This design comes from an exercise in tuning for small area on the open sky130 flow, not from production work. Only simulation tests tie the RTL to the original design; equivalence was not proved. Not every run is shown, and edits may drop behaviour that the tests do not exercise. No activity file was given, so power comes from the tool's default toggle rates.

### config.mk
export PLATFORM = sky130hd
export DESIGN_NAME = yduck_soc
export DESIGN_NICKNAME = yduck_soc
export VERILOG_FILES = /design/flow/design.v
export SDC_FILE = /design/flow/constraint.sdc
export NUM_CORES = 4
export LEC_CHECK = 0
export CAP_MARGIN = 20
export CORE_MARGIN = 2
export CORE_UTILIZATION = 40
export SLEW_MARGIN = 20
### constraint.sdc
create_clock -name core_clock -period 12.0 [get_ports {clk}]
set_input_delay 2.4000 -clock core_clock [delete_from_list [all_inputs] [get_ports {clk}]]
set_output_delay 2.4000 -clock core_clock [all_outputs]
set_load 0.01 [all_outputs]
### design.v
module YD_reg (
	input wire clk,   
	input wire rst,   
	input wire jpc,	 
	input wire dsv,  
	input wire [15:0]din0,
	input wire [3:0]waddr0,
	input wire we0,
	input wire [15:0]din1,
	input wire [3:0]waddr1,
	input wire we1,
	input wire [3:0]raddr0,
	output reg [15:0]dout0, 
	input wire [3:0]raddr1,
	output reg [15:0]dout1, 
	output reg [15:0]PC, 
	output reg [15:0]DKD 
);
reg [15:0]RX[12:0];
reg [15:0]DK;
reg [3:0]raddr0_r; 
reg [3:0]raddr1_r; 
reg [3:0]waddr0_r; 
reg [3:0]waddr1_r; 
reg we0_r; 
reg we1_r; 
reg [15:0]din0_r; 
reg [15:0]din1_r; 
reg [15:0]dout0_r; 
reg [15:0]dout1_r;
localparam ZEA=4'b0000;
localparam DKA=4'b0001;
localparam R0A=4'b0010;
localparam PCA=4'b1111;
always @(posedge clk) begin
if(rst) begin 
	DK <= 16'h0;
	PC <= 16'h0;
	RX[0] <= 16'h0;
	RX[1] <= 16'h0;
	RX[2] <= 16'h0;
	RX[3] <= 16'h0;
	RX[4] <= 16'h0;
	RX[5] <= 16'h0;
	RX[6] <= 16'h0;
	RX[7] <= 16'h0;
	RX[8] <= 16'h0;
	RX[9] <= 16'h0;
	RX[10] <= 16'h0;
	RX[11] <= 16'h0;
	RX[12] <= 16'h0;
	end 
else begin
	if(~jpc && ~dsv) 
		PC <= PC+16'h1;
	if(we0&&we1&&(waddr0==waddr1)) begin 
		case(waddr0)
			ZEA:; 
			DKA:DK <= din0;
			PCA:if(jpc) PC <= din0; 
			default:RX[waddr0-R0A] <= din0;
			endcase 
		end
	else begin 
		if(we0) begin 
			case(waddr0)
				ZEA:;
				DKA:DK <= din0;
				PCA:if(jpc) PC <= din0; 
				default:RX[waddr0-R0A] <= din0;
				endcase 
			end
		if(we1) begin 
			case(waddr1)
				ZEA:;
				DKA:DK <= din1;
				PCA:if(jpc) PC <= din1; 
				default:RX[waddr1-R0A] <= din1;
				endcase 
			end
		end
	end
end
always @(posedge clk) begin
if(rst) begin
	raddr0_r <= 4'h0;
	raddr1_r <= 4'h0;
	waddr0_r <= 4'h0;
	waddr1_r <= 4'h0;
	din0_r <= 16'h0;
	din1_r <= 16'h0;
	we0_r <= 1'b0;
	we1_r <= 1'b0;
	end 
else begin
	raddr0_r <= raddr0; 
	raddr1_r <= raddr1; 
	waddr0_r <= waddr0; 
	waddr1_r <= waddr1; 
	din0_r <= din0; 
	din1_r <= din1; 
	we0_r <= we0;
	we1_r <= we1;
	end
end
always @(*) begin
	case (raddr0_r)
		ZEA:dout0=16'h0;
		DKA:
			if ((raddr0_r==waddr0_r&&we0_r)||(raddr0_r==waddr1_r&&we1_r))  
				if(raddr0_r==waddr0_r&&we0_r)
					dout0=din0_r;
				else if(raddr0_r==waddr1_r&&we1_r)
					dout0=din1_r;
				else
					dout0=DK;
			else
				dout0=DK;
		PCA:
			if (((raddr0_r==waddr0_r&&we0_r)||(raddr0_r==waddr1_r&&we1_r))&&jpc)  
				if(raddr0_r==waddr0_r&&we0_r)
					dout0=din0_r;
				else if(raddr0_r==waddr1_r&&we1_r)
					dout0=din1_r;
				else
					dout0=PC;
			else
				dout0=PC;
		default:
			if ((raddr0_r==waddr0_r&&we0_r)||(raddr0_r==waddr1_r&&we1_r)) 
				if(raddr0_r==waddr0_r&&we0_r)
					dout0=din0_r;
				else if(raddr0_r==waddr1_r&&we1_r)
					dout0=din1_r;
				else
					dout0=RX[raddr0_r-R0A];
			else
				dout0=RX[raddr0_r-R0A];
		endcase
	case (raddr1_r)
		ZEA:dout1=16'h0;
		DKA:
			if ((raddr1_r==waddr0_r&&we0_r)||(raddr1_r==waddr1_r&&we1_r))  
				if(raddr1_r==waddr0_r&&we0_r)
					dout1=din0_r;
				else if(raddr1_r==waddr1_r&&we1_r)
					dout1=din1_r;
				else
					dout1=DK;
			else
				dout1=DK;
		PCA:
			if (((raddr1_r==waddr0_r&&we0_r)||(raddr1_r==waddr1_r&&we1_r))&&jpc)  
				if(raddr1_r==waddr0_r&&we0_r)
					dout1=din0_r;
				else if(raddr1_r==waddr1_r&&we1_r)
					dout1=din1_r;
				else
					dout1=PC;
			else
				dout1=PC;
		default:
			if ((raddr1_r==waddr0_r&&we0_r)||(raddr1_r==waddr1_r&&we1_r)) 
				if(raddr1_r==waddr0_r&&we0_r)
					dout1=din0_r;
				else if(raddr1_r==waddr1_r&&we1_r)
					dout1=din1_r;
				else
					dout1=RX[raddr1_r-R0A];
			else
				dout1=RX[raddr1_r-R0A];
		endcase
end
always @(*) begin
	DKD=DK;
	if(waddr0==DKA && we0 || waddr1==DKA && we1) 
		if(waddr0==DKA && we0)
			DKD=din0;
		else if(waddr1==DKA && we1)
			DKD=din1;
	else
		DKD=DK;
end
wire [15:0]R0W=RX[0];
wire [15:0]R1W=RX[1];
wire [15:0]R2W=RX[2];
wire [15:0]R3W=RX[3];
wire [15:0]R4W=RX[4];
wire [15:0]R5W=RX[5];
wire [15:0]R6W=RX[6];
wire [15:0]R7W=RX[7];
wire [15:0]R8W=RX[8];
wire [15:0]R9W=RX[9];
wire [15:0]RAW=RX[10];
wire [15:0]RBW=RX[11];
wire [15:0]RCW=RX[12];
endmodule
module YD_int
(
	input		wire	clk,  
	input		wire	rst,   
	input 	wire int_vld,  
	output 	reg int_rdy,  
	input wire[15:0]PC,  
	input wire jpc,  
	output reg int_jpc,  
	output reg inp, 
	input wire [15:0]din0,
	input wire [3:0]waddr0,
	input wire we0,
	input wire [15:0]din1,
	input wire [3:0]waddr1,
	input wire we1,
	output reg [15:0]int_din0,
	output reg [3:0]int_waddr0,
	output reg int_we0,
	output reg [15:0]int_din1,
	output reg [3:0]int_waddr1,
	output reg int_we1
);
reg [2:0]state; 
reg sen; 
localparam IDLE=3'h0; 
localparam CPL=3'h1; 
localparam WBK=3'h2; 
localparam RIN=3'h3; 
localparam IED=3'h4; 
reg [15:0]PC_r;
always @(posedge clk) begin
	if(rst) begin
		sen <= 1'b0;
		state <= 3'h0;
		end 
	else begin
		if(int_vld) begin 
			sen <= 1'b1; 
			state <= CPL; 
			PC_r <= PC;
			end
		if(sen) 
			if(state<IED) 
				state <= state+1; 
			else begin 
				state <= IDLE; 
				sen <= 1'b0;
				end
		else 
			if(state!=IDLE)
				state <= IDLE;
		end
end
always @(*) begin
	if(rst) begin
		int_din0=din0;
		int_waddr0=waddr0;
		int_we0=we0;
		int_din1=din1;
		int_waddr1=waddr1;
		int_we1=we1;
		int_rdy=1;
		inp=0;
		int_jpc=jpc;
		end 
	else begin
		case (state)
			IDLE: begin 
				int_din0=din0;
				int_waddr0=waddr0;
				int_we0=we0;
				int_din1=din1;
				int_waddr1=waddr1;
				int_we1=we1;
				int_rdy=1;
				inp=0;
				int_jpc=jpc;
				end
			CPL: begin 
				int_din0=din0;
				int_waddr0=waddr0;
				int_we0=we0;
				int_din1=din1;
				int_waddr1=waddr1;
				int_we1=we1;
				int_rdy=0;
				inp=1;
				int_jpc=jpc;
				end
			WBK: begin 
				int_din0=PC_r; 
				int_waddr0=4'b1110;
				int_we0=1;
				int_din1=16'h0004; 
				int_waddr1=4'b1111;
				int_we1=1;
				int_rdy=0;
				inp=1;
				int_jpc=1;
				end
			RIN: begin 
				int_din0=din0;
				int_waddr0=waddr0;
				int_we0=we0;
				int_din1=din1;
				int_waddr1=waddr1;
				int_we1=we1;
				int_rdy=0;
				inp=1;
				int_jpc=jpc;
				end
			IED: begin 
				int_din0=din0;
				int_waddr0=waddr0;
				int_we0=we0;
				int_din1=din1;
				int_waddr1=waddr1;
				int_we1=we1;
				int_rdy=0;
				inp=0;
				int_jpc=jpc;
				end
			default: begin
				int_din0=din0;
				int_waddr0=waddr0;
				int_we0=we0;
				int_din1=din1;
				int_waddr1=waddr1;
				int_we1=we1;
				int_rdy=1;
				inp=0;
				int_jpc=jpc;
				end
		endcase
		end
end
endmodule
module YD_core
(
	input		wire	clk,  
	input		wire	rst,   
	output 	wire[15:0]	i_addr,  
	input 	wire[15:0]	i_dout,  
	output	reg[15:0]	d_din,  
	output 	reg[15:0]	d_addr,  
	output	reg 		d_we,  
	input 	wire[15:0]	d_dout,  
	input 	wire int_vld,  
	output 	wire int_rdy  
);
reg rst_r; 
reg jpc,jpc_r; 
reg dwi; 
reg dsv_0;
reg dsv_1;
reg dsw; 
reg dsw_r; 
reg [15:0]idata; 
reg [15:0]idata_r; 
reg [15:0]din0;
reg [3:0]waddr0;
reg we0;
reg [15:0]din1;
reg [3:0]waddr1;
reg we1;
reg [3:0]raddr0;
reg [3:0]raddr1;
reg [15:0]d_addr_d0; 
reg [15:0]d_addr_d1; 
reg [15:0]d_addr_z0; 
reg [15:0]d_addr_z1; 
reg [15:0]d_din_z0; 
reg [15:0]d_din_z1; 
reg d_we_z0; 
reg d_we_z1; 
wire [15:0]dout0;
wire [15:0]dout1;
wire [15:0]DKD; 
wire inp;
wire [15:0]int_din0;
wire [3:0]int_waddr0;
wire int_we0;
wire [15:0]int_din1;
wire [3:0]int_waddr1;
wire int_we1;
localparam NF=4'b0000;	 
localparam LD=4'b0001;	 
localparam SV=4'b0010;	 
localparam IN=4'b0011;	 
localparam SW=4'b0100;	 
localparam WR=4'b0101;	 
localparam CR=4'b0110;	 
localparam LA=4'b0111;	 
localparam LO=4'b1000;	 
localparam AD=4'b1001;	 
localparam SB=4'b1010;	 
localparam JW=4'b1011;	 
localparam JA=4'b1100;	 
localparam LL=4'b1101;	 
localparam LR=4'b1110;	 
localparam TL=4'b1111;	 
localparam ZEA=4'b0000;
localparam DKA=4'b0001;
localparam R0A=4'b0010;
localparam PCA=4'b1111;
always @(*) begin
	if(jpc|jpc_r|dwi|inp)
		idata=16'h0;
	else
		idata=i_dout;
end
always @(posedge clk) begin
	if(rst_r)
		idata_r <= 16'h0;
	else
		idata_r <= idata;
end
always @(posedge clk) rst_r <= rst; 
always @(*) begin
	dsw=1'b0;
	raddr0=4'h0;
	d_addr_d0=16'h0;
	dsv_0=1'b0;
	dsv_1=1'b0;
	raddr1=4'h0;
	d_addr_d1=16'h0;
	case (idata[15:12])
		NF:begin 
			dsw=1'b1; 
			raddr0=idata[11:8];
			end
		LD:begin 
			dsw=1'b1;
			d_addr_d0=DKD; 
			end
		SV:begin 
			dsw=1'b1;
			raddr0=idata[11:8];
			dsv_0=1'b1; 
			end
		IN:begin 
			dsw=1'b1;
			raddr0=idata[11:8];
			end
		SW:begin 
			dsw=1'b1;
			raddr0=idata[11:8];
			end
		WR:begin 
			dsw=1'b0; 
			raddr0=idata[11:8];
			raddr1=idata[7:4];
			end
		CR:begin 
			dsw=1'b0;
			raddr0=idata[11:8];
			raddr1=idata[7:4];
			end
		LA:begin 
			dsw=1'b0;
			raddr0=idata[11:8];
			raddr1=idata[7:4];
			end
		LO:begin 
			dsw=1'b0;
			raddr0=idata[11:8];
			raddr1=idata[7:4];
			end
		AD:begin 
			dsw=1'b0;
			raddr0=idata[11:8];
			raddr1=DKA;
			end
		SB:begin 
			dsw=1'b0;
			raddr0=idata[11:8];
			raddr1=DKA;
			end
		JW:begin 
			dsw=1'b0;
			raddr0=idata[11:8];
			raddr1=DKA;
			end
		JA:begin 
			dsw=1'b0;
			raddr0=idata[11:8];
			end
		LL:begin 
			dsw=1'b0;
			raddr0=idata[11:8];
			raddr1=DKA;
			end
		LR:begin 
			dsw=1'b0;
			raddr0=idata[11:8];
			raddr1=DKA;
			end
		TL:begin 
			dsw=1'b0;
			raddr0=idata[11:8];
			raddr1=DKA;
			end
	endcase
	if(dsw) begin
		case (idata[7:4])
			NF:raddr1=idata[3:0];
			LD:d_addr_d1=DKD;
			SV: begin raddr1=idata[3:0]; dsv_1=1'b1; end 
			IN:raddr1=idata[3:0];
			SW:raddr1=idata[3:0];
		endcase
		end
end
always @(*) begin
	dsw_r=1'b0;
	d_din_z0=16'h0;
	d_addr_z0=16'h0;
	d_we_z0=1'b0;
	d_din_z1=16'h0;
	d_addr_z1=16'h0;
	d_we_z1=1'b0;
	din0=16'h0;
	waddr0=4'h0;
	we0=1'b0;
	din1=16'h0;
	waddr1=4'h0;
	we1=1'b0;
	case (idata_r[15:12])
		NF:begin 
			dsw_r=1'b1; 
			din0=~dout0;
			waddr0=idata_r[11:8];
			we0=1'b1;
			end
		LD:begin 
			dsw_r=1'b1;
			din0=d_dout;
			waddr0=idata_r[11:8];
			we0=1'b1;
			end
		SV:begin 
			dsw_r=1'b1;
			d_din_z0=dout0;
			d_addr_z0=DKD;
			d_we_z0=1'b1;
			end
		IN:begin 
			dsw_r=1'b1;
			din0=dout0+1;
			waddr0=idata_r[11:8];
			we0=1'b1;
			end
		SW:begin 
			dsw_r=1'b1;
			din0={dout0[7:0],dout0[15:8]};
			waddr0=idata_r[11:8];
			we0=1'b1;
			end
		WR:begin 
			dsw_r=1'b0; 
			din0=dout0;
			waddr0=idata_r[7:4];
			we0=1'b1;
			end
		CR:begin 
			dsw_r=1'b0;
			din0=dout0>dout1?16'h1:16'h0;
			waddr0=DKA;
			we0=1'b1;
			end
		LA:begin 
			dsw_r=1'b0;
			din0=dout0&dout1;
			waddr0=DKA;
			we0=1'b1;
			end
		LO:begin 
			dsw_r=1'b0;
			din0=dout0|dout1;
			waddr0=DKA;
			we0=1'b1;
			end
		AD:begin 
			dsw_r=1'b0;
			din0=dout1+dout0+{8'h0,idata_r[7:0]};
			waddr0=DKA;
			we0=1'b1;
			end
		SB:begin 
			dsw_r=1'b0;
			din0=dout1-dout0-{8'h0,idata_r[7:0]};
			waddr0=DKA;
			we0=1'b1;
			end
		JW:begin 
			dsw_r=1'b0;
			din0=(dout1!=16'h0)?dout0+{8'h0,idata_r[7:0]}:16'h0;
			waddr0=(dout1!=16'h0)?PCA:4'h0;
			we0=(dout1!=16'h0)?1'b1:1'b0;
			end
		JA:begin 
			dsw_r=1'b0;
			din0=dout0+{8'h0,idata_r[7:0]};
			waddr0=PCA;
			we0=1'b1;
			end
		LL:begin 
			dsw_r=1'b0;
			din0=dout1<<(dout0[3:0]+idata_r[3:0]);
			waddr0=DKA;
			we0=1'b1;
			end
		LR:begin 
			dsw_r=1'b0;
			din0=dout1>>(dout0[3:0]+idata_r[3:0]);
			waddr0=DKA;
			we0=1'b1;
			end
		TL:begin 
			dsw_r=1'b0;
			if(idata_r[0])
				if(idata_r[1]==1'b0)
					din0={dout1[14:0],dout1[15]};
				else
					din0={dout1[0],dout1[15:1]};
			else
				if(dout0==16'h0)
					din0={dout1[14:0],dout1[15]};
				else
					din0={dout1[0],dout1[15:1]};
			waddr0=DKA;
			we0=1'b1;
			end
	endcase
	if(dsw_r) begin
		case (idata[7:4])
			NF:begin 
				din1=~dout1;
				waddr1=idata_r[3:0];
				we1=1'b1;
				end
			LD:begin 
				din1=d_dout;
				waddr1=idata_r[3:0];
				we0=1'b1;
				end
			SV:begin 
				d_din_z1=dout1;
				d_addr_z1=DKD;
				d_we_z1=1'b1;
				end
			IN:begin 
				din1=dout1+1;
				waddr1=idata_r[3:0];
				we1=1'b1;
				end
			SW:begin 
				din1={dout1[7:0],dout1[15:8]};
				waddr1=idata_r[3:0];
				we1=1'b1;
				end
		endcase
	end
end
always @(posedge clk) begin
	if(rst_r) begin
		dwi <= 1'b0;
		jpc <= 1'b0;
		jpc_r <= 1'b0;
		end 
	else begin
		jpc_r <= jpc;
		if(idata[15:12]==JA || idata[15:12]==JW)
			jpc <= 1'b1;
		else
			jpc <= 1'b0;
		if((idata[15:12]==SV || idata[7:4]==SV) && dsw)
			dwi <= 1'b1;
		else
			dwi <= 1'b0;
		end
end
always @(*) begin
	if(rst) begin
		d_din = 16'h0;
		d_addr = 16'h0;
		d_we = 1'b0;
		end
	else begin
		if(dwi) begin
			d_addr = d_addr_z1 | d_addr_z0;
			d_din = d_din_z1 | d_din_z0;
			d_we = d_we_z1 | d_we_z0;
			end
		else begin
			d_din = 16'h0;
			d_addr = d_addr_d0 | d_addr_d1;
			d_we =1'b0;
			end
		end
end
wire [15:0]PC;
assign i_addr=PC; 
YD_reg u_YD_reg 
(
	.clk    (clk),
	.rst    (rst),
	.jpc    (int_jpc),
	.dsv	(dsv_0 | dsv_1),
	.din0   (int_din0),
	.waddr0 (int_waddr0),
	.we0    (int_we0),
	.din1   (int_din1),
	.waddr1 (int_waddr1),
	.we1    (int_we1),
	.raddr0 (raddr0),
	.dout0  (dout0),
	.raddr1 (raddr1),
	.dout1  (dout1),
	.PC     (PC),
	.DKD	(DKD)
);
YD_int u_YD_int 
(
	.clk        (clk),
	.rst        (rst),
	.int_vld    (int_vld),
	.int_rdy    (int_rdy),
	.PC         (PC),
	.jpc        (jpc),
	.int_jpc    (int_jpc),
	.inp        (inp),
	.din0       (din0),
	.waddr0     (waddr0),
	.we0        (we0),
	.din1       (din1),
	.waddr1     (waddr1),
	.we1        (we1),
	.int_din0   (int_din0),
	.int_waddr0 (int_waddr0),
	.int_we0    (int_we0),
	.int_din1   (int_din1),
	.int_waddr1 (int_waddr1),
	.int_we1    (int_we1)
);
endmodule
module ram
#(
	parameter DW = 16,
	parameter AW = 13,
	parameter RAM_AW = 7
)(
	input			clk,  
	input 			rst,   
	input [DW-1:0]	din,  
	input [AW-1:0]	addr,  
	input			we,  
	output [DW-1:0] dout  
);
reg [DW-1:0] mem_r [(2**RAM_AW)-1:0]; 
always @(posedge clk) begin
	if(we)
		mem_r[addr[RAM_AW-1:0]] <= din; 
end
reg [RAM_AW-1:0] addr_r; 
always @(posedge clk) begin
	if (~we)
		addr_r <= addr[RAM_AW-1:0]; 
end
assign dout = mem_r[addr_r[RAM_AW-1:0]];
endmodule
module io
#(
	parameter DW = 16,
	parameter AW = 12 
)(
	input			clk,  
	input 			rst,   
	input [DW-1:0]	din,  
	input [AW-1:0]	addr,  
	input			we,  
	output reg[DW-1:0] dout,  
	input wire [DW-1:0]gpio_in, 
	output wire [DW-1:0]gpio_out 
);
localparam GPI_A = 12'h000;
localparam GPO_A = 12'h001;
reg [DW-1:0]gpio_in_reg;
reg [DW-1:0]gpio_out_reg;
always @(posedge clk) begin
	gpio_in_reg <= gpio_in;
end
assign gpio_out=gpio_out_reg;
always @(posedge clk) begin
if(rst) begin
	gpio_out_reg <= 16'h0;
	dout <= 16'h0;
end	
else
	if(we)
		case (addr)
			GPO_A: gpio_out_reg <= din;
			default: ;
		endcase
	else
		case (addr)
			GPI_A: dout <= gpio_in_reg;
			default: dout <= 0;
		endcase
end
endmodule
module timer
#(
	parameter DW = 16,
	parameter AW = 12 
)(
	input			clk,  
	input			 rst,   
	input [DW-1:0]	din,  
	input [AW-1:0]	addr,  
	input			we,  
	output reg[DW-1:0] dout,  
	output reg T0_PWM_P, 
	output reg T0_PWM_N, 
	output reg T1_PWM_P, 
	output reg T1_PWM_N, 
	output reg intp_T0, 
	output reg intp_T1 
);
localparam TCTR_A = 12'h00; 
localparam TDIV_A = 12'h01; 
localparam TATS0_A = 12'h02; 
localparam TCMP0_A = 12'h03; 
localparam TCNT0_A = 12'h04; 
localparam TATS1_A = 12'h05; 
localparam TCMP1_A = 12'h06; 
localparam TCNT1_A = 12'h07; 
reg[15:0]TCTR;
reg[15:0]TDIV;
reg[15:0]TDIV_r; 
reg[15:0]TATS0;
reg[15:0]TATS0_r; 
reg[15:0]TCMP0;
reg[15:0]TCMP0_r; 
reg[15:0]TCNT0;
reg[15:0]TATS1;
reg[15:0]TATS1_r; 
reg[15:0]TCMP1;
reg[15:0]TCMP1_r; 
reg[15:0]TCNT1;
reg DIV_EN; 
reg [15:0]DIV_CNT; 
always @(posedge clk) begin
	if(rst) begin
		DIV_CNT<=16'h0;
		TDIV_r<=16'h0;
		end
	else begin
		if(DIV_CNT==TDIV_r) begin 
			DIV_EN<=1'b1; 
			DIV_CNT<=16'h0;
			if(TDIV_r!=TDIV) 
				TDIV_r<=TDIV;
			end
		else begin 
			DIV_CNT<=DIV_CNT+1; 
			DIV_EN<=1'b0;
			end
		end
end
always @(posedge clk) begin
if(rst) begin
	TCTR <= 16'h0;
	TDIV <= 16'h0;
	TATS0 <= 16'h0;
	TATS1 <= 16'h0;
	TCMP0 <= 16'h0;
	TCMP1 <= 16'h0;
	dout <= 16'h0;
end	
else
	if(we)
		case (addr) 
			TCTR_A: TCTR <= din;
			TDIV_A: TDIV <= din;
			TATS0_A: TATS0 <= din;
			TCMP0_A: TCMP0 <= din;
			TATS1_A: TATS1 <= din;
			TCMP1_A: TCMP1 <= din;
			default: ;
		endcase
	else begin
		case (addr) 
			TCTR_A: dout <= TCTR;
			TCNT0_A: dout <= TCNT0;
			TCNT1_A: dout <= TCNT1;
			default: dout <= 16'h0;
		endcase
		end
end
always @(posedge clk) begin
if(rst) begin
	TCNT0 <= 16'h0;
	TCNT1 <= 16'h0;
	intp_T0 <= 1'b0;
	intp_T1 <= 1'b0;
	end	
else begin
	if(TCTR[0]) begin 
		if(TCNT0==TATS0_r) begin 
			TCNT0 <= 16'h0; 
			intp_T0 <= 1'b1; 
			TATS0_r <= TATS0; 
			TCMP0_r <= TCMP0; 
			end
		else begin
			TCNT0 <= TCNT0+1; 
			intp_T0 <= 1'b0;
			end
		end
	else begin 
		TCNT0 <= 16'h0;
		intp_T0 <= 1'b0;
		TATS0_r <= TATS0;
		TCMP0_r <= TCMP0;
		end
	if(TCTR[8]) begin 
		if(TCNT1==TATS1_r) begin 
			TCNT1 <= 16'h0; 
			intp_T1 <= 1'b1; 
			TATS1_r <= TATS1; 
			TCMP1_r <= TCMP1; 
			end
		else begin
			TCNT1 <= TCNT1+1; 
			intp_T0 <= 1'b0;
			end
		end
	else begin 
		TCNT1 <= 16'h0;
		intp_T0 <= 1'b0;
		TATS1_r <= TATS1;
		TCMP1_r <= TCMP1;
		end
	end
end
always @(*) begin
if(TCNT0<=TCMP0_r) begin
	T0_PWM_P = TCTR[1];
	T0_PWM_N = ~TCTR[1];
	end
else begin
	T0_PWM_P = ~TCTR[1];
	T0_PWM_N = TCTR[1];
	end
if(TCNT1<=TCMP1_r) begin
	T1_PWM_P = TCTR[9];
	T1_PWM_N = ~TCTR[9];
	end
else begin
	T1_PWM_P = ~TCTR[9];
	T1_PWM_N = TCTR[9];
	end
end
endmodule
module intc
#(
	parameter DW = 16,
	parameter AW = 13 
)(
	input			clk,  
	input			 rst,   
	input [DW-1:0]	din,  
	input [AW-1:0]	addr,  
	input			we,  
	output reg[DW-1:0] dout,  
	input wire[7:0]intp_i, 
	input wire int_rdy, 
	output reg int_vld 
);
localparam INTC_A=12'h0; 
localparam INT0_A=12'h1; 
localparam INT1_A=12'h2; 
reg [10:0]INTC; 
reg [15:0]INT0; 
reg [16:0]INT1; 
wire [31:0]INTA={INT1,INT0};
reg [7:0]intp_i_r; 
reg [7:0]intp_i_rr; 
reg [7:0]intp_c; 
reg [7:0]intp_tg; 
reg [7:0]intp_h; 
reg intp_ht; 
reg [2:0]intp_hn; 
reg [7:0]intp_l; 
reg intp_lt; 
reg [2:0]intp_ln; 
always @(posedge clk) begin
if(rst) begin
	INTC[7:0] <= 8'h0;
	INT0 <= 16'h0;
	INT1 <= 16'h0;
	dout <= 16'h0;
	end	
else begin
	if(we)
		case (addr) 
			INTC_A: INTC[7:0] <= din[7:0];
			INT0_A: INT0 <= din;
			INT1_A: INT1 <= din;
			default: ;
		endcase
	else begin
		case (addr) 
			INTC_A: dout <= INTC;
			INT0_A: dout <= INT0;
			INT1_A: dout <= INT1;
			default: dout <= 16'h0;
		endcase
		end
	end
end
integer j;
always @(*) begin
	for(j=0;j<=7;j=j+1)
		intp_c[j]=INTA[4*j]?intp_i[j]:1'b0;
end
always @(posedge clk) begin
if(rst) begin
	intp_i_r <= 16'h0;
	intp_i_rr <= 16'h0;
	end	
else begin
	intp_i_r <= intp_c;
	intp_i_rr <= intp_i_r;
	end
end
always @(*) begin
	for(j=0;j<=7;j=j+1) begin
		case ({INTA[4*j+3],INTA[4*j+2]})
			2'b00: intp_tg[j]=intp_i_r[j];
			2'b01: intp_tg[j]=~intp_i_r[j];
			2'b10: intp_tg[j]=(intp_i_r[j] && ~intp_i_rr[j])?1'b1:1'b0;
			2'b11: intp_tg[j]=(~intp_i_r[j] && intp_i_rr[j])?1'b1:1'b0;
		endcase
		end
end
always @(*) begin
	for(j=0;j<=7;j=j+1) begin
		if(INTA[4*j+1]) begin
			intp_h[j]=1'b0;
			intp_l[j]=intp_tg[j];
			end
		else begin
			intp_h[j]=intp_tg[j];
			intp_l[j]=1'b0;
			end
		end
end
always @(*) begin
	if(intp_h[0]) begin
		intp_ht=1'b1;
		intp_hn=3'h0;
		end
	else if(intp_h[1]) begin
		intp_ht=1'b1;
		intp_hn=3'h1;
		end
	else if(intp_h[2]) begin
		intp_ht=1'b1;
		intp_hn=3'h2;
		end
	else if(intp_h[3]) begin
		intp_ht=1'b1;
		intp_hn=3'h3;
		end
	else if(intp_h[4]) begin
		intp_ht=1'b1;
		intp_hn=3'h4;
		end
	else if(intp_h[5]) begin
		intp_ht=1'b1;
		intp_hn=3'h5;
		end
	else if(intp_h[6]) begin
		intp_ht=1'b1;
		intp_hn=3'h6;
		end
	else if(intp_h[7]) begin
		intp_ht=1'b1;
		intp_hn=3'h7;
		end
	else begin
		intp_ht=1'b0;
		intp_hn=3'h0;
		end
end
always @(*) begin
	if(intp_l[0]) begin
		intp_lt=1'b1;
		intp_ln=3'h0;
		end
	else if(intp_h[1]) begin
		intp_lt=1'b1;
		intp_ln=3'h1;
		end
	else if(intp_h[2]) begin
		intp_lt=1'b1;
		intp_ln=3'h2;
		end
	else if(intp_h[3]) begin
		intp_lt=1'b1;
		intp_ln=3'h3;
		end
	else if(intp_h[4]) begin
		intp_lt=1'b1;
		intp_ln=3'h4;
		end
	else if(intp_h[5]) begin
		intp_lt=1'b1;
		intp_ln=3'h5;
		end
	else if(intp_h[6]) begin
		intp_lt=1'b1;
		intp_ln=3'h6;
		end
	else if(intp_h[7]) begin
		intp_lt=1'b1;
		intp_ln=3'h7;
		end
	else begin
		intp_lt=1'b0;
		intp_ln=3'h0;
		end
end
always @(posedge clk) begin
	if(rst) begin
		int_vld <= 1'b0;
		INTC[10:8] <= 3'h0;
		end 
	else begin
		if(INTC[0]) begin
			if(intp_ht) begin
				int_vld <= 1'b1;
				INTC[10:8] <= intp_hn;
				end
			else if(intp_lt) begin
				int_vld <= 1'b1;
				INTC[10:8] <= intp_ln;
				end
			else begin
				int_vld <= 1'b0;
				INTC[10:8] <= 3'h0;
				end
			end
		else begin
			int_vld <= 1'b0;
			INTC[10:8] <= 3'h0;
			end
		end
end
endmodule
module dbus
#(
	parameter RAM_AW = 7
)(
	input			clk,  
	input			rst,   
	input [15:0]	din,  
	input [15:0]	addr,  
	input			we,  
	output reg [15:0]	dout,  
	input wire [15:0]	gpio_in, 
	output wire [15:0]gpio_out, 
	output wire T0_PWM_P, 
	output wire T0_PWM_N, 
	output wire T1_PWM_P, 
	output wire T1_PWM_N, 
	input wire [3:0]intp_ext, 
	input wire int_rdy, 
	output wire int_vld 
);
localparam BKAW=12;
localparam DW = 16;
localparam AW = 16;
localparam s0_bk=4'h0; 
wire [DW-1:0]s0_dout; 
reg  [DW-1:0]s0_din; 
reg  [AW-5:0]s0_addr; 
reg  s0_we; 
localparam s1_bk=4'h1;
wire [DW-1:0]s1_dout;
reg  [DW-1:0]s1_din;
reg  [AW-5:0]s1_addr;
reg  s1_we;
localparam s2_bk=4'h2;
wire [DW-1:0]s2_dout;
reg  [DW-1:0]s2_din;
reg  [AW-5:0]s2_addr;
reg  s2_we;
localparam s3_bk=4'h3;
wire [DW-1:0]s3_dout;
reg  [DW-1:0]s3_din;
reg  [AW-5:0]s3_addr;
reg  s3_we;
wire intp_T0;
wire intp_T1;
wire [7:0]intp_i={intp_ext,2'b0,intp_T1,intp_T0};
always @(*) begin
	s0_din=0;
	s0_addr=0;
	s0_we=0;
	s1_din=0;
	s1_addr=0;
	s1_we=0;
	s2_din=0;
	s2_addr=0;
	s2_we=0;
	s3_din=0;
	s3_addr=0;
	s3_we=0;
	case(addr[AW-1:AW-4])
		s0_bk:begin
			s0_din=din; 
			s0_addr=addr[AW-5:0]; 
			s0_we=we; 
			end
		s1_bk:begin
			s1_din=din;
			s1_addr=addr[AW-5:0];
			s1_we=we;
			end
		s2_bk:begin
			s2_din=din;
			s2_addr=addr[AW-5:0];
			s2_we=we;
			end
		s3_bk:begin
			s3_din=din;
			s3_addr=addr[AW-5:0];
			s3_we=we;
			end
		default:;
	endcase
end
reg [3:0]bkr; 
always @(posedge clk ) begin
	if(rst)
		bkr<=4'h0;
	else
		bkr <= addr[AW-1:AW-4];
end
always @(*) begin
	case(bkr)
		s0_bk:dout=s0_dout;
		s1_bk:dout=s1_dout;
		s2_bk:dout=s2_dout;
		s3_bk:dout=s3_dout;
		default:dout=32'h0;
	endcase
end
ram #(
	.DW(16),
	.AW(BKAW),
	.RAM_AW(RAM_AW)
)u_ram(
	.clk     (clk),
	.rst     (rst),
	.din     (s0_din),
	.addr    (s0_addr),
	.we      (s0_we),
	.dout    (s0_dout)
);
io #(
	.DW(16),
	.AW(BKAW)
)u_io(
	.clk     (clk),
	.rst     (rst),
	.din     (s1_din),
	.addr    (s1_addr),
	.we      (s1_we),
	.dout    (s1_dout),
	.gpio_in (gpio_in),
	.gpio_out(gpio_out)
);
timer #(
	.DW(16),
	.AW(BKAW)
)u_timer(
	.clk     (clk),
	.rst     (rst),
	.din     (s2_din),
	.addr    (s2_addr),
	.we      (s2_we),
	.dout    (s2_dout),
	.T0_PWM_P(T0_PWM_P),
	.T0_PWM_N(T0_PWM_N),
	.T1_PWM_P(T1_PWM_P),
	.T1_PWM_N(T1_PWM_N),
	.intp_T0 (intp_T0),
	.intp_T1 (intp_T1)
);
intc #(
	.DW(16),
	.AW(BKAW)
)u_intc (
	.clk     (clk),
	.rst     (rst),
	.din     (s3_din),
	.addr    (s3_addr),
	.we      (s3_we),
	.dout    (s3_dout),
	.intp_i  (intp_i),
	.int_rdy (int_rdy),
	.int_vld (int_vld)
);
endmodule
module ibus
(
	input			clk,
	input [15:0]	addr,
	output wire [15:0] dout,
	output wire [15:0] rom_addr,
	input  wire [15:0] rom_data
    );
reg [15:0] addr_r;
always @(posedge clk) begin
		addr_r <= addr;
end
assign rom_addr = addr_r;
assign dout = rom_data;
endmodule
module yduck_soc (
	input wire clk,
	input wire rst,                  
	output wire [15:0] rom_addr,
	input wire [15:0] rom_data,
	input wire [15:0] gpio_in,
	output wire [15:0] gpio_out,
	output wire T0_PWM_P,
	output wire T0_PWM_N,
	output wire T1_PWM_P,
	output wire T1_PWM_N,
	input wire [3:0] intp_ext,
	input wire intp_s
);
parameter RAM_AW=5;
wire [15:0]i_addr,i_dout,d_din,d_addr,d_dout;
wire d_we;
wire int_rdy,int_vld;
YD_core u_YD_core
(
	.clk    (clk),
	.rst    (rst),
	.i_addr (i_addr),
	.i_dout (i_dout),
	.d_din  (d_din),
	.d_addr (d_addr),
	.d_we   (d_we),
	.d_dout (d_dout),
	.int_vld(int_vld|intp_s),
	.int_rdy(int_rdy)
);
dbus #(
	.RAM_AW(RAM_AW)
) u_dbus (
	.clk      (clk),
	.rst      (rst),
	.din      (d_din),
	.addr     (d_addr),
	.we       (d_we),
	.dout     (d_dout),
	.gpio_in  (gpio_in),
	.gpio_out (gpio_out),
	.T0_PWM_P(T0_PWM_P),
	.T0_PWM_N(T0_PWM_N),
	.T1_PWM_P(T1_PWM_P),
	.T1_PWM_N(T1_PWM_N),
	.intp_ext(intp_ext),
	.int_rdy (int_rdy),
	.int_vld (int_vld)
);
ibus u_ibus (
	.clk(clk),
	.addr(i_addr),
	.dout(i_dout),
	.rom_addr(rom_addr),
	.rom_data(rom_data)
);
endmodule
### run.sh
#!/bin/bash
# synth_recipe.tcl (not shown) runs the flow's synth.tcl, then flattens the netlist and writes it again
# the make line also repeats each setting of config.mk as NAME=value (left out here)
make -C /OpenROAD-flow-scripts/flow DESIGN_CONFIG=/design/flow/config.mk WORK_HOME=/design/flow/orfs CLKGATE_MAP_FILE= SYNTH_SCRIPT=/design/flow/synth_recipe.tcl finish
**Run 1: met1 routing**

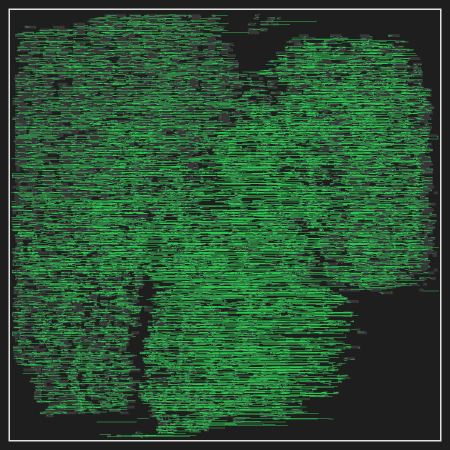
nets with wire on the layer: 5,900
wire length on this layer: 110 mm

**Run 1: signal wires on met2**

The bar under the picture is 100 um long.
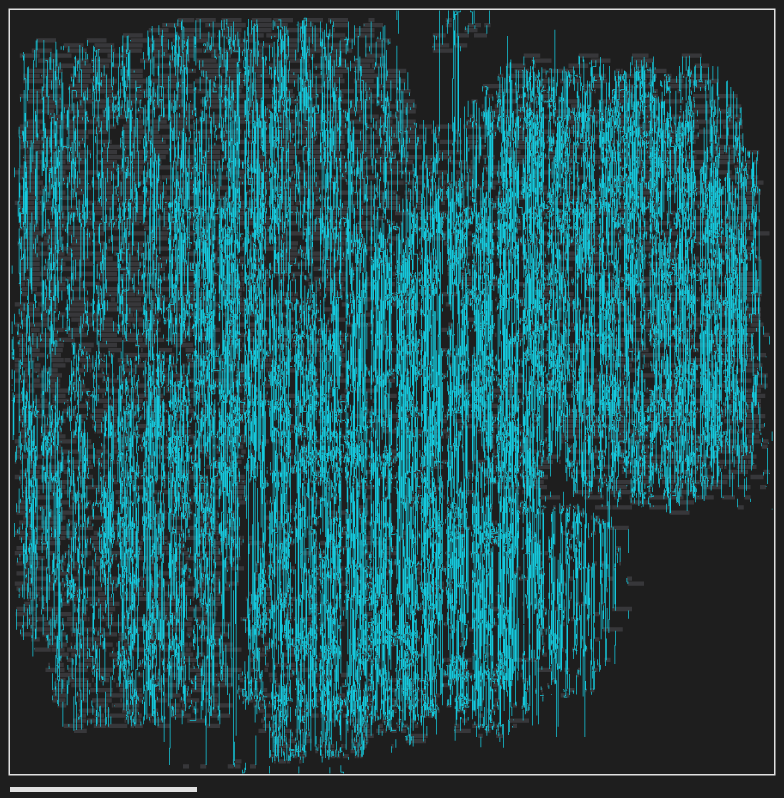
longest straight run: 133 um
share of all routed wire: 44%
wire length on this layer: 125 mm
nets with wire on the layer: 5,074
main direction: vertical

==> metrics.cfg, run 1 <==
[clock_network]
clockBufferDepth = 3
clock-sinks = 1234
numCtsBuffers = 138
post_cts_buffers = 0

[synth]
synth.top_cell.area_share = 0.390
mappedNetlistArea_mm2 = 0.0657
seq_area_frac_synth = 0.506
syn_area_per_cell_um2 = 11.2
ys_types = 129
synth_area_leaders = edfxtp_1 39%, dfxtp_1 12%, mux4_2 8.6%
yosysTopAreaCell = edfxtp_1
ys_ff_latch = 1234
synth_fp_nets = 6061

[route]
num_vias = 53842
wl_per_cell_um = 34.7
wl_met3_um = 32800
top_layer_used = met5
drc = 0
wl_um = 286000
met2_length_um = 125000

[global_routing]
grt_pass1_vias = 51157
antenna_found_initial = 20
grt_max_degree = 78

[finish]
fin_area_mm2 = 0.0748
utilization = 0.459
final_cells = 8252
layout_common_cells = 853 x edfxtp_1, 464 x nor2_1, 461 x nand2_1
fin_nets = 6152
drive_gt1_frac = 0.167
fillCellCount = 14979

[timing]
finClkSkew_ps = 73.9
tns_ps = 0
post-route-min-period_ps = 10590
setup_viol = 0
max_freq_mhz = 94.4
whs_ps = 400

[power_and_ir_drop]
combPwrFrac = 0.282
power_mw = 12.7
p_leak_nw = 25.4
p_per_area_mw_per_mm2 = 170
switching_share = 0.360
ir_drop_v = 0.000156
seqPwrFrac = 0.373

[hold_path]
hp-class = flip-flop to flip-flop
min_from = u_dbus.u_timer.intp_T0

[critical_path]
endpoint_kind = flip-flop
cp_max_fo = 23
crit_required_ps = 12710
startpoint = u_YD_core.u_YD_reg.raddr0_r[1]
r2r_start = u_YD_core.u_YD_reg.raddr0_r[1]
crit_type = flip-flop to flip-flop
r2r_slack_ps = 1410
crit_family = compound AO/OA/AOI/OAI gates
critPathBufInv = 6

[floorplanning]
die_h_um = 409
dieWidth_um = 409
core_area_mm2 = 0.163

[run_status]
outcome = finished clean

[place]
dpl.cell_count = 7987
portBuffers = 74
post_dp_cell_area_mm2 = 0.0699

[flow_run]
maxCapViolations = 0

**Run 1: the metal 3 layer**

The bar under the picture is 100 um long.
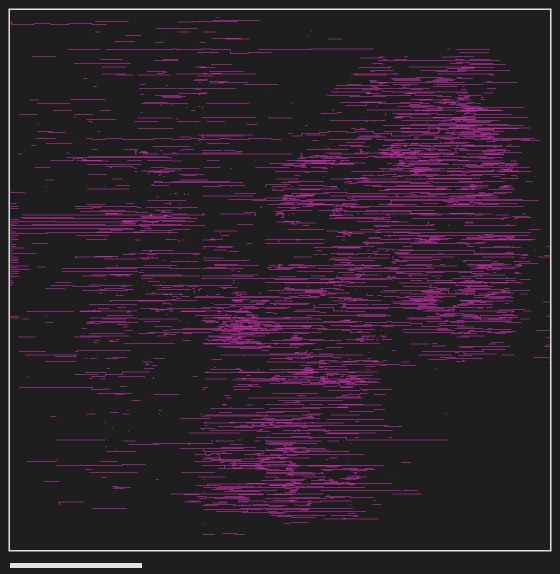
wire length on this layer: 32.8 mm
nets with wire on the layer: 1,075

## run 1: power by group through the flow
stage                     clock, mW  sequential, mW  combinational, mW
final                          4.39            4.76               3.60
after global routing           4.61            4.76               3.67
after CTS                      4.45            4.75               3.42
after detailed placement          0            4.84               3.40
after global placement            0            4.84               3.43
after floorplan                   0            4.77               1.96
## run 1: final cells by class
class | count | area, um2 | area share
flip-flops and latches | 1234 | 33300 | 0.445
diodes | 7 | 17.5 | 0.000234
clock inverters | 79 | 1030 | 0.0138
inverters | 182 | 684 | 0.00915
repair buffers | 380 | 3150 | 0.0421
well taps | 2175 | 2720 | 0.0364
multi-input cells | 4018 | 30200 | 0.404
clock buffers | 177 | 3720 | 0.0498
## run 1: layer usage
layer	vias up	global-route usage
met4	14	0.183
met2	3757	0.504
met1	26777	0.439
met5	-	0
met3	792	0.0866
li1	22502	-
## run 1: cell families after synthesis
kind of cell	after synthesis	share of synthesized area
AOI/OAI and AO/OA	1320	0.136
xor gates and xnor gates	136	0.0182
adders and majority gates	159	0.0320
and+or+nand+nor	1910	0.143
buffers and inverters	611	0.0409
DFF	1234	0.506
muxes	493	0.124
## Run 2: files that changed since run 1, shown whole
==> design.v <==
module yduck_soc (
	input wire clk,
	input wire rst,                  
	output wire [15:0] rom_addr,
	input wire [15:0] rom_data,
	input wire [15:0] gpio_in,
	output wire [15:0] gpio_out,
	output wire T0_PWM_P,
	output wire T0_PWM_N,
	output wire T1_PWM_P,
	output wire T1_PWM_N,
	input wire [3:0] intp_ext,
	input wire intp_s
);
localparam NF=4'h0, LD=4'h1, SV=4'h2, IN=4'h3, SW=4'h4, WR=4'h5, CR=4'h6, LA=4'h7,
           LO=4'h8, AD=4'h9, SB=4'ha, JW=4'hb, JA=4'hc, LL=4'hd, LR=4'he, TL=4'hf;
reg        rst_r;
reg [15:0] PC;
reg [15:0] rom_addr_r;
reg [15:0] DK;
reg [15:0] RX [2:14];
reg [15:0] idata_r;
reg        jpc, jpc_r, dwi;
reg        pcb_v;
reg [15:0] pcb_d;
reg [2:0]  state;
reg        sen;
reg [15:0] PC_r;
reg [15:0] mem [0:31];
reg [4:0]  ram_addr_r;
reg        ram_sel_r;
reg [15:0] rdata_r;
reg [15:0] gpio_in_reg, gpio_out_reg;
reg [15:0] TCTR, TATS0, TATS0_r, TCMP0, TCMP0_r, TCNT0, TATS1, TATS1_r, TCMP1, TCMP1_r, TCNT1;
reg        intp_T0, intp_T1;
reg [10:0] INTC;
reg [15:0] INT0, INT1;
reg [7:0]  intp_i_r, intp_i_rr;
reg        int_vld;
assign rom_addr = rom_addr_r;
assign gpio_out = gpio_out_reg;
always @(posedge clk) rst_r <= rst;
always @(posedge clk) rom_addr_r <= PC;
localparam IDLE=3'h0, CPL=3'h1, WBK=3'h2, RIN=3'h3, IED=3'h4;
wire int_req = int_vld | intp_s;
always @(posedge clk) begin
	if (rst) begin
		sen <= 1'b0;
		state <= IDLE;
	end else begin
		if (int_req) begin
			sen <= 1'b1;
			state <= CPL;
			PC_r <= PC;
		end
		if (sen)
			if (state < IED)
				state <= state + 3'd1;
			else begin
				state <= IDLE;
				sen <= 1'b0;
			end
		else if (state != IDLE)
			state <= IDLE;
	end
end
wire wbk = (state == WBK);
wire inp = (state == CPL) | (state == WBK) | (state == RIN);
wire [15:0] idata = (jpc | jpc_r | dwi | inp) ? 16'h0 : rom_data;
wire [3:0]  op_d  = idata[15:12];
wire [3:0]  op2   = idata[7:4];
wire        dsw_d = (op_d <= SW);
wire        dsv   = (op_d == SV) | (dsw_d & (op2 == SV));
always @(posedge clk) begin
	if (rst_r) begin
		idata_r <= 16'h0;
		jpc <= 1'b0;
		jpc_r <= 1'b0;
		dwi <= 1'b0;
	end else begin
		idata_r <= idata;
		jpc <= (op_d == JA) | (op_d == JW);
		jpc_r <= jpc;
		dwi <= dsv;
	end
end
wire [3:0] op    = idata_r[15:12];
wire       dsw_r = (op <= SW);
wire [7:0] imm   = idata_r[7:0];
wire       int_jpc = jpc | wbk;
wire [3:0] ra = idata_r[11:8];
wire       op2r_ok = (idata_r[7:4] == NF) | (idata_r[7:4] == SV) | (idata_r[7:4] == IN) | (idata_r[7:4] == SW);
wire [3:0] rb = dsw_r ? (op2r_ok ? idata_r[3:0] : 4'h0) :
                ((op == CR) | (op == LA) | (op == LO)) ? idata_r[7:4] : 4'h1;
wire [15:0] pc_rd = (int_jpc & pcb_v) ? pcb_d : PC;
reg [15:0] a, b;
always @(*) begin
	case (ra)
		4'h0: a = 16'h0;
		4'h1: a = DK;
		4'hf: a = pc_rd;
		default: a = RX[ra];
	endcase
	case (rb)
		4'h0: b = 16'h0;
		4'h1: b = DK;
		4'hf: b = pc_rd;
		default: b = RX[rb];
	endcase
end
wire [15:0] d_dout;
wire [3:0] sh = a[3:0] + idata_r[3:0];
reg [15:0] din0;
reg [3:0]  waddr0;
reg        we0;
always @(*) begin
	din0 = 16'h0;
	waddr0 = 4'h1;
	we0 = 1'b1;
	case (op)
		NF: begin din0 = ~a; waddr0 = ra; end
		LD: begin din0 = d_dout; waddr0 = ra; end
		SV: begin we0 = 1'b0; waddr0 = 4'h0; end
		IN: begin din0 = a + 16'h1; waddr0 = ra; end
		SW: begin din0 = {a[7:0], a[15:8]}; waddr0 = ra; end
		WR: begin din0 = a; waddr0 = idata_r[7:4]; end
		CR: din0 = (a > b) ? 16'h1 : 16'h0;
		LA: din0 = a & b;
		LO: din0 = a | b;
		AD: din0 = b + a + {8'h0, imm};
		SB: din0 = b - a - {8'h0, imm};
		JW: begin din0 = a + {8'h0, imm}; waddr0 = 4'hf; we0 = (b != 16'h0); end
		JA: begin din0 = a + {8'h0, imm}; waddr0 = 4'hf; end
		LL: din0 = b << sh;
		LR: din0 = b >> sh;
		TL: begin
			if (idata_r[0] ? ~idata_r[1] : (a == 16'h0))
				din0 = {b[14:0], b[15]};
			else
				din0 = {b[0], b[15:1]};
		end
	endcase
end
reg [15:0] din1;
reg        we1;
always @(*) begin
	din1 = 16'h0;
	we1 = 1'b0;
	if (dsw_r)
		case (op2)
			NF: begin din1 = ~b; we1 = 1'b1; end
			IN: begin din1 = b + 16'h1; we1 = 1'b1; end
			SW: begin din1 = {b[7:0], b[15:8]}; we1 = 1'b1; end
			default: ;
		endcase
end
wire [3:0] waddr1 = idata_r[3:0];
wire [15:0] idin0 = wbk ? PC_r : din0;
wire [3:0]  iwa0  = wbk ? 4'he : waddr0;
wire        iwe0  = wbk | we0;
wire [15:0] idin1 = wbk ? 16'h0004 : din1;
wire [3:0]  iwa1  = wbk ? 4'hf : waddr1;
wire        iwe1  = wbk | we1;
wire [15:0] DKD = (iwe0 & (iwa0 == 4'h1)) ? idin0 :
                  (iwe1 & (iwa1 == 4'h1)) ? idin1 : DK;
wire w0pc = iwe0 & (iwa0 == 4'hf);
wire w1pc = iwe1 & (iwa1 == 4'hf);
integer k;
always @(posedge clk) begin
	if (rst) begin
		DK <= 16'h0;
		PC <= 16'h0;
		for (k = 2; k <= 14; k = k + 1) RX[k] <= 16'h0;
		pcb_v <= 1'b0;
	end else begin
		if (iwe0 & (iwa0 == 4'h1)) DK <= idin0;
		else if (iwe1 & (iwa1 == 4'h1)) DK <= idin1;
		for (k = 2; k <= 14; k = k + 1)
			if (iwe0 & (iwa0 == k)) RX[k] <= idin0;
			else if (iwe1 & (iwa1 == k)) RX[k] <= idin1;
		if (int_jpc) begin
			if (w0pc) PC <= idin0;
			else if (w1pc) PC <= idin1;
		end else if (~dsv)
			PC <= PC + 16'h1;
		pcb_v <= w0pc | w1pc;
	end
end
always @(posedge clk) pcb_d <= w0pc ? idin0 : idin1;
wire        d_we = ~rst & dwi & (op == SV);
wire [15:0] d_din = a;
wire [3:0]  bank = DKD[15:12];
wire [11:0] off  = DKD[11:0];
always @(posedge clk)
	if (d_we & (bank == 4'h0)) mem[DKD[4:0]] <= d_din;
reg [15:0] rsel;
always @(*) begin
	rsel = 16'h0;
	case (bank)
		4'h1: if (off == 12'h000) rsel = gpio_in_reg;
		4'h2: case (off)
			12'h000: rsel = TCTR;
			12'h004: rsel = TCNT0;
			12'h007: rsel = TCNT1;
			default: ;
		endcase
		4'h3: case (off)
			12'h000: rsel = {5'h0, INTC};
			12'h001: rsel = INT0;
			12'h002: rsel = INT1;
			default: ;
		endcase
		default: ;
	endcase
end
always @(posedge clk) begin
	ram_addr_r <= DKD[4:0];
	ram_sel_r <= (bank == 4'h0);
	rdata_r <= rsel;
end
assign d_dout = ram_sel_r ? mem[ram_addr_r] : rdata_r;
always @(posedge clk) gpio_in_reg <= gpio_in;
always @(posedge clk)
	if (rst) gpio_out_reg <= 16'h0;
	else if (d_we & (bank == 4'h1) & (off == 12'h001)) gpio_out_reg <= d_din;
wire t_we = d_we & (bank == 4'h2);
always @(posedge clk) begin
	if (rst) begin
		TCTR <= 16'h0;
		TATS0 <= 16'h0;
		TATS1 <= 16'h0;
		TCMP0 <= 16'h0;
		TCMP1 <= 16'h0;
	end else if (t_we)
		case (off)
			12'h000: TCTR <= d_din;
			12'h002: TATS0 <= d_din;
			12'h003: TCMP0 <= d_din;
			12'h005: TATS1 <= d_din;
			12'h006: TCMP1 <= d_din;
			default: ;
		endcase
end
wire eq0 = (TCNT0 == TATS0_r);
wire eq1 = (TCNT1 == TATS1_r);
always @(posedge clk) begin
	if (rst) begin
		TCNT0 <= 16'h0;
		TCNT1 <= 16'h0;
		intp_T0 <= 1'b0;
		intp_T1 <= 1'b0;
	end else begin
		if (TCTR[0] & ~eq0) TCNT0 <= TCNT0 + 16'h1;
		else TCNT0 <= 16'h0;
		if (~TCTR[0] | eq0) begin
			TATS0_r <= TATS0;
			TCMP0_r <= TCMP0;
		end
		if (TCTR[8] & ~eq1) TCNT1 <= TCNT1 + 16'h1;
		else TCNT1 <= 16'h0;
		if (~TCTR[8] | eq1) begin
			TATS1_r <= TATS1;
			TCMP1_r <= TCMP1;
		end
		intp_T0 <= TCTR[0] & eq0 & TCTR[8] & eq1;
		if (TCTR[8] & eq1) intp_T1 <= 1'b1;
	end
end
assign T0_PWM_P = (TCNT0 <= TCMP0_r) ? TCTR[1] : ~TCTR[1];
assign T0_PWM_N = ~T0_PWM_P;
assign T1_PWM_P = (TCNT1 <= TCMP1_r) ? TCTR[9] : ~TCTR[9];
assign T1_PWM_N = ~T1_PWM_P;
wire [31:0] INTA = {INT1, INT0};
wire [7:0]  intp_i = {intp_ext, 2'b0, intp_T1, intp_T0};
wire i_we = d_we & (bank == 4'h3);
always @(posedge clk) begin
	if (rst) begin
		INTC[7:0] <= 8'h0;
		INT0 <= 16'h0;
		INT1 <= 16'h0;
	end else if (i_we)
		case (off)
			12'h000: INTC[7:0] <= d_din[7:0];
			12'h001: INT0 <= d_din;
			12'h002: INT1 <= d_din;
			default: ;
		endcase
end
reg [7:0] intp_c, intp_tg, intp_h;
reg       intp_ht;
reg [2:0] intp_hn;
integer j;
always @(*) begin
	for (j = 0; j <= 7; j = j + 1) begin
		intp_c[j] = INTA[4*j] ? intp_i[j] : 1'b0;
		case ({INTA[4*j+3], INTA[4*j+2]})
			2'b00: intp_tg[j] = intp_i_r[j];
			2'b01: intp_tg[j] = ~intp_i_r[j];
			2'b10: intp_tg[j] = intp_i_r[j] & ~intp_i_rr[j];
			2'b11: intp_tg[j] = ~intp_i_r[j] & intp_i_rr[j];
		endcase
		intp_h[j] = ~INTA[4*j+1] & intp_tg[j];
	end
	intp_ht = |intp_h;
	casez (intp_h)
		8'b???????1: intp_hn = 3'h0;
		8'b??????10: intp_hn = 3'h1;
		8'b?????100: intp_hn = 3'h2;
		8'b????1000: intp_hn = 3'h3;
		8'b???10000: intp_hn = 3'h4;
		8'b??100000: intp_hn = 3'h5;
		8'b?1000000: intp_hn = 3'h6;
		8'b10000000: intp_hn = 3'h7;
		default:     intp_hn = 3'h0;
	endcase
end
wire intp_l0 = INTA[1] & intp_tg[0];
always @(posedge clk) begin
	if (rst) begin
		intp_i_r <= 8'h0;
		intp_i_rr <= 8'h0;
		int_vld <= 1'b0;
		INTC[10:8] <= 3'h0;
	end else begin
		intp_i_r <= intp_c;
		intp_i_rr <= intp_i_r;
		int_vld <= INTC[0] & (intp_ht | intp_l0);
		INTC[10:8] <= (INTC[0] & intp_ht) ? intp_hn : 3'h0;
	end
end
endmodule
==> config.mk <==
export PLATFORM = sky130hd
export DESIGN_NAME = yduck_soc
export DESIGN_NICKNAME = yduck_soc
export VERILOG_FILES = /design/flow/design.v
export SDC_FILE = /design/flow/constraint.sdc
export NUM_CORES = 4
export LEC_CHECK = 0
export CAP_MARGIN = 20
export CORE_MARGIN = 2
export CORE_UTILIZATION = 65
export CTS_BUF_LIST = sky130_fd_sc_hd__clkbuf_4 sky130_fd_sc_hd__clkbuf_8
export SLEW_MARGIN = 20
==> run 2 against run 1 <==
Against the previous run: the run now fails in global routing (5_1_grt); synthesized area decreased by 11%; synthesized cell count decreased by 6.5%.
==> metrics.cfg, run 2 <==
[synth]
yosysTopAreaCell = edfxtp_1
synth_top_family_by_area = compound AO/OA/AOI/OAI gates
ys_types = 132  ; +2.3%
synth_area_leaders = edfxtp_1 30%, dfxtp_1 18%, mux4_2 6.0%
synthArstFlopShare = 0
synth_edf_count = 592
synth_warnings = 34
synthFlopType = edfxtp_1
synthAdderAreaFrac = 0.0360  ; +0.00405
synth_xor_area_frac = 0.0149  ; -0.00332
seq_area_frac_synth = 0.481  ; -0.0252
syn_inst = 5482
yosys.area_share.simple = 0.133  ; -0.0104
synth.top_cell.area_share = 0.303  ; -0.0869
yosys-top-cells-count = 592 x edfxtp_1, 521 x dfxtp_1, 513 x nor2_1, 454 x nand2_1, 312 x a211oi_1
yosysMostFrequentCell = edfxtp_1
synth_fp_nets = 5678  ; -6.3%
mappedNetlistArea_mm2 = 0.0587  ; -11%
ys_ff_latch = 1113  ; -9.8%
synth_compound_area_frac = 0.178  ; +0.0421
muxShareOfSynthArea = 0.115  ; -0.00931
syn_area_per_cell_um2 = 10.7  ; -4.5%

[global_routing]
grt_usage = 0.697
grt_max_degree = 101
grt_pass1_vias = 58850
gr-total-overflow = 5
grt_pass1_wl_um = 458000

[place]
post_dp_cell_area_mm2 = 0.0609  ; -13%
routabilityCongestion = 1.13
portBuffers = 74  ; unchanged
hpwl_um = 202000

[clock_network]
htreeDepth = 4
clockBufferDepth = 3  ; unchanged
cts_resized = 0
post_cts_buffers = 0  ; unchanged
clock-sinks = 1113  ; -9.8%
holdBufCountCts = 0
numCtsBuffers = 177  ; +28%
clk_root_buffer_cell = clkbuf_8

[floorplanning]
dieWidth_um = 304  ; -26%
rows = 110
die_h_um = 304  ; -26%
io_pins = 75
start_util = 0.654

[run_status]
lastStage = global routing (5_1_grt)
stop_error = [ERROR GRT-0116] Global routing finished with congestion. Check the congestion regions in the DRC Viewer.
outcome = did not finish

==> run 2: changes by cell type after synthesis, sizes merged, moves of 34 or more <==
cell    before  now
a211oi      46  316
edfxtp     853  592
o21ai      368  222
dfxtp      381  521
nand3      261  139
mux4       252  156
or3         99   14
nor3       165   81
mux2i      205  286
o211ai      25   77
o31ai       59   18
inv        176  141
and3        23   57
or2         44   10
==> run 2: metal layers <==
layer  GRT overflow  track usage
met5              0        0.176
met4              1        0.679
met3              0        0.487
met2              3        0.890
met1              1        0.722
==> run 2: how the worst max path moves through the flow <==
stage,startpoint,cells past startpoint,to,slack [ps]
floorplan,state[0],24,mem[9][0],3400
global placement,idata_r[13],28,TCMP1[5],2060
detailed placement,idata_r[13],29,mem[2][13],1880
CTS,idata_r[13],27,mem[16][7],1600
==> run 2: stage by stage <==
step	std cells	hold WS [ps]	worst slack (ps)
after CTS	6839	423	1600
after detailed placement	6513	416	1880
after global placement	6513	412	2060
after floorplan	5482	345	3400
==> run 2: logic make-up after synthesis <==
| group | Yosys count |
|---|---|
| compound gates | 1442 |
| mux | 471 |
| buf+inv | 582 |
| flops | 1113 |
| fa+ha+maj | 157 |
| xor+xnor | 100 |
| simple gates | 1617 |
## Run 3: what changed since run 2
--- a/config.mk
+++ b/config.mk
@@ -8,5 +8,5 @@
 export CAP_MARGIN = 20
 export CORE_MARGIN = 2
-export CORE_UTILIZATION = 65
+export CORE_UTILIZATION = 50
 export CTS_BUF_LIST = sky130_fd_sc_hd__clkbuf_4 sky130_fd_sc_hd__clkbuf_8
 export SLEW_MARGIN = 20
**Run 3: congestion heat map**

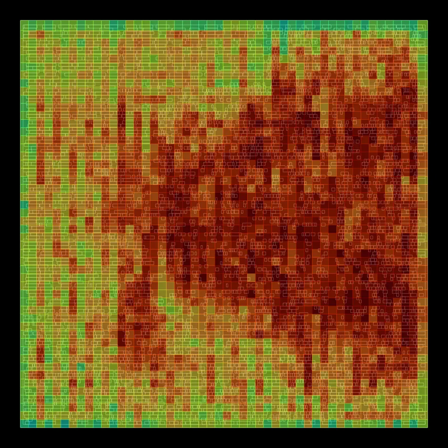
DR WL/cell: 36.7 um
met3 usage: 0.116
post-layout util: 0.560
GR Layer Usage met2: 0.667

**Run 3: signal wires on met2**

The bar under the picture is 100 um long.
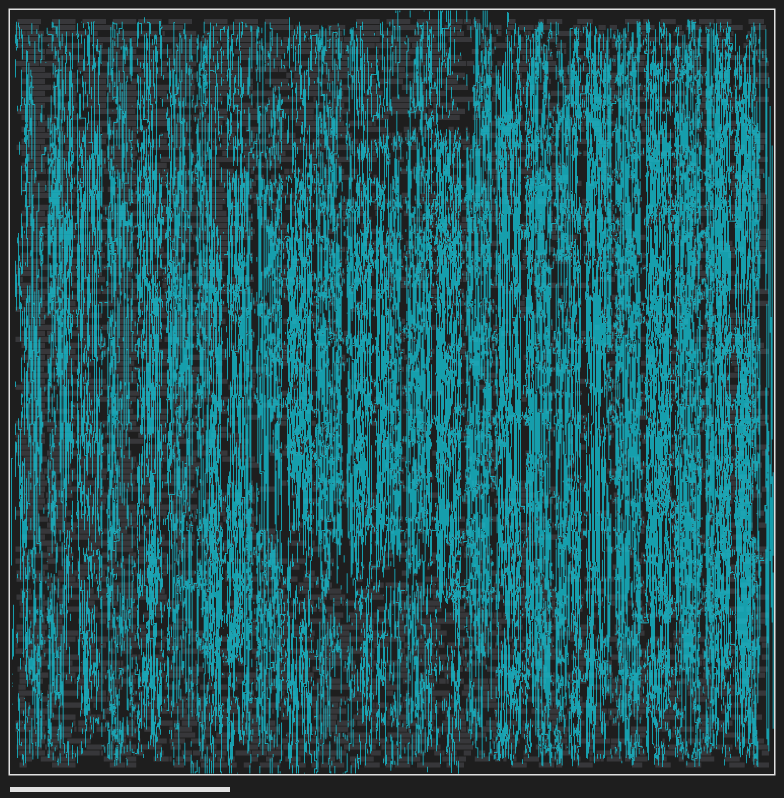
wire length on this layer: 117 mm
nets with wire on the layer: 4,692

==> run 3 against run 2 <==
Against the previous run: the run now finishes clean; synthesized area unchanged; synthesized cell count unchanged.
==> metrics.cfg, run 3 <==
[run_status]
outcome = finished clean

[timing]
max_freq_mhz = 94.3
setup_ws_ps = 1400
rsz0062_at_grt = false
worst_pin_slew_ps = 1290
finClkSkew_ps = 122
tns_ps = 0
setup_viol = 0
drv_slew = 0

[place]
hpwl_um = 189000  ; -6.5%
routabilityCongestion = 1.16  ; +2.7%
post_dp_cell_area_mm2 = 0.0612  ; +0.58%
dp_slack_ps = 1940  ; +61.0 ps
portBuffers = 74  ; unchanged
dpl.cell_count = 6849  ; +5.2%

[synth]
synth_xor_area_frac = 0.0149  ; unchanged
synth_area_leaders = edfxtp_1 30%, dfxtp_1 18%, mux4_2 6.0%
yosysMostFrequentCell = edfxtp_1
synth_compound_area_frac = 0.178  ; unchanged
ys_ff_latch = 1113  ; unchanged
yosysTopAreaCell = edfxtp_1
synth_top_family_by_area = compound AO/OA/AOI/OAI gates
muxShareOfSynthArea = 0.115  ; unchanged
synth_fp_nets = 5678  ; unchanged
synth.top_cell.area_share = 0.303  ; unchanged
syn_inst = 5482  ; unchanged
seq_area_frac_synth = 0.481  ; unchanged
yosys-top-cells-count = 592 x edfxtp_1, 521 x dfxtp_1, 513 x nor2_1, 454 x nand2_1, 312 x a211oi_1
synthFlopType = edfxtp_1
synthArstFlopShare = 0  ; unchanged
mappedNetlistArea_mm2 = 0.0587  ; unchanged
yosys.area_share.simple = 0.133  ; unchanged
syn_area_per_cell_um2 = 10.7  ; unchanged
synth_edf_count = 592  ; unchanged
synthAdderAreaFrac = 0.0360  ; unchanged
synth_warnings = 34  ; unchanged
ys_types = 132  ; unchanged

[clock_network]
cts_resized = 0  ; unchanged
clk_root_buffer_cell = clkbuf_8
insertion_delay_ps = 990
numCtsBuffers = 181  ; +2.3%
clk_pin_slew_worst_paths_ps = 70
clockBufferDepth = 3  ; unchanged
clock-sinks = 1113  ; unchanged
post_cts_buffers = 0  ; unchanged
htreeDepth = 4  ; unchanged
holdBufCountCts = 0  ; unchanged
tritoncts = built

[finish]
fin_nets = 5707
fin_area_mm2 = 0.0652
layout_common_cells = 592 x edfxtp_1, 514 x dfxtp_1, 499 x nor2_1
fillCellCount = 10021
final_cells = 7190
syn_to_final_growth_pct = 11.0
multi_input_area_mm2 = 0.0282
drive_gt1_frac = 0.153
regArea_mm2 = 0.0282

[floorplanning]
io_pins = 75  ; unchanged
dieArea_mm2 = 0.120
die_h_um = 347  ; +14%
dieWidth_um = 347  ; +14%
start_util = 0.504  ; -0.150
rows = 125  ; +14%

[global_routing]
antenna_found_initial = 21
grt_pass1_wl_um = 370000
grt_usage = 0.435
grt_max_degree = 92
gr-total-overflow = 0
grt_pass1_vias = 47809

[route]
num_vias = 49845
avgViaCountPerCell = 6.93
postRouteAntennaNets = 0
dr.pass1.iters = 7
drt-initial-drc-count = 7224
wl_um = 264000
drc = 0

[hold_path]
hp-class = flip-flop to flip-flop

[critical_path]
crit_family = compound AO/OA/AOI/OAI gates
cp_max_fo = 32
critPathBufInv = 4
endpoint_kind = flip-flop
cpPeakStageDelay_ps = 720
cpMostUsedCell = buf_4

[power_and_ir_drop]
p_leak_nw = 22.9
p_clk_frac = 0.306
p_per_area_mw_per_mm2 = 176
combPwrFrac = 0.311
ir_drop_v = 0.000118
power_mw = 11.5
switching_share = 0.379

**Run 3: M4 wires**

The bar under the picture is 100 um long.
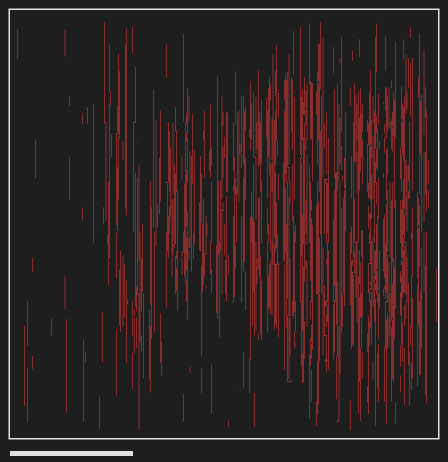
longest straight run: 196 um
wire length on this layer: 26.2 mm
main direction: vertical
share of all routed wire: 9.9%

**Run 3: met1 routing**

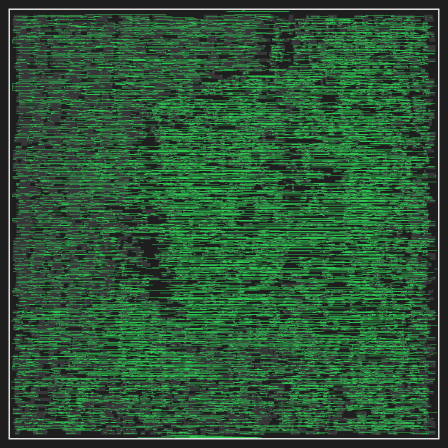
wire length on this layer: 94.7 mm
longest straight run: 138 um
nets with wire on the layer: 5,448

==> run 3: cell counts after synthesis <==
No cell type changed its count.
==> run 3: power by group through the flow <==
stage                     clock, mW  sequential [mW]  combinational, mW
after global routing           3.72             4.40               3.65
after global placement            0             4.46               3.40
after floorplan                   0             4.31               2.09
final                          3.51             4.40               3.57
after detailed placement          0             4.46               3.39
after CTS                      3.55             4.38               3.40
==> run 3: layout make-up <==
class                           instances  area share
Tap cell                             1524      0.0293
Inverter                              143     0.00832
Clock inverter                         69     0.00910
Clock buffer                          261      0.0499
Timing Repair Buffer                  285      0.0365
Antenna cell                            8    0.000307
Sequential cell                      1113       0.433
Multi-Input combinational cell       3787       0.433
==> run 3: final timing paths <==
kind                    start          to  slack (ps)  cells past startpoint
hold / removal       TATS1[7]  TATS1_r[7]         410                      0
setup reg to reg  idata_r[15]   mem[1][3]        1400                     27
setup / recovery  idata_r[15]   mem[1][3]        1400                     27
hold reg to reg      TATS1[7]  TATS1_r[7]         410                      0
==> run 3: per-layer routing <==
layer,vias up,part of all wire,GRT usage
li1,20974,-,-
met1,24240,0.36,0.515
met2,3429,0.44,0.667
met3,1184,0.099,0.116
met4,18,0.099,0.352
met5,-,0.00042,0.000400
==> run 4: a larger rewrite; changed files in full <==
==> design.v <==
module yduck_soc (
	input wire clk,
	input wire rst,                  
	output wire [15:0] rom_addr,
	input wire [15:0] rom_data,
	input wire [15:0] gpio_in,
	output wire [15:0] gpio_out,
	output wire T0_PWM_P,
	output wire T0_PWM_N,
	output wire T1_PWM_P,
	output wire T1_PWM_N,
	input wire [3:0] intp_ext,
	input wire intp_s
);
localparam NF=4'h0, LD=4'h1, SV=4'h2, IN=4'h3, SW=4'h4, WR=4'h5, CR=4'h6, LA=4'h7,
           LO=4'h8, AD=4'h9, SB=4'ha, JW=4'hb, JA=4'hc, LL=4'hd, LR=4'he, TL=4'hf;
reg        rst_r;
reg [15:0] PC;
reg [15:0] rom_addr_r;
reg [15:0] DK;
reg [15:0] RX [2:14];
reg [15:0] idata_r;
reg        jpc, jpc_r, dwi;
reg        pcb_v;
reg [15:0] pcb_d;
reg [2:0]  state;
reg        sen;
reg [15:0] PC_r;
reg [15:0] mem [0:31];
reg [4:0]  ram_addr_r;
reg        ram_sel_r;
reg [15:0] rdata_r;
reg [15:0] gpio_in_reg, gpio_out_reg;
reg [15:0] TCTR, TATS0, TATS0_r, TCMP0, TCMP0_r, TCNT0, TATS1, TATS1_r, TCMP1, TCMP1_r, TCNT1;
reg        intp_T0, intp_T1;
reg [10:0] INTC;
reg [15:0] INT0, INT1;
reg [7:0]  intp_i_r, intp_i_rr;
reg        int_vld;
assign rom_addr = rom_addr_r;
assign gpio_out = gpio_out_reg;
always @(posedge clk) rst_r <= rst;
always @(posedge clk) rom_addr_r <= PC;
localparam IDLE=3'h0, CPL=3'h1, WBK=3'h2, RIN=3'h3, IED=3'h4;
wire int_req = int_vld | intp_s;
always @(posedge clk) begin
	if (rst) begin
		sen <= 1'b0;
		state <= IDLE;
	end else begin
		if (int_req) begin
			sen <= 1'b1;
			state <= CPL;
			PC_r <= PC;
		end
		if (sen)
			if (state < IED)
				state <= state + 3'd1;
			else begin
				state <= IDLE;
				sen <= 1'b0;
			end
		else if (state != IDLE)
			state <= IDLE;
	end
end
wire wbk = (state == WBK);
wire inp = (state == CPL) | (state == WBK) | (state == RIN);
wire [15:0] idata = (jpc | jpc_r | dwi | inp) ? 16'h0 : rom_data;
wire [3:0]  op_d  = idata[15:12];
wire [3:0]  op2   = idata[7:4];
wire        dsw_d = (op_d <= SW);
wire        dsv   = (op_d == SV) | (dsw_d & (op2 == SV));
always @(posedge clk) begin
	if (rst_r) begin
		idata_r <= 16'h0;
		jpc <= 1'b0;
		jpc_r <= 1'b0;
		dwi <= 1'b0;
	end else begin
		idata_r <= idata;
		jpc <= (op_d == JA) | (op_d == JW);
		jpc_r <= jpc;
		dwi <= dsv;
	end
end
wire [3:0] op    = idata_r[15:12];
wire       dsw_r = (op <= SW);
wire [7:0] imm   = idata_r[7:0];
wire       int_jpc = jpc | wbk;
wire [3:0] ra = idata_r[11:8];
wire       op2r_ok = (idata_r[7:4] == NF) | (idata_r[7:4] == SV) | (idata_r[7:4] == IN) | (idata_r[7:4] == SW);
wire [3:0] rb = dsw_r ? (op2r_ok ? idata_r[3:0] : 4'h0) :
                ((op == CR) | (op == LA) | (op == LO)) ? idata_r[7:4] : 4'h1;
wire [15:0] pc_rd = (int_jpc & pcb_v) ? pcb_d : PC;
reg [15:0] a, b;
integer n;
always @(*) begin
	a = (DK & {16{ra == 4'h1}}) | (pc_rd & {16{ra == 4'hf}});
	b = (DK & {16{rb == 4'h1}}) | (pc_rd & {16{rb == 4'hf}});
	for (n = 2; n <= 14; n = n + 1) begin
		a = a | (RX[n] & {16{ra == n}});
		b = b | (RX[n] & {16{rb == n}});
	end
end
wire [15:0] d_dout;
wire op_ad = (op == AD), op_sb = (op == SB), op_cr = (op == CR);
wire op_j  = (op == JA) | (op == JW);
wire op_in = (op == IN);
wire use_b = op_ad | op_sb | op_cr;
wire use_i = op_ad | op_sb | op_j;
wire op_nf = (op == NF);
wire inv   = op_sb | op_cr | op_nf;
wire [15:0] ximm = use_i ? {8'h0, imm} : 16'h0;
wire [15:0] xa = a ^ {16{inv}};
wire [15:0] xi = ximm ^ {16{op_sb}};
wire [15:0] xb = use_b ? b : 16'h0;
wire [1:0]  cin = {1'b0, op_sb | op_cr | op_in} + {1'b0, op_sb};
wire [16:0] sum = {1'b0, xb} + {1'b0, xa} + {1'b0, xi} + {15'h0, cin};
wire        cr_bit = ~sum[16];
wire [3:0] sh = a[3:0] + idata_r[3:0];
wire       shl = (op == LL);
reg  [15:0] b_rev, s_rev;
wire [15:0] sh_in = shl ? b_rev : b;
wire [15:0] sh_out = sh_in >> sh;
integer q;
always @(*) for (q = 0; q < 16; q = q + 1) begin
	b_rev[q] = b[15-q];
	s_rev[q] = sh_out[15-q];
end
wire [15:0] shres = shl ? s_rev : sh_out;
wire rotl = idata_r[0] ? ~idata_r[1] : (a == 16'h0);
wire [15:0] rot = rotl ? {b[14:0], b[15]} : {b[0], b[15:1]};
reg [15:0] din0;
reg [3:0]  waddr0;
reg        we0;
always @(*) begin
	din0 = sum[15:0];
	waddr0 = 4'h1;
	we0 = 1'b1;
	case (op)
		NF: waddr0 = ra;
		LD: begin din0 = d_dout; waddr0 = ra; end
		SV: begin we0 = 1'b0; waddr0 = 4'h0; end
		IN: waddr0 = ra;
		SW: begin din0 = {a[7:0], a[15:8]}; waddr0 = ra; end
		WR: waddr0 = idata_r[7:4];
		CR: din0 = {15'h0, cr_bit};
		LA: din0 = a & b;
		LO: din0 = a | b;
		AD: ;
		SB: ;
		JW: begin waddr0 = 4'hf; we0 = (b != 16'h0); end
		JA: waddr0 = 4'hf;
		LL: din0 = shres;
		LR: din0 = shres;
		TL: din0 = rot;
	endcase
end
reg [15:0] din1;
reg        we1;
always @(*) begin
	din1 = 16'h0;
	we1 = 1'b0;
	if (dsw_r)
		case (op2)
			NF: begin din1 = ~b; we1 = 1'b1; end
			IN: begin din1 = b + 16'h1; we1 = 1'b1; end
			SW: begin din1 = {b[7:0], b[15:8]}; we1 = 1'b1; end
			default: ;
		endcase
end
wire [3:0] waddr1 = idata_r[3:0];
wire [15:0] idin0 = wbk ? PC_r : din0;
wire [3:0]  iwa0  = wbk ? 4'he : waddr0;
wire        iwe0  = wbk | we0;
wire [15:0] idin1 = wbk ? 16'h0004 : din1;
wire [3:0]  iwa1  = wbk ? 4'hf : waddr1;
wire        iwe1  = wbk | we1;
wire [15:0] DKD = (iwe0 & (iwa0 == 4'h1)) ? idin0 :
                  (iwe1 & (iwa1 == 4'h1)) ? idin1 : DK;
wire w0pc = iwe0 & (iwa0 == 4'hf);
wire w1pc = iwe1 & (iwa1 == 4'hf);
wire [15:0] wd0 = idin0 & {16{~rst}};
wire [15:0] wd1 = idin1 & {16{~rst}};
integer k;
always @(posedge clk) begin
	if (rst | (iwe0 & (iwa0 == 4'h1)) | (iwe1 & (iwa1 == 4'h1)))
		DK <= (iwe0 & (iwa0 == 4'h1)) ? wd0 : wd1;
	for (k = 2; k <= 14; k = k + 1)
		if (rst | (iwe0 & (iwa0 == k)) | (iwe1 & (iwa1 == k)))
			RX[k] <= (iwe0 & (iwa0 == k)) ? wd0 : wd1;
end
always @(posedge clk) begin
	if (rst) begin
		PC <= 16'h0;
		pcb_v <= 1'b0;
	end else begin
		if (int_jpc) begin
			if (w0pc) PC <= idin0;
			else if (w1pc) PC <= idin1;
		end else if (~dsv)
			PC <= PC + 16'h1;
		pcb_v <= w0pc | w1pc;
	end
end
always @(posedge clk) pcb_d <= w0pc ? idin0 : idin1;
wire        d_we = ~rst & dwi & (op == SV);
wire [15:0] d_din = a;
wire [15:0] pwd = d_din & {16{~rst}};
wire [3:0]  bank = DKD[15:12];
wire [11:0] off  = DKD[11:0];
wire [15:0] sta  = (idata_r[3:0] == 4'h1) ? ~b : DK;
wire [3:0]  sbank = sta[15:12];
wire [11:0] soff  = sta[11:0];
always @(posedge clk)
	if (d_we & (sbank == 4'h0)) mem[sta[4:0]] <= d_din;
reg [15:0] rsel;
always @(*) begin
	rsel = 16'h0;
	case (bank)
		4'h1: if (off == 12'h000) rsel = gpio_in_reg;
		4'h2: case (off)
			12'h000: rsel = TCTR;
			12'h004: rsel = TCNT0;
			12'h007: rsel = TCNT1;
			default: ;
		endcase
		4'h3: case (off)
			12'h000: rsel = {5'h0, INTC};
			12'h001: rsel = INT0;
			12'h002: rsel = INT1;
			default: ;
		endcase
		default: ;
	endcase
end
always @(posedge clk) begin
	ram_addr_r <= DKD[4:0];
	ram_sel_r <= (bank == 4'h0);
	rdata_r <= rsel;
end
reg [15:0] ram_q;
integer m;
always @(*) begin
	ram_q = 16'h0;
	for (m = 0; m < 32; m = m + 1)
		ram_q = ram_q | (mem[m] & {16{ram_addr_r == m}});
end
assign d_dout = ram_sel_r ? ram_q : rdata_r;
always @(posedge clk) gpio_in_reg <= gpio_in;
always @(posedge clk)
	if (rst | (d_we & (sbank == 4'h1) & (soff == 12'h001))) gpio_out_reg <= pwd;
wire t_we = d_we & (sbank == 4'h2);
always @(posedge clk) begin
	if (rst | (t_we & (soff == 12'h000))) TCTR <= pwd;
	if (rst | (t_we & (soff == 12'h002))) TATS0 <= pwd;
	if (rst | (t_we & (soff == 12'h003))) TCMP0 <= pwd;
	if (rst | (t_we & (soff == 12'h005))) TATS1 <= pwd;
	if (rst | (t_we & (soff == 12'h006))) TCMP1 <= pwd;
end
wire eq0 = (TCNT0 == TATS0_r);
wire eq1 = (TCNT1 == TATS1_r);
always @(posedge clk) begin
	if (rst) begin
		TCNT0 <= 16'h0;
		TCNT1 <= 16'h0;
		intp_T0 <= 1'b0;
		intp_T1 <= 1'b0;
	end else begin
		if (TCTR[0] & ~eq0) TCNT0 <= TCNT0 + 16'h1;
		else TCNT0 <= 16'h0;
		if (~TCTR[0] | eq0) begin
			TATS0_r <= TATS0;
			TCMP0_r <= TCMP0;
		end
		if (TCTR[8] & ~eq1) TCNT1 <= TCNT1 + 16'h1;
		else TCNT1 <= 16'h0;
		if (~TCTR[8] | eq1) begin
			TATS1_r <= TATS1;
			TCMP1_r <= TCMP1;
		end
		intp_T0 <= TCTR[0] & eq0 & TCTR[8] & eq1;
		if (TCTR[8] & eq1) intp_T1 <= 1'b1;
	end
end
reg gt0, gt1;
always @(posedge clk) begin
	if (rst) begin
		gt0 <= 1'b0;
		gt1 <= 1'b0;
	end else begin
		gt0 <= TCTR[0] & ~eq0 & (gt0 | (TCNT0 == TCMP0_r));
		gt1 <= TCTR[8] & ~eq1 & (gt1 | (TCNT1 == TCMP1_r));
	end
end
assign T0_PWM_P = gt0 ^ TCTR[1];
assign T0_PWM_N = ~T0_PWM_P;
assign T1_PWM_P = gt1 ^ TCTR[9];
assign T1_PWM_N = ~T1_PWM_P;
wire [31:0] INTA = {INT1, INT0};
wire [7:0]  intp_i = {intp_ext, 2'b0, intp_T1, intp_T0};
wire i_we = d_we & (sbank == 4'h3);
always @(posedge clk) begin
	if (rst | (i_we & (soff == 12'h000))) INTC[7:0] <= pwd[7:0];
	if (rst | (i_we & (soff == 12'h001))) INT0 <= pwd;
	if (rst | (i_we & (soff == 12'h002))) INT1 <= pwd;
end
reg [7:0] intp_c, intp_tg, intp_h;
reg       intp_ht;
reg [2:0] intp_hn;
integer j;
always @(*) begin
	for (j = 0; j <= 7; j = j + 1) begin
		intp_c[j] = INTA[4*j] ? intp_i[j] : 1'b0;
		case ({INTA[4*j+3], INTA[4*j+2]})
			2'b00: intp_tg[j] = intp_i_r[j];
			2'b01: intp_tg[j] = ~intp_i_r[j];
			2'b10: intp_tg[j] = intp_i_r[j] & ~intp_i_rr[j];
			2'b11: intp_tg[j] = ~intp_i_r[j] & intp_i_rr[j];
		endcase
		intp_h[j] = ~INTA[4*j+1] & intp_tg[j];
	end
	intp_ht = |intp_h;
	casez (intp_h)
		8'b???????1: intp_hn = 3'h0;
		8'b??????10: intp_hn = 3'h1;
		8'b?????100: intp_hn = 3'h2;
		8'b????1000: intp_hn = 3'h3;
		8'b???10000: intp_hn = 3'h4;
		8'b??100000: intp_hn = 3'h5;
		8'b?1000000: intp_hn = 3'h6;
		8'b10000000: intp_hn = 3'h7;
		default:     intp_hn = 3'h0;
	endcase
end
wire intp_l0 = INTA[1] & intp_tg[0];
always @(posedge clk) begin
	if (rst) begin
		intp_i_r <= 8'h0;
		intp_i_rr <= 8'h0;
		int_vld <= 1'b0;
		INTC[10:8] <= 3'h0;
	end else begin
		intp_i_r <= intp_c;
		intp_i_rr <= intp_i_r;
		int_vld <= INTC[0] & (intp_ht | intp_l0);
		INTC[10:8] <= (INTC[0] & intp_ht) ? intp_hn : 3'h0;
	end
end
endmodule
==> config.mk <==
export PLATFORM = sky130hd
export DESIGN_NAME = yduck_soc
export DESIGN_NICKNAME = yduck_soc
export VERILOG_FILES = /design/flow/design.v
export SDC_FILE = /design/flow/constraint.sdc
export NUM_CORES = 4
export LEC_CHECK = 0
export ABC_AREA = 1
export CAP_MARGIN = 20
export CORE_MARGIN = 2
export CORE_UTILIZATION = 50
export CTS_BUF_LIST = sky130_fd_sc_hd__clkbuf_16
export CTS_CLUSTER_DIAMETER = 70
export CTS_CLUSTER_SIZE = 24
export SLEW_MARGIN = 20
**Run 4: congestion heat map**

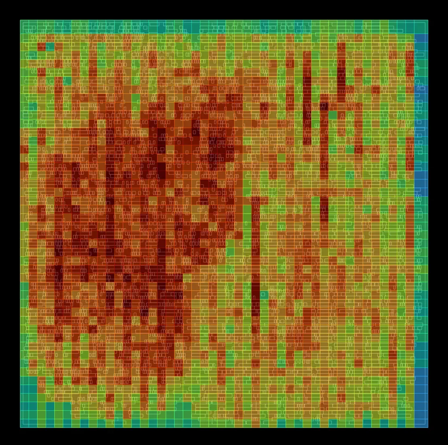
met3 usage: 0.0654
post-layout util: 0.552
most used routing layer: met2
GRT Overall Usage: 0.360

**Run 4: the clock tree on the layout**

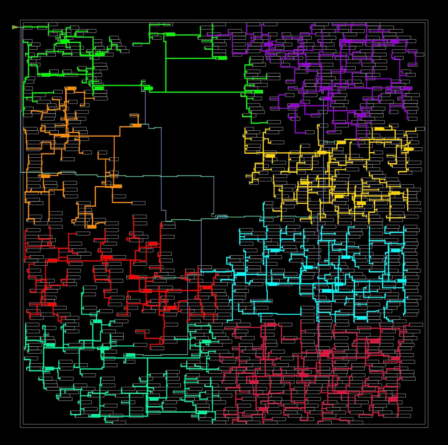
clock sinks: 1,115
CTS buffer count: 70

==> run 4 against run 3 <==
Against the previous run: still clean; fmax increased by 24%; clock skew is 87 ps lower; first-iteration DRC count shrank 22%; clock-buffer cell count is 188 lower; largest power group unchanged; highest routed layer unchanged.
==> metrics.cfg, run 4 <==
[route]
avgViaCountPerCell = 6.10  ; -12%
wl_um = 196000  ; -26%
postRouteAntennaNets = 0  ; unchanged
drc = 0  ; unchanged
met2_length_um = 88700  ; -24%
wl_per_cell_um = 28.4  ; -23%
top_layer_used = met5

[global_routing]
grt_pass1_wl_um = 278000  ; -25%
grt_max_degree = 84  ; -8.7%
grt_pass1_vias = 39309  ; -18%
grt_util_met2 = 0.567  ; -0.0999

[synth]
ys_ff_latch = 1115  ; +0.18%
syn_inst = 5350  ; -2.4%
synthAdderAreaFrac = 0.0136  ; -0.0224
yosysMostFrequentCell = nand2_1
synth_compound_area_frac = 0.0912  ; -0.0866
yosysTopAreaCell = edfxtp_1
mappedNetlistArea_mm2 = 0.0526  ; -10%
synth_warnings = 2  ; -94%

[timing]
rsz0062_at_grt = false
drv_slew = 0  ; unchanged
setup_viol = 0  ; unchanged
tns_ps = 0  ; unchanged
max_freq_mhz = 117  ; +24%

[power_and_ir_drop]
p_seq_mw = 5.03  ; +14%
pg_comb_mw = 3.97  ; +11%
ir_drop_v = 0.000113  ; -4.2%

[run_status]
outcome = finished clean

[critical_path]
critPathBufInv = 6  ; +2
cp_num_cells = 37  ; +37%
cpMostUsedCell = nand2_1
endpoint_kind = flip-flop
r2r_start = state[0]
crit_end = rdata_r[15]

[finish]
final_cells = 6885  ; -4.2%
drive_gt1_frac = 0.0803  ; -0.0727
syn_to_final_growth_pct = 9.91

[hold_path]
whs_path_depth = 0  ; unchanged
hp-class = flip-flop to flip-flop

[clock_network]
holdBufCountCts = 0  ; unchanged
clk_root_buffer_cell = clkbuf_16
cts_resized = 0  ; unchanged
htreeDepth = 3  ; -1
tritoncts = built

[floorplanning]
die_h_um = 328  ; -5.2%
start_util = 0.502  ; -0.00213

[place]
hpwl_um = 136000  ; -28%

**Run 4: M4 wires**

The bar under the picture is 100 um long.
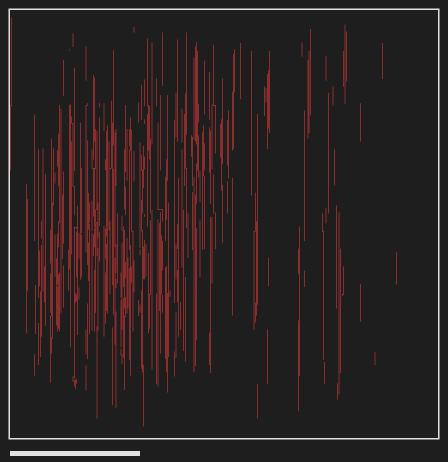
nets with wire on the layer: 195
longest straight run: 186 um
main direction: vertical
share of all routed wire: 7.6%

**Run 4: met1 routing**

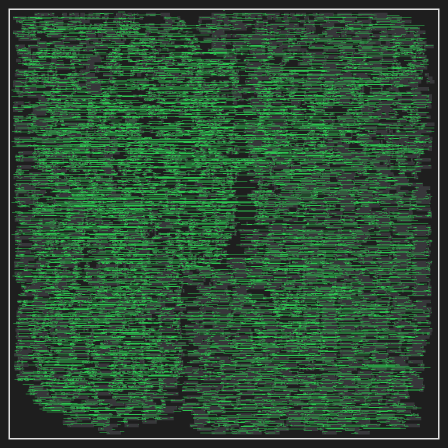
detailed-route via count: 41,988
met1 Usage GRT: 0.463

run 4: changes by cell type in the layout (fill, tap and decap cells not counted), sizes merged, moves of 57 or more:
cell,previous run,this run
a211oi,316,20
dfxtp,521,163
mux4,156,0
a21oi,245,159
clkbuf,262,73
nand3,139,567
o211ai,77,20
inv,151,427
o21ai,222,355
edfxtp,592,952
nand2,456,1344
ha,137,27
mux2i,286,0
run 4: logic make-up after synthesis:
kind of cell,count (synthesis)
AO/OA/AOI/OAI,782
AND/OR/NAND/NOR,2669
XOR/XNOR,98
buffers and inverters,640
adder cells (fa/ha/maj),46
flip-flops,1115
run 4: area by class of cell:
cell class	instances	area [um2]	area share
inverter	404	1520	0.0263
timing repair buffer	250	2060	0.0356
antenna	4	10.0	0.000173
clock inverter	53	582	0.0101
sequential	1115	31900	0.551
multi-input combinational	3595	18300	0.316
clock buffer	73	1830	0.0316
tap	1391	1740	0.0301
run 4: per-stage QoR:
stage	hold WS [ps]	total power [mW]	worst slack [ps]	area, um2	util
floorplan	361	7.18	6330	52600	-
global placement	389	8.92	3960	55400	0.529
detailed placement	386	8.94	3860	55400	0.529
CTS	408	11.6	3770	57800	0.552
global route	401	12.1	2890	57800	0.552
finish	404	11.7	3430	57900	0.552
**Run 4: signal wires on met2**

The bar under the picture is 100 um long.
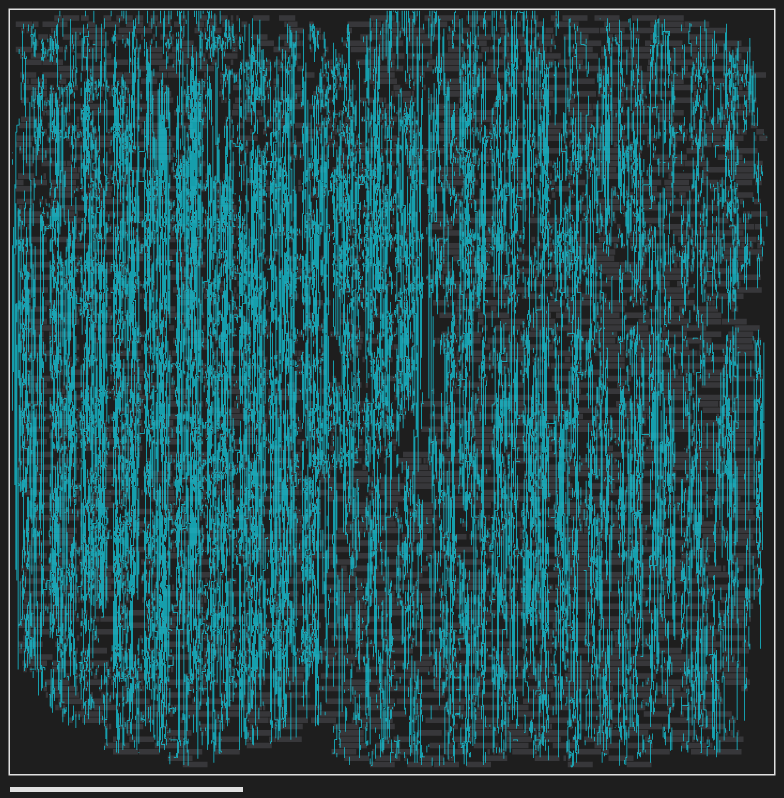

## Run 5: what changed since run 4
--- a/config.mk
+++ b/config.mk
@@ -10,6 +10,6 @@
 export CORE_MARGIN = 2
 export CORE_UTILIZATION = 50
-export CTS_BUF_LIST = sky130_fd_sc_hd__clkbuf_16
-export CTS_CLUSTER_DIAMETER = 70
-export CTS_CLUSTER_SIZE = 24
+export CTS_BUF_LIST = sky130_fd_sc_hd__clkbuf_8 sky130_fd_sc_hd__clkbuf_16
+export CTS_CLUSTER_DIAMETER = 60
+export CTS_CLUSTER_SIZE = 16
 export SLEW_MARGIN = 20
**Run 5: signal wires on met2**

The bar under the picture is 100 um long.
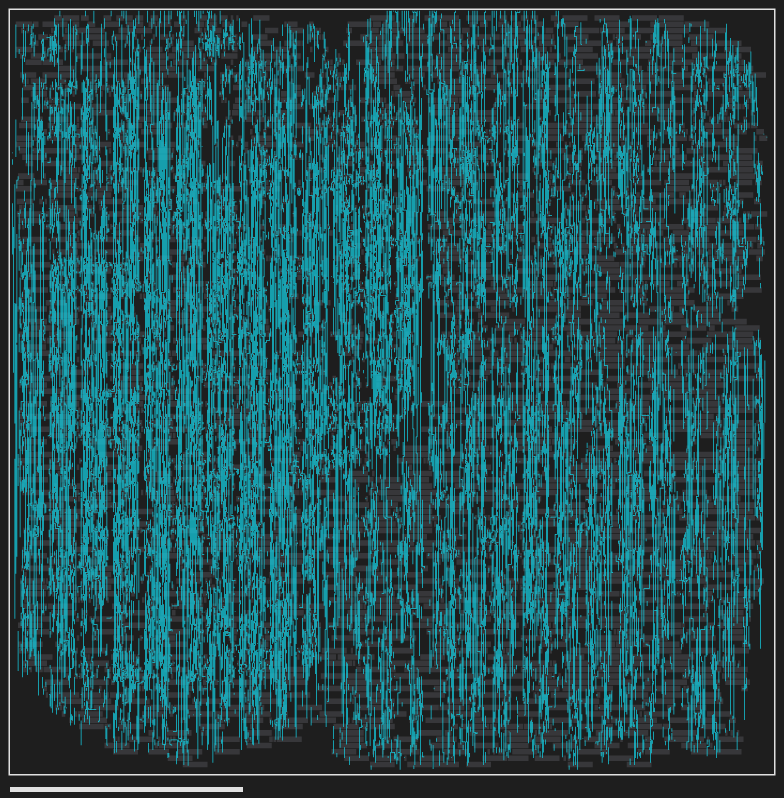
longest straight run: 133 um
wire length on this layer: 89.1 mm
share of all routed wire: 45%
main direction: vertical

**Run 5: met1 routing**

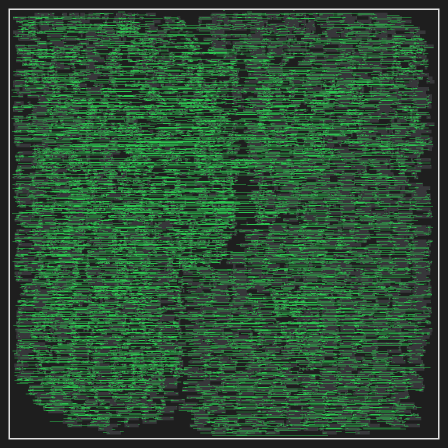
main direction: horizontal
nets with wire on the layer: 5,303
longest straight run: 118 um
wire length on this layer: 75.4 mm

==> run 5 against run 4 <==
Against the previous run: register-to-register slack worse by 30 ps; global-route usage up 0.079 points; routed wire length grew 0.43%; via count rose by 0.61%; sequential power hardly changed; fmax decreased by 0.36%; non-clock buffer count fell by 1; first-iteration DRC count grew 0.29%; combinational power about the same; critical path depth stayed put; worst setup slack got worse by 31 ps; still clean.
==> metrics.cfg, run 5 <==
[run_status]
outcome = finished clean

[synth]
seq_area_frac_synth = 0.605
ys_ff_latch = 1115  ; unchanged
synth_warnings = 2  ; unchanged
synthArstFlopShare = 0
syn_inst = 5350  ; unchanged
synth.top_cell.area_share = 0.543
yosys-top-cells-count = 1,311 x nand2_1, 952 x edfxtp_1, 561 x nand3_1, 467 x nor2_1, 372 x inv_1
yosysMostFrequentCell = nand2_1
syn_area_per_cell_um2 = 9.84
mappedNetlistArea_mm2 = 0.0526  ; unchanged
yosysTopAreaCell = edfxtp_1

[critical_path]
crit_end = rdata_r[15]
r2r_slack_ps = 3400
critPathSlowestCell = a21oi_1
crit_type = flip-flop to flip-flop
crit_arrival_ps = 9250
r2r_start = state[0]
endpoint_kind = flip-flop
cpMostUsedCell = nand2_1
crit_required_ps = 12640
cpPeakStageDelay_ps = 900

[finish]
utilization = 0.560  ; +0.00793
final_cells = 6923  ; +0.55%
multi_input_area_mm2 = 0.0183  ; about the same
regArea_mm2 = 0.0319  ; unchanged
fillCellCount = 9213
largest_reg_flops = 512
drive_gt1_frac = 0.0859  ; +0.00558
syn_to_final_growth_pct = 11.5
fin_area_mm2 = 0.0587  ; +1.4%
fin_nets = 5546

[floorplanning]
core_area_mm2 = 0.105
io_pins = 75
die_h_um = 328  ; unchanged
start_util = 0.502  ; unchanged

[global_routing]
grt_usage = 0.361  ; +0.000794
grt.met1_usage = 0.467  ; +0.00335
grt_most_used_layer = met2
grt_max_degree = 84  ; unchanged
grt_util_met2 = 0.568  ; +0.00105
grt_pass1_vias = 39553  ; +0.62%
gr-total-overflow = 0
met3_usage = 0.0641  ; -0.00127
grt_pass1_wl_um = 279000  ; +0.32%
antenna_found_initial = 8

[route]
postRouteAntennaNets = 0  ; unchanged
drc = 0  ; unchanged
dr.pass1.iters = 9
wl_um = 197000  ; +0.43%
drt-initial-drc-count = 5625
avgViaCountPerCell = 6.10  ; about the same
m1WireLength_um = 75400
num_vias = 42243  ; +0.61%
wl_per_cell_um = 28.4  ; -0.12%
met2_length_um = 89100  ; +0.47%
top_layer_used = met5

[timing]
max_freq_mhz = 116  ; -0.36%
setup_viol = 0  ; unchanged
drv_slew = 0  ; unchanged
worst_slew_margin_rel = 0.104
whs_ps = 395  ; -8.88 ps
finClkSkew_ps = 38.9
worst_pin_slew_ps = 1340
rsz0062_at_grt = false
period_share = 0.717
tns_ps = 0  ; unchanged
setup_ws_ps = 3400  ; -30.9 ps

[power_and_ir_drop]
combPwrFrac = 0.324
seqPwrFrac = 0.410
ir_drop_v = 0.000141  ; +24%
pg_comb_mw = 3.98  ; about the same
power_mw = 12.3  ; +4.8%
p_clk_frac = 0.265
p_seq_mw = 5.04  ; about the same

[place]
dp_slack_ps = 3860  ; unchanged
routabilityCongestion = 1.06
post_dp_cell_area_mm2 = 0.0554  ; unchanged
hpwl_um = 136000  ; unchanged

[flow_run]
maxCapViolations = 0

[clock_network]
cts_resized = 0  ; unchanged
post_cts_buffers = 0
htreeDepth = 3  ; unchanged
holdBufCountCts = 0  ; unchanged
tritoncts = built
clock-sinks = 1115  ; unchanged
insertion_delay_ps = 720

[hold_path]
whs_path_depth = 0  ; unchanged
hold-path-endpoint = rom_addr_r[5]
hp-class = flip-flop to flip-flop

**Run 5: M4 wires**

The bar under the picture is 100 um long.
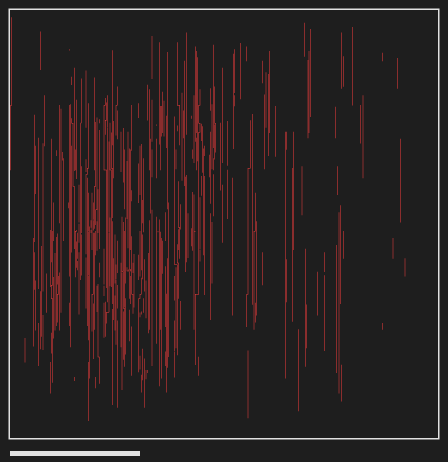
longest straight run: 189 um
nets with wire on the layer: 204
share of all routed wire: 7.5%

**Run 5: the clock tree on the layout**

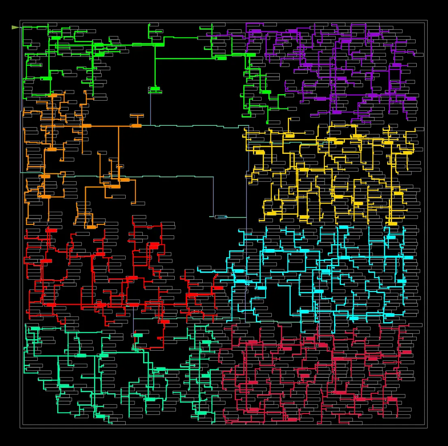
CTS buffer count: 96
root buf cell: clkbuf_16
final sequential cell count: 1,115

==> run 5: cell count changes in the layout (fill, tap and decap cells not counted), moves of 2 or more <==
cell and delta:
inv_12 -5, clkinv_16 +2, clkinv_1 -3, clkbuf_8 +4
bufinv_16 +3, clkbuf_16 +27, inv_1 +7, inv_16 -4
clkinv_8 +5
==> run 5: layout make-up <==
class,count,area share
multi-input cells,3595,0.311
well taps,1391,0.0297
repair buffers,249,0.0350
diodes,3,0.000128
inverters,404,0.0259
flip-flops and latches,1115,0.543
clock buffers,104,0.0436
clock inverters,62,0.0119
==> run 5: critical path: cells and delay by family (launching register included) <==
kind                       cells  cell delay [ps]
AOI/OAI and AO/OA              6             1700
and+or+nand+nor               21             3500
DFF                            1              380
adders and majority gates      3             1000
xor gates and xnor gates       1              210
buffers and inverters          6             1670
==> run 5: cells by family (layout without fill, tap and decap cells) <==
logic type	Yosys count	after routing	share of synthesized area
simple gates	2669	2669	0.224
flops	1115	1115	0.605
compound gates	782	782	0.0912
buf+inv	640	819	0.0500
other cells	0	3	0
fa+ha+maj	46	46	0.0136
xor+xnor	98	98	0.0164
## Run 6: what changed since run 5
--- a/design.v
+++ b/design.v
@@ -38,4 +38,15 @@
 reg [7:0]  intp_i_r, intp_i_rr;
 reg        int_vld;
+function [15:0] inc16(input [15:0] x);
+	reg c;
+	integer i;
+	begin
+		c = 1'b1;
+		for (i = 0; i < 16; i = i + 1) begin
+			inc16[i] = x[i] ^ c;
+			c = c & x[i];
+		end
+	end
+endfunction
 assign rom_addr = rom_addr_r;
 assign gpio_out = gpio_out_reg;
@@ -116,6 +127,13 @@
 wire [15:0] xi = ximm ^ {16{op_sb}};
 wire [15:0] xb = use_b ? b : 16'h0;
-wire [1:0]  cin = {1'b0, op_sb | op_cr | op_in} + {1'b0, op_sb};
-wire [16:0] sum = {1'b0, xb} + {1'b0, xa} + {1'b0, xi} + {15'h0, cin};
+wire [15:0] s1 = xb ^ xa ^ xi;
+wire [16:0] c1 = {(xb & xa) | (xb & xi) | (xa & xi), op_sb | op_cr | op_in};
+wire [16:0] rc;
+assign rc[0] = op_sb;
+genvar g;
+generate for (g = 0; g < 16; g = g + 1) begin : rca
+	assign rc[g+1] = (s1[g] & c1[g]) | (s1[g] & rc[g]) | (c1[g] & rc[g]);
+end endgenerate
+wire [16:0] sum = {rc[16] ^ c1[16], s1 ^ c1[15:0] ^ rc[15:0]};
 wire        cr_bit = ~sum[16];
 wire [3:0] sh = a[3:0] + idata_r[3:0];
@@ -166,5 +184,5 @@
 		case (op2)
 			NF: begin din1 = ~b; we1 = 1'b1; end
-			IN: begin din1 = b + 16'h1; we1 = 1'b1; end
+			IN: begin din1 = inc16(b); we1 = 1'b1; end
 			SW: begin din1 = {b[7:0], b[15:8]}; we1 = 1'b1; end
 			default: ;
@@ -201,5 +219,5 @@
 			else if (w1pc) PC <= idin1;
 		end else if (~dsv)
-			PC <= PC + 16'h1;
+			PC <= inc16(PC);
 		pcb_v <= w0pc | w1pc;
 	end
@@ -269,5 +287,5 @@
 		intp_T1 <= 1'b0;
 	end else begin
-		if (TCTR[0] & ~eq0) TCNT0 <= TCNT0 + 16'h1;
+		if (TCTR[0] & ~eq0) TCNT0 <= inc16(TCNT0);
 		else TCNT0 <= 16'h0;
 		if (~TCTR[0] | eq0) begin
@@ -275,5 +293,5 @@
 			TCMP0_r <= TCMP0;
 		end
-		if (TCTR[8] & ~eq1) TCNT1 <= TCNT1 + 16'h1;
+		if (TCTR[8] & ~eq1) TCNT1 <= inc16(TCNT1);
 		else TCNT1 <= 16'h0;
 		if (~TCTR[8] | eq1) begin
--- a/config.mk
+++ b/config.mk
@@ -10,6 +10,6 @@
 export CORE_MARGIN = 2
 export CORE_UTILIZATION = 50
-export CTS_BUF_LIST = sky130_fd_sc_hd__clkbuf_8 sky130_fd_sc_hd__clkbuf_16
-export CTS_CLUSTER_DIAMETER = 60
-export CTS_CLUSTER_SIZE = 16
+export CTS_BUF_LIST = sky130_fd_sc_hd__clkbuf_16
+export CTS_CLUSTER_DIAMETER = 70
+export CTS_CLUSTER_SIZE = 24
 export SLEW_MARGIN = 20
==> run 6 against run 5 <==
Against the previous run: non-clock buffer count up 53; core utilization down 0.28 points; global-route usage up 0.23 points; largest cell class unchanged; critical path type unchanged; routed wire length down 0.20%.
==> metrics.cfg, run 6 <==
[run_status]
outcome = finished clean

[floorplanning]
io_pins = 75  ; unchanged
well_tap_count = 1380  ; -0.79%
core_area_mm2 = 0.103  ; -1.3%
rows = 118
start_util = 0.504  ; +0.00142

[critical_path]
critPathBufInv = 4  ; -2
r2r_cells = 44
r2r_slack_ps = 520  ; -2880 ps
endpoint_kind = flip-flop
cpMostUsedCell = fa_1
crit_family = adder cells
timing.rr.end = rdata_r[12]
cpPeakStageDelay_ps = 480  ; -420 ps
crit_type = flip-flop to flip-flop
crit_required_ps = 12570  ; -70 ps
r2r_start = idata_r[13]
critPathSlowestCell = fa_1
crit_arrival_ps = 12050  ; +2800 ps

[clock_network]
insertion_delay_ps = 700  ; -20 ps
tritoncts = built
clock-sinks = 1115  ; unchanged
clk_root_buffer_cell = clkbuf_16
holdBufCountCts = 0  ; unchanged

[power_and_ir_drop]
seqPwrFrac = 0.442  ; +0.032
pg_comb_mw = 3.62  ; -9.0%
ir_drop_v = 0.000146  ; +3.4%
combPwrFrac = 0.326  ; +0.002
p_clk_frac = 0.232  ; -0.033
power_mw = 11.1  ; -9.7%
clk-power_mw = 2.57
p_seq_mw = 4.90  ; -3%

[route]
drc = 0  ; unchanged
drt-initial-drc-count = 5316  ; -5.5%
top_layer_used = met4
avgViaCountPerCell = 6.06  ; -0.62%
num_vias = 40633  ; -3.8%
met2_length_um = 88100  ; -1.1%
dr.pass1.iters = 8  ; -1
wl_um = 196000  ; -0.20%
postRouteAntennaNets = 0  ; unchanged
wl_met3_um = 17000

[synth]
yosysMostFrequentCell = nand2_1
muxShareOfSynthArea = 0.000432  ; +0.000432
synth_fp_nets = 5271
syn_inst = 5135  ; -4.0%
yosys.area_share.simple = 0.212  ; -0.0116
synthAdderAreaFrac = 0.0280  ; +0.0144
synthArstFlopShare = 0  ; unchanged
yosys-top-cells-count = 1,300 x nand2_1, 952 x edfxtp_1, 515 x nand3_1, 378 x nor2_1, 319 x inv_1
seq_area_frac_synth = 0.611  ; +0.00601
yosysTopAreaCell = edfxtp_1
syn_area_per_cell_um2 = 10.1  ; +3.2%
mappedNetlistArea_mm2 = 0.0521  ; -0.98%
synth_top_family_by_area = simple AND/OR/NAND/NOR gates
synth_compound_area_frac = 0.0849  ; -0.00630
ys_ff_latch = 1115  ; unchanged
synth.top_cell.area_share = 0.548  ; +0.00540
synth_warnings = 2  ; unchanged
synth_xor_area_frac = 0.0158  ; -0.000653

[finish]
multi_input_area_mm2 = 0.0179  ; -1.8%
seq_area_frac = 0.552  ; +0.00974
final_cells = 6701  ; -3.2%
clock_cell_area_share = 0.0393  ; -0.0162
diodes = 1  ; -2
drive_gt1_frac = 0.100  ; +0.0141
signal_buffers = 302  ; +21%
syn_to_final_growth_pct = 10.6
regArea_mm2 = 0.0319  ; about the same
largest_reg_flops = 512  ; unchanged
n_clock_buffer = 72  ; -31%
nonClockInverterCount = 372  ; -7.9%
largest_class = flip-flops and latches
multi_input_comb_cells = 3411  ; -5.1%
nonClkBufAreaFrac = 0.0431  ; +0.00818
fillCellCount = 9114  ; -1.1%
fin_nets = 5406  ; -2.5%
multi_input_area_share = 0.311  ; about the same
seq_cell_count = 1115  ; unchanged

[timing]
worst_slew_margin_rel = 0.163  ; +0.0593
period_share = 0.957  ; +0.240
drv_slew = 0  ; unchanged
setup_ws_ps = 522  ; -2880 ps
hold_viol = 0
finClkSkew_ps = 35.5  ; -3.45 ps
whs_ps = 389  ; -6.56 ps
max_freq_mhz = 87.1  ; -25%
setup_viol = 0  ; unchanged

[flow_run]
maxCapViolations = 0  ; unchanged

[global_routing]
antenna_found_initial = 2  ; -6
grt_pass1_vias = 37734  ; -4.6%
grt_max_degree = 44  ; -48%
grt_most_used_layer = met2
gr-total-overflow = 0  ; unchanged
grt_pass1_wl_um = 276000  ; -1.0%
met3_usage = 0.0638  ; -0.000281

[hold_path]
hold-path-endpoint = rom_addr_r[11]
hp-class = flip-flop to flip-flop
whs_path_depth = 0  ; unchanged
min_from = PC[11]

[place]
dp_slack_ps = 294  ; -3560 ps
routabilityCongestion = 1.07  ; +0.64%
portBuffers = 74
hpwl_um = 137000  ; +0.66%

[run 6: cell types whose count changed after synthesis, moves of 23 or more]
| cell | change |
|---|---|
| o21ai_0 | -31 |
| xor2_1 | +23 |
| nor2_1 | -89 |
| a21oi_1 | -35 |
| inv_1 | -53 |
| xnor2_1 | -26 |
| ha_1 | +37 |
| nand3_1 | -46 |
[run 6: worst max-delay path by stage]
stage | endpoint | startpoint | cells past startpoint
after global placement | rdata_r[12] | idata_r[14] | 49
after CTS | rdata_r[11] | idata_r[14] | 49
after detailed placement | rdata_r[11] | idata_r[14] | 49
after floorplan | rdata_r[0] | idata_r[13] | 43
after global routing | rdata_r[11] | idata_r[13] | 50
final | rdata_r[12] | idata_r[13] | 44
[run 6: repair_timing]
item	4_1_cts	5_1_grt
buffers inserted	0	2
endpoints found under the setup margin	0	19
gates resized for setup	0	12
[run 6: through the flow]
stage	instance area, um2	util	TNS [ps]
2_1_floorplan	52100	-	0
3_3_place_gp	55300	0.534	0
3_5_place_dp	55300	0.534	0
4_1_cts	57500	0.556	0
5_1_grt	57700	0.557	-6.51
6_report	57700	0.557	0
**Run 6: M4 wires**

The bar under the picture is 100 um long.
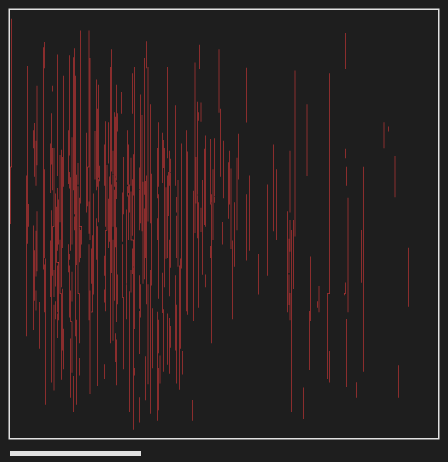
main direction: vertical
nets with wire on the layer: 184
longest straight run: 211 um

**Run 6: the clock tree on the layout**

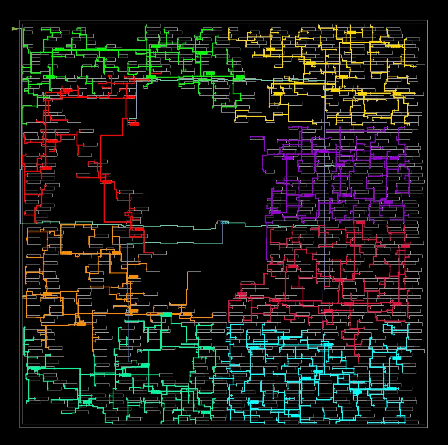
CTS buffer count: 68
H-tree depth: 3

**Run 6: signal wires on met2**

The bar under the picture is 100 um long.
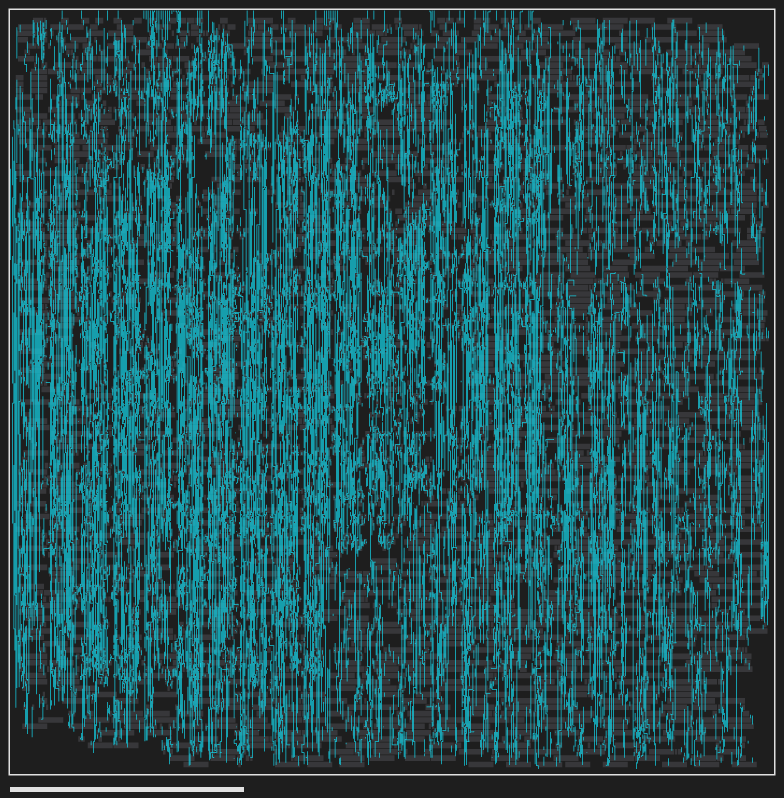
longest straight run: 161 um
main direction: vertical
share of all routed wire: 45%
wire length on this layer: 88.1 mm

**Run 6: congestion heat map**

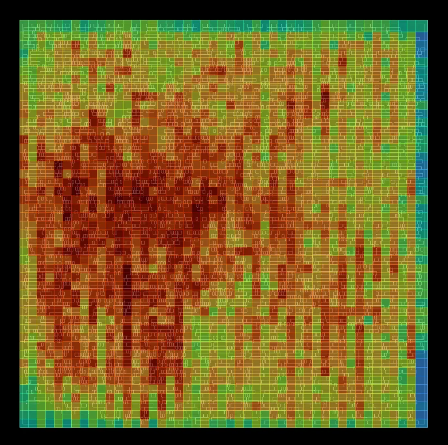
GR Layer Usage met2: 0.561
met1 Usage GRT: 0.481
GRT Overall Usage: 0.363
DR WL/cell: 29.3 um

## Run 7: what changed since run 6
==> flow/run.sh (new file) <==
#!/bin/bash
# Layout flow: the standard flow (standard.sh), with one change to synthesis:
# ABC maps the combinational logic for area and leaves buffering and gate sizing to
# OpenROAD's repair steps. Flip-flops are mapped (dfflibmap) before ABC runs, so the
# registers, their names and cell types are those of the standard synthesis.
set -euo pipefail
W=$(pwd)
cat > "$W/abc_area_nobuf.script" <<'EOT'
&get -n
&st
&dch
&nf -R 1000 -p
&put
topo
EOT
{
	head -n 1 "$W/synth_recipe.tcl"
	echo "proc abc {args} { set i [lsearch \$args -script]; if {\$i >= 0} { lset args [expr {\$i+1}] $W/abc_area_nobuf.script }; yosys abc {*}\$args }"
	tail -n +2 "$W/synth_recipe.tcl"
} > "$W/area_synth.tcl"
bash "$W/standard.sh" SYNTH_SCRIPT="$W/area_synth.tcl" finish > "$W/make.log" 2>&1
==> standard.sh (new file) <==
#!/bin/bash
# synth_recipe.tcl (not shown) runs the flow's synth.tcl, then flattens the netlist and writes it again
# the make line also repeats each setting of config.mk as NAME=value (left out here)
make -C /OpenROAD-flow-scripts/flow DESIGN_CONFIG=/design/flow/config.mk WORK_HOME=/design/flow/orfs CLKGATE_MAP_FILE= SYNTH_SCRIPT=/design/flow/synth_recipe.tcl "${@:-finish}"
removed: run.sh
**Run 7: met1 routing**

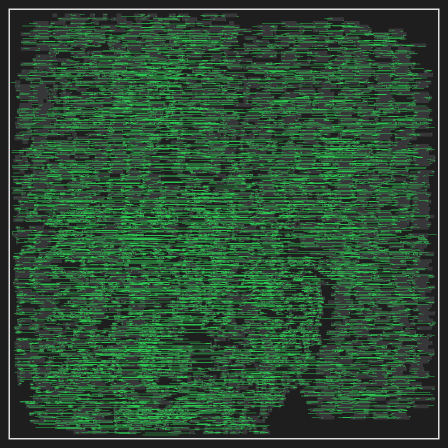
main direction: horizontal
wire length on this layer: 66.4 mm
share of all routed wire: 40%
nets with wire on the layer: 4,014

**Run 7: the metal 3 layer**

The bar under the picture is 100 um long.
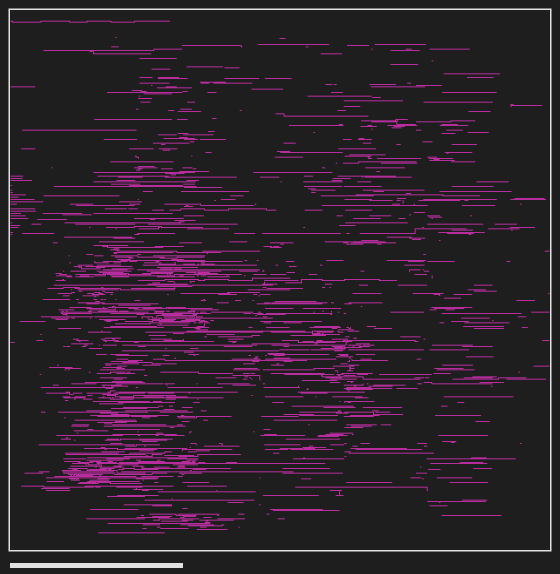
wire length on this layer: 16,300 um
main direction: horizontal

==> run 7 against run 6 <==
Against the previous run: still clean on timing, DRC and antenna; sequential power about the same; combinational power decreased by 17%; register-to-register slack got worse by 120 ps; clock-buffer cell count decreased by 3; clock power decreased by 2%; non-clock buffer count increased by 35; sequential cell count unchanged; worst hold slack improved by 34 ps; die area decreased by 8.5%; largest cell class unchanged; highest routed layer is now met5.
==> metrics.cfg, run 7 <==
[run_status]
outcome = finished clean

[route]
drt-initial-drc-count = 6464  ; +22%
num_vias = 35571  ; -12%
postRouteAntennaNets = 0  ; unchanged
avgViaCountPerCell = 6.60  ; +8.9%
met2_length_um = 74200  ; -16%
wl_um = 165000  ; -16%
drc = 0  ; unchanged
m1WireLength_um = 66400
top_layer_used = met5
dr.pass1.iters = 13  ; +5
wl_met3_um = 16300  ; -4.5%

[power_and_ir_drop]
power_mw = 10.4  ; -6.2%
internal_power_mw = 6.69
ir_drop_v = 0.000133  ; -8.4%
p_per_area_mw_per_mm2 = 189
pg_comb_mw = 3.00  ; -17%
seqPwrFrac = 0.469  ; +0.027
clk-power_mw = 2.53  ; -2%
p_seq_mw = 4.88  ; about the same
p_clk_frac = 0.243  ; +0.011
p_leak_nw = 19.1
combPwrFrac = 0.288  ; -0.038
power-top-group = registers

[critical_path]
critPathBufInv = 4  ; unchanged
cpPeakStageDelay_ps = 520  ; +40 ps
cp_max_fo = 7
crit_required_ps = 12540  ; -30 ps
crit_family = adder cells
critPathSlowestCell = fa_1
cpMostUsedCell = fa_2
crit_arrival_ps = 12140  ; +90 ps
crit_type = flip-flop to flip-flop
endpoint_kind = flip-flop

[timing]
setup_ws_ps = 401  ; -121 ps
period_share = 0.967  ; +0.0101
hold_viol = 0  ; unchanged
worst_slew_margin_rel = 0.200  ; +0.0367
finClkSkew_ps = 38.4  ; +2.93 ps
max_freq_mhz = 86.2  ; -1.0%
drv_slew = 0  ; unchanged
setup_viol = 0  ; unchanged
worst_pin_slew_ps = 1200
tns_ps = 0  ; unchanged
post-route-min-period_ps = 11600
whs_ps = 423  ; +33.9 ps

[synth]
synth_compound_area_frac = 0.154  ; +0.0689
synth_area_leaders = edfxtp_1 60%, dfxtp_1 6.8%, a222oi_1 4.1%
ys_ff_latch = 1115  ; unchanged
synth_xor_area_frac = 0.0180  ; +0.00222
yosysMostFrequentCell = edfxtp_1
synthAdderAreaFrac = 0.0307  ; +0.00263
synth_top_family_by_area = compound AO/OA/AOI/OAI gates
synth_fp_nets = 3797  ; -28%
synth_edf_count = 952
yosys-top-cells-count = 952 x edfxtp_1, 372 x nor2_1, 368 x nand2_1, 263 x o21ai_0, 242 x a21oi_1
ys_types = 60
syn_inst = 3661  ; -29%
seq_area_frac_synth = 0.668  ; +0.0573
synth.top_cell.area_share = 0.600  ; +0.0514
synthFlopType = edfxtp_1
yosysTopAreaCell = edfxtp_1
synthArstFlopShare = 0  ; unchanged
muxShareOfSynthArea = 0.00782  ; +0.00739
mappedNetlistArea_mm2 = 0.0477  ; -8.6%
syn_area_per_cell_um2 = 13.0  ; +28%
synth_warnings = 2  ; unchanged
yosys.area_share.simple = 0.117  ; -0.0947

[flow_run]
maxCapViolations = 0  ; unchanged

[global_routing]
grt_most_used_layer = met2
antenna_found_initial = 9  ; +7
grt_pass1_vias = 32877  ; -13%
grt_max_degree = 60  ; +36%
gr-total-overflow = 0  ; unchanged
grt_pass1_wl_um = 234000  ; -15%
grt_usage = 0.330  ; -0.0332

[place]
dpl.cell_count = 5254
hpwl_um = 110000  ; -20%
portBuffers = 74  ; unchanged
post_dp_cell_area_mm2 = 0.0525  ; -5.0%
routabilityCongestion = 0.988  ; -7.6%
dp_slack_ps = -171  ; -465 ps

[finish]
utilization = 0.580  ; +0.0229
layout_common_cells = 952 x edfxtp_1, 365 x nand2_1, 348 x nor2_1
fillCellCount = 7707  ; -15%
fin_nets = 4202  ; -22%
syn_to_final_growth_pct = 15.3
largest_reg_flops = 512  ; unchanged
fin_area_mm2 = 0.0549  ; -4.7%
final_cells = 5388  ; -20%
drive_gt1_frac = 0.125  ; +0.0255

[clock_network]
htreeDepth = 3  ; unchanged
insertion_delay_ps = 680  ; -20 ps
cts_resized = 8  ; +8
tritoncts = built
clock-sinks = 1115  ; unchanged
post_cts_buffers = 4  ; +4
holdBufCountCts = 0  ; unchanged
clk_root_buffer_cell = clkbuf_16
numCtsBuffers = 66  ; -2.9%
clk_pin_slew_worst_paths_ps = 90

[floorplanning]
io_pins = 75  ; unchanged
die_h_um = 313
rows = 113  ; -4.2%
dieWidth_um = 313
core_area_mm2 = 0.0947  ; -8.5%
start_util = 0.503  ; -0.000553
dieArea_mm2 = 0.0978

[hold_path]
hp-class = flip-flop to flip-flop

**Run 7: congestion heat map**

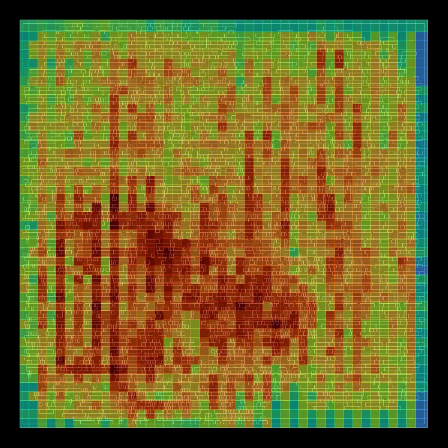
DR WL/cell: 30.6 um
met1 Usage GRT: 0.464
GR Layer Usage met2: 0.510
met3 usage: 0.0564

**Run 7: M4 wires**

The bar under the picture is 100 um long.
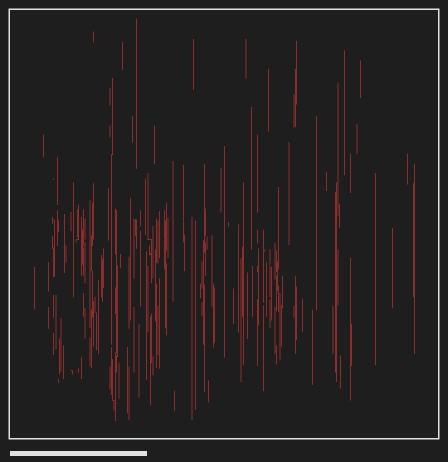
longest straight run: 154 um
nets with wire on the layer: 125
main direction: vertical
share of all routed wire: 4.8%
wire length on this layer: 7,940 um

-- run 7: cell count changes after synthesis, sizes merged, moves of 51 or more --
cell    previous run  this run
nand2           1343       368
nand3            526        59
inv              358         0
a222oi             0       193
clkbuf           158         0
a22oi              8       134
a21oi            125       242
buf               79         0
o21ai            327       263
nor2b              0        59
nor2             423       372
-- run 7: final timing paths --
path	end	depth (start not counted)	slack (ps)	start
setup / recovery	rdata_r[3]	44	400	idata_r[13]
hold / removal	TCMP1_r[7]	0	420	TCMP1[7]
setup reg to reg	rdata_r[3]	44	400	idata_r[13]
hold reg to reg	TCMP1_r[7]	0	420	TCMP1[7]
-- run 7: cell type report --
type | instances | area, um2 | share of cell area
antenna | 3 | 7.51 | 0.000137
clock buffer | 69 | 1730 | 0.0314
clock inverter | 53 | 492 | 0.00895
inverter | 51 | 193 | 0.00351
multi-input combinational | 2495 | 16400 | 0.298
sequential | 1115 | 31900 | 0.580
tap | 1265 | 1580 | 0.0288
timing repair buffer | 337 | 2730 | 0.0496
-- run 7: worst register-to-register path: cells and delay by family, from the launching register on --
family,cells,cell delay [ps]
xor+xnor,1,60
fa+ha+maj,17,6680
flops,1,370
buf+inv,4,510
simple gates,9,1330
compound gates,13,2560
## Run 8: what changed since run 7
--- a/design.v
+++ b/design.v
@@ -16,5 +16,5 @@
            LO=4'h8, AD=4'h9, SB=4'ha, JW=4'hb, JA=4'hc, LL=4'hd, LR=4'he, TL=4'hf;
 reg        rst_r;
-reg [15:0] PC;
+reg [1:0]  pcm;     
 reg [15:0] rom_addr_r;
 reg [15:0] DK;
@@ -52,4 +52,5 @@
 assign gpio_out = gpio_out_reg;
 always @(posedge clk) rst_r <= rst;
+wire [15:0] PC = (pcm == 2'd3) ? 16'h0 : pcm[1] ? pcb_d : (pcm[0] ? inc16(rom_addr_r) : rom_addr_r);
 always @(posedge clk) rom_addr_r <= PC;
 localparam IDLE=3'h0, CPL=3'h1, WBK=3'h2, RIN=3'h3, IED=3'h4;
@@ -212,12 +213,9 @@
 always @(posedge clk) begin
 	if (rst) begin
-		PC <= 16'h0;
+		pcm <= 2'd3;
 		pcb_v <= 1'b0;
 	end else begin
-		if (int_jpc) begin
-			if (w0pc) PC <= idin0;
-			else if (w1pc) PC <= idin1;
-		end else if (~dsv)
-			PC <= inc16(PC);
+		if (int_jpc) pcm <= (w0pc | w1pc) ? 2'd2 : 2'd0;
+		else pcm <= ~dsv ? 2'd1 : 2'd0;
 		pcb_v <= w0pc | w1pc;
 	end
==> flow/run.sh (replaced) <==
#!/bin/bash
# Layout flow: the standard flow (standard.sh) with these changes:
#  - synthesis: ABC maps the combinational logic for area and leaves buffering and gate
#    sizing to OpenROAD's repair steps. Flip-flops are mapped (dfflibmap) before ABC runs,
#    so the registers, their names and cell types are those of the standard synthesis.
#  - clock tree: clkbuf_16 sink clusters of up to 24 flops, no dummy balancing loads.
#  - port buffers: buf_2 cells.
# Each tool's output goes to the ORFS logs under orfs/logs; make's own output to make.log.
set -euo pipefail
W=$(pwd)
cat > "$W/abc_area_nobuf.script" <<'EOT'
&get -n
&st
&dch
&nf -R 1000 -p
&put
topo
EOT
{
	head -n 1 "$W/synth_recipe.tcl"
	echo "proc abc {args} { set i [lsearch \$args -script]; if {\$i >= 0} { lset args [expr {\$i+1}] $W/abc_area_nobuf.script }; yosys abc {*}\$args }"
	tail -n +2 "$W/synth_recipe.tcl"
} > "$W/area_synth.tcl"
bash "$W/standard.sh" SYNTH_SCRIPT="$W/area_synth.tcl" \
	CTS_ARGS="-sink_clustering_enable -repair_clock_nets -sink_clustering_size 24 -sink_clustering_max_diameter 70 -buf_list sky130_fd_sc_hd__clkbuf_16 -dont_use_dummy_load" \
	BUFFER_PORTS_ARGS="-buffer_cell sky130_fd_sc_hd__buf_2" \
	finish > "$W/make.log" 2>&1
--- a/config.mk
+++ b/config.mk
@@ -10,6 +10,3 @@
 export CORE_MARGIN = 2
 export CORE_UTILIZATION = 50
-export CTS_BUF_LIST = sky130_fd_sc_hd__clkbuf_16
-export CTS_CLUSTER_DIAMETER = 70
-export CTS_CLUSTER_SIZE = 24
 export SLEW_MARGIN = 20
**Run 8: the clock tree on the layout**

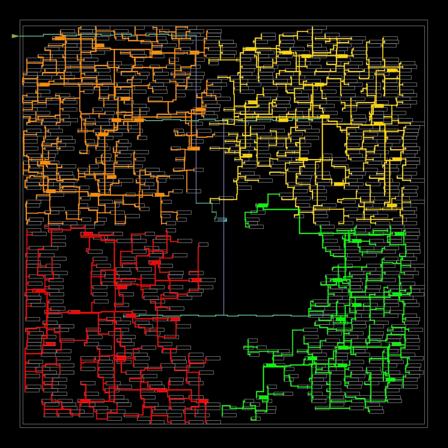
final sequential cell count: 1,101
clock sinks: 1,101
H-tree depth: 2
CTS buffer count: 60

**Run 8: the metal 3 layer**

The bar under the picture is 100 um long.
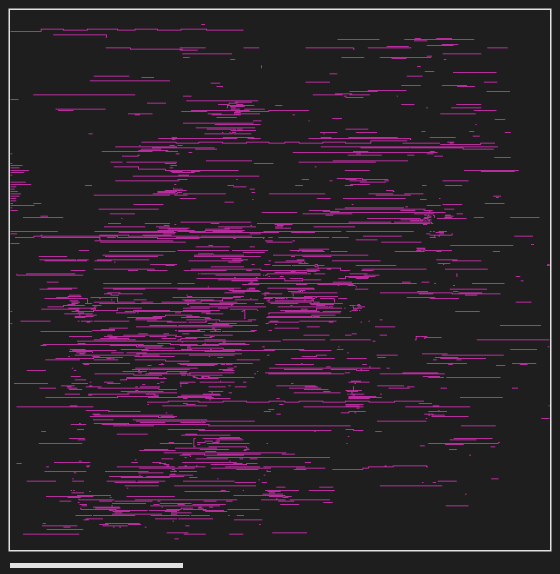
nets with wire on the layer: 586
share of all routed wire: 9.6%
wire length on this layer: 15,900 um
longest straight run: 117 um
main direction: horizontal

==> run 8 against run 7 <==
Against the previous run: still clean on timing, DRC and antenna; design area shrank 2.7%; synthesized cell count fell by 0.85%; register-to-register slack about the same; core utilization decreased by 0.89 points; cell count fell by 2.1%; power is 4.0% lower; non-clock buffer count fell by 7; critical endpoint is now rdata_r[9]; highest routed layer unchanged.
==> metrics.cfg, run 8 <==
[run_status]
outcome = finished clean

[power_and_ir_drop]
seqPwrFrac = 0.486  ; +0.017
p_clk_frac = 0.206  ; -0.037
pg_comb_mw = 3.08  ; +3%
p_leak_nw = 18.4  ; -3.5%
p_seq_mw = 4.85  ; about the same
p_per_area_mw_per_mm2 = 187  ; -1.3%
power_mw = 9.98  ; -4.0%
internal_power_mw = 6.38  ; -4.7%
ir_drop_v = 0.000141  ; +5.6%
clk-power_mw = 2.05  ; -19%
combPwrFrac = 0.308  ; +0.020
power-top-group = registers

[synth]
ys_types = 60  ; unchanged
synth_warnings = 2  ; unchanged
syn_area_per_cell_um2 = 13.1  ; +0.32%
seq_area_frac_synth = 0.666  ; -0.00237
synth.top_cell.area_share = 0.603  ; +0.00318
ys_ff_latch = 1101  ; -1.3%
synth_fp_nets = 3766  ; -0.82%
yosys-top-cells-count = 952 x edfxtp_1, 373 x nand2_1, 367 x nor2_1, 260 x o21ai_0, 218 x a21oi_1
synthFlopType = edfxtp_1
synth_edf_count = 952  ; unchanged
syn_inst = 3630  ; -0.85%
synth_area_leaders = edfxtp_1 60%, dfxtp_1 6.3%, a222oi_1 3.9%
yosysMostFrequentCell = edfxtp_1
synthArstFlopShare = 0  ; unchanged
yosysTopAreaCell = edfxtp_1
mappedNetlistArea_mm2 = 0.0474  ; -0.53%

[global_routing]
grt_most_used_layer = met2
grt_util_met2 = 0.528  ; +0.0179
grt.met1_usage = 0.462  ; -0.00190
grt_pass1_wl_um = 236000  ; +0.88%
gr-total-overflow = 0  ; unchanged
grt_max_degree = 65  ; +8.3%
antenna_found_initial = 4  ; -5
met3_usage = 0.0536  ; -0.00286
grt_pass1_vias = 32582  ; -0.90%

[place]
routabilityCongestion = 0.955  ; -3.4%
dpl.cell_count = 5209  ; -0.86%
hpwl_um = 113000  ; +3.2%
post_dp_cell_area_mm2 = 0.0518  ; -1.3%
portBuffers = 74  ; unchanged
dp_slack_ps = -375  ; -204 ps

[timing]
max_freq_mhz = 86.1  ; about the same
hold_viol = 0  ; unchanged
period_share = 0.967  ; about the same
whs_ps = 415  ; -7.57 ps
post-route-min-period_ps = 11610  ; +10.6 ps
worst_pin_slew_ps = 1170  ; -29.1 ps
setup_ws_ps = 390  ; -10.6 ps
setup_viol = 0  ; unchanged
finClkSkew_ps = 70.6  ; +32.2 ps
worst_slew_margin_rel = 0.219  ; +0.0185
tns_ps = 0  ; unchanged

[critical_path]
crit_required_ps = 12600  ; +60 ps
crit_family = adder cells
r2r_start = idata_r[13]
startpoint = idata_r[13]
timing.rr.end = rdata_r[9]
critPathBufInv = 5  ; +1
critPathSlowestCell = fa_1
crit_arrival_ps = 12210  ; +70 ps
crit_type = flip-flop to flip-flop
r2r_cells = 44  ; unchanged
cpPeakStageDelay_ps = 550  ; +30 ps
cp_max_fo = 7  ; unchanged
r2r_slack_ps = 390  ; about the same
endpoint_kind = flip-flop

[finish]
syn_to_final_growth_pct = 12.8
largest_reg_flops = 512  ; unchanged
final_cells = 5275  ; -2.1%
layout_commonest_cell = edfxtp_1
drive_gt1_frac = 0.132  ; +0.00611
fin_area_mm2 = 0.0535  ; -2.7%
fin_nets = 4158  ; -1.0%
layout_common_cells = 952 x edfxtp_1, 371 x nand2_1, 344 x nor2_1

[floorplanning]
dieWidth_um = 312  ; -0.26%
rows = 112  ; -0.88%
io_pins = 75  ; unchanged
dieArea_mm2 = 0.0973  ; -0.52%
start_util = 0.506  ; +0.00332
die_h_um = 312  ; -0.26%
core_area_mm2 = 0.0936  ; -1.2%

[route]
dr.pass1.iters = 10  ; -3
drt-initial-drc-count = 5703  ; -12%
postRouteAntennaNets = 0  ; unchanged
wl_per_cell_um = 31.4  ; +2.7%
drc = 0  ; unchanged
avgViaCountPerCell = 6.64  ; +0.54%

[clock_network]
clk_root_buffer_cell = clkbuf_16
clockBufferDepth = 3
cts_resized = 7  ; -1
insertion_delay_ps = 710  ; +30 ps
post_cts_buffers = 2  ; -2
tritoncts = built
clk_pin_slew_worst_paths_ps = 90  ; about the same
holdBufCountCts = 0  ; unchanged

[hold_path]
hp-class = flip-flop to flip-flop
hold-path-endpoint = TCMP1_r[6]
whs_path_depth = 0  ; unchanged
min_from = TCMP1[6]

[flow_run]
maxCapViolations = 0  ; unchanged

**Run 8: congestion heat map**

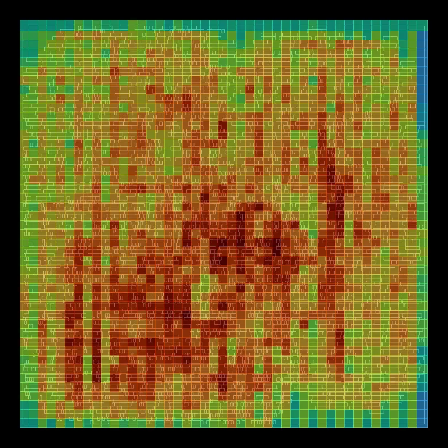
post-layout util: 0.571
GRT Overall Usage: 0.335

**Run 8: M4 wires**

The bar under the picture is 100 um long.
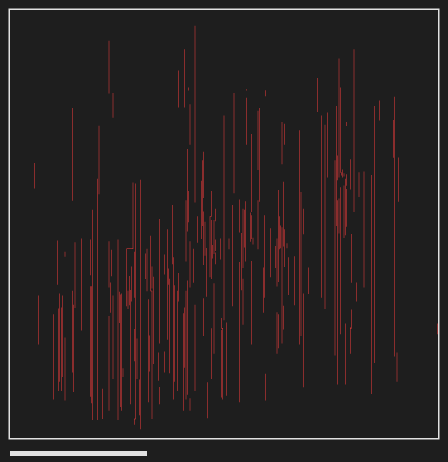
wirelength, routed: 166,000 um
detailed-route via count: 35,014

## run 8: worst max-delay path by stage
| stage | endpoint | cells after the start | slack [ps] |
|---|---|---|---|
| after floorplan | rdata_r[7] | 42 | 40 |
| after global placement | rdata_r[0] | 42 | -160 |
| after detailed placement | rdata_r[5] | 40 | -380 |
| after CTS | rdata_r[4] | 44 | 6 |
| after global routing | rdata_r[9] | 44 | -30 |
| final | rdata_r[9] | 44 | 390 |
## run 8: cell families after synthesis
family | after synthesis | share of synthesized area
flip-flops | 1101 | 0.666
multiplexers | 53 | 0.0113
buffers and inverters | 48 | 0.00380
AND/OR/NAND/NOR | 1189 | 0.117
adder cells (fa/ha/maj) | 97 | 0.0308
AO/OA/AOI/OAI | 1044 | 0.153
XOR/XNOR | 98 | 0.0181
## run 8: final cells by class
cell class                      count  area (um2)
Multi-Input combinational cell   2481       16300
Sequential cell                  1101       31600
Antenna cell                        1        2.50
Tap cell                         1254        1570
Fill cell                        7821       40200
Clock buffer                       60        1500
Timing Repair Buffer              330        2340
Inverter                           48         180
## run 8: routing by layer
layer | share of wire | routed length, um
met5 | 0.000078 | 13
met3 | 0.096 | 15900
met1 | 0.39 | 64900
met2 | 0.46 | 75800
met4 | 0.056 | 9200
## Run 9: what changed since run 8
--- a/design.v
+++ b/design.v
@@ -16,5 +16,5 @@
            LO=4'h8, AD=4'h9, SB=4'ha, JW=4'hb, JA=4'hc, LL=4'hd, LR=4'he, TL=4'hf;
 reg        rst_r;
-reg [1:0]  pcm;     
+reg [15:0] PC;
 reg [15:0] rom_addr_r;
 reg [15:0] DK;
@@ -52,5 +52,4 @@
 assign gpio_out = gpio_out_reg;
 always @(posedge clk) rst_r <= rst;
-wire [15:0] PC = (pcm == 2'd3) ? 16'h0 : pcm[1] ? pcb_d : (pcm[0] ? inc16(rom_addr_r) : rom_addr_r);
 always @(posedge clk) rom_addr_r <= PC;
 localparam IDLE=3'h0, CPL=3'h1, WBK=3'h2, RIN=3'h3, IED=3'h4;
@@ -161,5 +160,5 @@
 		NF: waddr0 = ra;
 		LD: begin din0 = d_dout; waddr0 = ra; end
-		SV: begin we0 = 1'b0; waddr0 = 4'h0; end
+		SV: we0 = 1'b0;
 		IN: waddr0 = ra;
 		SW: begin din0 = {a[7:0], a[15:8]}; waddr0 = ra; end
@@ -177,26 +176,16 @@
 	endcase
 end
-reg [15:0] din1;
-reg        we1;
-always @(*) begin
-	din1 = 16'h0;
-	we1 = 1'b0;
-	if (dsw_r)
-		case (op2)
-			NF: begin din1 = ~b; we1 = 1'b1; end
-			IN: begin din1 = inc16(b); we1 = 1'b1; end
-			SW: begin din1 = {b[7:0], b[15:8]}; we1 = 1'b1; end
-			default: ;
-		endcase
-end
+wire [15:0] din1 = (op2 == IN) ? inc16(b) : (op2 == SW) ? {b[7:0], b[15:8]} : ~b;
+wire        we1 = dsw_r & ((op2 == NF) | (op2 == IN) | (op2 == SW));
 wire [3:0] waddr1 = idata_r[3:0];
 wire [15:0] idin0 = wbk ? PC_r : din0;
 wire [3:0]  iwa0  = wbk ? 4'he : waddr0;
 wire        iwe0  = wbk | we0;
-wire [15:0] idin1 = wbk ? 16'h0004 : din1;
+wire [15:0] idin1 = {din1[15:3] & {13{~wbk}}, din1[2] | wbk, din1[1:0] & {2{~wbk}}};
 wire [3:0]  iwa1  = wbk ? 4'hf : waddr1;
 wire        iwe1  = wbk | we1;
-wire [15:0] DKD = (iwe0 & (iwa0 == 4'h1)) ? idin0 :
-                  (iwe1 & (iwa1 == 4'h1)) ? idin1 : DK;
+wire dk0 = iwe0 & (iwa0 == 4'h1);
+wire dk1 = ~dk0 & iwe1 & (iwa1 == 4'h1);
+wire [15:0] DKD = (idin0 & {16{dk0}}) | (idin1 & {16{dk1}}) | (DK & {16{~(dk0 | dk1)}});
 wire w0pc = iwe0 & (iwa0 == 4'hf);
 wire w1pc = iwe1 & (iwa1 == 4'hf);
@@ -206,16 +195,19 @@
 always @(posedge clk) begin
 	if (rst | (iwe0 & (iwa0 == 4'h1)) | (iwe1 & (iwa1 == 4'h1)))
-		DK <= (iwe0 & (iwa0 == 4'h1)) ? wd0 : wd1;
+		DK <= (wd0 & {16{iwe0 & (iwa0 == 4'h1)}}) | (wd1 & {16{~(iwe0 & (iwa0 == 4'h1)) & iwe1 & (iwa1 == 4'h1)}});
 	for (k = 2; k <= 14; k = k + 1)
 		if (rst | (iwe0 & (iwa0 == k)) | (iwe1 & (iwa1 == k)))
-			RX[k] <= (iwe0 & (iwa0 == k)) ? wd0 : wd1;
+			RX[k] <= (wd0 & {16{iwe0 & (iwa0 == k)}}) | (wd1 & {16{~(iwe0 & (iwa0 == k)) & iwe1 & (iwa1 == k)}});
 end
 always @(posedge clk) begin
 	if (rst) begin
-		pcm <= 2'd3;
+		PC <= 16'h0;
 		pcb_v <= 1'b0;
 	end else begin
-		if (int_jpc) pcm <= (w0pc | w1pc) ? 2'd2 : 2'd0;
-		else pcm <= ~dsv ? 2'd1 : 2'd0;
+		if (int_jpc) begin
+			if (w0pc) PC <= idin0;
+			else if (w1pc) PC <= idin1;
+		end else if (~dsv)
+			PC <= inc16(PC);
 		pcb_v <= w0pc | w1pc;
 	end
@@ -232,24 +224,12 @@
 always @(posedge clk)
 	if (d_we & (sbank == 4'h0)) mem[sta[4:0]] <= d_din;
-reg [15:0] rsel;
-always @(*) begin
-	rsel = 16'h0;
-	case (bank)
-		4'h1: if (off == 12'h000) rsel = gpio_in_reg;
-		4'h2: case (off)
-			12'h000: rsel = TCTR;
-			12'h004: rsel = TCNT0;
-			12'h007: rsel = TCNT1;
-			default: ;
-		endcase
-		4'h3: case (off)
-			12'h000: rsel = {5'h0, INTC};
-			12'h001: rsel = INT0;
-			12'h002: rsel = INT1;
-			default: ;
-		endcase
-		default: ;
-	endcase
-end
+wire hi0 = (off[11:3] == 9'h0);
+wire [15:0] rsel = (gpio_in_reg & {16{(bank == 4'h1) & hi0 & (off[2:0] == 3'd0)}}) |
+                   (TCTR  & {16{(bank == 4'h2) & hi0 & (off[2:0] == 3'd0)}}) |
+                   (TCNT0 & {16{(bank == 4'h2) & hi0 & (off[2:0] == 3'd4)}}) |
+                   (TCNT1 & {16{(bank == 4'h2) & hi0 & (off[2:0] == 3'd7)}}) |
+                   ({5'h0, INTC} & {16{(bank == 4'h3) & hi0 & (off[2:0] == 3'd0)}}) |
+                   (INT0  & {16{(bank == 4'h3) & hi0 & (off[2:0] == 3'd1)}}) |
+                   (INT1  & {16{(bank == 4'h3) & hi0 & (off[2:0] == 3'd2)}});
 always @(posedge clk) begin
 	ram_addr_r <= DKD[4:0];
--- a/config.mk
+++ b/config.mk
@@ -10,3 +10,4 @@
 export CORE_MARGIN = 2
 export CORE_UTILIZATION = 50
+export SETUP_SLACK_MARGIN = 0.3
 export SLEW_MARGIN = 20
**Run 9: signal wires on met2**

The bar under the picture is 100 um long.
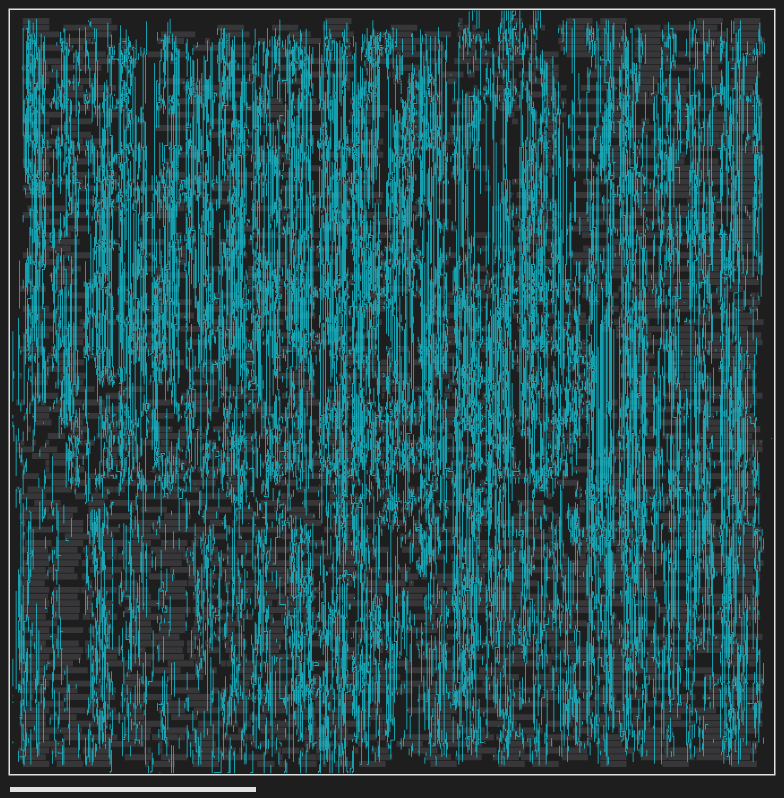
GR Layer Usage met2: 0.553
wirelength, routed: 169,000 um
detailed-route via count: 34,601

**Run 9: congestion heat map**

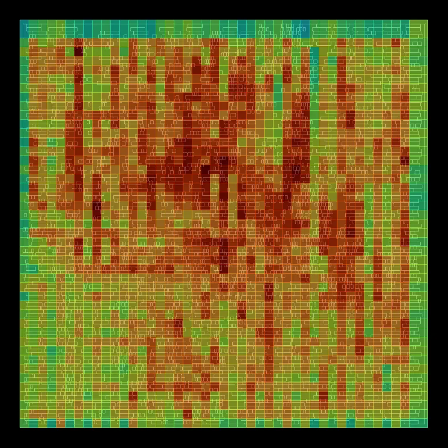
met3 usage: 0.0590
GRT Overall Usage: 0.345
DR WL/cell: 33.8 um

==> run 9 against run 8 <==
Against the previous run: synthesized cell count down 6.3%; global-route usage up 0.99 points; clock power barely moved; routed wire length grew 1.7%; cell count fell by 5.5%; sequential cell count increased by 14; first-iteration DRC count is 0.84% lower; worst hold slack gained 2.2 ps; design area fell by 1.8%; sequential power shrank 3%; combinational power shrank 24%; critical path type unchanged; largest cell class unchanged.
==> metrics.cfg, run 9 <==
[clock_network]
clk_pin_slew_worst_paths_ps = 90  ; about the same
htreeDepth = 2  ; unchanged
numCtsBuffers = 61  ; +1.7%
holdBufCountCts = 0  ; unchanged
post_cts_buffers = 3  ; +1
tritoncts = built
insertion_delay_ps = 710  ; about the same
clk_root_buffer_cell = clkbuf_16

[synth]
ys_types = 60  ; unchanged
synth_area_leaders = edfxtp_1 61%, dfxtp_1 6.9%, a222oi_1 3.9%
synth.top_cell.area_share = 0.609  ; +0.00574
yosys-top-cells-count = 952 x edfxtp_1, 293 x nand2_1, 229 x o22ai_1, 211 x nor2_1, 181 x a222oi_1
yosysTopAreaCell = edfxtp_1
synth_warnings = 2  ; unchanged
synth_fp_nets = 3539  ; -6.0%
syn_area_per_cell_um2 = 13.8  ; +5.7%
yosysMostFrequentCell = edfxtp_1
syn_inst = 3403  ; -6.3%

[finish]
layout_commonest_cell = edfxtp_1
fin_nets = 3866  ; -7.0%
fillCellCount = 7638  ; -2.3%
syn_to_final_growth_pct = 11.8
final_cells = 4984  ; -5.5%
layout_common_cells = 952 x edfxtp_1, 292 x nand2_1, 229 x o22ai_1
largest_reg_flops = 512  ; unchanged

[critical_path]
crit_family = adder cells
timing.rr.end = rdata_r[12]
r2r_slack_ps = 750  ; +360 ps
crit_end = rdata_r[12]
crit_arrival_ps = 11910  ; -300 ps
cpPeakStageDelay_ps = 450  ; -100 ps
crit_type = flip-flop to flip-flop
cp_num_cells = 47  ; +6.8%
critPathSlowestCell = fa_1
startpoint = idata_r[14]
cp_max_fo = 8  ; +1
endpoint_kind = flip-flop

[route]
postRouteAntennaNets = 0  ; unchanged
avgViaCountPerCell = 6.94  ; +4.6%
drt-initial-drc-count = 5655  ; -0.84%
dr.pass1.iters = 10  ; unchanged
drc = 0  ; unchanged

[power_and_ir_drop]
pg_comb_mw = 2.33  ; -24%
internal_power_mw = 6.05  ; -5.2%
power-top-group = registers
p_clk_frac = 0.228  ; +0.022
p_per_area_mw_per_mm2 = 173  ; -7.2%
seqPwrFrac = 0.516  ; +0.030

[timing]
tns_ps = 0  ; unchanged
period_share = 0.938  ; -0.0296
worst_slew_margin_rel = 0.260  ; +0.0418
hold_viol = 0  ; unchanged
worst_pin_slew_ps = 1110  ; -58.4 ps
setup_ws_ps = 746  ; +355 ps
setup_viol = 0  ; unchanged
post-route-min-period_ps = 11250  ; -355 ps
max_freq_mhz = 88.9  ; +3.2%

[global_routing]
grt.met1_usage = 0.466  ; +0.00372
grt_max_degree = 40  ; -38%
grt_most_used_layer = met2
antenna_found_initial = 5  ; +1
gr-total-overflow = 0  ; unchanged
grt_pass1_wl_um = 238000  ; +0.71%

[place]
dp_slack_ps = 139  ; +515 ps
portBuffers = 74  ; unchanged
dpl.cell_count = 4909  ; -5.8%
routabilityCongestion = 0.965  ; +1.1%

[floorplanning]
die_h_um = 310  ; -0.46%
start_util = 0.504  ; -0.00251
dieWidth_um = 310  ; -0.46%
rows = 112  ; unchanged
core_area_mm2 = 0.0932  ; -0.45%
io_pins = 75  ; unchanged

[hold_path]
hp-class = flip-flop to flip-flop
whs_path_depth = 0  ; unchanged
min_from = TCMP1[11]

[run_status]
outcome = finished clean

[flow_run]
maxCapViolations = 0  ; unchanged

**Run 9: the clock tree on the layout**

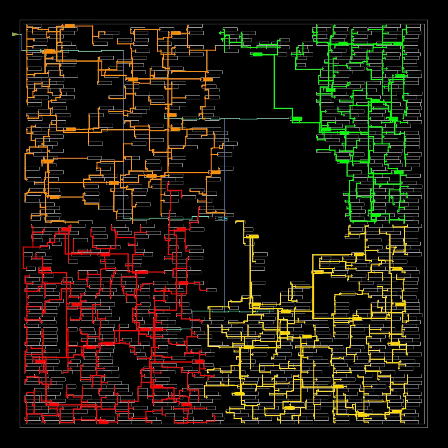
final sequential cell count: 1,115
clock sinks: 1,115

**Run 9: M4 wires**

The bar under the picture is 100 um long.
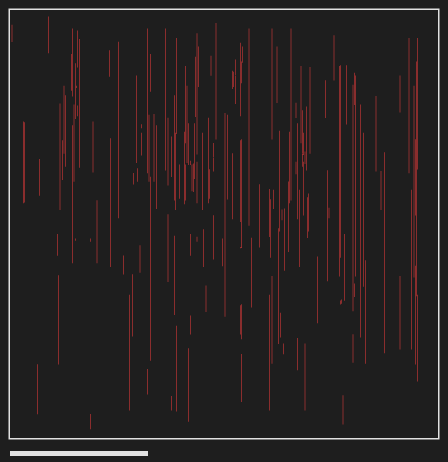

run 9: per-stage QoR:
step	hold slack [ps]	total power [mW]	utilization	instance area, um2
after floorplan	376	5.89	-	47200
after global placement	402	6.98	0.545	50800
after detailed placement	405	7.00	0.545	50800
after CTS	417	9.03	0.562	52300
after global routing	425	9.36	0.563	52500
final	417	9.11	0.563	52500
run 9: logic make-up (layout without fill, tap and decap cells):
logic type,after synthesis,in the layout,synth area share
flip-flops,1115,1115,0.678
buffers and inverters,41,366,0.00328
adder cells (fa/ha/maj),97,97,0.0311
AO/OA/AOI/OAI,1010,1010,0.156
multiplexers,43,43,0.00925
other,0,2,0
AND/OR/NAND/NOR,1001,1001,0.105
XOR/XNOR,96,96,0.0179
run 9: cell type report:
type | count | area [um2] | area share
diodes | 2 | 5.00 | 0.0000953
clock buffers | 61 | 1530 | 0.0291
inverters | 41 | 156 | 0.00298
multi-input cells | 2247 | 15600 | 0.297
flip-flops and latches | 1115 | 31900 | 0.607
well taps | 1254 | 1570 | 0.0299
repair buffers | 264 | 1810 | 0.0344
run 9: layer usage:
metal / part of all wire / wire, um
met1: 0.39 / 65000
met2: 0.47 / 79100
met3: 0.097 / 16400
met4: 0.048 / 8110
met5: 0.000065 / 11
## Run 10: what changed since run 9
--- a/design.v
+++ b/design.v
@@ -129,11 +129,19 @@
 wire [15:0] s1 = xb ^ xa ^ xi;
 wire [16:0] c1 = {(xb & xa) | (xb & xi) | (xa & xi), op_sb | op_cr | op_in};
-wire [16:0] rc;
-assign rc[0] = op_sb;
+wire [8:0]  rl;             
+wire [16:8] rh0, rh1;       
+assign rl[0] = op_sb;
+assign rh0[8] = 1'b0;
+assign rh1[8] = 1'b1;
 genvar g;
-generate for (g = 0; g < 16; g = g + 1) begin : rca
-	assign rc[g+1] = (s1[g] & c1[g]) | (s1[g] & rc[g]) | (c1[g] & rc[g]);
+generate for (g = 0; g < 8; g = g + 1) begin : rcl
+	assign rl[g+1] = (s1[g] & c1[g]) | (s1[g] & rl[g]) | (c1[g] & rl[g]);
 end endgenerate
-wire [16:0] sum = {rc[16] ^ c1[16], s1 ^ c1[15:0] ^ rc[15:0]};
+generate for (g = 8; g < 16; g = g + 1) begin : rch
+	assign rh0[g+1] = (s1[g] & c1[g]) | (s1[g] & rh0[g]) | (c1[g] & rh0[g]);
+	assign rh1[g+1] = (s1[g] & c1[g]) | (s1[g] & rh1[g]) | (c1[g] & rh1[g]);
+end endgenerate
+wire [16:8] rh = rl[8] ? rh1 : rh0;
+wire [16:0] sum = {rh[16] ^ c1[16], s1[15:8] ^ c1[15:8] ^ rh[15:8], s1[7:0] ^ c1[7:0] ^ rl[7:0]};
 wire        cr_bit = ~sum[16];
 wire [3:0] sh = a[3:0] + idata_r[3:0];
--- a/config.mk
+++ b/config.mk
@@ -10,4 +10,3 @@
 export CORE_MARGIN = 2
 export CORE_UTILIZATION = 50
-export SETUP_SLACK_MARGIN = 0.3
 export SLEW_MARGIN = 20
**Run 10: the metal 3 layer**

The bar under the picture is 100 um long.
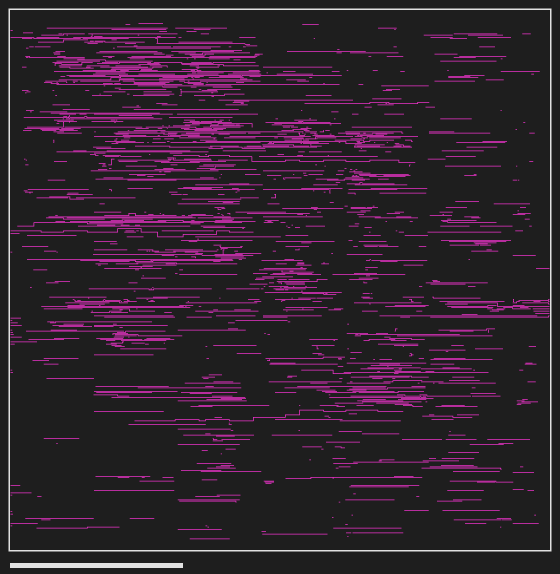
met3 usage: 0.0693
wirelength, routed: 175,000 um
detailed-route via count: 35,069

**Run 10: the clock tree on the layout**

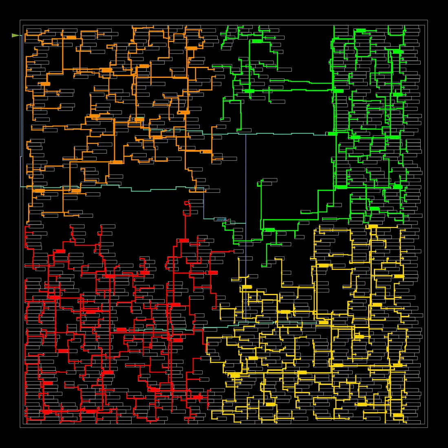

**Run 10: M4 wires**

The bar under the picture is 100 um long.
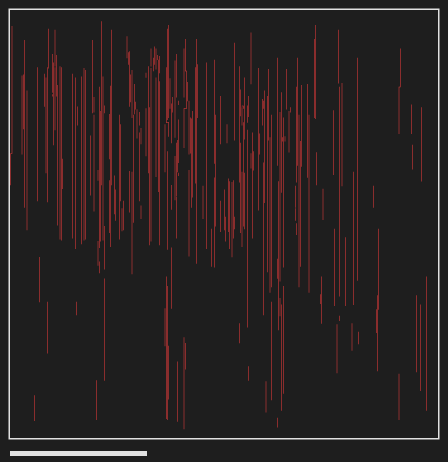
longest straight run: 163 um
main direction: vertical
wire length on this layer: 11,500 um
share of all routed wire: 6.6%

**Run 10: met1 routing**

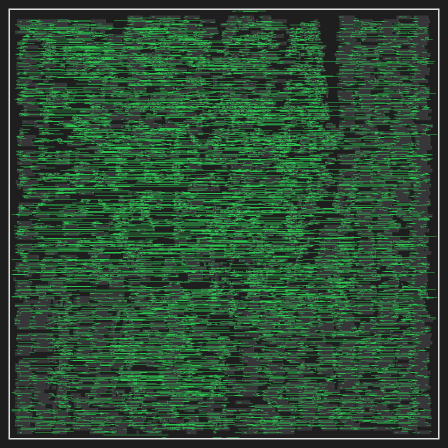
share of all routed wire: 37%
main direction: horizontal
wire length on this layer: 64.8 mm
nets with wire on the layer: 3,739
longest straight run: 86.0 um

==> run 10 against run 9 <==
Against the previous run: still clean; worst setup slack worse by 56 ps; clock skew decreased by 41 ps; routed wire length increased by 3.6%; synthesized cell count up 2.1%; die area rose by 0.57%; design area shrank 0.66%; clock-buffer cell count down 1; largest cell class unchanged.
==> metrics.cfg, run 10 <==
[place]
dp_slack_ps = 181  ; +41.9 ps
portBuffers = 74  ; unchanged
routabilityCongestion = 1.01  ; +4.4%
post_dp_cell_area_mm2 = 0.0506  ; -0.36%
dpl.cell_count = 4960  ; +1.0%

[critical_path]
timing.rr.end = rdata_r[12]
cpPeakStageDelay_ps = 510  ; +60 ps
crit_end = rdata_r[12]
crit_family = compound AO/OA/AOI/OAI gates
r2r_start = idata_r[15]
endpoint_kind = flip-flop
cp_max_fo = 16  ; +8
crit_arrival_ps = 11980  ; +70 ps
critPathBufInv = 4
startpoint = idata_r[15]
crit_type = flip-flop to flip-flop
crit_required_ps = 12670
start_kind = flip-flop
r2r_slack_ps = 690  ; -60 ps
critPathSlowestCell = or3_1
cp_num_cells = 45  ; -4.3%
cpMostUsedCell = fa_1

[power_and_ir_drop]
p_per_area_mw_per_mm2 = 179  ; +3.3%
power-top-group = registers
power.switching_mw = 3.26
clk-power_mw = 2.08
switching_share = 0.349
power_mw = 9.34  ; +2.6%
p_clk_frac = 0.222  ; -0.006
internal_power_mw = 6.09  ; +0.55%
seqPwrFrac = 0.507  ; -0.009
pg_comb_mw = 2.53  ; +8.6%
combPwrFrac = 0.270

[global_routing]
grt_pass1_vias = 33524
grt_usage = 0.354  ; +0.00849
grt_max_degree = 72  ; +80%
antenna_found_initial = 12  ; +7
gr-total-overflow = 0  ; unchanged
grt_util_met2 = 0.559  ; +0.00530
grt_most_used_layer = met2
grt.met1_usage = 0.462  ; -0.00306
grt_pass1_wl_um = 245000  ; +3.2%

[finish]
utilization = 0.558  ; -0.00538
final_cells = 5027  ; +0.86%
fin_nets = 3905  ; +1.0%
largest_reg_flops = 512  ; unchanged
fin_area_mm2 = 0.0522  ; -0.66%
layout_common_cells = 952 x edfxtp_1, 323 x nand2_1, 241 x nor2_1
syn_to_final_growth_pct = 10.5
layout_commonest_cell = edfxtp_1

[route]
wl_per_cell_um = 34.8  ; +2.7%
drc = 0  ; unchanged
m1WireLength_um = 64800  ; -0.33%
postRouteAntennaNets = 0  ; unchanged
met2_length_um = 79900  ; +1.1%
top_layer_used = met5
avgViaCountPerCell = 6.98  ; +0.49%
dr.pass1.iters = 12  ; +2
drt-initial-drc-count = 5852  ; +3.5%
wl_met3_um = 18400  ; +13%

[synth]
ys_ff_latch = 1115
synth_edf_count = 952
ys_types = 56  ; -6.7%
mappedNetlistArea_mm2 = 0.0472
synth_fp_nets = 3612  ; +2.1%
seq_area_frac_synth = 0.674
syn_area_per_cell_um2 = 13.6  ; -1.5%
yosysMostFrequentCell = edfxtp_1
synth.top_cell.area_share = 0.605  ; -0.00350
synth_warnings = 2  ; unchanged
synth_area_leaders = edfxtp_1 61%, dfxtp_1 6.9%, a222oi_1 3.6%
syn_inst = 3475  ; +2.1%
yosysTopAreaCell = edfxtp_1
synthArstFlopShare = 0
yosys-top-cells-count = 952 x edfxtp_1, 323 x nand2_1, 248 x nor2_1, 191 x o22ai_1, 170 x a222oi_1

[floorplanning]
rows = 112  ; unchanged
dieArea_mm2 = 0.0969
core_area_mm2 = 0.0935  ; +0.30%
io_pins = 75  ; unchanged
start_util = 0.505  ; +0.00139
die_h_um = 311  ; +0.29%
dieWidth_um = 311  ; +0.29%

[timing]
setup_viol = 0  ; unchanged
max_freq_mhz = 88.4  ; -0.49%
whs_ps = 386  ; -31.7 ps
worst_pin_slew_ps = 1220  ; +108 ps
setup_ws_ps = 690  ; -55.8 ps
post-route-min-period_ps = 11310  ; +55.8 ps
drv_slew = 0
tns_ps = 0  ; unchanged
worst_slew_margin_rel = 0.188  ; -0.0723
hold_viol = 0  ; unchanged
period_share = 0.942  ; +0.00465

[hold_path]
hold-path-endpoint = TATS0_r[11]
whs_path_depth = 0  ; unchanged
hp-class = flip-flop to flip-flop
min_from = TATS0[11]

[clock_network]
clock-sinks = 1115  ; unchanged
htreeDepth = 2  ; unchanged
tritoncts = built
holdBufCountCts = 0  ; unchanged
clk_root_buffer_cell = clkbuf_16
numCtsBuffers = 60  ; -1.6%
insertion_delay_ps = 720  ; about the same
clk_pin_slew_worst_paths_ps = 90  ; about the same

[run_status]
outcome = finished clean

[flow_run]
maxCapViolations = 0  ; unchanged

[run 10: cell count changes after synthesis, sizes merged, moves of 18 or more]
cell,before,now
a221o,12,52
and2,67,49
nor2b,18,41
a22oi,136,106
o22ai,229,191
o21ai,134,153
nor2,211,248
clkinv,41,59
nand3,67,43
o32ai,0,34
nand2,293,323
[run 10: cell families after synthesis]
| group | share of synthesized area |
|---|---|
| xor+xnor | 0.0193 |
| simple gates | 0.106 |
| compound gates | 0.158 |
| flops | 0.674 |
| buf+inv | 0.00469 |
| fa+ha+maj | 0.0299 |
| mux | 0.00837 |
[run 10: cell type report]
| type | instances | area, um2 |
|---|---|---|
| inverter | 59 | 221 |
| timing repair buffer | 231 | 1550 |
| tap | 1254 | 1570 |
| antenna | 7 | 17.5 |
| clock buffer | 60 | 1500 |
| sequential | 1115 | 31900 |
| multi-input combinational | 2301 | 15500 |
| fill | 7703 | 41300 |
[run 10: timing repair]
| item | in CTS | in global routing |
|---|---|---|
| gates resized for setup | 0 | 13 |
| endpoints found under the setup margin | 0 | 17 |
| buffers inserted | 0 | 0 |
## Run 11: what changed since run 10
--- a/design.v
+++ b/design.v
@@ -200,11 +200,16 @@
 wire [15:0] wd0 = idin0 & {16{~rst}};
 wire [15:0] wd1 = idin1 & {16{~rst}};
+reg [15:0] sel0, sel1;      
 integer k;
+always @(*) begin
+	for (k = 0; k < 16; k = k + 1) begin
+		sel0[k] = iwe0 & (iwa0 == k);
+		sel1[k] = ~sel0[k] & iwe1 & (iwa1 == k);
+	end
+end
 always @(posedge clk) begin
-	if (rst | (iwe0 & (iwa0 == 4'h1)) | (iwe1 & (iwa1 == 4'h1)))
-		DK <= (wd0 & {16{iwe0 & (iwa0 == 4'h1)}}) | (wd1 & {16{~(iwe0 & (iwa0 == 4'h1)) & iwe1 & (iwa1 == 4'h1)}});
+	DK <= (DK & {16{~rst & ~sel0[1] & ~sel1[1]}}) | (wd0 & {16{sel0[1]}}) | (wd1 & {16{sel1[1]}});
 	for (k = 2; k <= 14; k = k + 1)
-		if (rst | (iwe0 & (iwa0 == k)) | (iwe1 & (iwa1 == k)))
-			RX[k] <= (wd0 & {16{iwe0 & (iwa0 == k)}}) | (wd1 & {16{~(iwe0 & (iwa0 == k)) & iwe1 & (iwa1 == k)}});
+		RX[k] <= (RX[k] & {16{~rst & ~sel0[k] & ~sel1[k]}}) | (wd0 & {16{sel0[k]}}) | (wd1 & {16{sel1[k]}});
 end
 always @(posedge clk) begin
==> run 11 against run 10 <==
Against the previous run: worst setup slack better by 81 ps; worst hold slack better by 15 ps; sequential share of layout area is 4.4 points lower; sequential power is 6.1% lower; routed wire length is 6.4% lower; fmax is 0.72% higher; non-clock buffer count is 50 higher; die area is 0.78% lower; core utilization is 0.34 points higher; sequential cell count stayed put; global-route usage is 1.5 points lower; largest power group unchanged.
==> metrics.cfg, run 11 <==
[clock_network]
clk_pin_slew_worst_paths_ps = 90  ; about the same
insertion_delay_ps = 720  ; about the same
tritoncts = built
post_cts_buffers = 0  ; unchanged
clk_root_buffer_cell = clkbuf_16
numCtsBuffers = 58  ; -3.3%

[global_routing]
grt_most_used_layer = met2
antenna_found_initial = 8  ; -4
grt_pass1_vias = 34222  ; +2.1%
grt_usage = 0.338  ; -0.0154

[critical_path]
crit_type = flip-flop to flip-flop
cp_max_fo = 16  ; unchanged
r2r_slack_ps = 770  ; +80 ps
crit_arrival_ps = 11890  ; -90 ps
critPathSlowestCell = fa_1
start_kind = flip-flop
r2r_start = idata_r[15]
cpMostUsedCell = fa_1
cpPeakStageDelay_ps = 660  ; +150 ps
crit_required_ps = 12660  ; about the same

[floorplanning]
dieWidth_um = 310  ; -0.39%
start_util = 0.504  ; -0.00171
well_tap_count = 1254  ; unchanged
io_pins = 75  ; unchanged
rows = 112  ; unchanged
die_h_um = 310  ; -0.39%

[route]
drc = 0  ; unchanged
drt-initial-drc-count = 5636  ; -3.7%
dr.pass1.iters = 10  ; -2
avgViaCountPerCell = 6.59  ; -5.5%
postRouteAntennaNets = 0  ; unchanged

[finish]
signal_buffers = 281  ; +22%
diodes = 1  ; -6
layout_commonest_cell = edfxtp_1
syn_to_final_growth_pct = 11.5
multi_input_area_share = 0.334  ; +0.0379
nonClkBufAreaFrac = 0.0369  ; +0.00716
regArea_mm2 = 0.0296  ; -7.0%
final_cells = 5498  ; +9.4%
clock_cell_area_share = 0.0278  ; -0.00100
multi_input_comb_cells = 2727  ; +19%
fillCellCount = 8098  ; +5.1%
layout_common_cells = 728 x edfxtp_1, 701 x nand2_1, 387 x dfxtp_1
largest_class = flip-flops and latches
multi_input_area_mm2 = 0.0175  ; +13%
n_clock_buffer = 58  ; -3.3%
nonClockInverterCount = 62  ; +5.1%
seq_cell_count = 1115  ; unchanged

[power_and_ir_drop]
combPwrFrac = 0.239  ; -0.031
internal_power_mw = 5.70  ; -6.4%
p_per_area_mw_per_mm2 = 163  ; -9.1%
power.switching_mw = 2.81  ; -14%
p_clk_frac = 0.238  ; +0.016

[flow_run]
maxCapViolations = 0  ; unchanged

[hold_path]
hp-class = flip-flop to flip-flop
whs_path_depth = 0  ; unchanged
min_from = TCMP0[6]
hold-path-endpoint = TCMP0_r[6]

[run_status]
outcome = finished clean

[timing]
hold_viol = 0  ; unchanged
post-route-min-period_ps = 11230  ; -80.9 ps
tns_ps = 0  ; unchanged
setup_viol = 0  ; unchanged
worst_slew_margin_rel = 0.229  ; +0.0405
period_share = 0.936  ; -0.00674
drv_slew = 0  ; unchanged

[synth]
synth_xor_area_frac = 0.0200  ; +0.000714
yosysTopAreaCell = edfxtp_1
muxShareOfSynthArea = 0.00908  ; +0.000707
ys_ff_latch = 1115  ; unchanged
yosysMostFrequentCell = edfxtp_1
synth_area_leaders = edfxtp_1 47%, dfxtp_1 17%, a22oi_1 5.7%
synth.top_cell.area_share = 0.467  ; -0.139
synthAdderAreaFrac = 0.0295  ; -0.000403
mappedNetlistArea_mm2 = 0.0469  ; -0.79%
synth_top_family_by_area = compound AO/OA/AOI/OAI gates
synthArstFlopShare = 0  ; unchanged
synth_warnings = 2  ; unchanged
yosys-top-cells-count = 728 x edfxtp_1, 701 x nand2_1, 387 x dfxtp_1, 355 x a22oi_1, 248 x nor2_1

[place]
portBuffers = 74  ; unchanged
routabilityCongestion = 0.984  ; -2.4%
dpl.cell_count = 5437  ; +9.6%

[run 11: per-layer routing]
metal | up-vias | part of all wire
met5 | - | 0.00038
met4 | 10 | 0.053
met3 | 402 | 0.089
met2 | 1962 | 0.45
met1 | 17859 | 0.40
li1 | 16008 | -
[run 11: power groups by stage]
stage	Sequential [mW]	Clock [mW]	Combinational (mW)
6_report	4.45	2.03	2.03
3_3_place_gp	4.53	0	1.95
4_1_cts	4.44	2.05	1.97
2_1_floorplan	4.46	0	1.03
3_5_place_dp	4.53	0	1.96
5_1_grt	4.46	2.16	2.13
[run 11: repair_timing]
action / 4_1_cts / 5_1_grt
gates resized for setup: 0 / 1
endpoints found under the setup margin: 0 / 13
hold buffers: 0 / 0
[run 11: worst max-delay path, delay by kind of cell (launching register included)]
kind	cells	cell delay, ps
adder cells (fa/ha/maj)	8	3920
AND/OR/NAND/NOR	16	3750
AO/OA/AOI/OAI	12	2600
flip-flops	1	460
buffers and inverters	2	300
XOR/XNOR	1	160
[run 11: per-stage QoR]
step,hold WS (ps),setup slack (ps),area (um2)
floorplan,376,741,46900
global placement,400,1110,50700
detailed placement,405,777,50800
CTS,403,819,52200
global route,409,125,52200
finish,400,771,52200
**Run 11: congestion heat map**

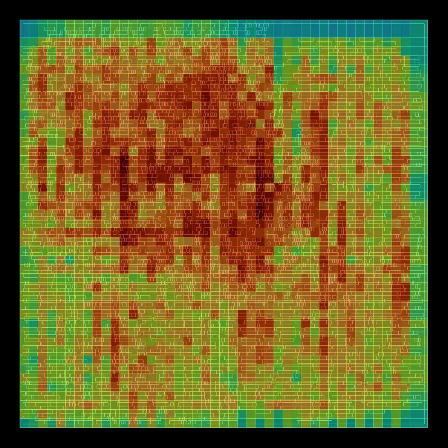
DR WL/cell: 29.8 um
GR Layer Usage met2: 0.530
post-layout util: 0.562
met3 usage: 0.0528
met1 Usage GRT: 0.465

**Run 11: the metal 3 layer**

The bar under the picture is 100 um long.
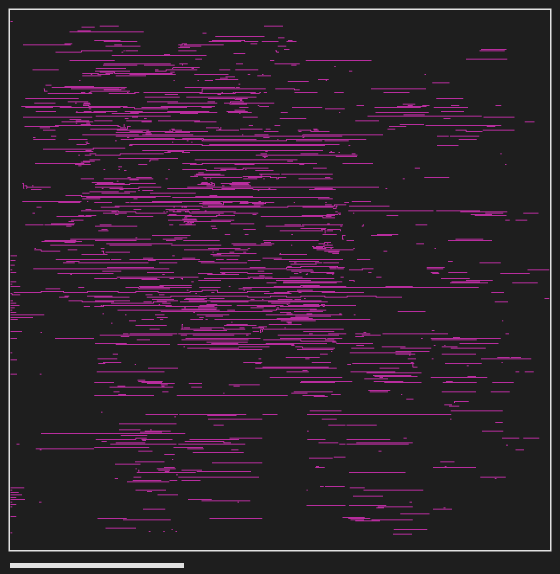
detailed-route via count: 36,241
wirelength, routed: 164,000 um

**Run 11: signal wires on met2**

The bar under the picture is 100 um long.
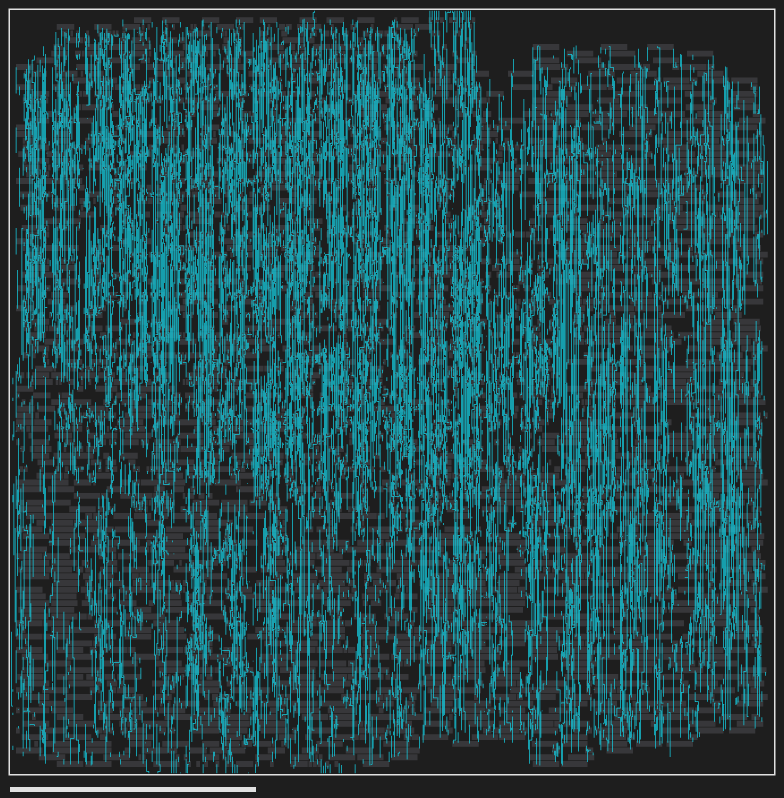
nets with wire on the layer: 3,419
wire length on this layer: 74.2 mm
main direction: vertical
share of all routed wire: 45%

**Run 11: M4 wires**

The bar under the picture is 100 um long.
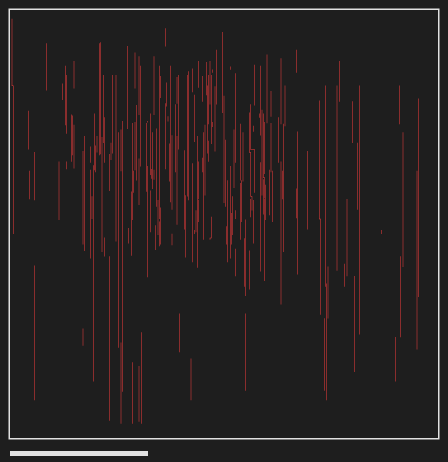

**Run 11: the clock tree on the layout**

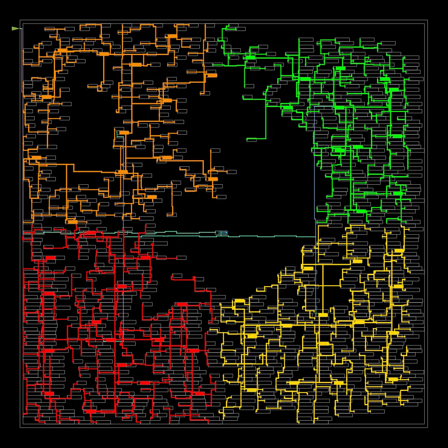

## Run 12: what changed since run 11
--- a/flow/run.sh
+++ b/flow/run.sh
@@ -1,5 +1,5 @@
 #!/bin/bash
 # Layout flow: the standard flow (standard.sh) with these changes:
-#  - synthesis: ABC maps the combinational logic for area and leaves buffering and gate
+#  - synthesis: ABC maps the combinational logic for area (three rounds) and leaves buffering and gate
 #    sizing to OpenROAD's repair steps. Flip-flops are mapped (dfflibmap) before ABC runs,
 #    so the registers, their names and cell types are those of the standard synthesis.
@@ -10,4 +10,14 @@
 W=$(pwd)
 cat > "$W/abc_area_nobuf.script" <<'EOT'
+&get -n
+&st
+&dch
+&nf -R 1000 -p
+&put
+&get -n
+&st
+&dch
+&nf -R 1000 -p
+&put
 &get -n
 &st
**Run 12: the clock tree on the layout**

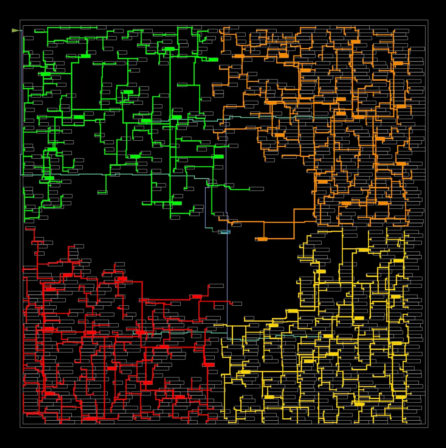

**Run 12: signal wires on met2**

The bar under the picture is 100 um long.
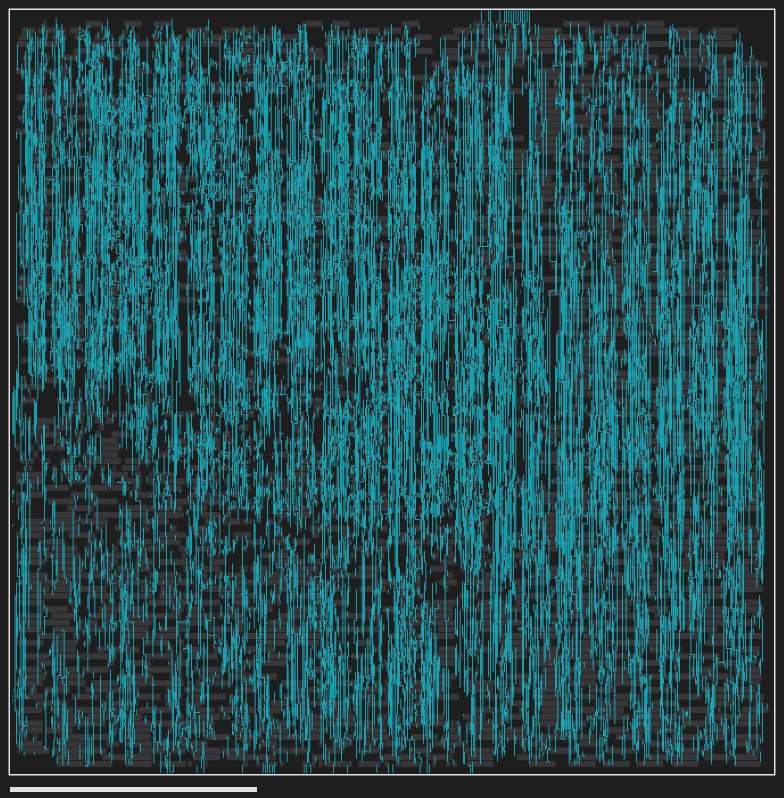
detailed-route via count: 37,397
GR Layer Usage met2: 0.584
wirelength, routed: 188,000 um

==> run 12 against run 11 <==
Against the previous run: synthesized area decreased by 0.81%; register-to-register slack lost 110 ps; fmax down 0.98%; critical path type unchanged.
==> metrics.cfg, run 12 <==
[run_status]
outcome = finished clean

[floorplanning]
rows = 111  ; -0.89%
die_h_um = 309  ; -0.40%
dieWidth_um = 309  ; -0.40%
io_pins = 75  ; unchanged

[critical_path]
cp_max_fo = 16  ; unchanged
crit_required_ps = 12530  ; -130 ps
cpPeakStageDelay_ps = 660  ; about the same
critPathSlowestCell = o21ai_0
critPathBufInv = 1  ; -1
r2r_slack_ps = 660  ; -110 ps
crit_type = flip-flop to flip-flop
cpMostUsedCell = fa_1
start_kind = flip-flop

[global_routing]
grt.met1_usage = 0.532  ; +0.0667
grt_pass1_vias = 35140  ; +2.7%
antenna_found_initial = 5  ; -3

[hold_path]
hp-class = flip-flop to flip-flop
hold-path-endpoint = TATS1_r[10]
whs_path_depth = 0  ; unchanged
min_from = TATS1[10]

[finish]
fillCellCount = 7943  ; -1.9%
syn_to_final_growth_pct = 12.1
layout_commonest_cell = edfxtp_1

[clock_network]
clk_pin_slew_worst_paths_ps = 90  ; about the same
numCtsBuffers = 60  ; +3.4%
cts_resized = 0  ; unchanged
tritoncts = built

[synth]
synth_warnings = 2  ; unchanged
synthAdderAreaFrac = 0.0298  ; +0.000242
yosys-top-cells-count = 728 x edfxtp_1, 517 x nand2_1, 387 x dfxtp_1, 278 x nor2_1, 264 x a22oi_1
synthArstFlopShare = 0  ; unchanged
synth_top_family_by_area = compound AO/OA/AOI/OAI gates
synth.top_cell.area_share = 0.470  ; +0.00382

[route]
top_layer_used = met5
wl_per_cell_um = 34.7  ; +17%
dr.pass1.iters = 11  ; +1
avgViaCountPerCell = 6.91  ; +4.9%

[place]
post_dp_cell_area_mm2 = 0.0505  ; -0.51%
routabilityCongestion = 1.03  ; +4.3%
portBuffers = 74  ; unchanged

[timing]
period_share = 0.945  ; +0.00928
drv_slew = 0  ; unchanged
setup_viol = 0  ; unchanged
tns_ps = 0  ; unchanged

[power_and_ir_drop]
power.switching_mw = 3.30  ; +17%
internal_power_mw = 5.92  ; +3.9%

**Run 12: met1 routing**

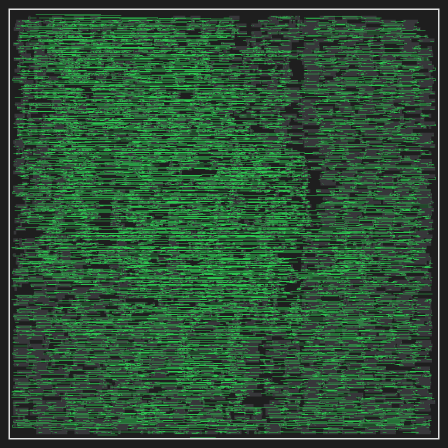
nets with wire on the layer: 4,135
wire length on this layer: 72.9 mm

**Run 12: M4 wires**

The bar under the picture is 100 um long.
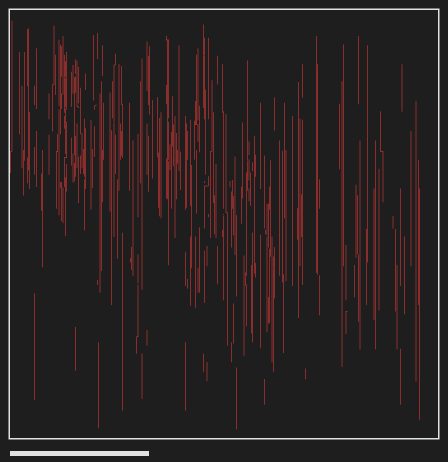
main direction: vertical
share of all routed wire: 6.8%
longest straight run: 206 um

[run 12: area by class of cell]
type                       count  area (um2)  area share
inverter                     117         439     0.00843
timing repair buffer         302        2120      0.0406
multi-input combinational   2570       16900       0.324
antenna                        3        7.51    0.000144
sequential                  1115       29600       0.568
tap                         1243        1560      0.0298
clock buffer                  60        1500      0.0288
[run 12: stage by stage]
| stage | utilization | std cells | setup WS, ps |
|---|---|---|---|
| after floorplan | - | 3802 | 30.8 |
| after global placement | 0.549 | 5341 | 553 |
| after detailed placement | 0.549 | 5343 | 215 |
| after CTS | 0.566 | 5403 | 165 |
| after global routing | 0.567 | 5407 | 19.6 |
| final | 0.567 | 5410 | 660 |
[run 12: worst max path at each step]
stage	end	slack [ps]	cells past startpoint
floorplan	rdata_r[0]	30	40
global placement	rdata_r[2]	550	42
detailed placement	rdata_r[0]	210	42
CTS	rdata_r[0]	160	42
global route	rdata_r[9]	20	44
finish	rdata_r[0]	660	43
[run 12: power by group through the flow]
stage	clock (mW)	sequential [mW]	combinational [mW]
after floorplan	0	4.57	1.22
after global placement	0	4.68	2.40
after detailed placement	0	4.67	2.40
after CTS	2.10	4.59	2.41
after global routing	2.22	4.62	2.63
final	2.08	4.60	2.53
**Run 12: congestion heat map**

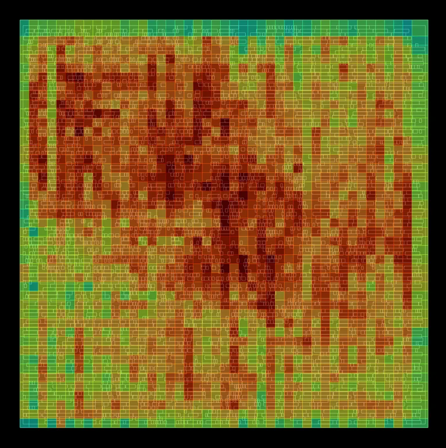

## Run 13: what changed since run 12
--- a/config.mk
+++ b/config.mk
@@ -10,3 +10,4 @@
 export CORE_MARGIN = 2
 export CORE_UTILIZATION = 50
+export PLACE_DENSITY = 0.75
 export SLEW_MARGIN = 20
**Run 13: congestion heat map**

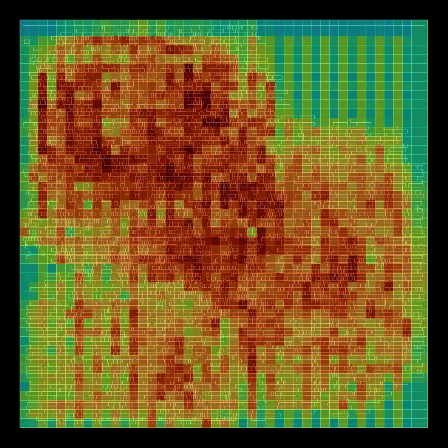
post-layout util: 0.565
met3 usage: 0.118
GRT Overall Usage: 0.366
GR Layer Usage met2: 0.532

**Run 13: M4 wires**

The bar under the picture is 100 um long.
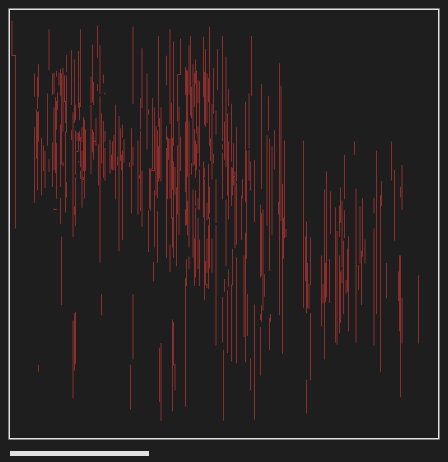
wirelength, routed: 178,000 um
detailed-route via count: 38,076

==> run 13 against run 12 <==
Against the previous run: still clean; via count up 1.8%; cell count decreased by 0.22%; routed wire length shrank 5.5%; power decreased by 1.1%; combinational power is 2% lower; die area did not move; synthesized cell count unchanged; first-iteration DRC count increased by 13%; critical path depth is 1 higher; design area down 0.32%; register-to-register slack hardly changed; sequential cell count stayed put; critical path type unchanged.
==> metrics.cfg, run 13 <==
[synth]
synth.top_cell.area_share = 0.470  ; unchanged
yosys-top-cells-count = 728 x edfxtp_1, 517 x nand2_1, 387 x dfxtp_1, 278 x nor2_1, 264 x a22oi_1
yosys.area_share.simple = 0.124
ys_ff_latch = 1115
synth_warnings = 2  ; unchanged
synthArstFlopShare = 0  ; unchanged

[place]
dpl.cell_count = 5334  ; -0.17%
portBuffers = 74  ; unchanged
dp_slack_ps = 420  ; +205 ps
routabilityCongestion = 1.07  ; +4.4%
post_dp_cell_area_mm2 = 0.0504  ; -0.22%

[floorplanning]
io_pins = 75  ; unchanged
dieWidth_um = 309  ; unchanged

[critical_path]
cp_max_fo = 16  ; unchanged
start_kind = flip-flop
r2r_slack_ps = 650  ; about the same
critPathBufInv = 2  ; +1
crit_type = flip-flop to flip-flop
critPathSlowestCell = fa_1
cpMostUsedCell = fa_1
cpPeakStageDelay_ps = 480  ; -180 ps

[timing]
period_share = 0.946  ; +0.000989
drv_slew = 0  ; unchanged
setup_ws_ps = 648  ; -11.9 ps
setup_viol = 0  ; unchanged
tns_ps = 0  ; unchanged

[hold_path]
whs_path_depth = 0  ; unchanged
min_from = TATS1[5]
hold-path-endpoint = TATS1_r[5]
hp-class = flip-flop to flip-flop

[clock_network]
numCtsBuffers = 59  ; -1.7%
tritoncts = built
cts_resized = 0  ; unchanged
clk_pin_slew_worst_paths_ps = 90  ; about the same

[global_routing]
grt_pass1_vias = 35348  ; +0.59%
antenna_found_initial = 3  ; -2

[finish]
fillCellCount = 7698  ; -3.1%
layout_commonest_cell = edfxtp_1
syn_to_final_growth_pct = 11.8
final_cells = 5398  ; -0.22%

[run_status]
outcome = finished clean

[route]
top_layer_used = met5
drt-initial-drc-count = 7968
dr.pass1.iters = 12  ; +1
wl_per_cell_um = 32.9  ; -5.3%

[power_and_ir_drop]
p_leak_nw = 19.1

**Run 13: met1 routing**

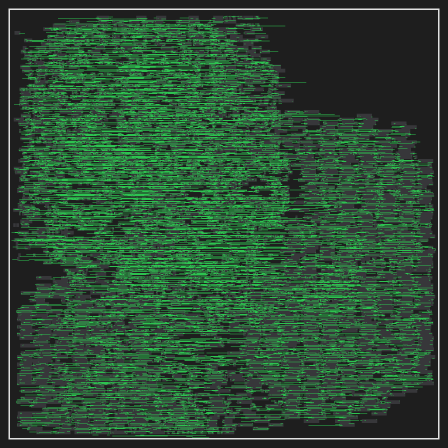
met1 Usage GRT: 0.488

**Run 13: the metal 3 layer**

The bar under the picture is 100 um long.
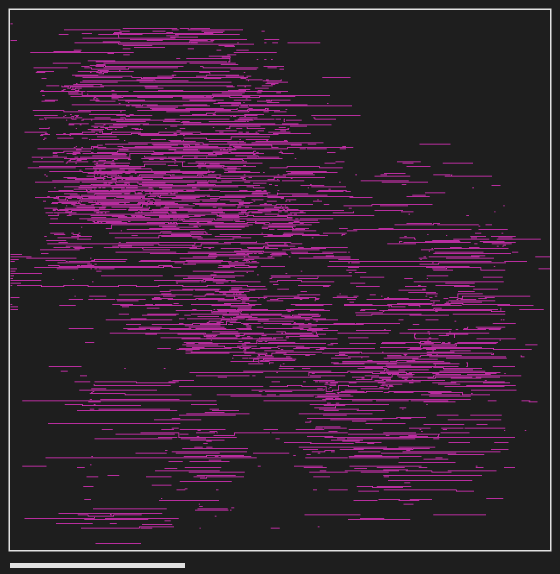
main direction: horizontal
nets with wire on the layer: 723
share of all routed wire: 15%

run 13: cell counts after synthesis:
No cell type changed its count.
run 13: final cells by class:
cell class,instances,area (um2),share of cell area
inverter,117,439,0.00845
multi-input combinational,2570,16900,0.325
antenna,4,10.0,0.000193
sequential,1115,29600,0.570
tap,1243,1560,0.0299
clock buffer,59,1480,0.0284
timing repair buffer,290,2000,0.0385
run 13: per-layer routing:
| layer | vias up | track usage |
|---|---|---|
| met5 | - | 0.00809 |
| met1 | 18357 | 0.488 |
| met4 | 4 | 0.194 |
| met2 | 3200 | 0.532 |
| met3 | 728 | 0.118 |
| li1 | 15787 | - |
run 13: worst max-delay path by stage:
stage	from	endpoint	cells past startpoint
after floorplan	state[0]	rdata_r[0]	40
after global placement	idata_r[13]	rdata_r[6]	42
after detailed placement	idata_r[13]	rdata_r[8]	42
after CTS	idata_r[13]	rdata_r[8]	42
after global routing	idata_r[13]	rdata_r[8]	44
final	idata_r[13]	rdata_r[8]	44
run 13: report_power, final:
group	internal [mW]	total, mW	switching [mW]
Combinational	0.647	2.47	1.82
Sequential	4.36	4.61	0.245
Clock	0.870	2.05	1.18
## Run 14: what changed since run 13
--- a/flow/run.sh
+++ b/flow/run.sh
@@ -5,5 +5,5 @@
 #    so the registers, their names and cell types are those of the standard synthesis.
 #  - clock tree: clkbuf_16 sink clusters of up to 24 flops, no dummy balancing loads.
-#  - port buffers: buf_2 cells.
+#  - port buffers: buf_2 cells; buf_4 and buf_6 not used.
 # Each tool's output goes to the ORFS logs under orfs/logs; make's own output to make.log.
 set -euo pipefail
@@ -32,6 +32,10 @@
 	tail -n +2 "$W/synth_recipe.tcl"
 } > "$W/area_synth.tcl"
+# The platform's don't-use cells, plus the mid-size buffers, so that OpenROAD's repair
+# steps buffer high-fanout nets with buf_2 cells.
+DONT_USE="sky130_fd_sc_hd__probe_p_8 sky130_fd_sc_hd__probec_p_8 sky130_fd_sc_hd__lpflow_bleeder_1 sky130_fd_sc_hd__lpflow_clkbufkapwr_1 sky130_fd_sc_hd__lpflow_clkbufkapwr_16 sky130_fd_sc_hd__lpflow_clkbufkapwr_2 sky130_fd_sc_hd__lpflow_clkbufkapwr_4 sky130_fd_sc_hd__lpflow_clkbufkapwr_8 sky130_fd_sc_hd__lpflow_clkinvkapwr_1 sky130_fd_sc_hd__lpflow_clkinvkapwr_16 sky130_fd_sc_hd__lpflow_clkinvkapwr_2 sky130_fd_sc_hd__lpflow_clkinvkapwr_4 sky130_fd_sc_hd__lpflow_clkinvkapwr_8 sky130_fd_sc_hd__lpflow_decapkapwr_12 sky130_fd_sc_hd__lpflow_decapkapwr_3 sky130_fd_sc_hd__lpflow_decapkapwr_4 sky130_fd_sc_hd__lpflow_decapkapwr_6 sky130_fd_sc_hd__lpflow_decapkapwr_8 sky130_fd_sc_hd__lpflow_inputiso0n_1 sky130_fd_sc_hd__lpflow_inputiso0p_1 sky130_fd_sc_hd__lpflow_inputiso1n_1 sky130_fd_sc_hd__lpflow_inputiso1p_1 sky130_fd_sc_hd__lpflow_inputisolatch_1 sky130_fd_sc_hd__lpflow_isobufsrc_1 sky130_fd_sc_hd__lpflow_isobufsrc_16 sky130_fd_sc_hd__lpflow_isobufsrc_2 sky130_fd_sc_hd__lpflow_isobufsrc_4 sky130_fd_sc_hd__lpflow_isobufsrc_8 sky130_fd_sc_hd__lpflow_isobufsrckapwr_16 sky130_fd_sc_hd__lpflow_lsbuf_lh_hl_isowell_tap_1 sky130_fd_sc_hd__lpflow_lsbuf_lh_hl_isowell_tap_2 sky130_fd_sc_hd__lpflow_lsbuf_lh_hl_isowell_tap_4 sky130_fd_sc_hd__lpflow_lsbuf_lh_isowell_4 sky130_fd_sc_hd__lpflow_lsbuf_lh_isowell_tap_1 sky130_fd_sc_hd__lpflow_lsbuf_lh_isowell_tap_2 sky130_fd_sc_hd__lpflow_lsbuf_lh_isowell_tap_4 sky130_fd_sc_hd__buf_4 sky130_fd_sc_hd__buf_6"
 bash "$W/standard.sh" SYNTH_SCRIPT="$W/area_synth.tcl" \
 	CTS_ARGS="-sink_clustering_enable -repair_clock_nets -sink_clustering_size 24 -sink_clustering_max_diameter 70 -buf_list sky130_fd_sc_hd__clkbuf_16 -dont_use_dummy_load" \
 	BUFFER_PORTS_ARGS="-buffer_cell sky130_fd_sc_hd__buf_2" \
+	DONT_USE_CELLS="$DONT_USE" \
 	finish > "$W/make.log" 2>&1
--- a/config.mk
+++ b/config.mk
@@ -10,4 +10,3 @@
 export CORE_MARGIN = 2
 export CORE_UTILIZATION = 50
-export PLACE_DENSITY = 0.75
 export SLEW_MARGIN = 20
**Run 14: congestion heat map**

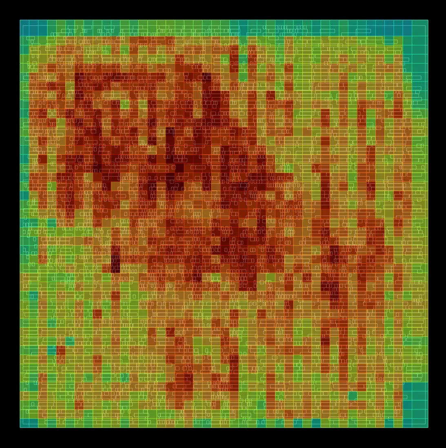
post-layout util: 0.563
DR WL/cell: 33.9 um
met3 usage: 0.0983
GR Layer Usage met2: 0.566

**Run 14: met1 routing**

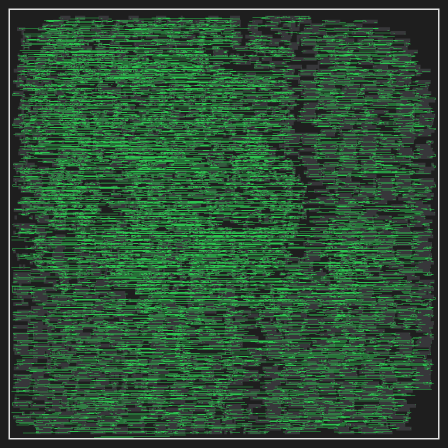
main direction: horizontal
longest straight run: 87.4 um

==> run 14 against run 13 <==
Against the previous run: still clean; clock power increased by 8%; via count decreased by 1.1%; sequential power about the same; die area unchanged; non-clock buffer count increased by 16; fmax increased by 1.3%; clock skew decreased by 44 ps; synthesized area unchanged; sequential share of layout area increased by 0.18 points; critical path depth unchanged.
==> metrics.cfg, run 14 <==
[critical_path]
crit_type = flip-flop to flip-flop
cpPeakStageDelay_ps = 560  ; +80 ps
critPathBufInv = 1  ; -1
critPathSlowestCell = nor2_2
start_kind = flip-flop
crit_arrival_ps = 11760
startpoint = idata_r[15]
cp_max_fo = 12  ; -4
cp_num_cells = 44  ; unchanged
cpMostUsedCell = fa_1

[synth]
synth_fp_nets = 3939
synth_area_leaders = edfxtp_1 47%, dfxtp_1 17%, a222oi_1 5.2%
synth.top_cell.area_share = 0.470  ; unchanged
yosysTopAreaCell = edfxtp_1
synth_warnings = 2  ; unchanged
ys_ff_latch = 1115  ; unchanged
seq_area_frac_synth = 0.637
yosys-top-cells-count = 728 x edfxtp_1, 517 x nand2_1, 387 x dfxtp_1, 278 x nor2_1, 264 x a22oi_1
synthArstFlopShare = 0  ; unchanged

[route]
postRouteAntennaNets = 0
top_layer_used = met5
wl_met3_um = 22200
drt-initial-drc-count = 6955  ; -13%
dr.pass1.iters = 14  ; +2

[power_and_ir_drop]
switching_share = 0.355  ; about the same
power.switching_mw = 3.29  ; +1.6%
p_leak_nw = 19.2  ; +0.95%
seqPwrFrac = 0.496  ; -0.009
internal_power_mw = 5.97  ; +1.6%
p_seq_mw = 4.59  ; about the same
clk-power_mw = 2.21  ; +8%
combPwrFrac = 0.266  ; -0.005
power-top-group = registers
p_clk_frac = 0.238  ; +0.014
pg_comb_mw = 2.46  ; about the same

[hold_path]
whs_path_depth = 0  ; unchanged
min_from = TATS0[9]
hp-class = flip-flop to flip-flop

[place]
dpl.cell_count = 5346  ; +0.22%
portBuffers = 74  ; unchanged
routabilityCongestion = 1.07  ; -0.39%
dp_slack_ps = 298  ; -122 ps
post_dp_cell_area_mm2 = 0.0499  ; -0.88%

[timing]
max_freq_mhz = 89.3
tns_ps = 0  ; unchanged
drv_slew = 0  ; unchanged
setup_viol = 0  ; unchanged
worst_pin_slew_ps = 1310
period_share = 0.934  ; -0.0125
setup_ws_ps = 798  ; +150 ps

[clock_network]
numCtsBuffers = 67  ; +14%
clk_pin_slew_worst_paths_ps = 90  ; about the same
tritoncts = built
clockBufferDepth = 3

[floorplanning]
io_pins = 75  ; unchanged
dieWidth_um = 309  ; unchanged

[run_status]
outcome = finished clean

[global_routing]
grt_pass1_vias = 34593  ; -2.1%
grt_usage = 0.379  ; +0.0135
grt.met1_usage = 0.512  ; +0.0240
grt_most_used_layer = met2
antenna_found_initial = 8  ; +5
gr-total-overflow = 0

[finish]
layout_commonest_cell = edfxtp_1
final_cells = 5420  ; +0.41%
fin_nets = 4314
syn_to_final_growth_pct = 11.4
fin_area_mm2 = 0.0518

**Run 14: signal wires on met2**

The bar under the picture is 100 um long.
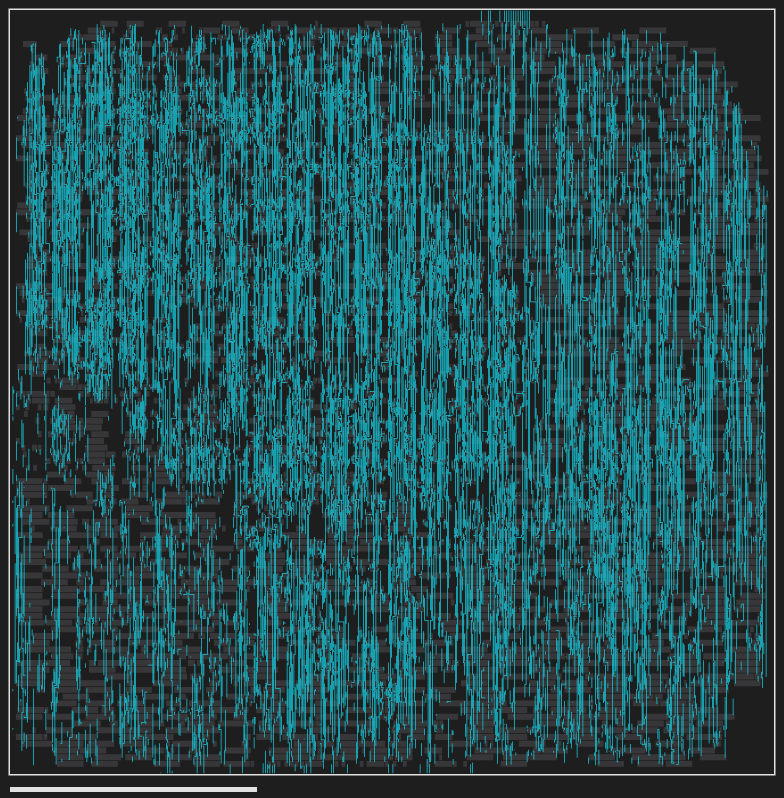
share of all routed wire: 43%
main direction: vertical
longest straight run: 161 um
nets with wire on the layer: 3,404

**Run 14: the metal 3 layer**

The bar under the picture is 100 um long.
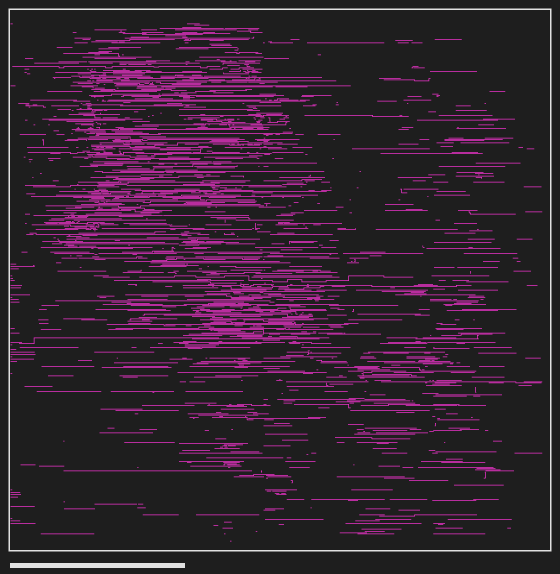
detailed-route via count: 37,661
wirelength, routed: 183,000 um

## run 14: area by class of cell
cell class | count | area [um2]
timing repair buffer | 306 | 1630
fill | 7871 | 40200
tap | 1243 | 1560
clock buffer | 67 | 1680
inverter | 117 | 439
antenna | 2 | 5.00
multi-input combinational | 2570 | 16900
sequential | 1115 | 29600
## run 14: path summary, 6_finish.rpt
check               end  slack [ps]
max          rdata_r[5]         800
max reg2reg  rdata_r[5]         800
min          TATS0_r[9]         400
min reg2reg  TATS0_r[9]         400
## run 14: repair_timing
item / 4_1_cts / 5_1_grt
resized for setup: 0 / 8
endpoints found under the setup margin: 0 / 16
setup buffers: 0 / 3
## run 14: cell families (layout without fill, tap and decap cells)
group | Yosys count | count (layout) | synth area share
fa+ha+maj | 98 | 98 | 0.0298
simple gates | 1275 | 1275 | 0.124
compound gates | 1051 | 1051 | 0.171
buf+inv | 117 | 490 | 0.00945
xor+xnor | 109 | 109 | 0.0205
other cells | 0 | 2 | 0
mux | 37 | 37 | 0.00813
flops | 1115 | 1115 | 0.637
## Run 15: what changed since run 14
--- a/config.mk
+++ b/config.mk
@@ -10,3 +10,4 @@
 export CORE_MARGIN = 2
 export CORE_UTILIZATION = 50
+export PLACE_DENSITY = 0.75
 export SLEW_MARGIN = 20
==> run 15 against run 14 <==
Against the previous run: cell count about the same; largest power group unchanged; design area hardly changed; still clean on timing, DRC and antenna; sequential share of layout area about the same; clock skew increased by 75 ps; global-route usage decreased by 1.1 points; core utilization is essentially flat; sequential cell count unchanged; fmax shrank 1.7%; synthesized cell count unchanged.
==> metrics.cfg, run 15 <==
[clock_network]
clockBufferDepth = 3  ; unchanged
tritoncts = built
clk_pin_slew_worst_paths_ps = 90  ; about the same
cts_resized = 0  ; unchanged
clk_root_buffer_cell = clkbuf_16
post_cts_buffers = 0  ; unchanged

[critical_path]
timing.rr.end = rdata_r[8]
critPathSlowestCell = fa_1
cp_num_cells = 44  ; unchanged
cpPeakStageDelay_ps = 500  ; -60 ps
startpoint = idata_r[13]
cpMostUsedCell = fa_1
crit_arrival_ps = 11960  ; +200 ps
r2r_cells = 44
crit_type = flip-flop to flip-flop
r2r_slack_ps = 610  ; -190 ps
critPathBufInv = 1  ; unchanged
cp_max_fo = 13  ; +1
crit_end = rdata_r[8]
start_kind = flip-flop

[place]
dpl.cell_count = 5333  ; -0.24%
post_dp_cell_area_mm2 = 0.0499  ; about the same
portBuffers = 74  ; unchanged
routabilityCongestion = 1.04  ; -2.6%

[synth]
synth_area_leaders = edfxtp_1 47%, dfxtp_1 17%, a222oi_1 5.2%
yosysTopAreaCell = edfxtp_1
synthArstFlopShare = 0  ; unchanged
synthAdderAreaFrac = 0.0298  ; unchanged
synth_warnings = 2  ; unchanged
yosys.area_share.simple = 0.124  ; unchanged
muxShareOfSynthArea = 0.00813  ; unchanged
yosys-top-cells-count = 728 x edfxtp_1, 517 x nand2_1, 387 x dfxtp_1, 278 x nor2_1, 264 x a22oi_1
syn_inst = 3802
synth_top_family_by_area = compound AO/OA/AOI/OAI gates
synth_fp_nets = 3939  ; unchanged
synth.top_cell.area_share = 0.470  ; unchanged
ys_types = 62
synth_compound_area_frac = 0.171  ; unchanged
ys_ff_latch = 1115  ; unchanged
synth_xor_area_frac = 0.0205  ; unchanged

[timing]
period_share = 0.949  ; +0.0160
max_freq_mhz = 87.8  ; -1.7%
drv_slew = 0  ; unchanged
worst_pin_slew_ps = 1260  ; -43.2 ps
setup_viol = 0  ; unchanged

[floorplanning]
dieWidth_um = 309  ; unchanged
well_tap_count = 1243  ; unchanged
rows = 111
io_pins = 75  ; unchanged

[hold_path]
hp-class = flip-flop to flip-flop
whs_path_depth = 0  ; unchanged
min_from = PC[7]

[route]
wl_met3_um = 26100  ; +17%
top_layer_used = met5
dr.pass1.iters = 14  ; unchanged
avgViaCountPerCell = 7.01
wl_per_cell_um = 33.0  ; -2.6%
drt-initial-drc-count = 7588  ; +9.1%
postRouteAntennaNets = 0  ; unchanged

[finish]
fin_nets = 4315  ; +0.023%
seq_area_frac = 0.572  ; about the same
largest_class = flip-flops and latches
layout_commonest_cell = edfxtp_1
seq_cell_count = 1115  ; unchanged
signal_buffers = 307  ; +0.33%
nonClkBufAreaFrac = 0.0306  ; -0.000899
fillCellCount = 7726  ; -1.8%
fin_area_mm2 = 0.0518  ; about the same
multi_input_area_share = 0.327  ; +0.000983
n_clock_buffer = 67  ; unchanged
syn_to_final_growth_pct = 11.4  ; about the same
final_cells = 5421  ; +0.018%
diodes = 2  ; unchanged
multi_input_comb_cells = 2570  ; unchanged
regArea_mm2 = 0.0296  ; about the same
clock_cell_area_share = 0.0324  ; about the same
nonClockInverterCount = 117  ; unchanged

[global_routing]
grt_most_used_layer = met2
grt_pass1_vias = 35407  ; +2.4%
antenna_found_initial = 5  ; -3
grt.met1_usage = 0.491  ; -0.0214
grt_util_met2 = 0.534  ; -0.0323
gr-total-overflow = 0  ; unchanged

[power_and_ir_drop]
p_leak_nw = 19.2  ; about the same

[run_status]
outcome = finished clean

## run 15: changes by cell type in the layout (fill, tap and decap cells not counted), sizes merged
cell,delta
buf,-1
clkbuf,+2
## run 15: through the flow
step | TNS (ps) | setup slack (ps) | util | power (mW)
2_1_floorplan | 0 | 30.8 | - | 5.80
6_report | 0 | 606 | 0.563 | 9.25
5_1_grt | -13.5 | -13.5 | 0.563 | 9.45
3_3_place_gp | 0 | 687 | 0.543 | 6.91
4_1_cts | 0 | 344 | 0.561 | 9.06
3_5_place_dp | 0 | 415 | 0.543 | 6.93
## run 15: where the power goes
part | total (mW) | internal, mW | switching [mW]
sequential | 4.61 | 4.36 | 0.247
combinational | 2.44 | 0.608 | 1.83
clock | 2.20 | 0.995 | 1.21
## run 15: how the worst min path moves through the flow
stage | end | slack (ps)
floorplan | rom_addr_r[12] | 380
global placement | TCMP1_r[6] | 400
detailed placement | TATS0_r[15] | 400
CTS | rom_addr_r[7] | 400
global route | rom_addr_r[7] | 410
finish | rom_addr_r[7] | 400
## run 15: logic make-up after synthesis
group,count (synthesis)
compound gates,1051
xor+xnor,109
fa+ha+maj,98
buf+inv,117
flops,1115
mux,37
simple gates,1275
**Run 15: signal wires on met2**

The bar under the picture is 100 um long.
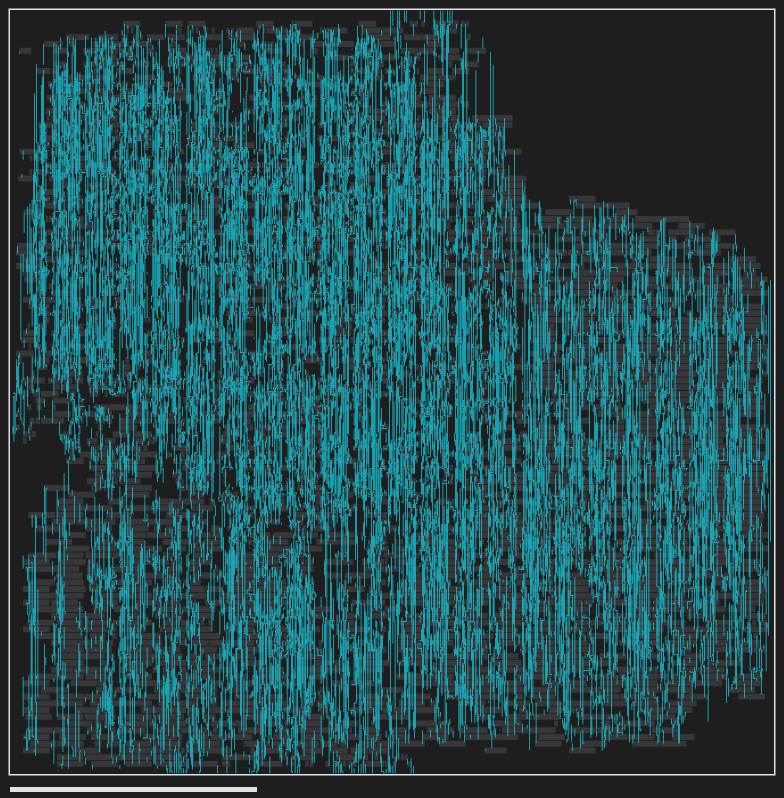
longest straight run: 106 um
nets with wire on the layer: 3,495

**Run 15: the metal 3 layer**

The bar under the picture is 100 um long.
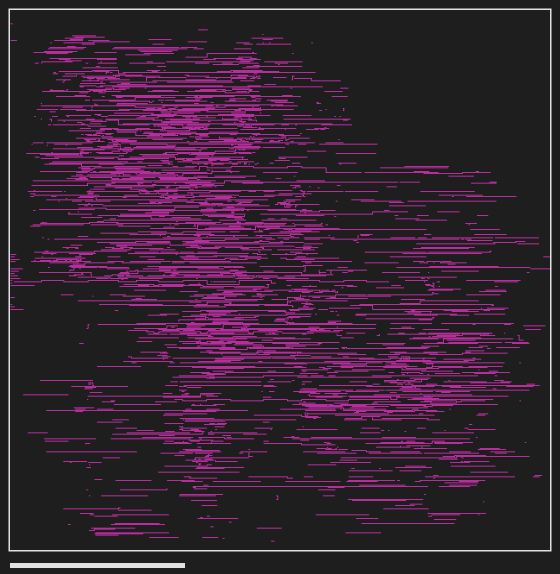
detailed-route via count: 38,023
met3 usage: 0.121
wirelength, routed: 179,000 um

**Run 15: M4 wires**

The bar under the picture is 100 um long.
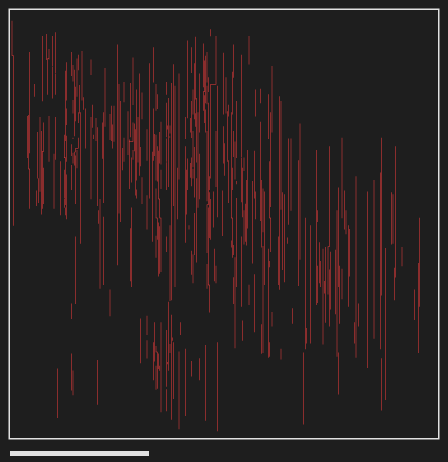
longest straight run: 159 um
nets with wire on the layer: 214
main direction: vertical
wire length on this layer: 11,900 um

**Run 15: the clock tree on the layout**

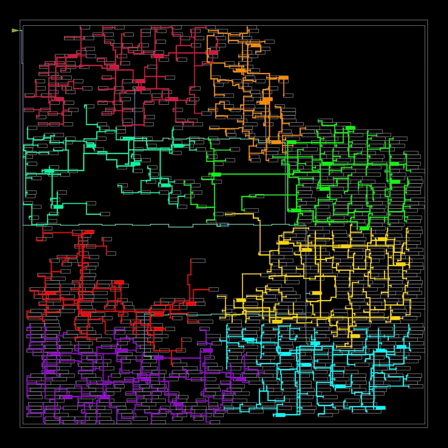
H-tree depth: 3
CTS buffer count: 67

## Run 16: what changed since run 15
--- a/flow/run.sh
+++ b/flow/run.sh
@@ -4,5 +4,5 @@
 #    sizing to OpenROAD's repair steps. Flip-flops are mapped (dfflibmap) before ABC runs,
 #    so the registers, their names and cell types are those of the standard synthesis.
-#  - clock tree: clkbuf_16 sink clusters of up to 24 flops, no dummy balancing loads.
+#  - clock tree: clkbuf_16 sink clusters of up to 28 flops, no dummy balancing loads.
 #  - port buffers: buf_2 cells; buf_4 and buf_6 not used.
 # Each tool's output goes to the ORFS logs under orfs/logs; make's own output to make.log.
@@ -36,5 +36,5 @@
 DONT_USE="sky130_fd_sc_hd__probe_p_8 sky130_fd_sc_hd__probec_p_8 sky130_fd_sc_hd__lpflow_bleeder_1 sky130_fd_sc_hd__lpflow_clkbufkapwr_1 sky130_fd_sc_hd__lpflow_clkbufkapwr_16 sky130_fd_sc_hd__lpflow_clkbufkapwr_2 sky130_fd_sc_hd__lpflow_clkbufkapwr_4 sky130_fd_sc_hd__lpflow_clkbufkapwr_8 sky130_fd_sc_hd__lpflow_clkinvkapwr_1 sky130_fd_sc_hd__lpflow_clkinvkapwr_16 sky130_fd_sc_hd__lpflow_clkinvkapwr_2 sky130_fd_sc_hd__lpflow_clkinvkapwr_4 sky130_fd_sc_hd__lpflow_clkinvkapwr_8 sky130_fd_sc_hd__lpflow_decapkapwr_12 sky130_fd_sc_hd__lpflow_decapkapwr_3 sky130_fd_sc_hd__lpflow_decapkapwr_4 sky130_fd_sc_hd__lpflow_decapkapwr_6 sky130_fd_sc_hd__lpflow_decapkapwr_8 sky130_fd_sc_hd__lpflow_inputiso0n_1 sky130_fd_sc_hd__lpflow_inputiso0p_1 sky130_fd_sc_hd__lpflow_inputiso1n_1 sky130_fd_sc_hd__lpflow_inputiso1p_1 sky130_fd_sc_hd__lpflow_inputisolatch_1 sky130_fd_sc_hd__lpflow_isobufsrc_1 sky130_fd_sc_hd__lpflow_isobufsrc_16 sky130_fd_sc_hd__lpflow_isobufsrc_2 sky130_fd_sc_hd__lpflow_isobufsrc_4 sky130_fd_sc_hd__lpflow_isobufsrc_8 sky130_fd_sc_hd__lpflow_isobufsrckapwr_16 sky130_fd_sc_hd__lpflow_lsbuf_lh_hl_isowell_tap_1 sky130_fd_sc_hd__lpflow_lsbuf_lh_hl_isowell_tap_2 sky130_fd_sc_hd__lpflow_lsbuf_lh_hl_isowell_tap_4 sky130_fd_sc_hd__lpflow_lsbuf_lh_isowell_4 sky130_fd_sc_hd__lpflow_lsbuf_lh_isowell_tap_1 sky130_fd_sc_hd__lpflow_lsbuf_lh_isowell_tap_2 sky130_fd_sc_hd__lpflow_lsbuf_lh_isowell_tap_4 sky130_fd_sc_hd__buf_4 sky130_fd_sc_hd__buf_6"
 bash "$W/standard.sh" SYNTH_SCRIPT="$W/area_synth.tcl" \
-	CTS_ARGS="-sink_clustering_enable -repair_clock_nets -sink_clustering_size 24 -sink_clustering_max_diameter 70 -buf_list sky130_fd_sc_hd__clkbuf_16 -dont_use_dummy_load" \
+	CTS_ARGS="-sink_clustering_enable -repair_clock_nets -sink_clustering_size 28 -sink_clustering_max_diameter 80 -buf_list sky130_fd_sc_hd__clkbuf_16 -dont_use_dummy_load" \
 	BUFFER_PORTS_ARGS="-buffer_cell sky130_fd_sc_hd__buf_2" \
 	DONT_USE_CELLS="$DONT_USE" \
--- a/config.mk
+++ b/config.mk
@@ -10,4 +10,3 @@
 export CORE_MARGIN = 2
 export CORE_UTILIZATION = 50
-export PLACE_DENSITY = 0.75
 export SLEW_MARGIN = 20
==> run 16 against run 15 <==
Against the previous run: core utilization down 0.45 points; sequential cell count unchanged; critical path depth unchanged; worst setup slack got worse by 5.1 ps; largest power group unchanged; die area is the same; worst hold slack worse by 0.99 ps; clock-buffer cell count is 16 lower; non-clock buffer count decreased by 2; sequential share of layout area grew 0.46 points; first-iteration DRC count decreased by 11%; combinational power barely moved; synthesized area did not move.
==> metrics.cfg, run 16 <==
[finish]
layout_commonest_cell = edfxtp_1
fin_nets = 4297  ; -0.42%
fin_area_mm2 = 0.0514  ; -0.81%
multi_input_comb_cells = 2570  ; unchanged
nonClockInverterCount = 117  ; unchanged
signal_buffers = 305  ; -0.65%
nonClkBufAreaFrac = 0.0313  ; +0.000760
multi_input_area_share = 0.329  ; +0.00183
syn_to_final_growth_pct = 10.5
regArea_mm2 = 0.0296  ; about the same
largest_class = flip-flops and latches
seq_cell_count = 1115  ; unchanged
clock_cell_area_share = 0.0248  ; -0.00753
n_clock_buffer = 51  ; -24%

[power_and_ir_drop]
p_leak_nw = 19.0  ; -1.1%
combPwrFrac = 0.274  ; +0.011
power-top-group = registers
pg_comb_mw = 2.46  ; about the same
seqPwrFrac = 0.512  ; +0.014
internal_power_mw = 5.74  ; -3.8%
p_seq_mw = 4.59  ; about the same

[route]
dr.pass1.iters = 12  ; -2
wl_per_cell_um = 34.0  ; +3.1%
wl_met3_um = 22600  ; -13%
postRouteAntennaNets = 0  ; unchanged

[clock_network]
clk_root_buffer_cell = clkbuf_16
tritoncts = built
clockBufferDepth = 3  ; unchanged

[critical_path]
timing.rr.end = rdata_r[7]
crit_type = flip-flop to flip-flop
critPathSlowestCell = nor3_4
r2r_cells = 44  ; unchanged
startpoint = idata_r[15]
start_kind = flip-flop
cp_max_fo = 16  ; +3
cpMostUsedCell = fa_1

[place]
post_dp_cell_area_mm2 = 0.0499  ; about the same
portBuffers = 74  ; unchanged
routabilityCongestion = 1.07  ; +2.7%

[floorplanning]
well_tap_count = 1243  ; unchanged
rows = 111  ; unchanged
dieWidth_um = 309  ; unchanged

[synth]
yosys-top-cells-count = 728 x edfxtp_1, 517 x nand2_1, 387 x dfxtp_1, 278 x nor2_1, 264 x a22oi_1
yosysTopAreaCell = edfxtp_1
ys_ff_latch = 1115  ; unchanged
synth_warnings = 2  ; unchanged

[timing]
period_share = 0.950  ; about the same
max_freq_mhz = 87.7  ; about the same
drv_slew = 0  ; unchanged
tns_ps = 0  ; unchanged

[global_routing]
grt_most_used_layer = met2
gr-total-overflow = 0  ; unchanged
antenna_found_initial = 8  ; +3
met3_usage = 0.106  ; -0.0149

[run_status]
outcome = finished clean

[hold_path]
min_from = TATS1[0]

[run 16: cell count changes in the layout (fill, tap and decap cells not counted), sizes merged]
| cell | change |
|---|---|
| clkbuf | -18 |
[run 16: worst reg2reg max path, delay by kind of cell (launching register included)]
family / cells / cell delay, ps
DFF: 1 / 350
xor gates and xnor gates: 1 / 160
AOI/OAI and AO/OA: 15 / 3150
adders and majority gates: 9 / 3960
buffers and inverters: 1 / 240
and+or+nand+nor: 18 / 3490
[run 16: cells by family after synthesis]
group                      share of synthesized area
buffers and inverters                        0.00945
adders and majority gates                     0.0298
muxes                                        0.00813
xor gates and xnor gates                      0.0205
and+or+nand+nor                                0.124
AOI/OAI and AO/OA                              0.171
DFF                                            0.637
[run 16: metrics by stage]
step	util	hold WS, ps	setup slack (ps)	total power, mW	std cells
CTS	0.557	403	309	8.84	5397
detailed placement	0.543	405	298	6.98	5346
finish	0.559	397	601	8.98	5403
global placement	0.543	400	659	6.98	5345
floorplan	-	375	30.8	5.80	3802
global route	0.559	404	2.66	9.20	5401
[run 16: what timing repair did]
item,CTS,global route
gates resized for setup,0,9
endpoints found under the setup margin,0,16
hold endpoints to repair,0,0
setup buffers,0,2
hold buffers,0,0
**Run 16: signal wires on met2**

The bar under the picture is 100 um long.
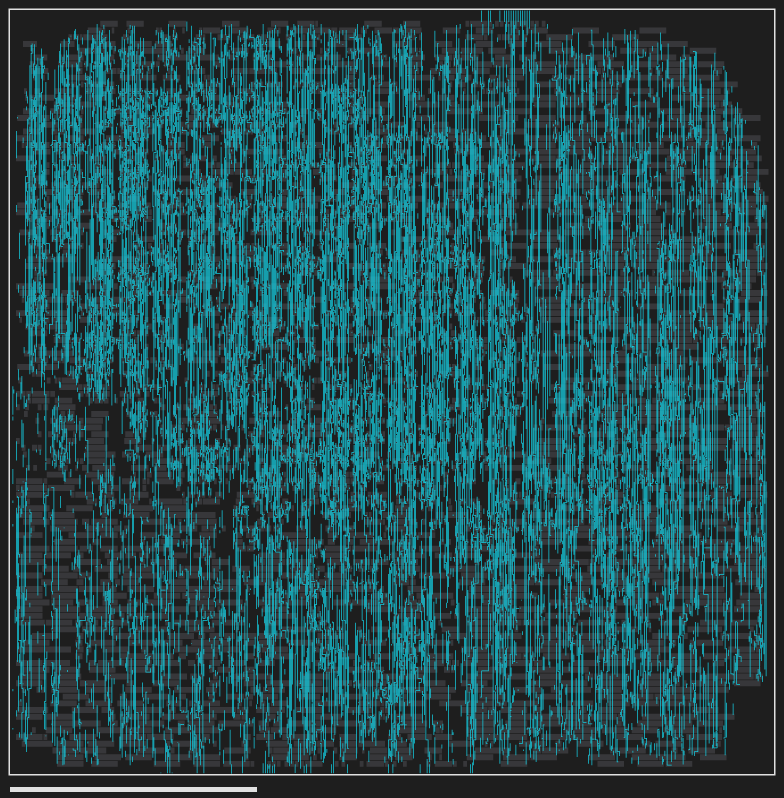
wirelength, routed: 184,000 um
detailed-route via count: 37,451
GR Layer Usage met2: 0.558

**Run 16: the clock tree on the layout**

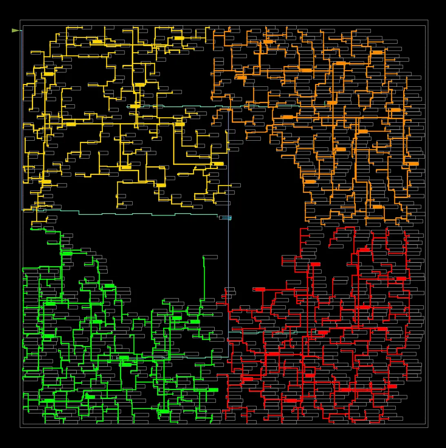
CTS buffer count: 51
H-tree depth: 2

**Run 16: the metal 3 layer**

The bar under the picture is 100 um long.
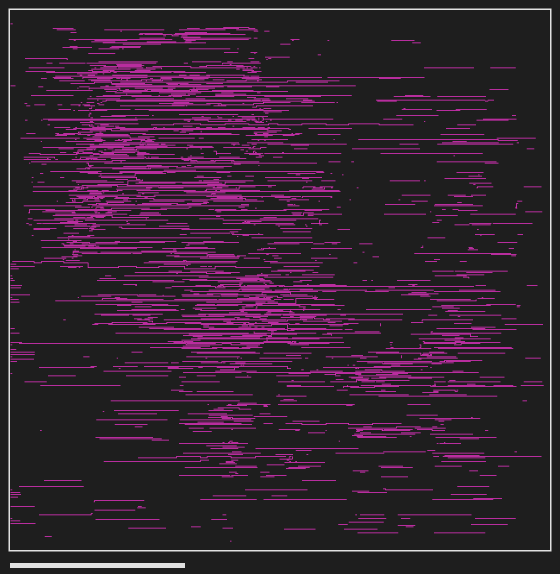
share of all routed wire: 12%
nets with wire on the layer: 664
main direction: horizontal
wire length on this layer: 22.6 mm

**Run 16: met1 routing**

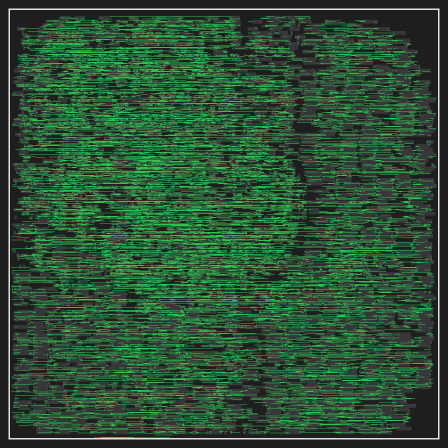
met1 Usage GRT: 0.509

## Run 17: what changed since run 16
--- a/design.v
+++ b/design.v
@@ -83,7 +83,12 @@
 wire        dsw_d = (op_d <= SW);
 wire        dsv   = (op_d == SV) | (dsw_d & (op2 == SV));
+wire        op2d_ok = (op2 == NF) | (op2 == SV) | (op2 == IN) | (op2 == SW);
+wire [3:0]  rb_d  = dsw_d ? (op2d_ok ? idata[3:0] : 4'h0) :
+                    ((op_d == CR) | (op_d == LA) | (op_d == LO)) ? idata[7:4] : 4'h1;
+reg  [3:0]  rb;
 always @(posedge clk) begin
 	if (rst_r) begin
 		idata_r <= 16'h0;
+		rb <= 4'h0;
 		jpc <= 1'b0;
 		jpc_r <= 1'b0;
@@ -91,4 +96,5 @@
 	end else begin
 		idata_r <= idata;
+		rb <= rb_d;
 		jpc <= (op_d == JA) | (op_d == JW);
 		jpc_r <= jpc;
@@ -101,7 +107,4 @@
 wire       int_jpc = jpc | wbk;
 wire [3:0] ra = idata_r[11:8];
-wire       op2r_ok = (idata_r[7:4] == NF) | (idata_r[7:4] == SV) | (idata_r[7:4] == IN) | (idata_r[7:4] == SW);
-wire [3:0] rb = dsw_r ? (op2r_ok ? idata_r[3:0] : 4'h0) :
-                ((op == CR) | (op == LA) | (op == LO)) ? idata_r[7:4] : 4'h1;
 wire [15:0] pc_rd = (int_jpc & pcb_v) ? pcb_d : PC;
 reg [15:0] a, b;
**Run 17: the metal 3 layer**

The bar under the picture is 100 um long.
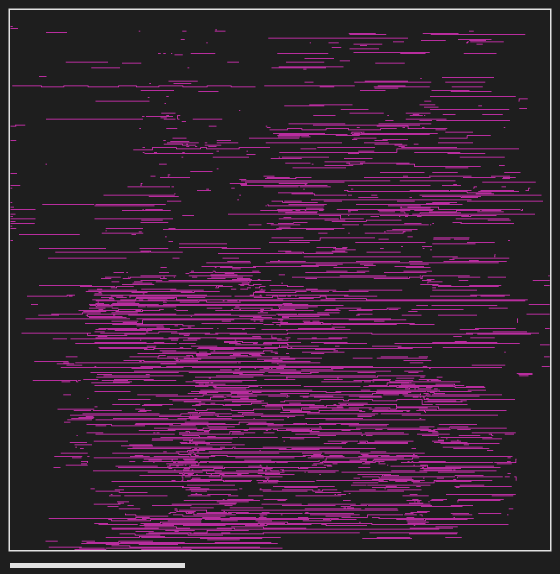
share of all routed wire: 15%
wire length on this layer: 27.2 mm
main direction: horizontal
nets with wire on the layer: 696
longest straight run: 177 um

**Run 17: met1 routing**

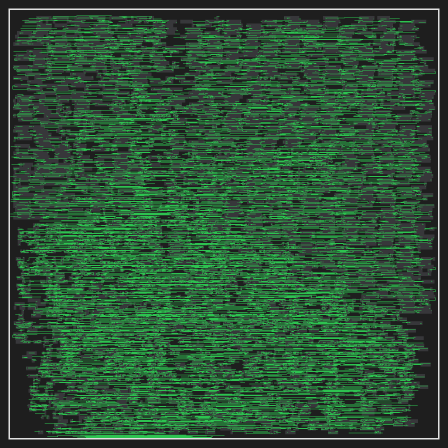
wire length on this layer: 74.5 mm
longest straight run: 120 um

**Run 17: the clock tree on the layout**

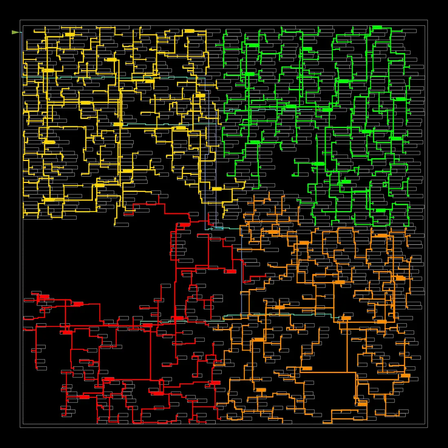
CTS buffer count: 53
final sequential cell count: 1,119

**Run 17: signal wires on met2**

The bar under the picture is 100 um long.
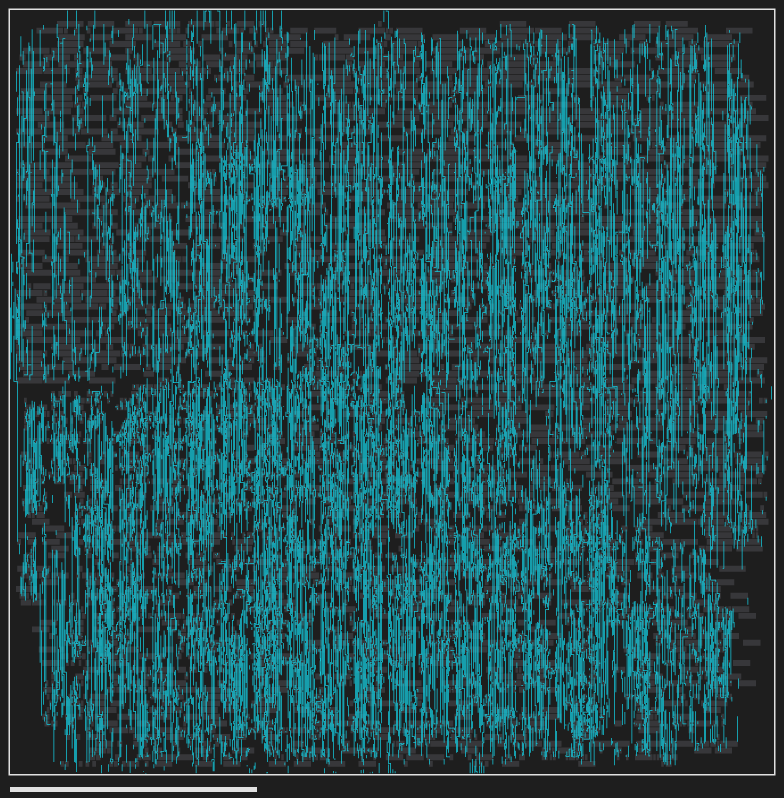
wire length on this layer: 76.9 mm
main direction: vertical
longest straight run: 136 um
share of all routed wire: 41%
nets with wire on the layer: 3,351

==> run 17 against run 16 <==
Against the previous run: still clean; synthesized cell count shrank 1.4%; routed wire length grew 1.5%; worst setup slack lost 58 ps; clock power grew 4%; combinational power shrank 17%; synthesized area is essentially flat; clock skew grew 42 ps; sequential power shrank 1%; power shrank 4.5%; sequential cell count grew 4; via count grew 0.28%; highest routed layer unchanged.
==> metrics.cfg, run 17 <==
[critical_path]
crit_required_ps = 12590
crit_type = flip-flop to flip-flop
critPathSlowestCell = nor3_2
r2r_cells = 40  ; -9.1%
cp_max_fo = 16  ; unchanged
cpMostUsedCell = fa_1
crit_family = adder cells
r2r_slack_ps = 540
r2r_start = state[0]
crit_arrival_ps = 12050
startpoint = state[0]
start_kind = flip-flop

[finish]
utilization = 0.558  ; -0.000653
regArea_mm2 = 0.0297  ; +0.27%
final_cells = 5339  ; -1.2%
layout_common_cells = 728 x edfxtp_1, 472 x nand2_1, 391 x dfxtp_1
layout_commonest_cell = edfxtp_1
largest_reg_flops = 512
fin_nets = 4228  ; -1.6%
fin_area_mm2 = 0.0513  ; -0.12%
syn_to_final_growth_pct = 10.4

[global_routing]
grt_pass1_vias = 33824
antenna_found_initial = 16  ; +8
gr-total-overflow = 0  ; unchanged
grt_util_met2 = 0.544  ; -0.0140
grt.met1_usage = 0.567  ; +0.0583
grt_most_used_layer = met1
grt_usage = 0.385
met3_usage = 0.112  ; +0.00541

[synth]
yosysMostFrequentCell = edfxtp_1
yosys-top-cells-count = 728 x edfxtp_1, 472 x nand2_1, 391 x dfxtp_1, 273 x a222oi_1, 272 x nor2_1
mappedNetlistArea_mm2 = 0.0465
synth_fp_nets = 3884
yosysTopAreaCell = edfxtp_1
syn_inst = 3747
ys_ff_latch = 1119  ; +0.36%
seq_area_frac_synth = 0.639
synth_warnings = 2  ; unchanged

[timing]
drv_slew = 0  ; unchanged
rsz0062_at_grt = false
post-route-min-period_ps = 11460
setup_ws_ps = 543  ; -58.0 ps
period_share = 0.955  ; +0.00484
worst_slew_margin_rel = 0.158
tns_ps = 0  ; unchanged
max_freq_mhz = 87.3  ; -0.51%
finClkSkew_ps = 94.5
whs_ps = 422  ; +24.1 ps

[place]
hpwl_um = 128000
dpl.cell_count = 5278  ; -1.3%
routabilityCongestion = 1.02  ; -4.2%
dp_slack_ps = 932  ; +634 ps
portBuffers = 74  ; unchanged
post_dp_cell_area_mm2 = 0.0499  ; about the same

[clock_network]
holdBufCountCts = 0  ; unchanged
tritoncts = built
cts_resized = 0  ; unchanged
post_cts_buffers = 0  ; unchanged
clk_root_buffer_cell = clkbuf_16
clk_pin_slew_worst_paths_ps = 100
htreeDepth = 2  ; unchanged
clockBufferDepth = 3  ; unchanged

[power_and_ir_drop]
p_leak_nw = 18.9  ; -0.93%
combPwrFrac = 0.239  ; -0.035
power_mw = 8.58  ; -4.5%
seqPwrFrac = 0.529  ; +0.017
p_per_area_mw_per_mm2 = 167
power.switching_mw = 2.97
internal_power_mw = 5.61  ; -2.3%
p_clk_frac = 0.232

[route]
wl_met3_um = 27200  ; +21%
postRouteAntennaNets = 0  ; unchanged
dr.pass1.iters = 12  ; unchanged
wl_per_cell_um = 34.9  ; +2.8%
num_vias = 37554  ; +0.28%
drc = 0
wl_um = 186000  ; +1.5%

[floorplanning]
io_pins = 75
dieWidth_um = 309  ; about the same
dieArea_mm2 = 0.0954
rows = 111  ; unchanged
core_area_mm2 = 0.0919

[hold_path]
min_from = TATS0[1]
whs_path_depth = 0

[run_status]
outcome = finished clean

[flow_run]
maxCapViolations = 0

-- run 17: power by group through the flow --
stage                     clock (mW)  combinational [mW]  sequential [mW]
after floorplan                    0                1.03             4.51
after global routing            2.11                2.12             4.55
after detailed placement           0                1.95             4.61
after global placement             0                1.94             4.61
final                           1.99                2.05             4.54
after CTS                       2.00                1.96             4.52
-- run 17: kinds of logic (layout without fill, tap and decap cells) --
kind of cell    Yosys count  count (layout)  share of synthesized area
fa+ha+maj                98              98                     0.0301
mux                      43              43                    0.00939
compound gates         1045            1045                      0.172
buf+inv                 105             447                    0.00848
xor+xnor                108             108                     0.0204
other cells               0               7                          0
simple gates           1229            1229                      0.121
flops                  1119            1119                      0.639
-- run 17: path summary, 6_finish.rpt --
| path | end |
|---|---|
| setup / recovery | rdata_r[6] |
| hold / removal | TATS0_r[1] |
| hold reg to reg | TATS0_r[1] |
| setup reg to reg | rdata_r[6] |
-- run 17: layout make-up --
| cell class | count | share of cell area |
|---|---|---|
| sequential | 1119 | 0.579 |
| inverter | 105 | 0.00768 |
| antenna | 7 | 0.000341 |
| tap | 1243 | 0.0303 |
| multi-input combinational | 2523 | 0.329 |
| clock buffer | 53 | 0.0258 |
| timing repair buffer | 289 | 0.0285 |
## Run 18: what changed since run 17
--- a/flow/run.sh
+++ b/flow/run.sh
@@ -4,5 +4,5 @@
 #    sizing to OpenROAD's repair steps. Flip-flops are mapped (dfflibmap) before ABC runs,
 #    so the registers, their names and cell types are those of the standard synthesis.
-#  - clock tree: clkbuf_16 sink clusters of up to 28 flops, no dummy balancing loads.
+#  - clock tree: clkbuf_16 sink clusters of up to 24 flops, no dummy balancing loads.
 #  - port buffers: buf_2 cells; buf_4 and buf_6 not used.
 # Each tool's output goes to the ORFS logs under orfs/logs; make's own output to make.log.
@@ -36,5 +36,5 @@
 DONT_USE="sky130_fd_sc_hd__probe_p_8 sky130_fd_sc_hd__probec_p_8 sky130_fd_sc_hd__lpflow_bleeder_1 sky130_fd_sc_hd__lpflow_clkbufkapwr_1 sky130_fd_sc_hd__lpflow_clkbufkapwr_16 sky130_fd_sc_hd__lpflow_clkbufkapwr_2 sky130_fd_sc_hd__lpflow_clkbufkapwr_4 sky130_fd_sc_hd__lpflow_clkbufkapwr_8 sky130_fd_sc_hd__lpflow_clkinvkapwr_1 sky130_fd_sc_hd__lpflow_clkinvkapwr_16 sky130_fd_sc_hd__lpflow_clkinvkapwr_2 sky130_fd_sc_hd__lpflow_clkinvkapwr_4 sky130_fd_sc_hd__lpflow_clkinvkapwr_8 sky130_fd_sc_hd__lpflow_decapkapwr_12 sky130_fd_sc_hd__lpflow_decapkapwr_3 sky130_fd_sc_hd__lpflow_decapkapwr_4 sky130_fd_sc_hd__lpflow_decapkapwr_6 sky130_fd_sc_hd__lpflow_decapkapwr_8 sky130_fd_sc_hd__lpflow_inputiso0n_1 sky130_fd_sc_hd__lpflow_inputiso0p_1 sky130_fd_sc_hd__lpflow_inputiso1n_1 sky130_fd_sc_hd__lpflow_inputiso1p_1 sky130_fd_sc_hd__lpflow_inputisolatch_1 sky130_fd_sc_hd__lpflow_isobufsrc_1 sky130_fd_sc_hd__lpflow_isobufsrc_16 sky130_fd_sc_hd__lpflow_isobufsrc_2 sky130_fd_sc_hd__lpflow_isobufsrc_4 sky130_fd_sc_hd__lpflow_isobufsrc_8 sky130_fd_sc_hd__lpflow_isobufsrckapwr_16 sky130_fd_sc_hd__lpflow_lsbuf_lh_hl_isowell_tap_1 sky130_fd_sc_hd__lpflow_lsbuf_lh_hl_isowell_tap_2 sky130_fd_sc_hd__lpflow_lsbuf_lh_hl_isowell_tap_4 sky130_fd_sc_hd__lpflow_lsbuf_lh_isowell_4 sky130_fd_sc_hd__lpflow_lsbuf_lh_isowell_tap_1 sky130_fd_sc_hd__lpflow_lsbuf_lh_isowell_tap_2 sky130_fd_sc_hd__lpflow_lsbuf_lh_isowell_tap_4 sky130_fd_sc_hd__buf_4 sky130_fd_sc_hd__buf_6"
 bash "$W/standard.sh" SYNTH_SCRIPT="$W/area_synth.tcl" \
-	CTS_ARGS="-sink_clustering_enable -repair_clock_nets -sink_clustering_size 28 -sink_clustering_max_diameter 80 -buf_list sky130_fd_sc_hd__clkbuf_16 -dont_use_dummy_load" \
+	CTS_ARGS="-sink_clustering_enable -repair_clock_nets -sink_clustering_size 24 -sink_clustering_max_diameter 70 -buf_list sky130_fd_sc_hd__clkbuf_16 -dont_use_dummy_load" \
 	BUFFER_PORTS_ARGS="-buffer_cell sky130_fd_sc_hd__buf_2" \
 	DONT_USE_CELLS="$DONT_USE" \
==> run 18 against run 17 <==
Against the previous run: worst setup slack improved by 100 ps; highest routed layer unchanged; sequential share of layout area fell by 0.39 points; routed wire length rose by 0.14%.
==> metrics.cfg, run 18 <==
[synth]
yosys-top-cells-count = 728 x edfxtp_1, 472 x nand2_1, 391 x dfxtp_1, 273 x a222oi_1, 272 x nor2_1
muxShareOfSynthArea = 0.00940  ; unchanged
syn_inst = 3747  ; unchanged
synthAdderAreaFrac = 0.0301  ; unchanged
synth_top_family_by_area = compound AO/OA/AOI/OAI gates
synth_xor_area_frac = 0.0204  ; unchanged
synth_warnings = 2  ; unchanged
yosysMostFrequentCell = edfxtp_1
ys_ff_latch = 1119  ; unchanged

[route]
dr.pass1.iters = 14  ; +2
wl_met3_um = 27100  ; -0.50%
postRouteAntennaNets = 0  ; unchanged
drc = 0  ; unchanged
wl_um = 187000  ; +0.14%

[critical_path]
timing.rr.end = rdata_r[1]
crit_required_ps = 12550  ; -40 ps
r2r_start = state[0]
start_kind = flip-flop
cpMostUsedCell = fa_1
r2r_slack_ps = 650  ; +100 ps
critPathSlowestCell = nor3_2
crit_family = adder cells
r2r_cells = 40  ; unchanged
crit_type = flip-flop to flip-flop
cp_max_fo = 16  ; unchanged

[power_and_ir_drop]
p_per_area_mw_per_mm2 = 171  ; +2.0%
power.switching_mw = 2.99  ; +0.74%
internal_power_mw = 5.82  ; +3.7%
combPwrFrac = 0.233  ; -0.006
power-top-group = registers
seqPwrFrac = 0.515  ; -0.014
power_mw = 8.81  ; +2.7%
p_leak_nw = 19.0  ; +0.92%
p_clk_frac = 0.252  ; +0.020
clk-power_mw = 2.22  ; +12%
pg_comb_mw = 2.05  ; about the same
p_seq_mw = 4.54  ; about the same

[floorplanning]
dieArea_mm2 = 0.0954  ; unchanged
core_area_mm2 = 0.0919  ; unchanged
io_pins = 75  ; unchanged
dieWidth_um = 309  ; unchanged

[hold_path]
hold-path-endpoint = TATS0_r[12]
whs_path_depth = 0  ; unchanged
min_from = TATS0[12]

[place]
dpl.cell_count = 5278  ; unchanged
routabilityCongestion = 1.02  ; unchanged

[finish]
layout_common_cells = 728 x edfxtp_1, 472 x nand2_1, 391 x dfxtp_1
largest_reg_flops = 512  ; unchanged
fin_nets = 4243  ; +0.35%
layout_commonest_cell = edfxtp_1
final_cells = 5351  ; +0.22%

[timing]
max_freq_mhz = 88.1  ; +0.91%
finClkSkew_ps = 114  ; +19.0 ps
worst_slew_margin_rel = 0.146  ; -0.0113
rsz0062_at_grt = false
period_share = 0.946  ; -0.00858
drv_slew = 0  ; unchanged

[clock_network]
post_cts_buffers = 0  ; unchanged
clockBufferDepth = 3  ; unchanged
numCtsBuffers = 67  ; +26%
holdBufCountCts = 0  ; unchanged
cts_resized = 0  ; unchanged
htreeDepth = 3  ; +1

[global_routing]
gr-total-overflow = 0  ; unchanged
grt_usage = 0.385  ; about the same
grt_pass1_vias = 33867  ; +0.13%
antenna_found_initial = 15  ; -1

[run_status]
outcome = finished clean

run 18: cell counts after synthesis:
Identical to the previous run, type by type.
run 18: through the flow:
stage | instance area (um2) | worst slack [ps] | hold WS (ps) | utilization
after floorplan | 46500 | 521 | 373 | -
after global placement | 49900 | 1150 | 400 | 0.543
after detailed placement | 49900 | 932 | 405 | 0.543
after CTS | 51600 | 914 | 422 | 0.561
after global routing | 51700 | 144 | 430 | 0.562
final | 51700 | 646 | 417 | 0.562
run 18: metal layers:
layer | vias up | GRT usage
met3 | 462 | 0.111
met5 | - | 0
met2 | 2993 | 0.544
met4 | 8 | 0.134
li1 | 15754 | -
met1 | 18548 | 0.566
run 18: worst max path at each step:
stage	to	slack, ps	cells past startpoint
final	rdata_r[1]	650	40
after global routing	rdata_r[2]	140	40
after CTS	rdata_r[6]	910	40
after detailed placement	rdata_r[2]	930	40
after global placement	rdata_r[10]	1150	37
after floorplan	rdata_r[0]	520	37
run 18: cell type report:
cell class	count	area (um2)	area share
flip-flops and latches	1119	29700	0.575
multi-input cells	2523	16900	0.326
clock buffers	67	1680	0.0325
well taps	1243	1560	0.0301
repair buffers	290	1480	0.0286
inverters	105	394	0.00763
diodes	4	10.0	0.000194
**Run 18: signal wires on met2**

The bar under the picture is 100 um long.
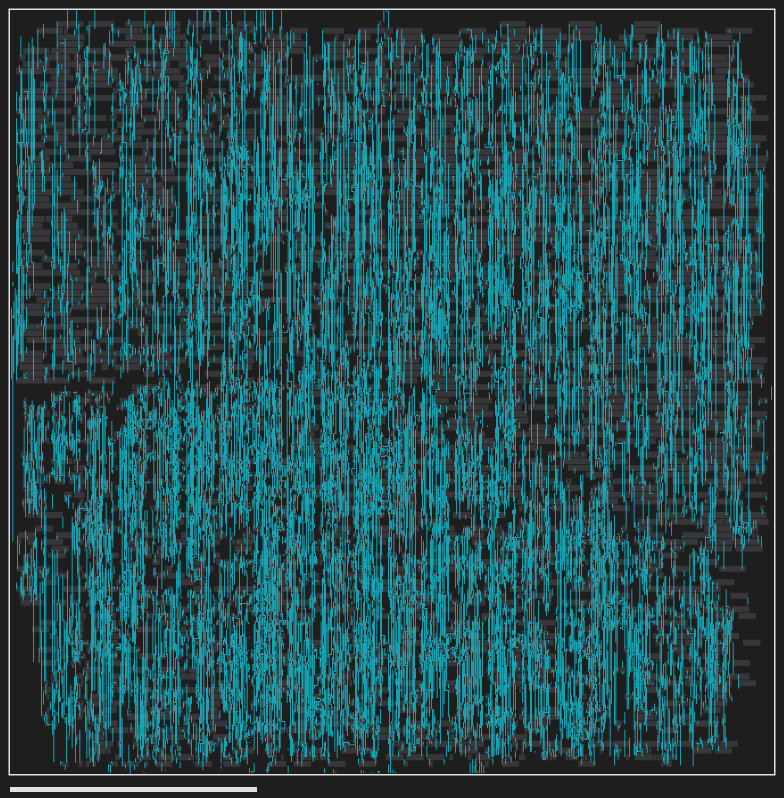
detailed-route via count: 37,765
GR Layer Usage met2: 0.544

**Run 18: M4 wires**

The bar under the picture is 100 um long.
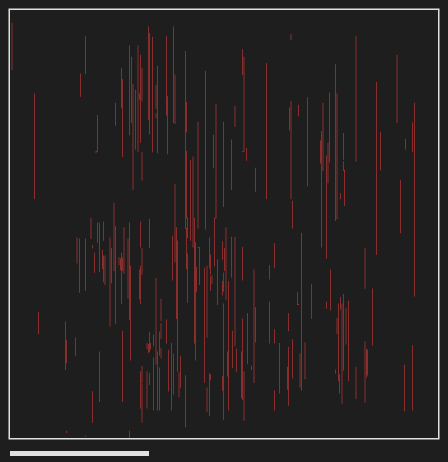
nets with wire on the layer: 160
main direction: vertical
share of all routed wire: 4.1%

**Run 18: met1 routing**

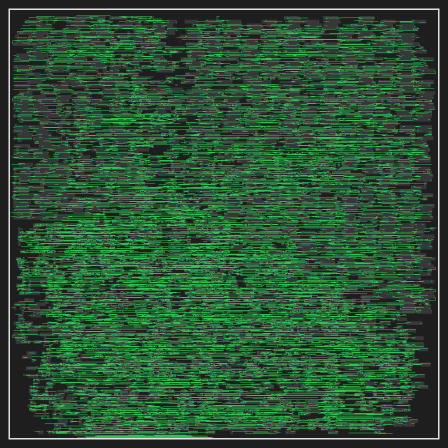
nets with wire on the layer: 4,077
wire length on this layer: 74.5 mm
longest straight run: 110 um
main direction: horizontal

**Run 18: congestion heat map**

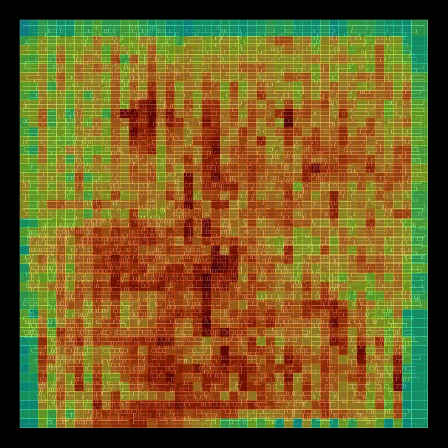
met1 Usage GRT: 0.566
most used routing layer: met1
DR WL/cell: 34.9 um
met3 usage: 0.111

-- re-timing with driven ports --
The flow's constraints put no driver on any port. The routed layouts listed below were extracted and timed again, unchanged, in two steps.
Step 1: set_driving_cell puts a clkbuf_16 on clk and a buf_2 on each other input, an assumption about the parent block.
Step 2 adds t to the input delays and takes it off the output delays; t is the mean of the earliest and latest rising clock arrival at the registers after step 1. Input paths then give back, and output paths get back, about the clock's delay inside the block.
Three values: ideal, step 1, step 2; two values: the first two.
| run | t (ns) | setup WS [ns] | clock arrival spread, ns |
|---|---|---|---|
| run 1 | 0.875 | 1.411 / 1.411 / 0.634 | 0.074 / 0.074 |
| run 3 | 1.017 | 1.396 / 1.396 / 1.396 | 0.122 / 0.122 |
| run 4 | 0.759 | 3.430 / 3.430 / 3.430 | 0.035 / 0.034 |
| run 5 | 0.782 | 3.399 / 3.399 / 3.399 | 0.039 / 0.039 |
| run 6 | 0.768 | 0.522 / 0.522 / 0.522 | 0.036 / 0.035 |
| run 7 | 0.733 | 0.401 / 0.401 / 0.401 | 0.038 / 0.038 |
| run 8 | 0.746 | 0.390 / 0.390 / 0.390 | 0.071 / 0.071 |
| run 9 | 0.730 | 0.746 / 0.746 / 0.746 | 0.123 / 0.124 |
| run 10 | 0.760 | 0.690 / 0.690 / 0.690 | 0.074 / 0.074 |
| run 11 | 0.756 | 0.771 / 0.771 / 0.771 | 0.081 / 0.081 |
| run 12 | 0.770 | 0.660 / 0.660 / 0.660 | 0.076 / 0.077 |
| run 13 | 0.742 | 0.648 / 0.648 / 0.648 | 0.111 / 0.111 |
| run 14 | 0.709 | 0.798 / 0.798 / 0.798 | 0.073 / 0.073 |
| run 15 | 0.696 | 0.606 / 0.606 / 0.606 | 0.141 / 0.141 |
| run 16 | 0.736 | 0.601 / 0.601 / 0.601 | 0.052 / 0.053 |
| run 17 | 0.744 | 0.543 / 0.543 / 0.543 | 0.095 / 0.094 |
| run 18 | 0.706 | 0.646 / 0.646 / 0.646 | 0.114 / 0.113 |
After both steps setup and hold are still met in every run listed. The setup slack of run 1, which loses most, moves by 0.000 ns with the drivers and by -0.777 ns with both steps.
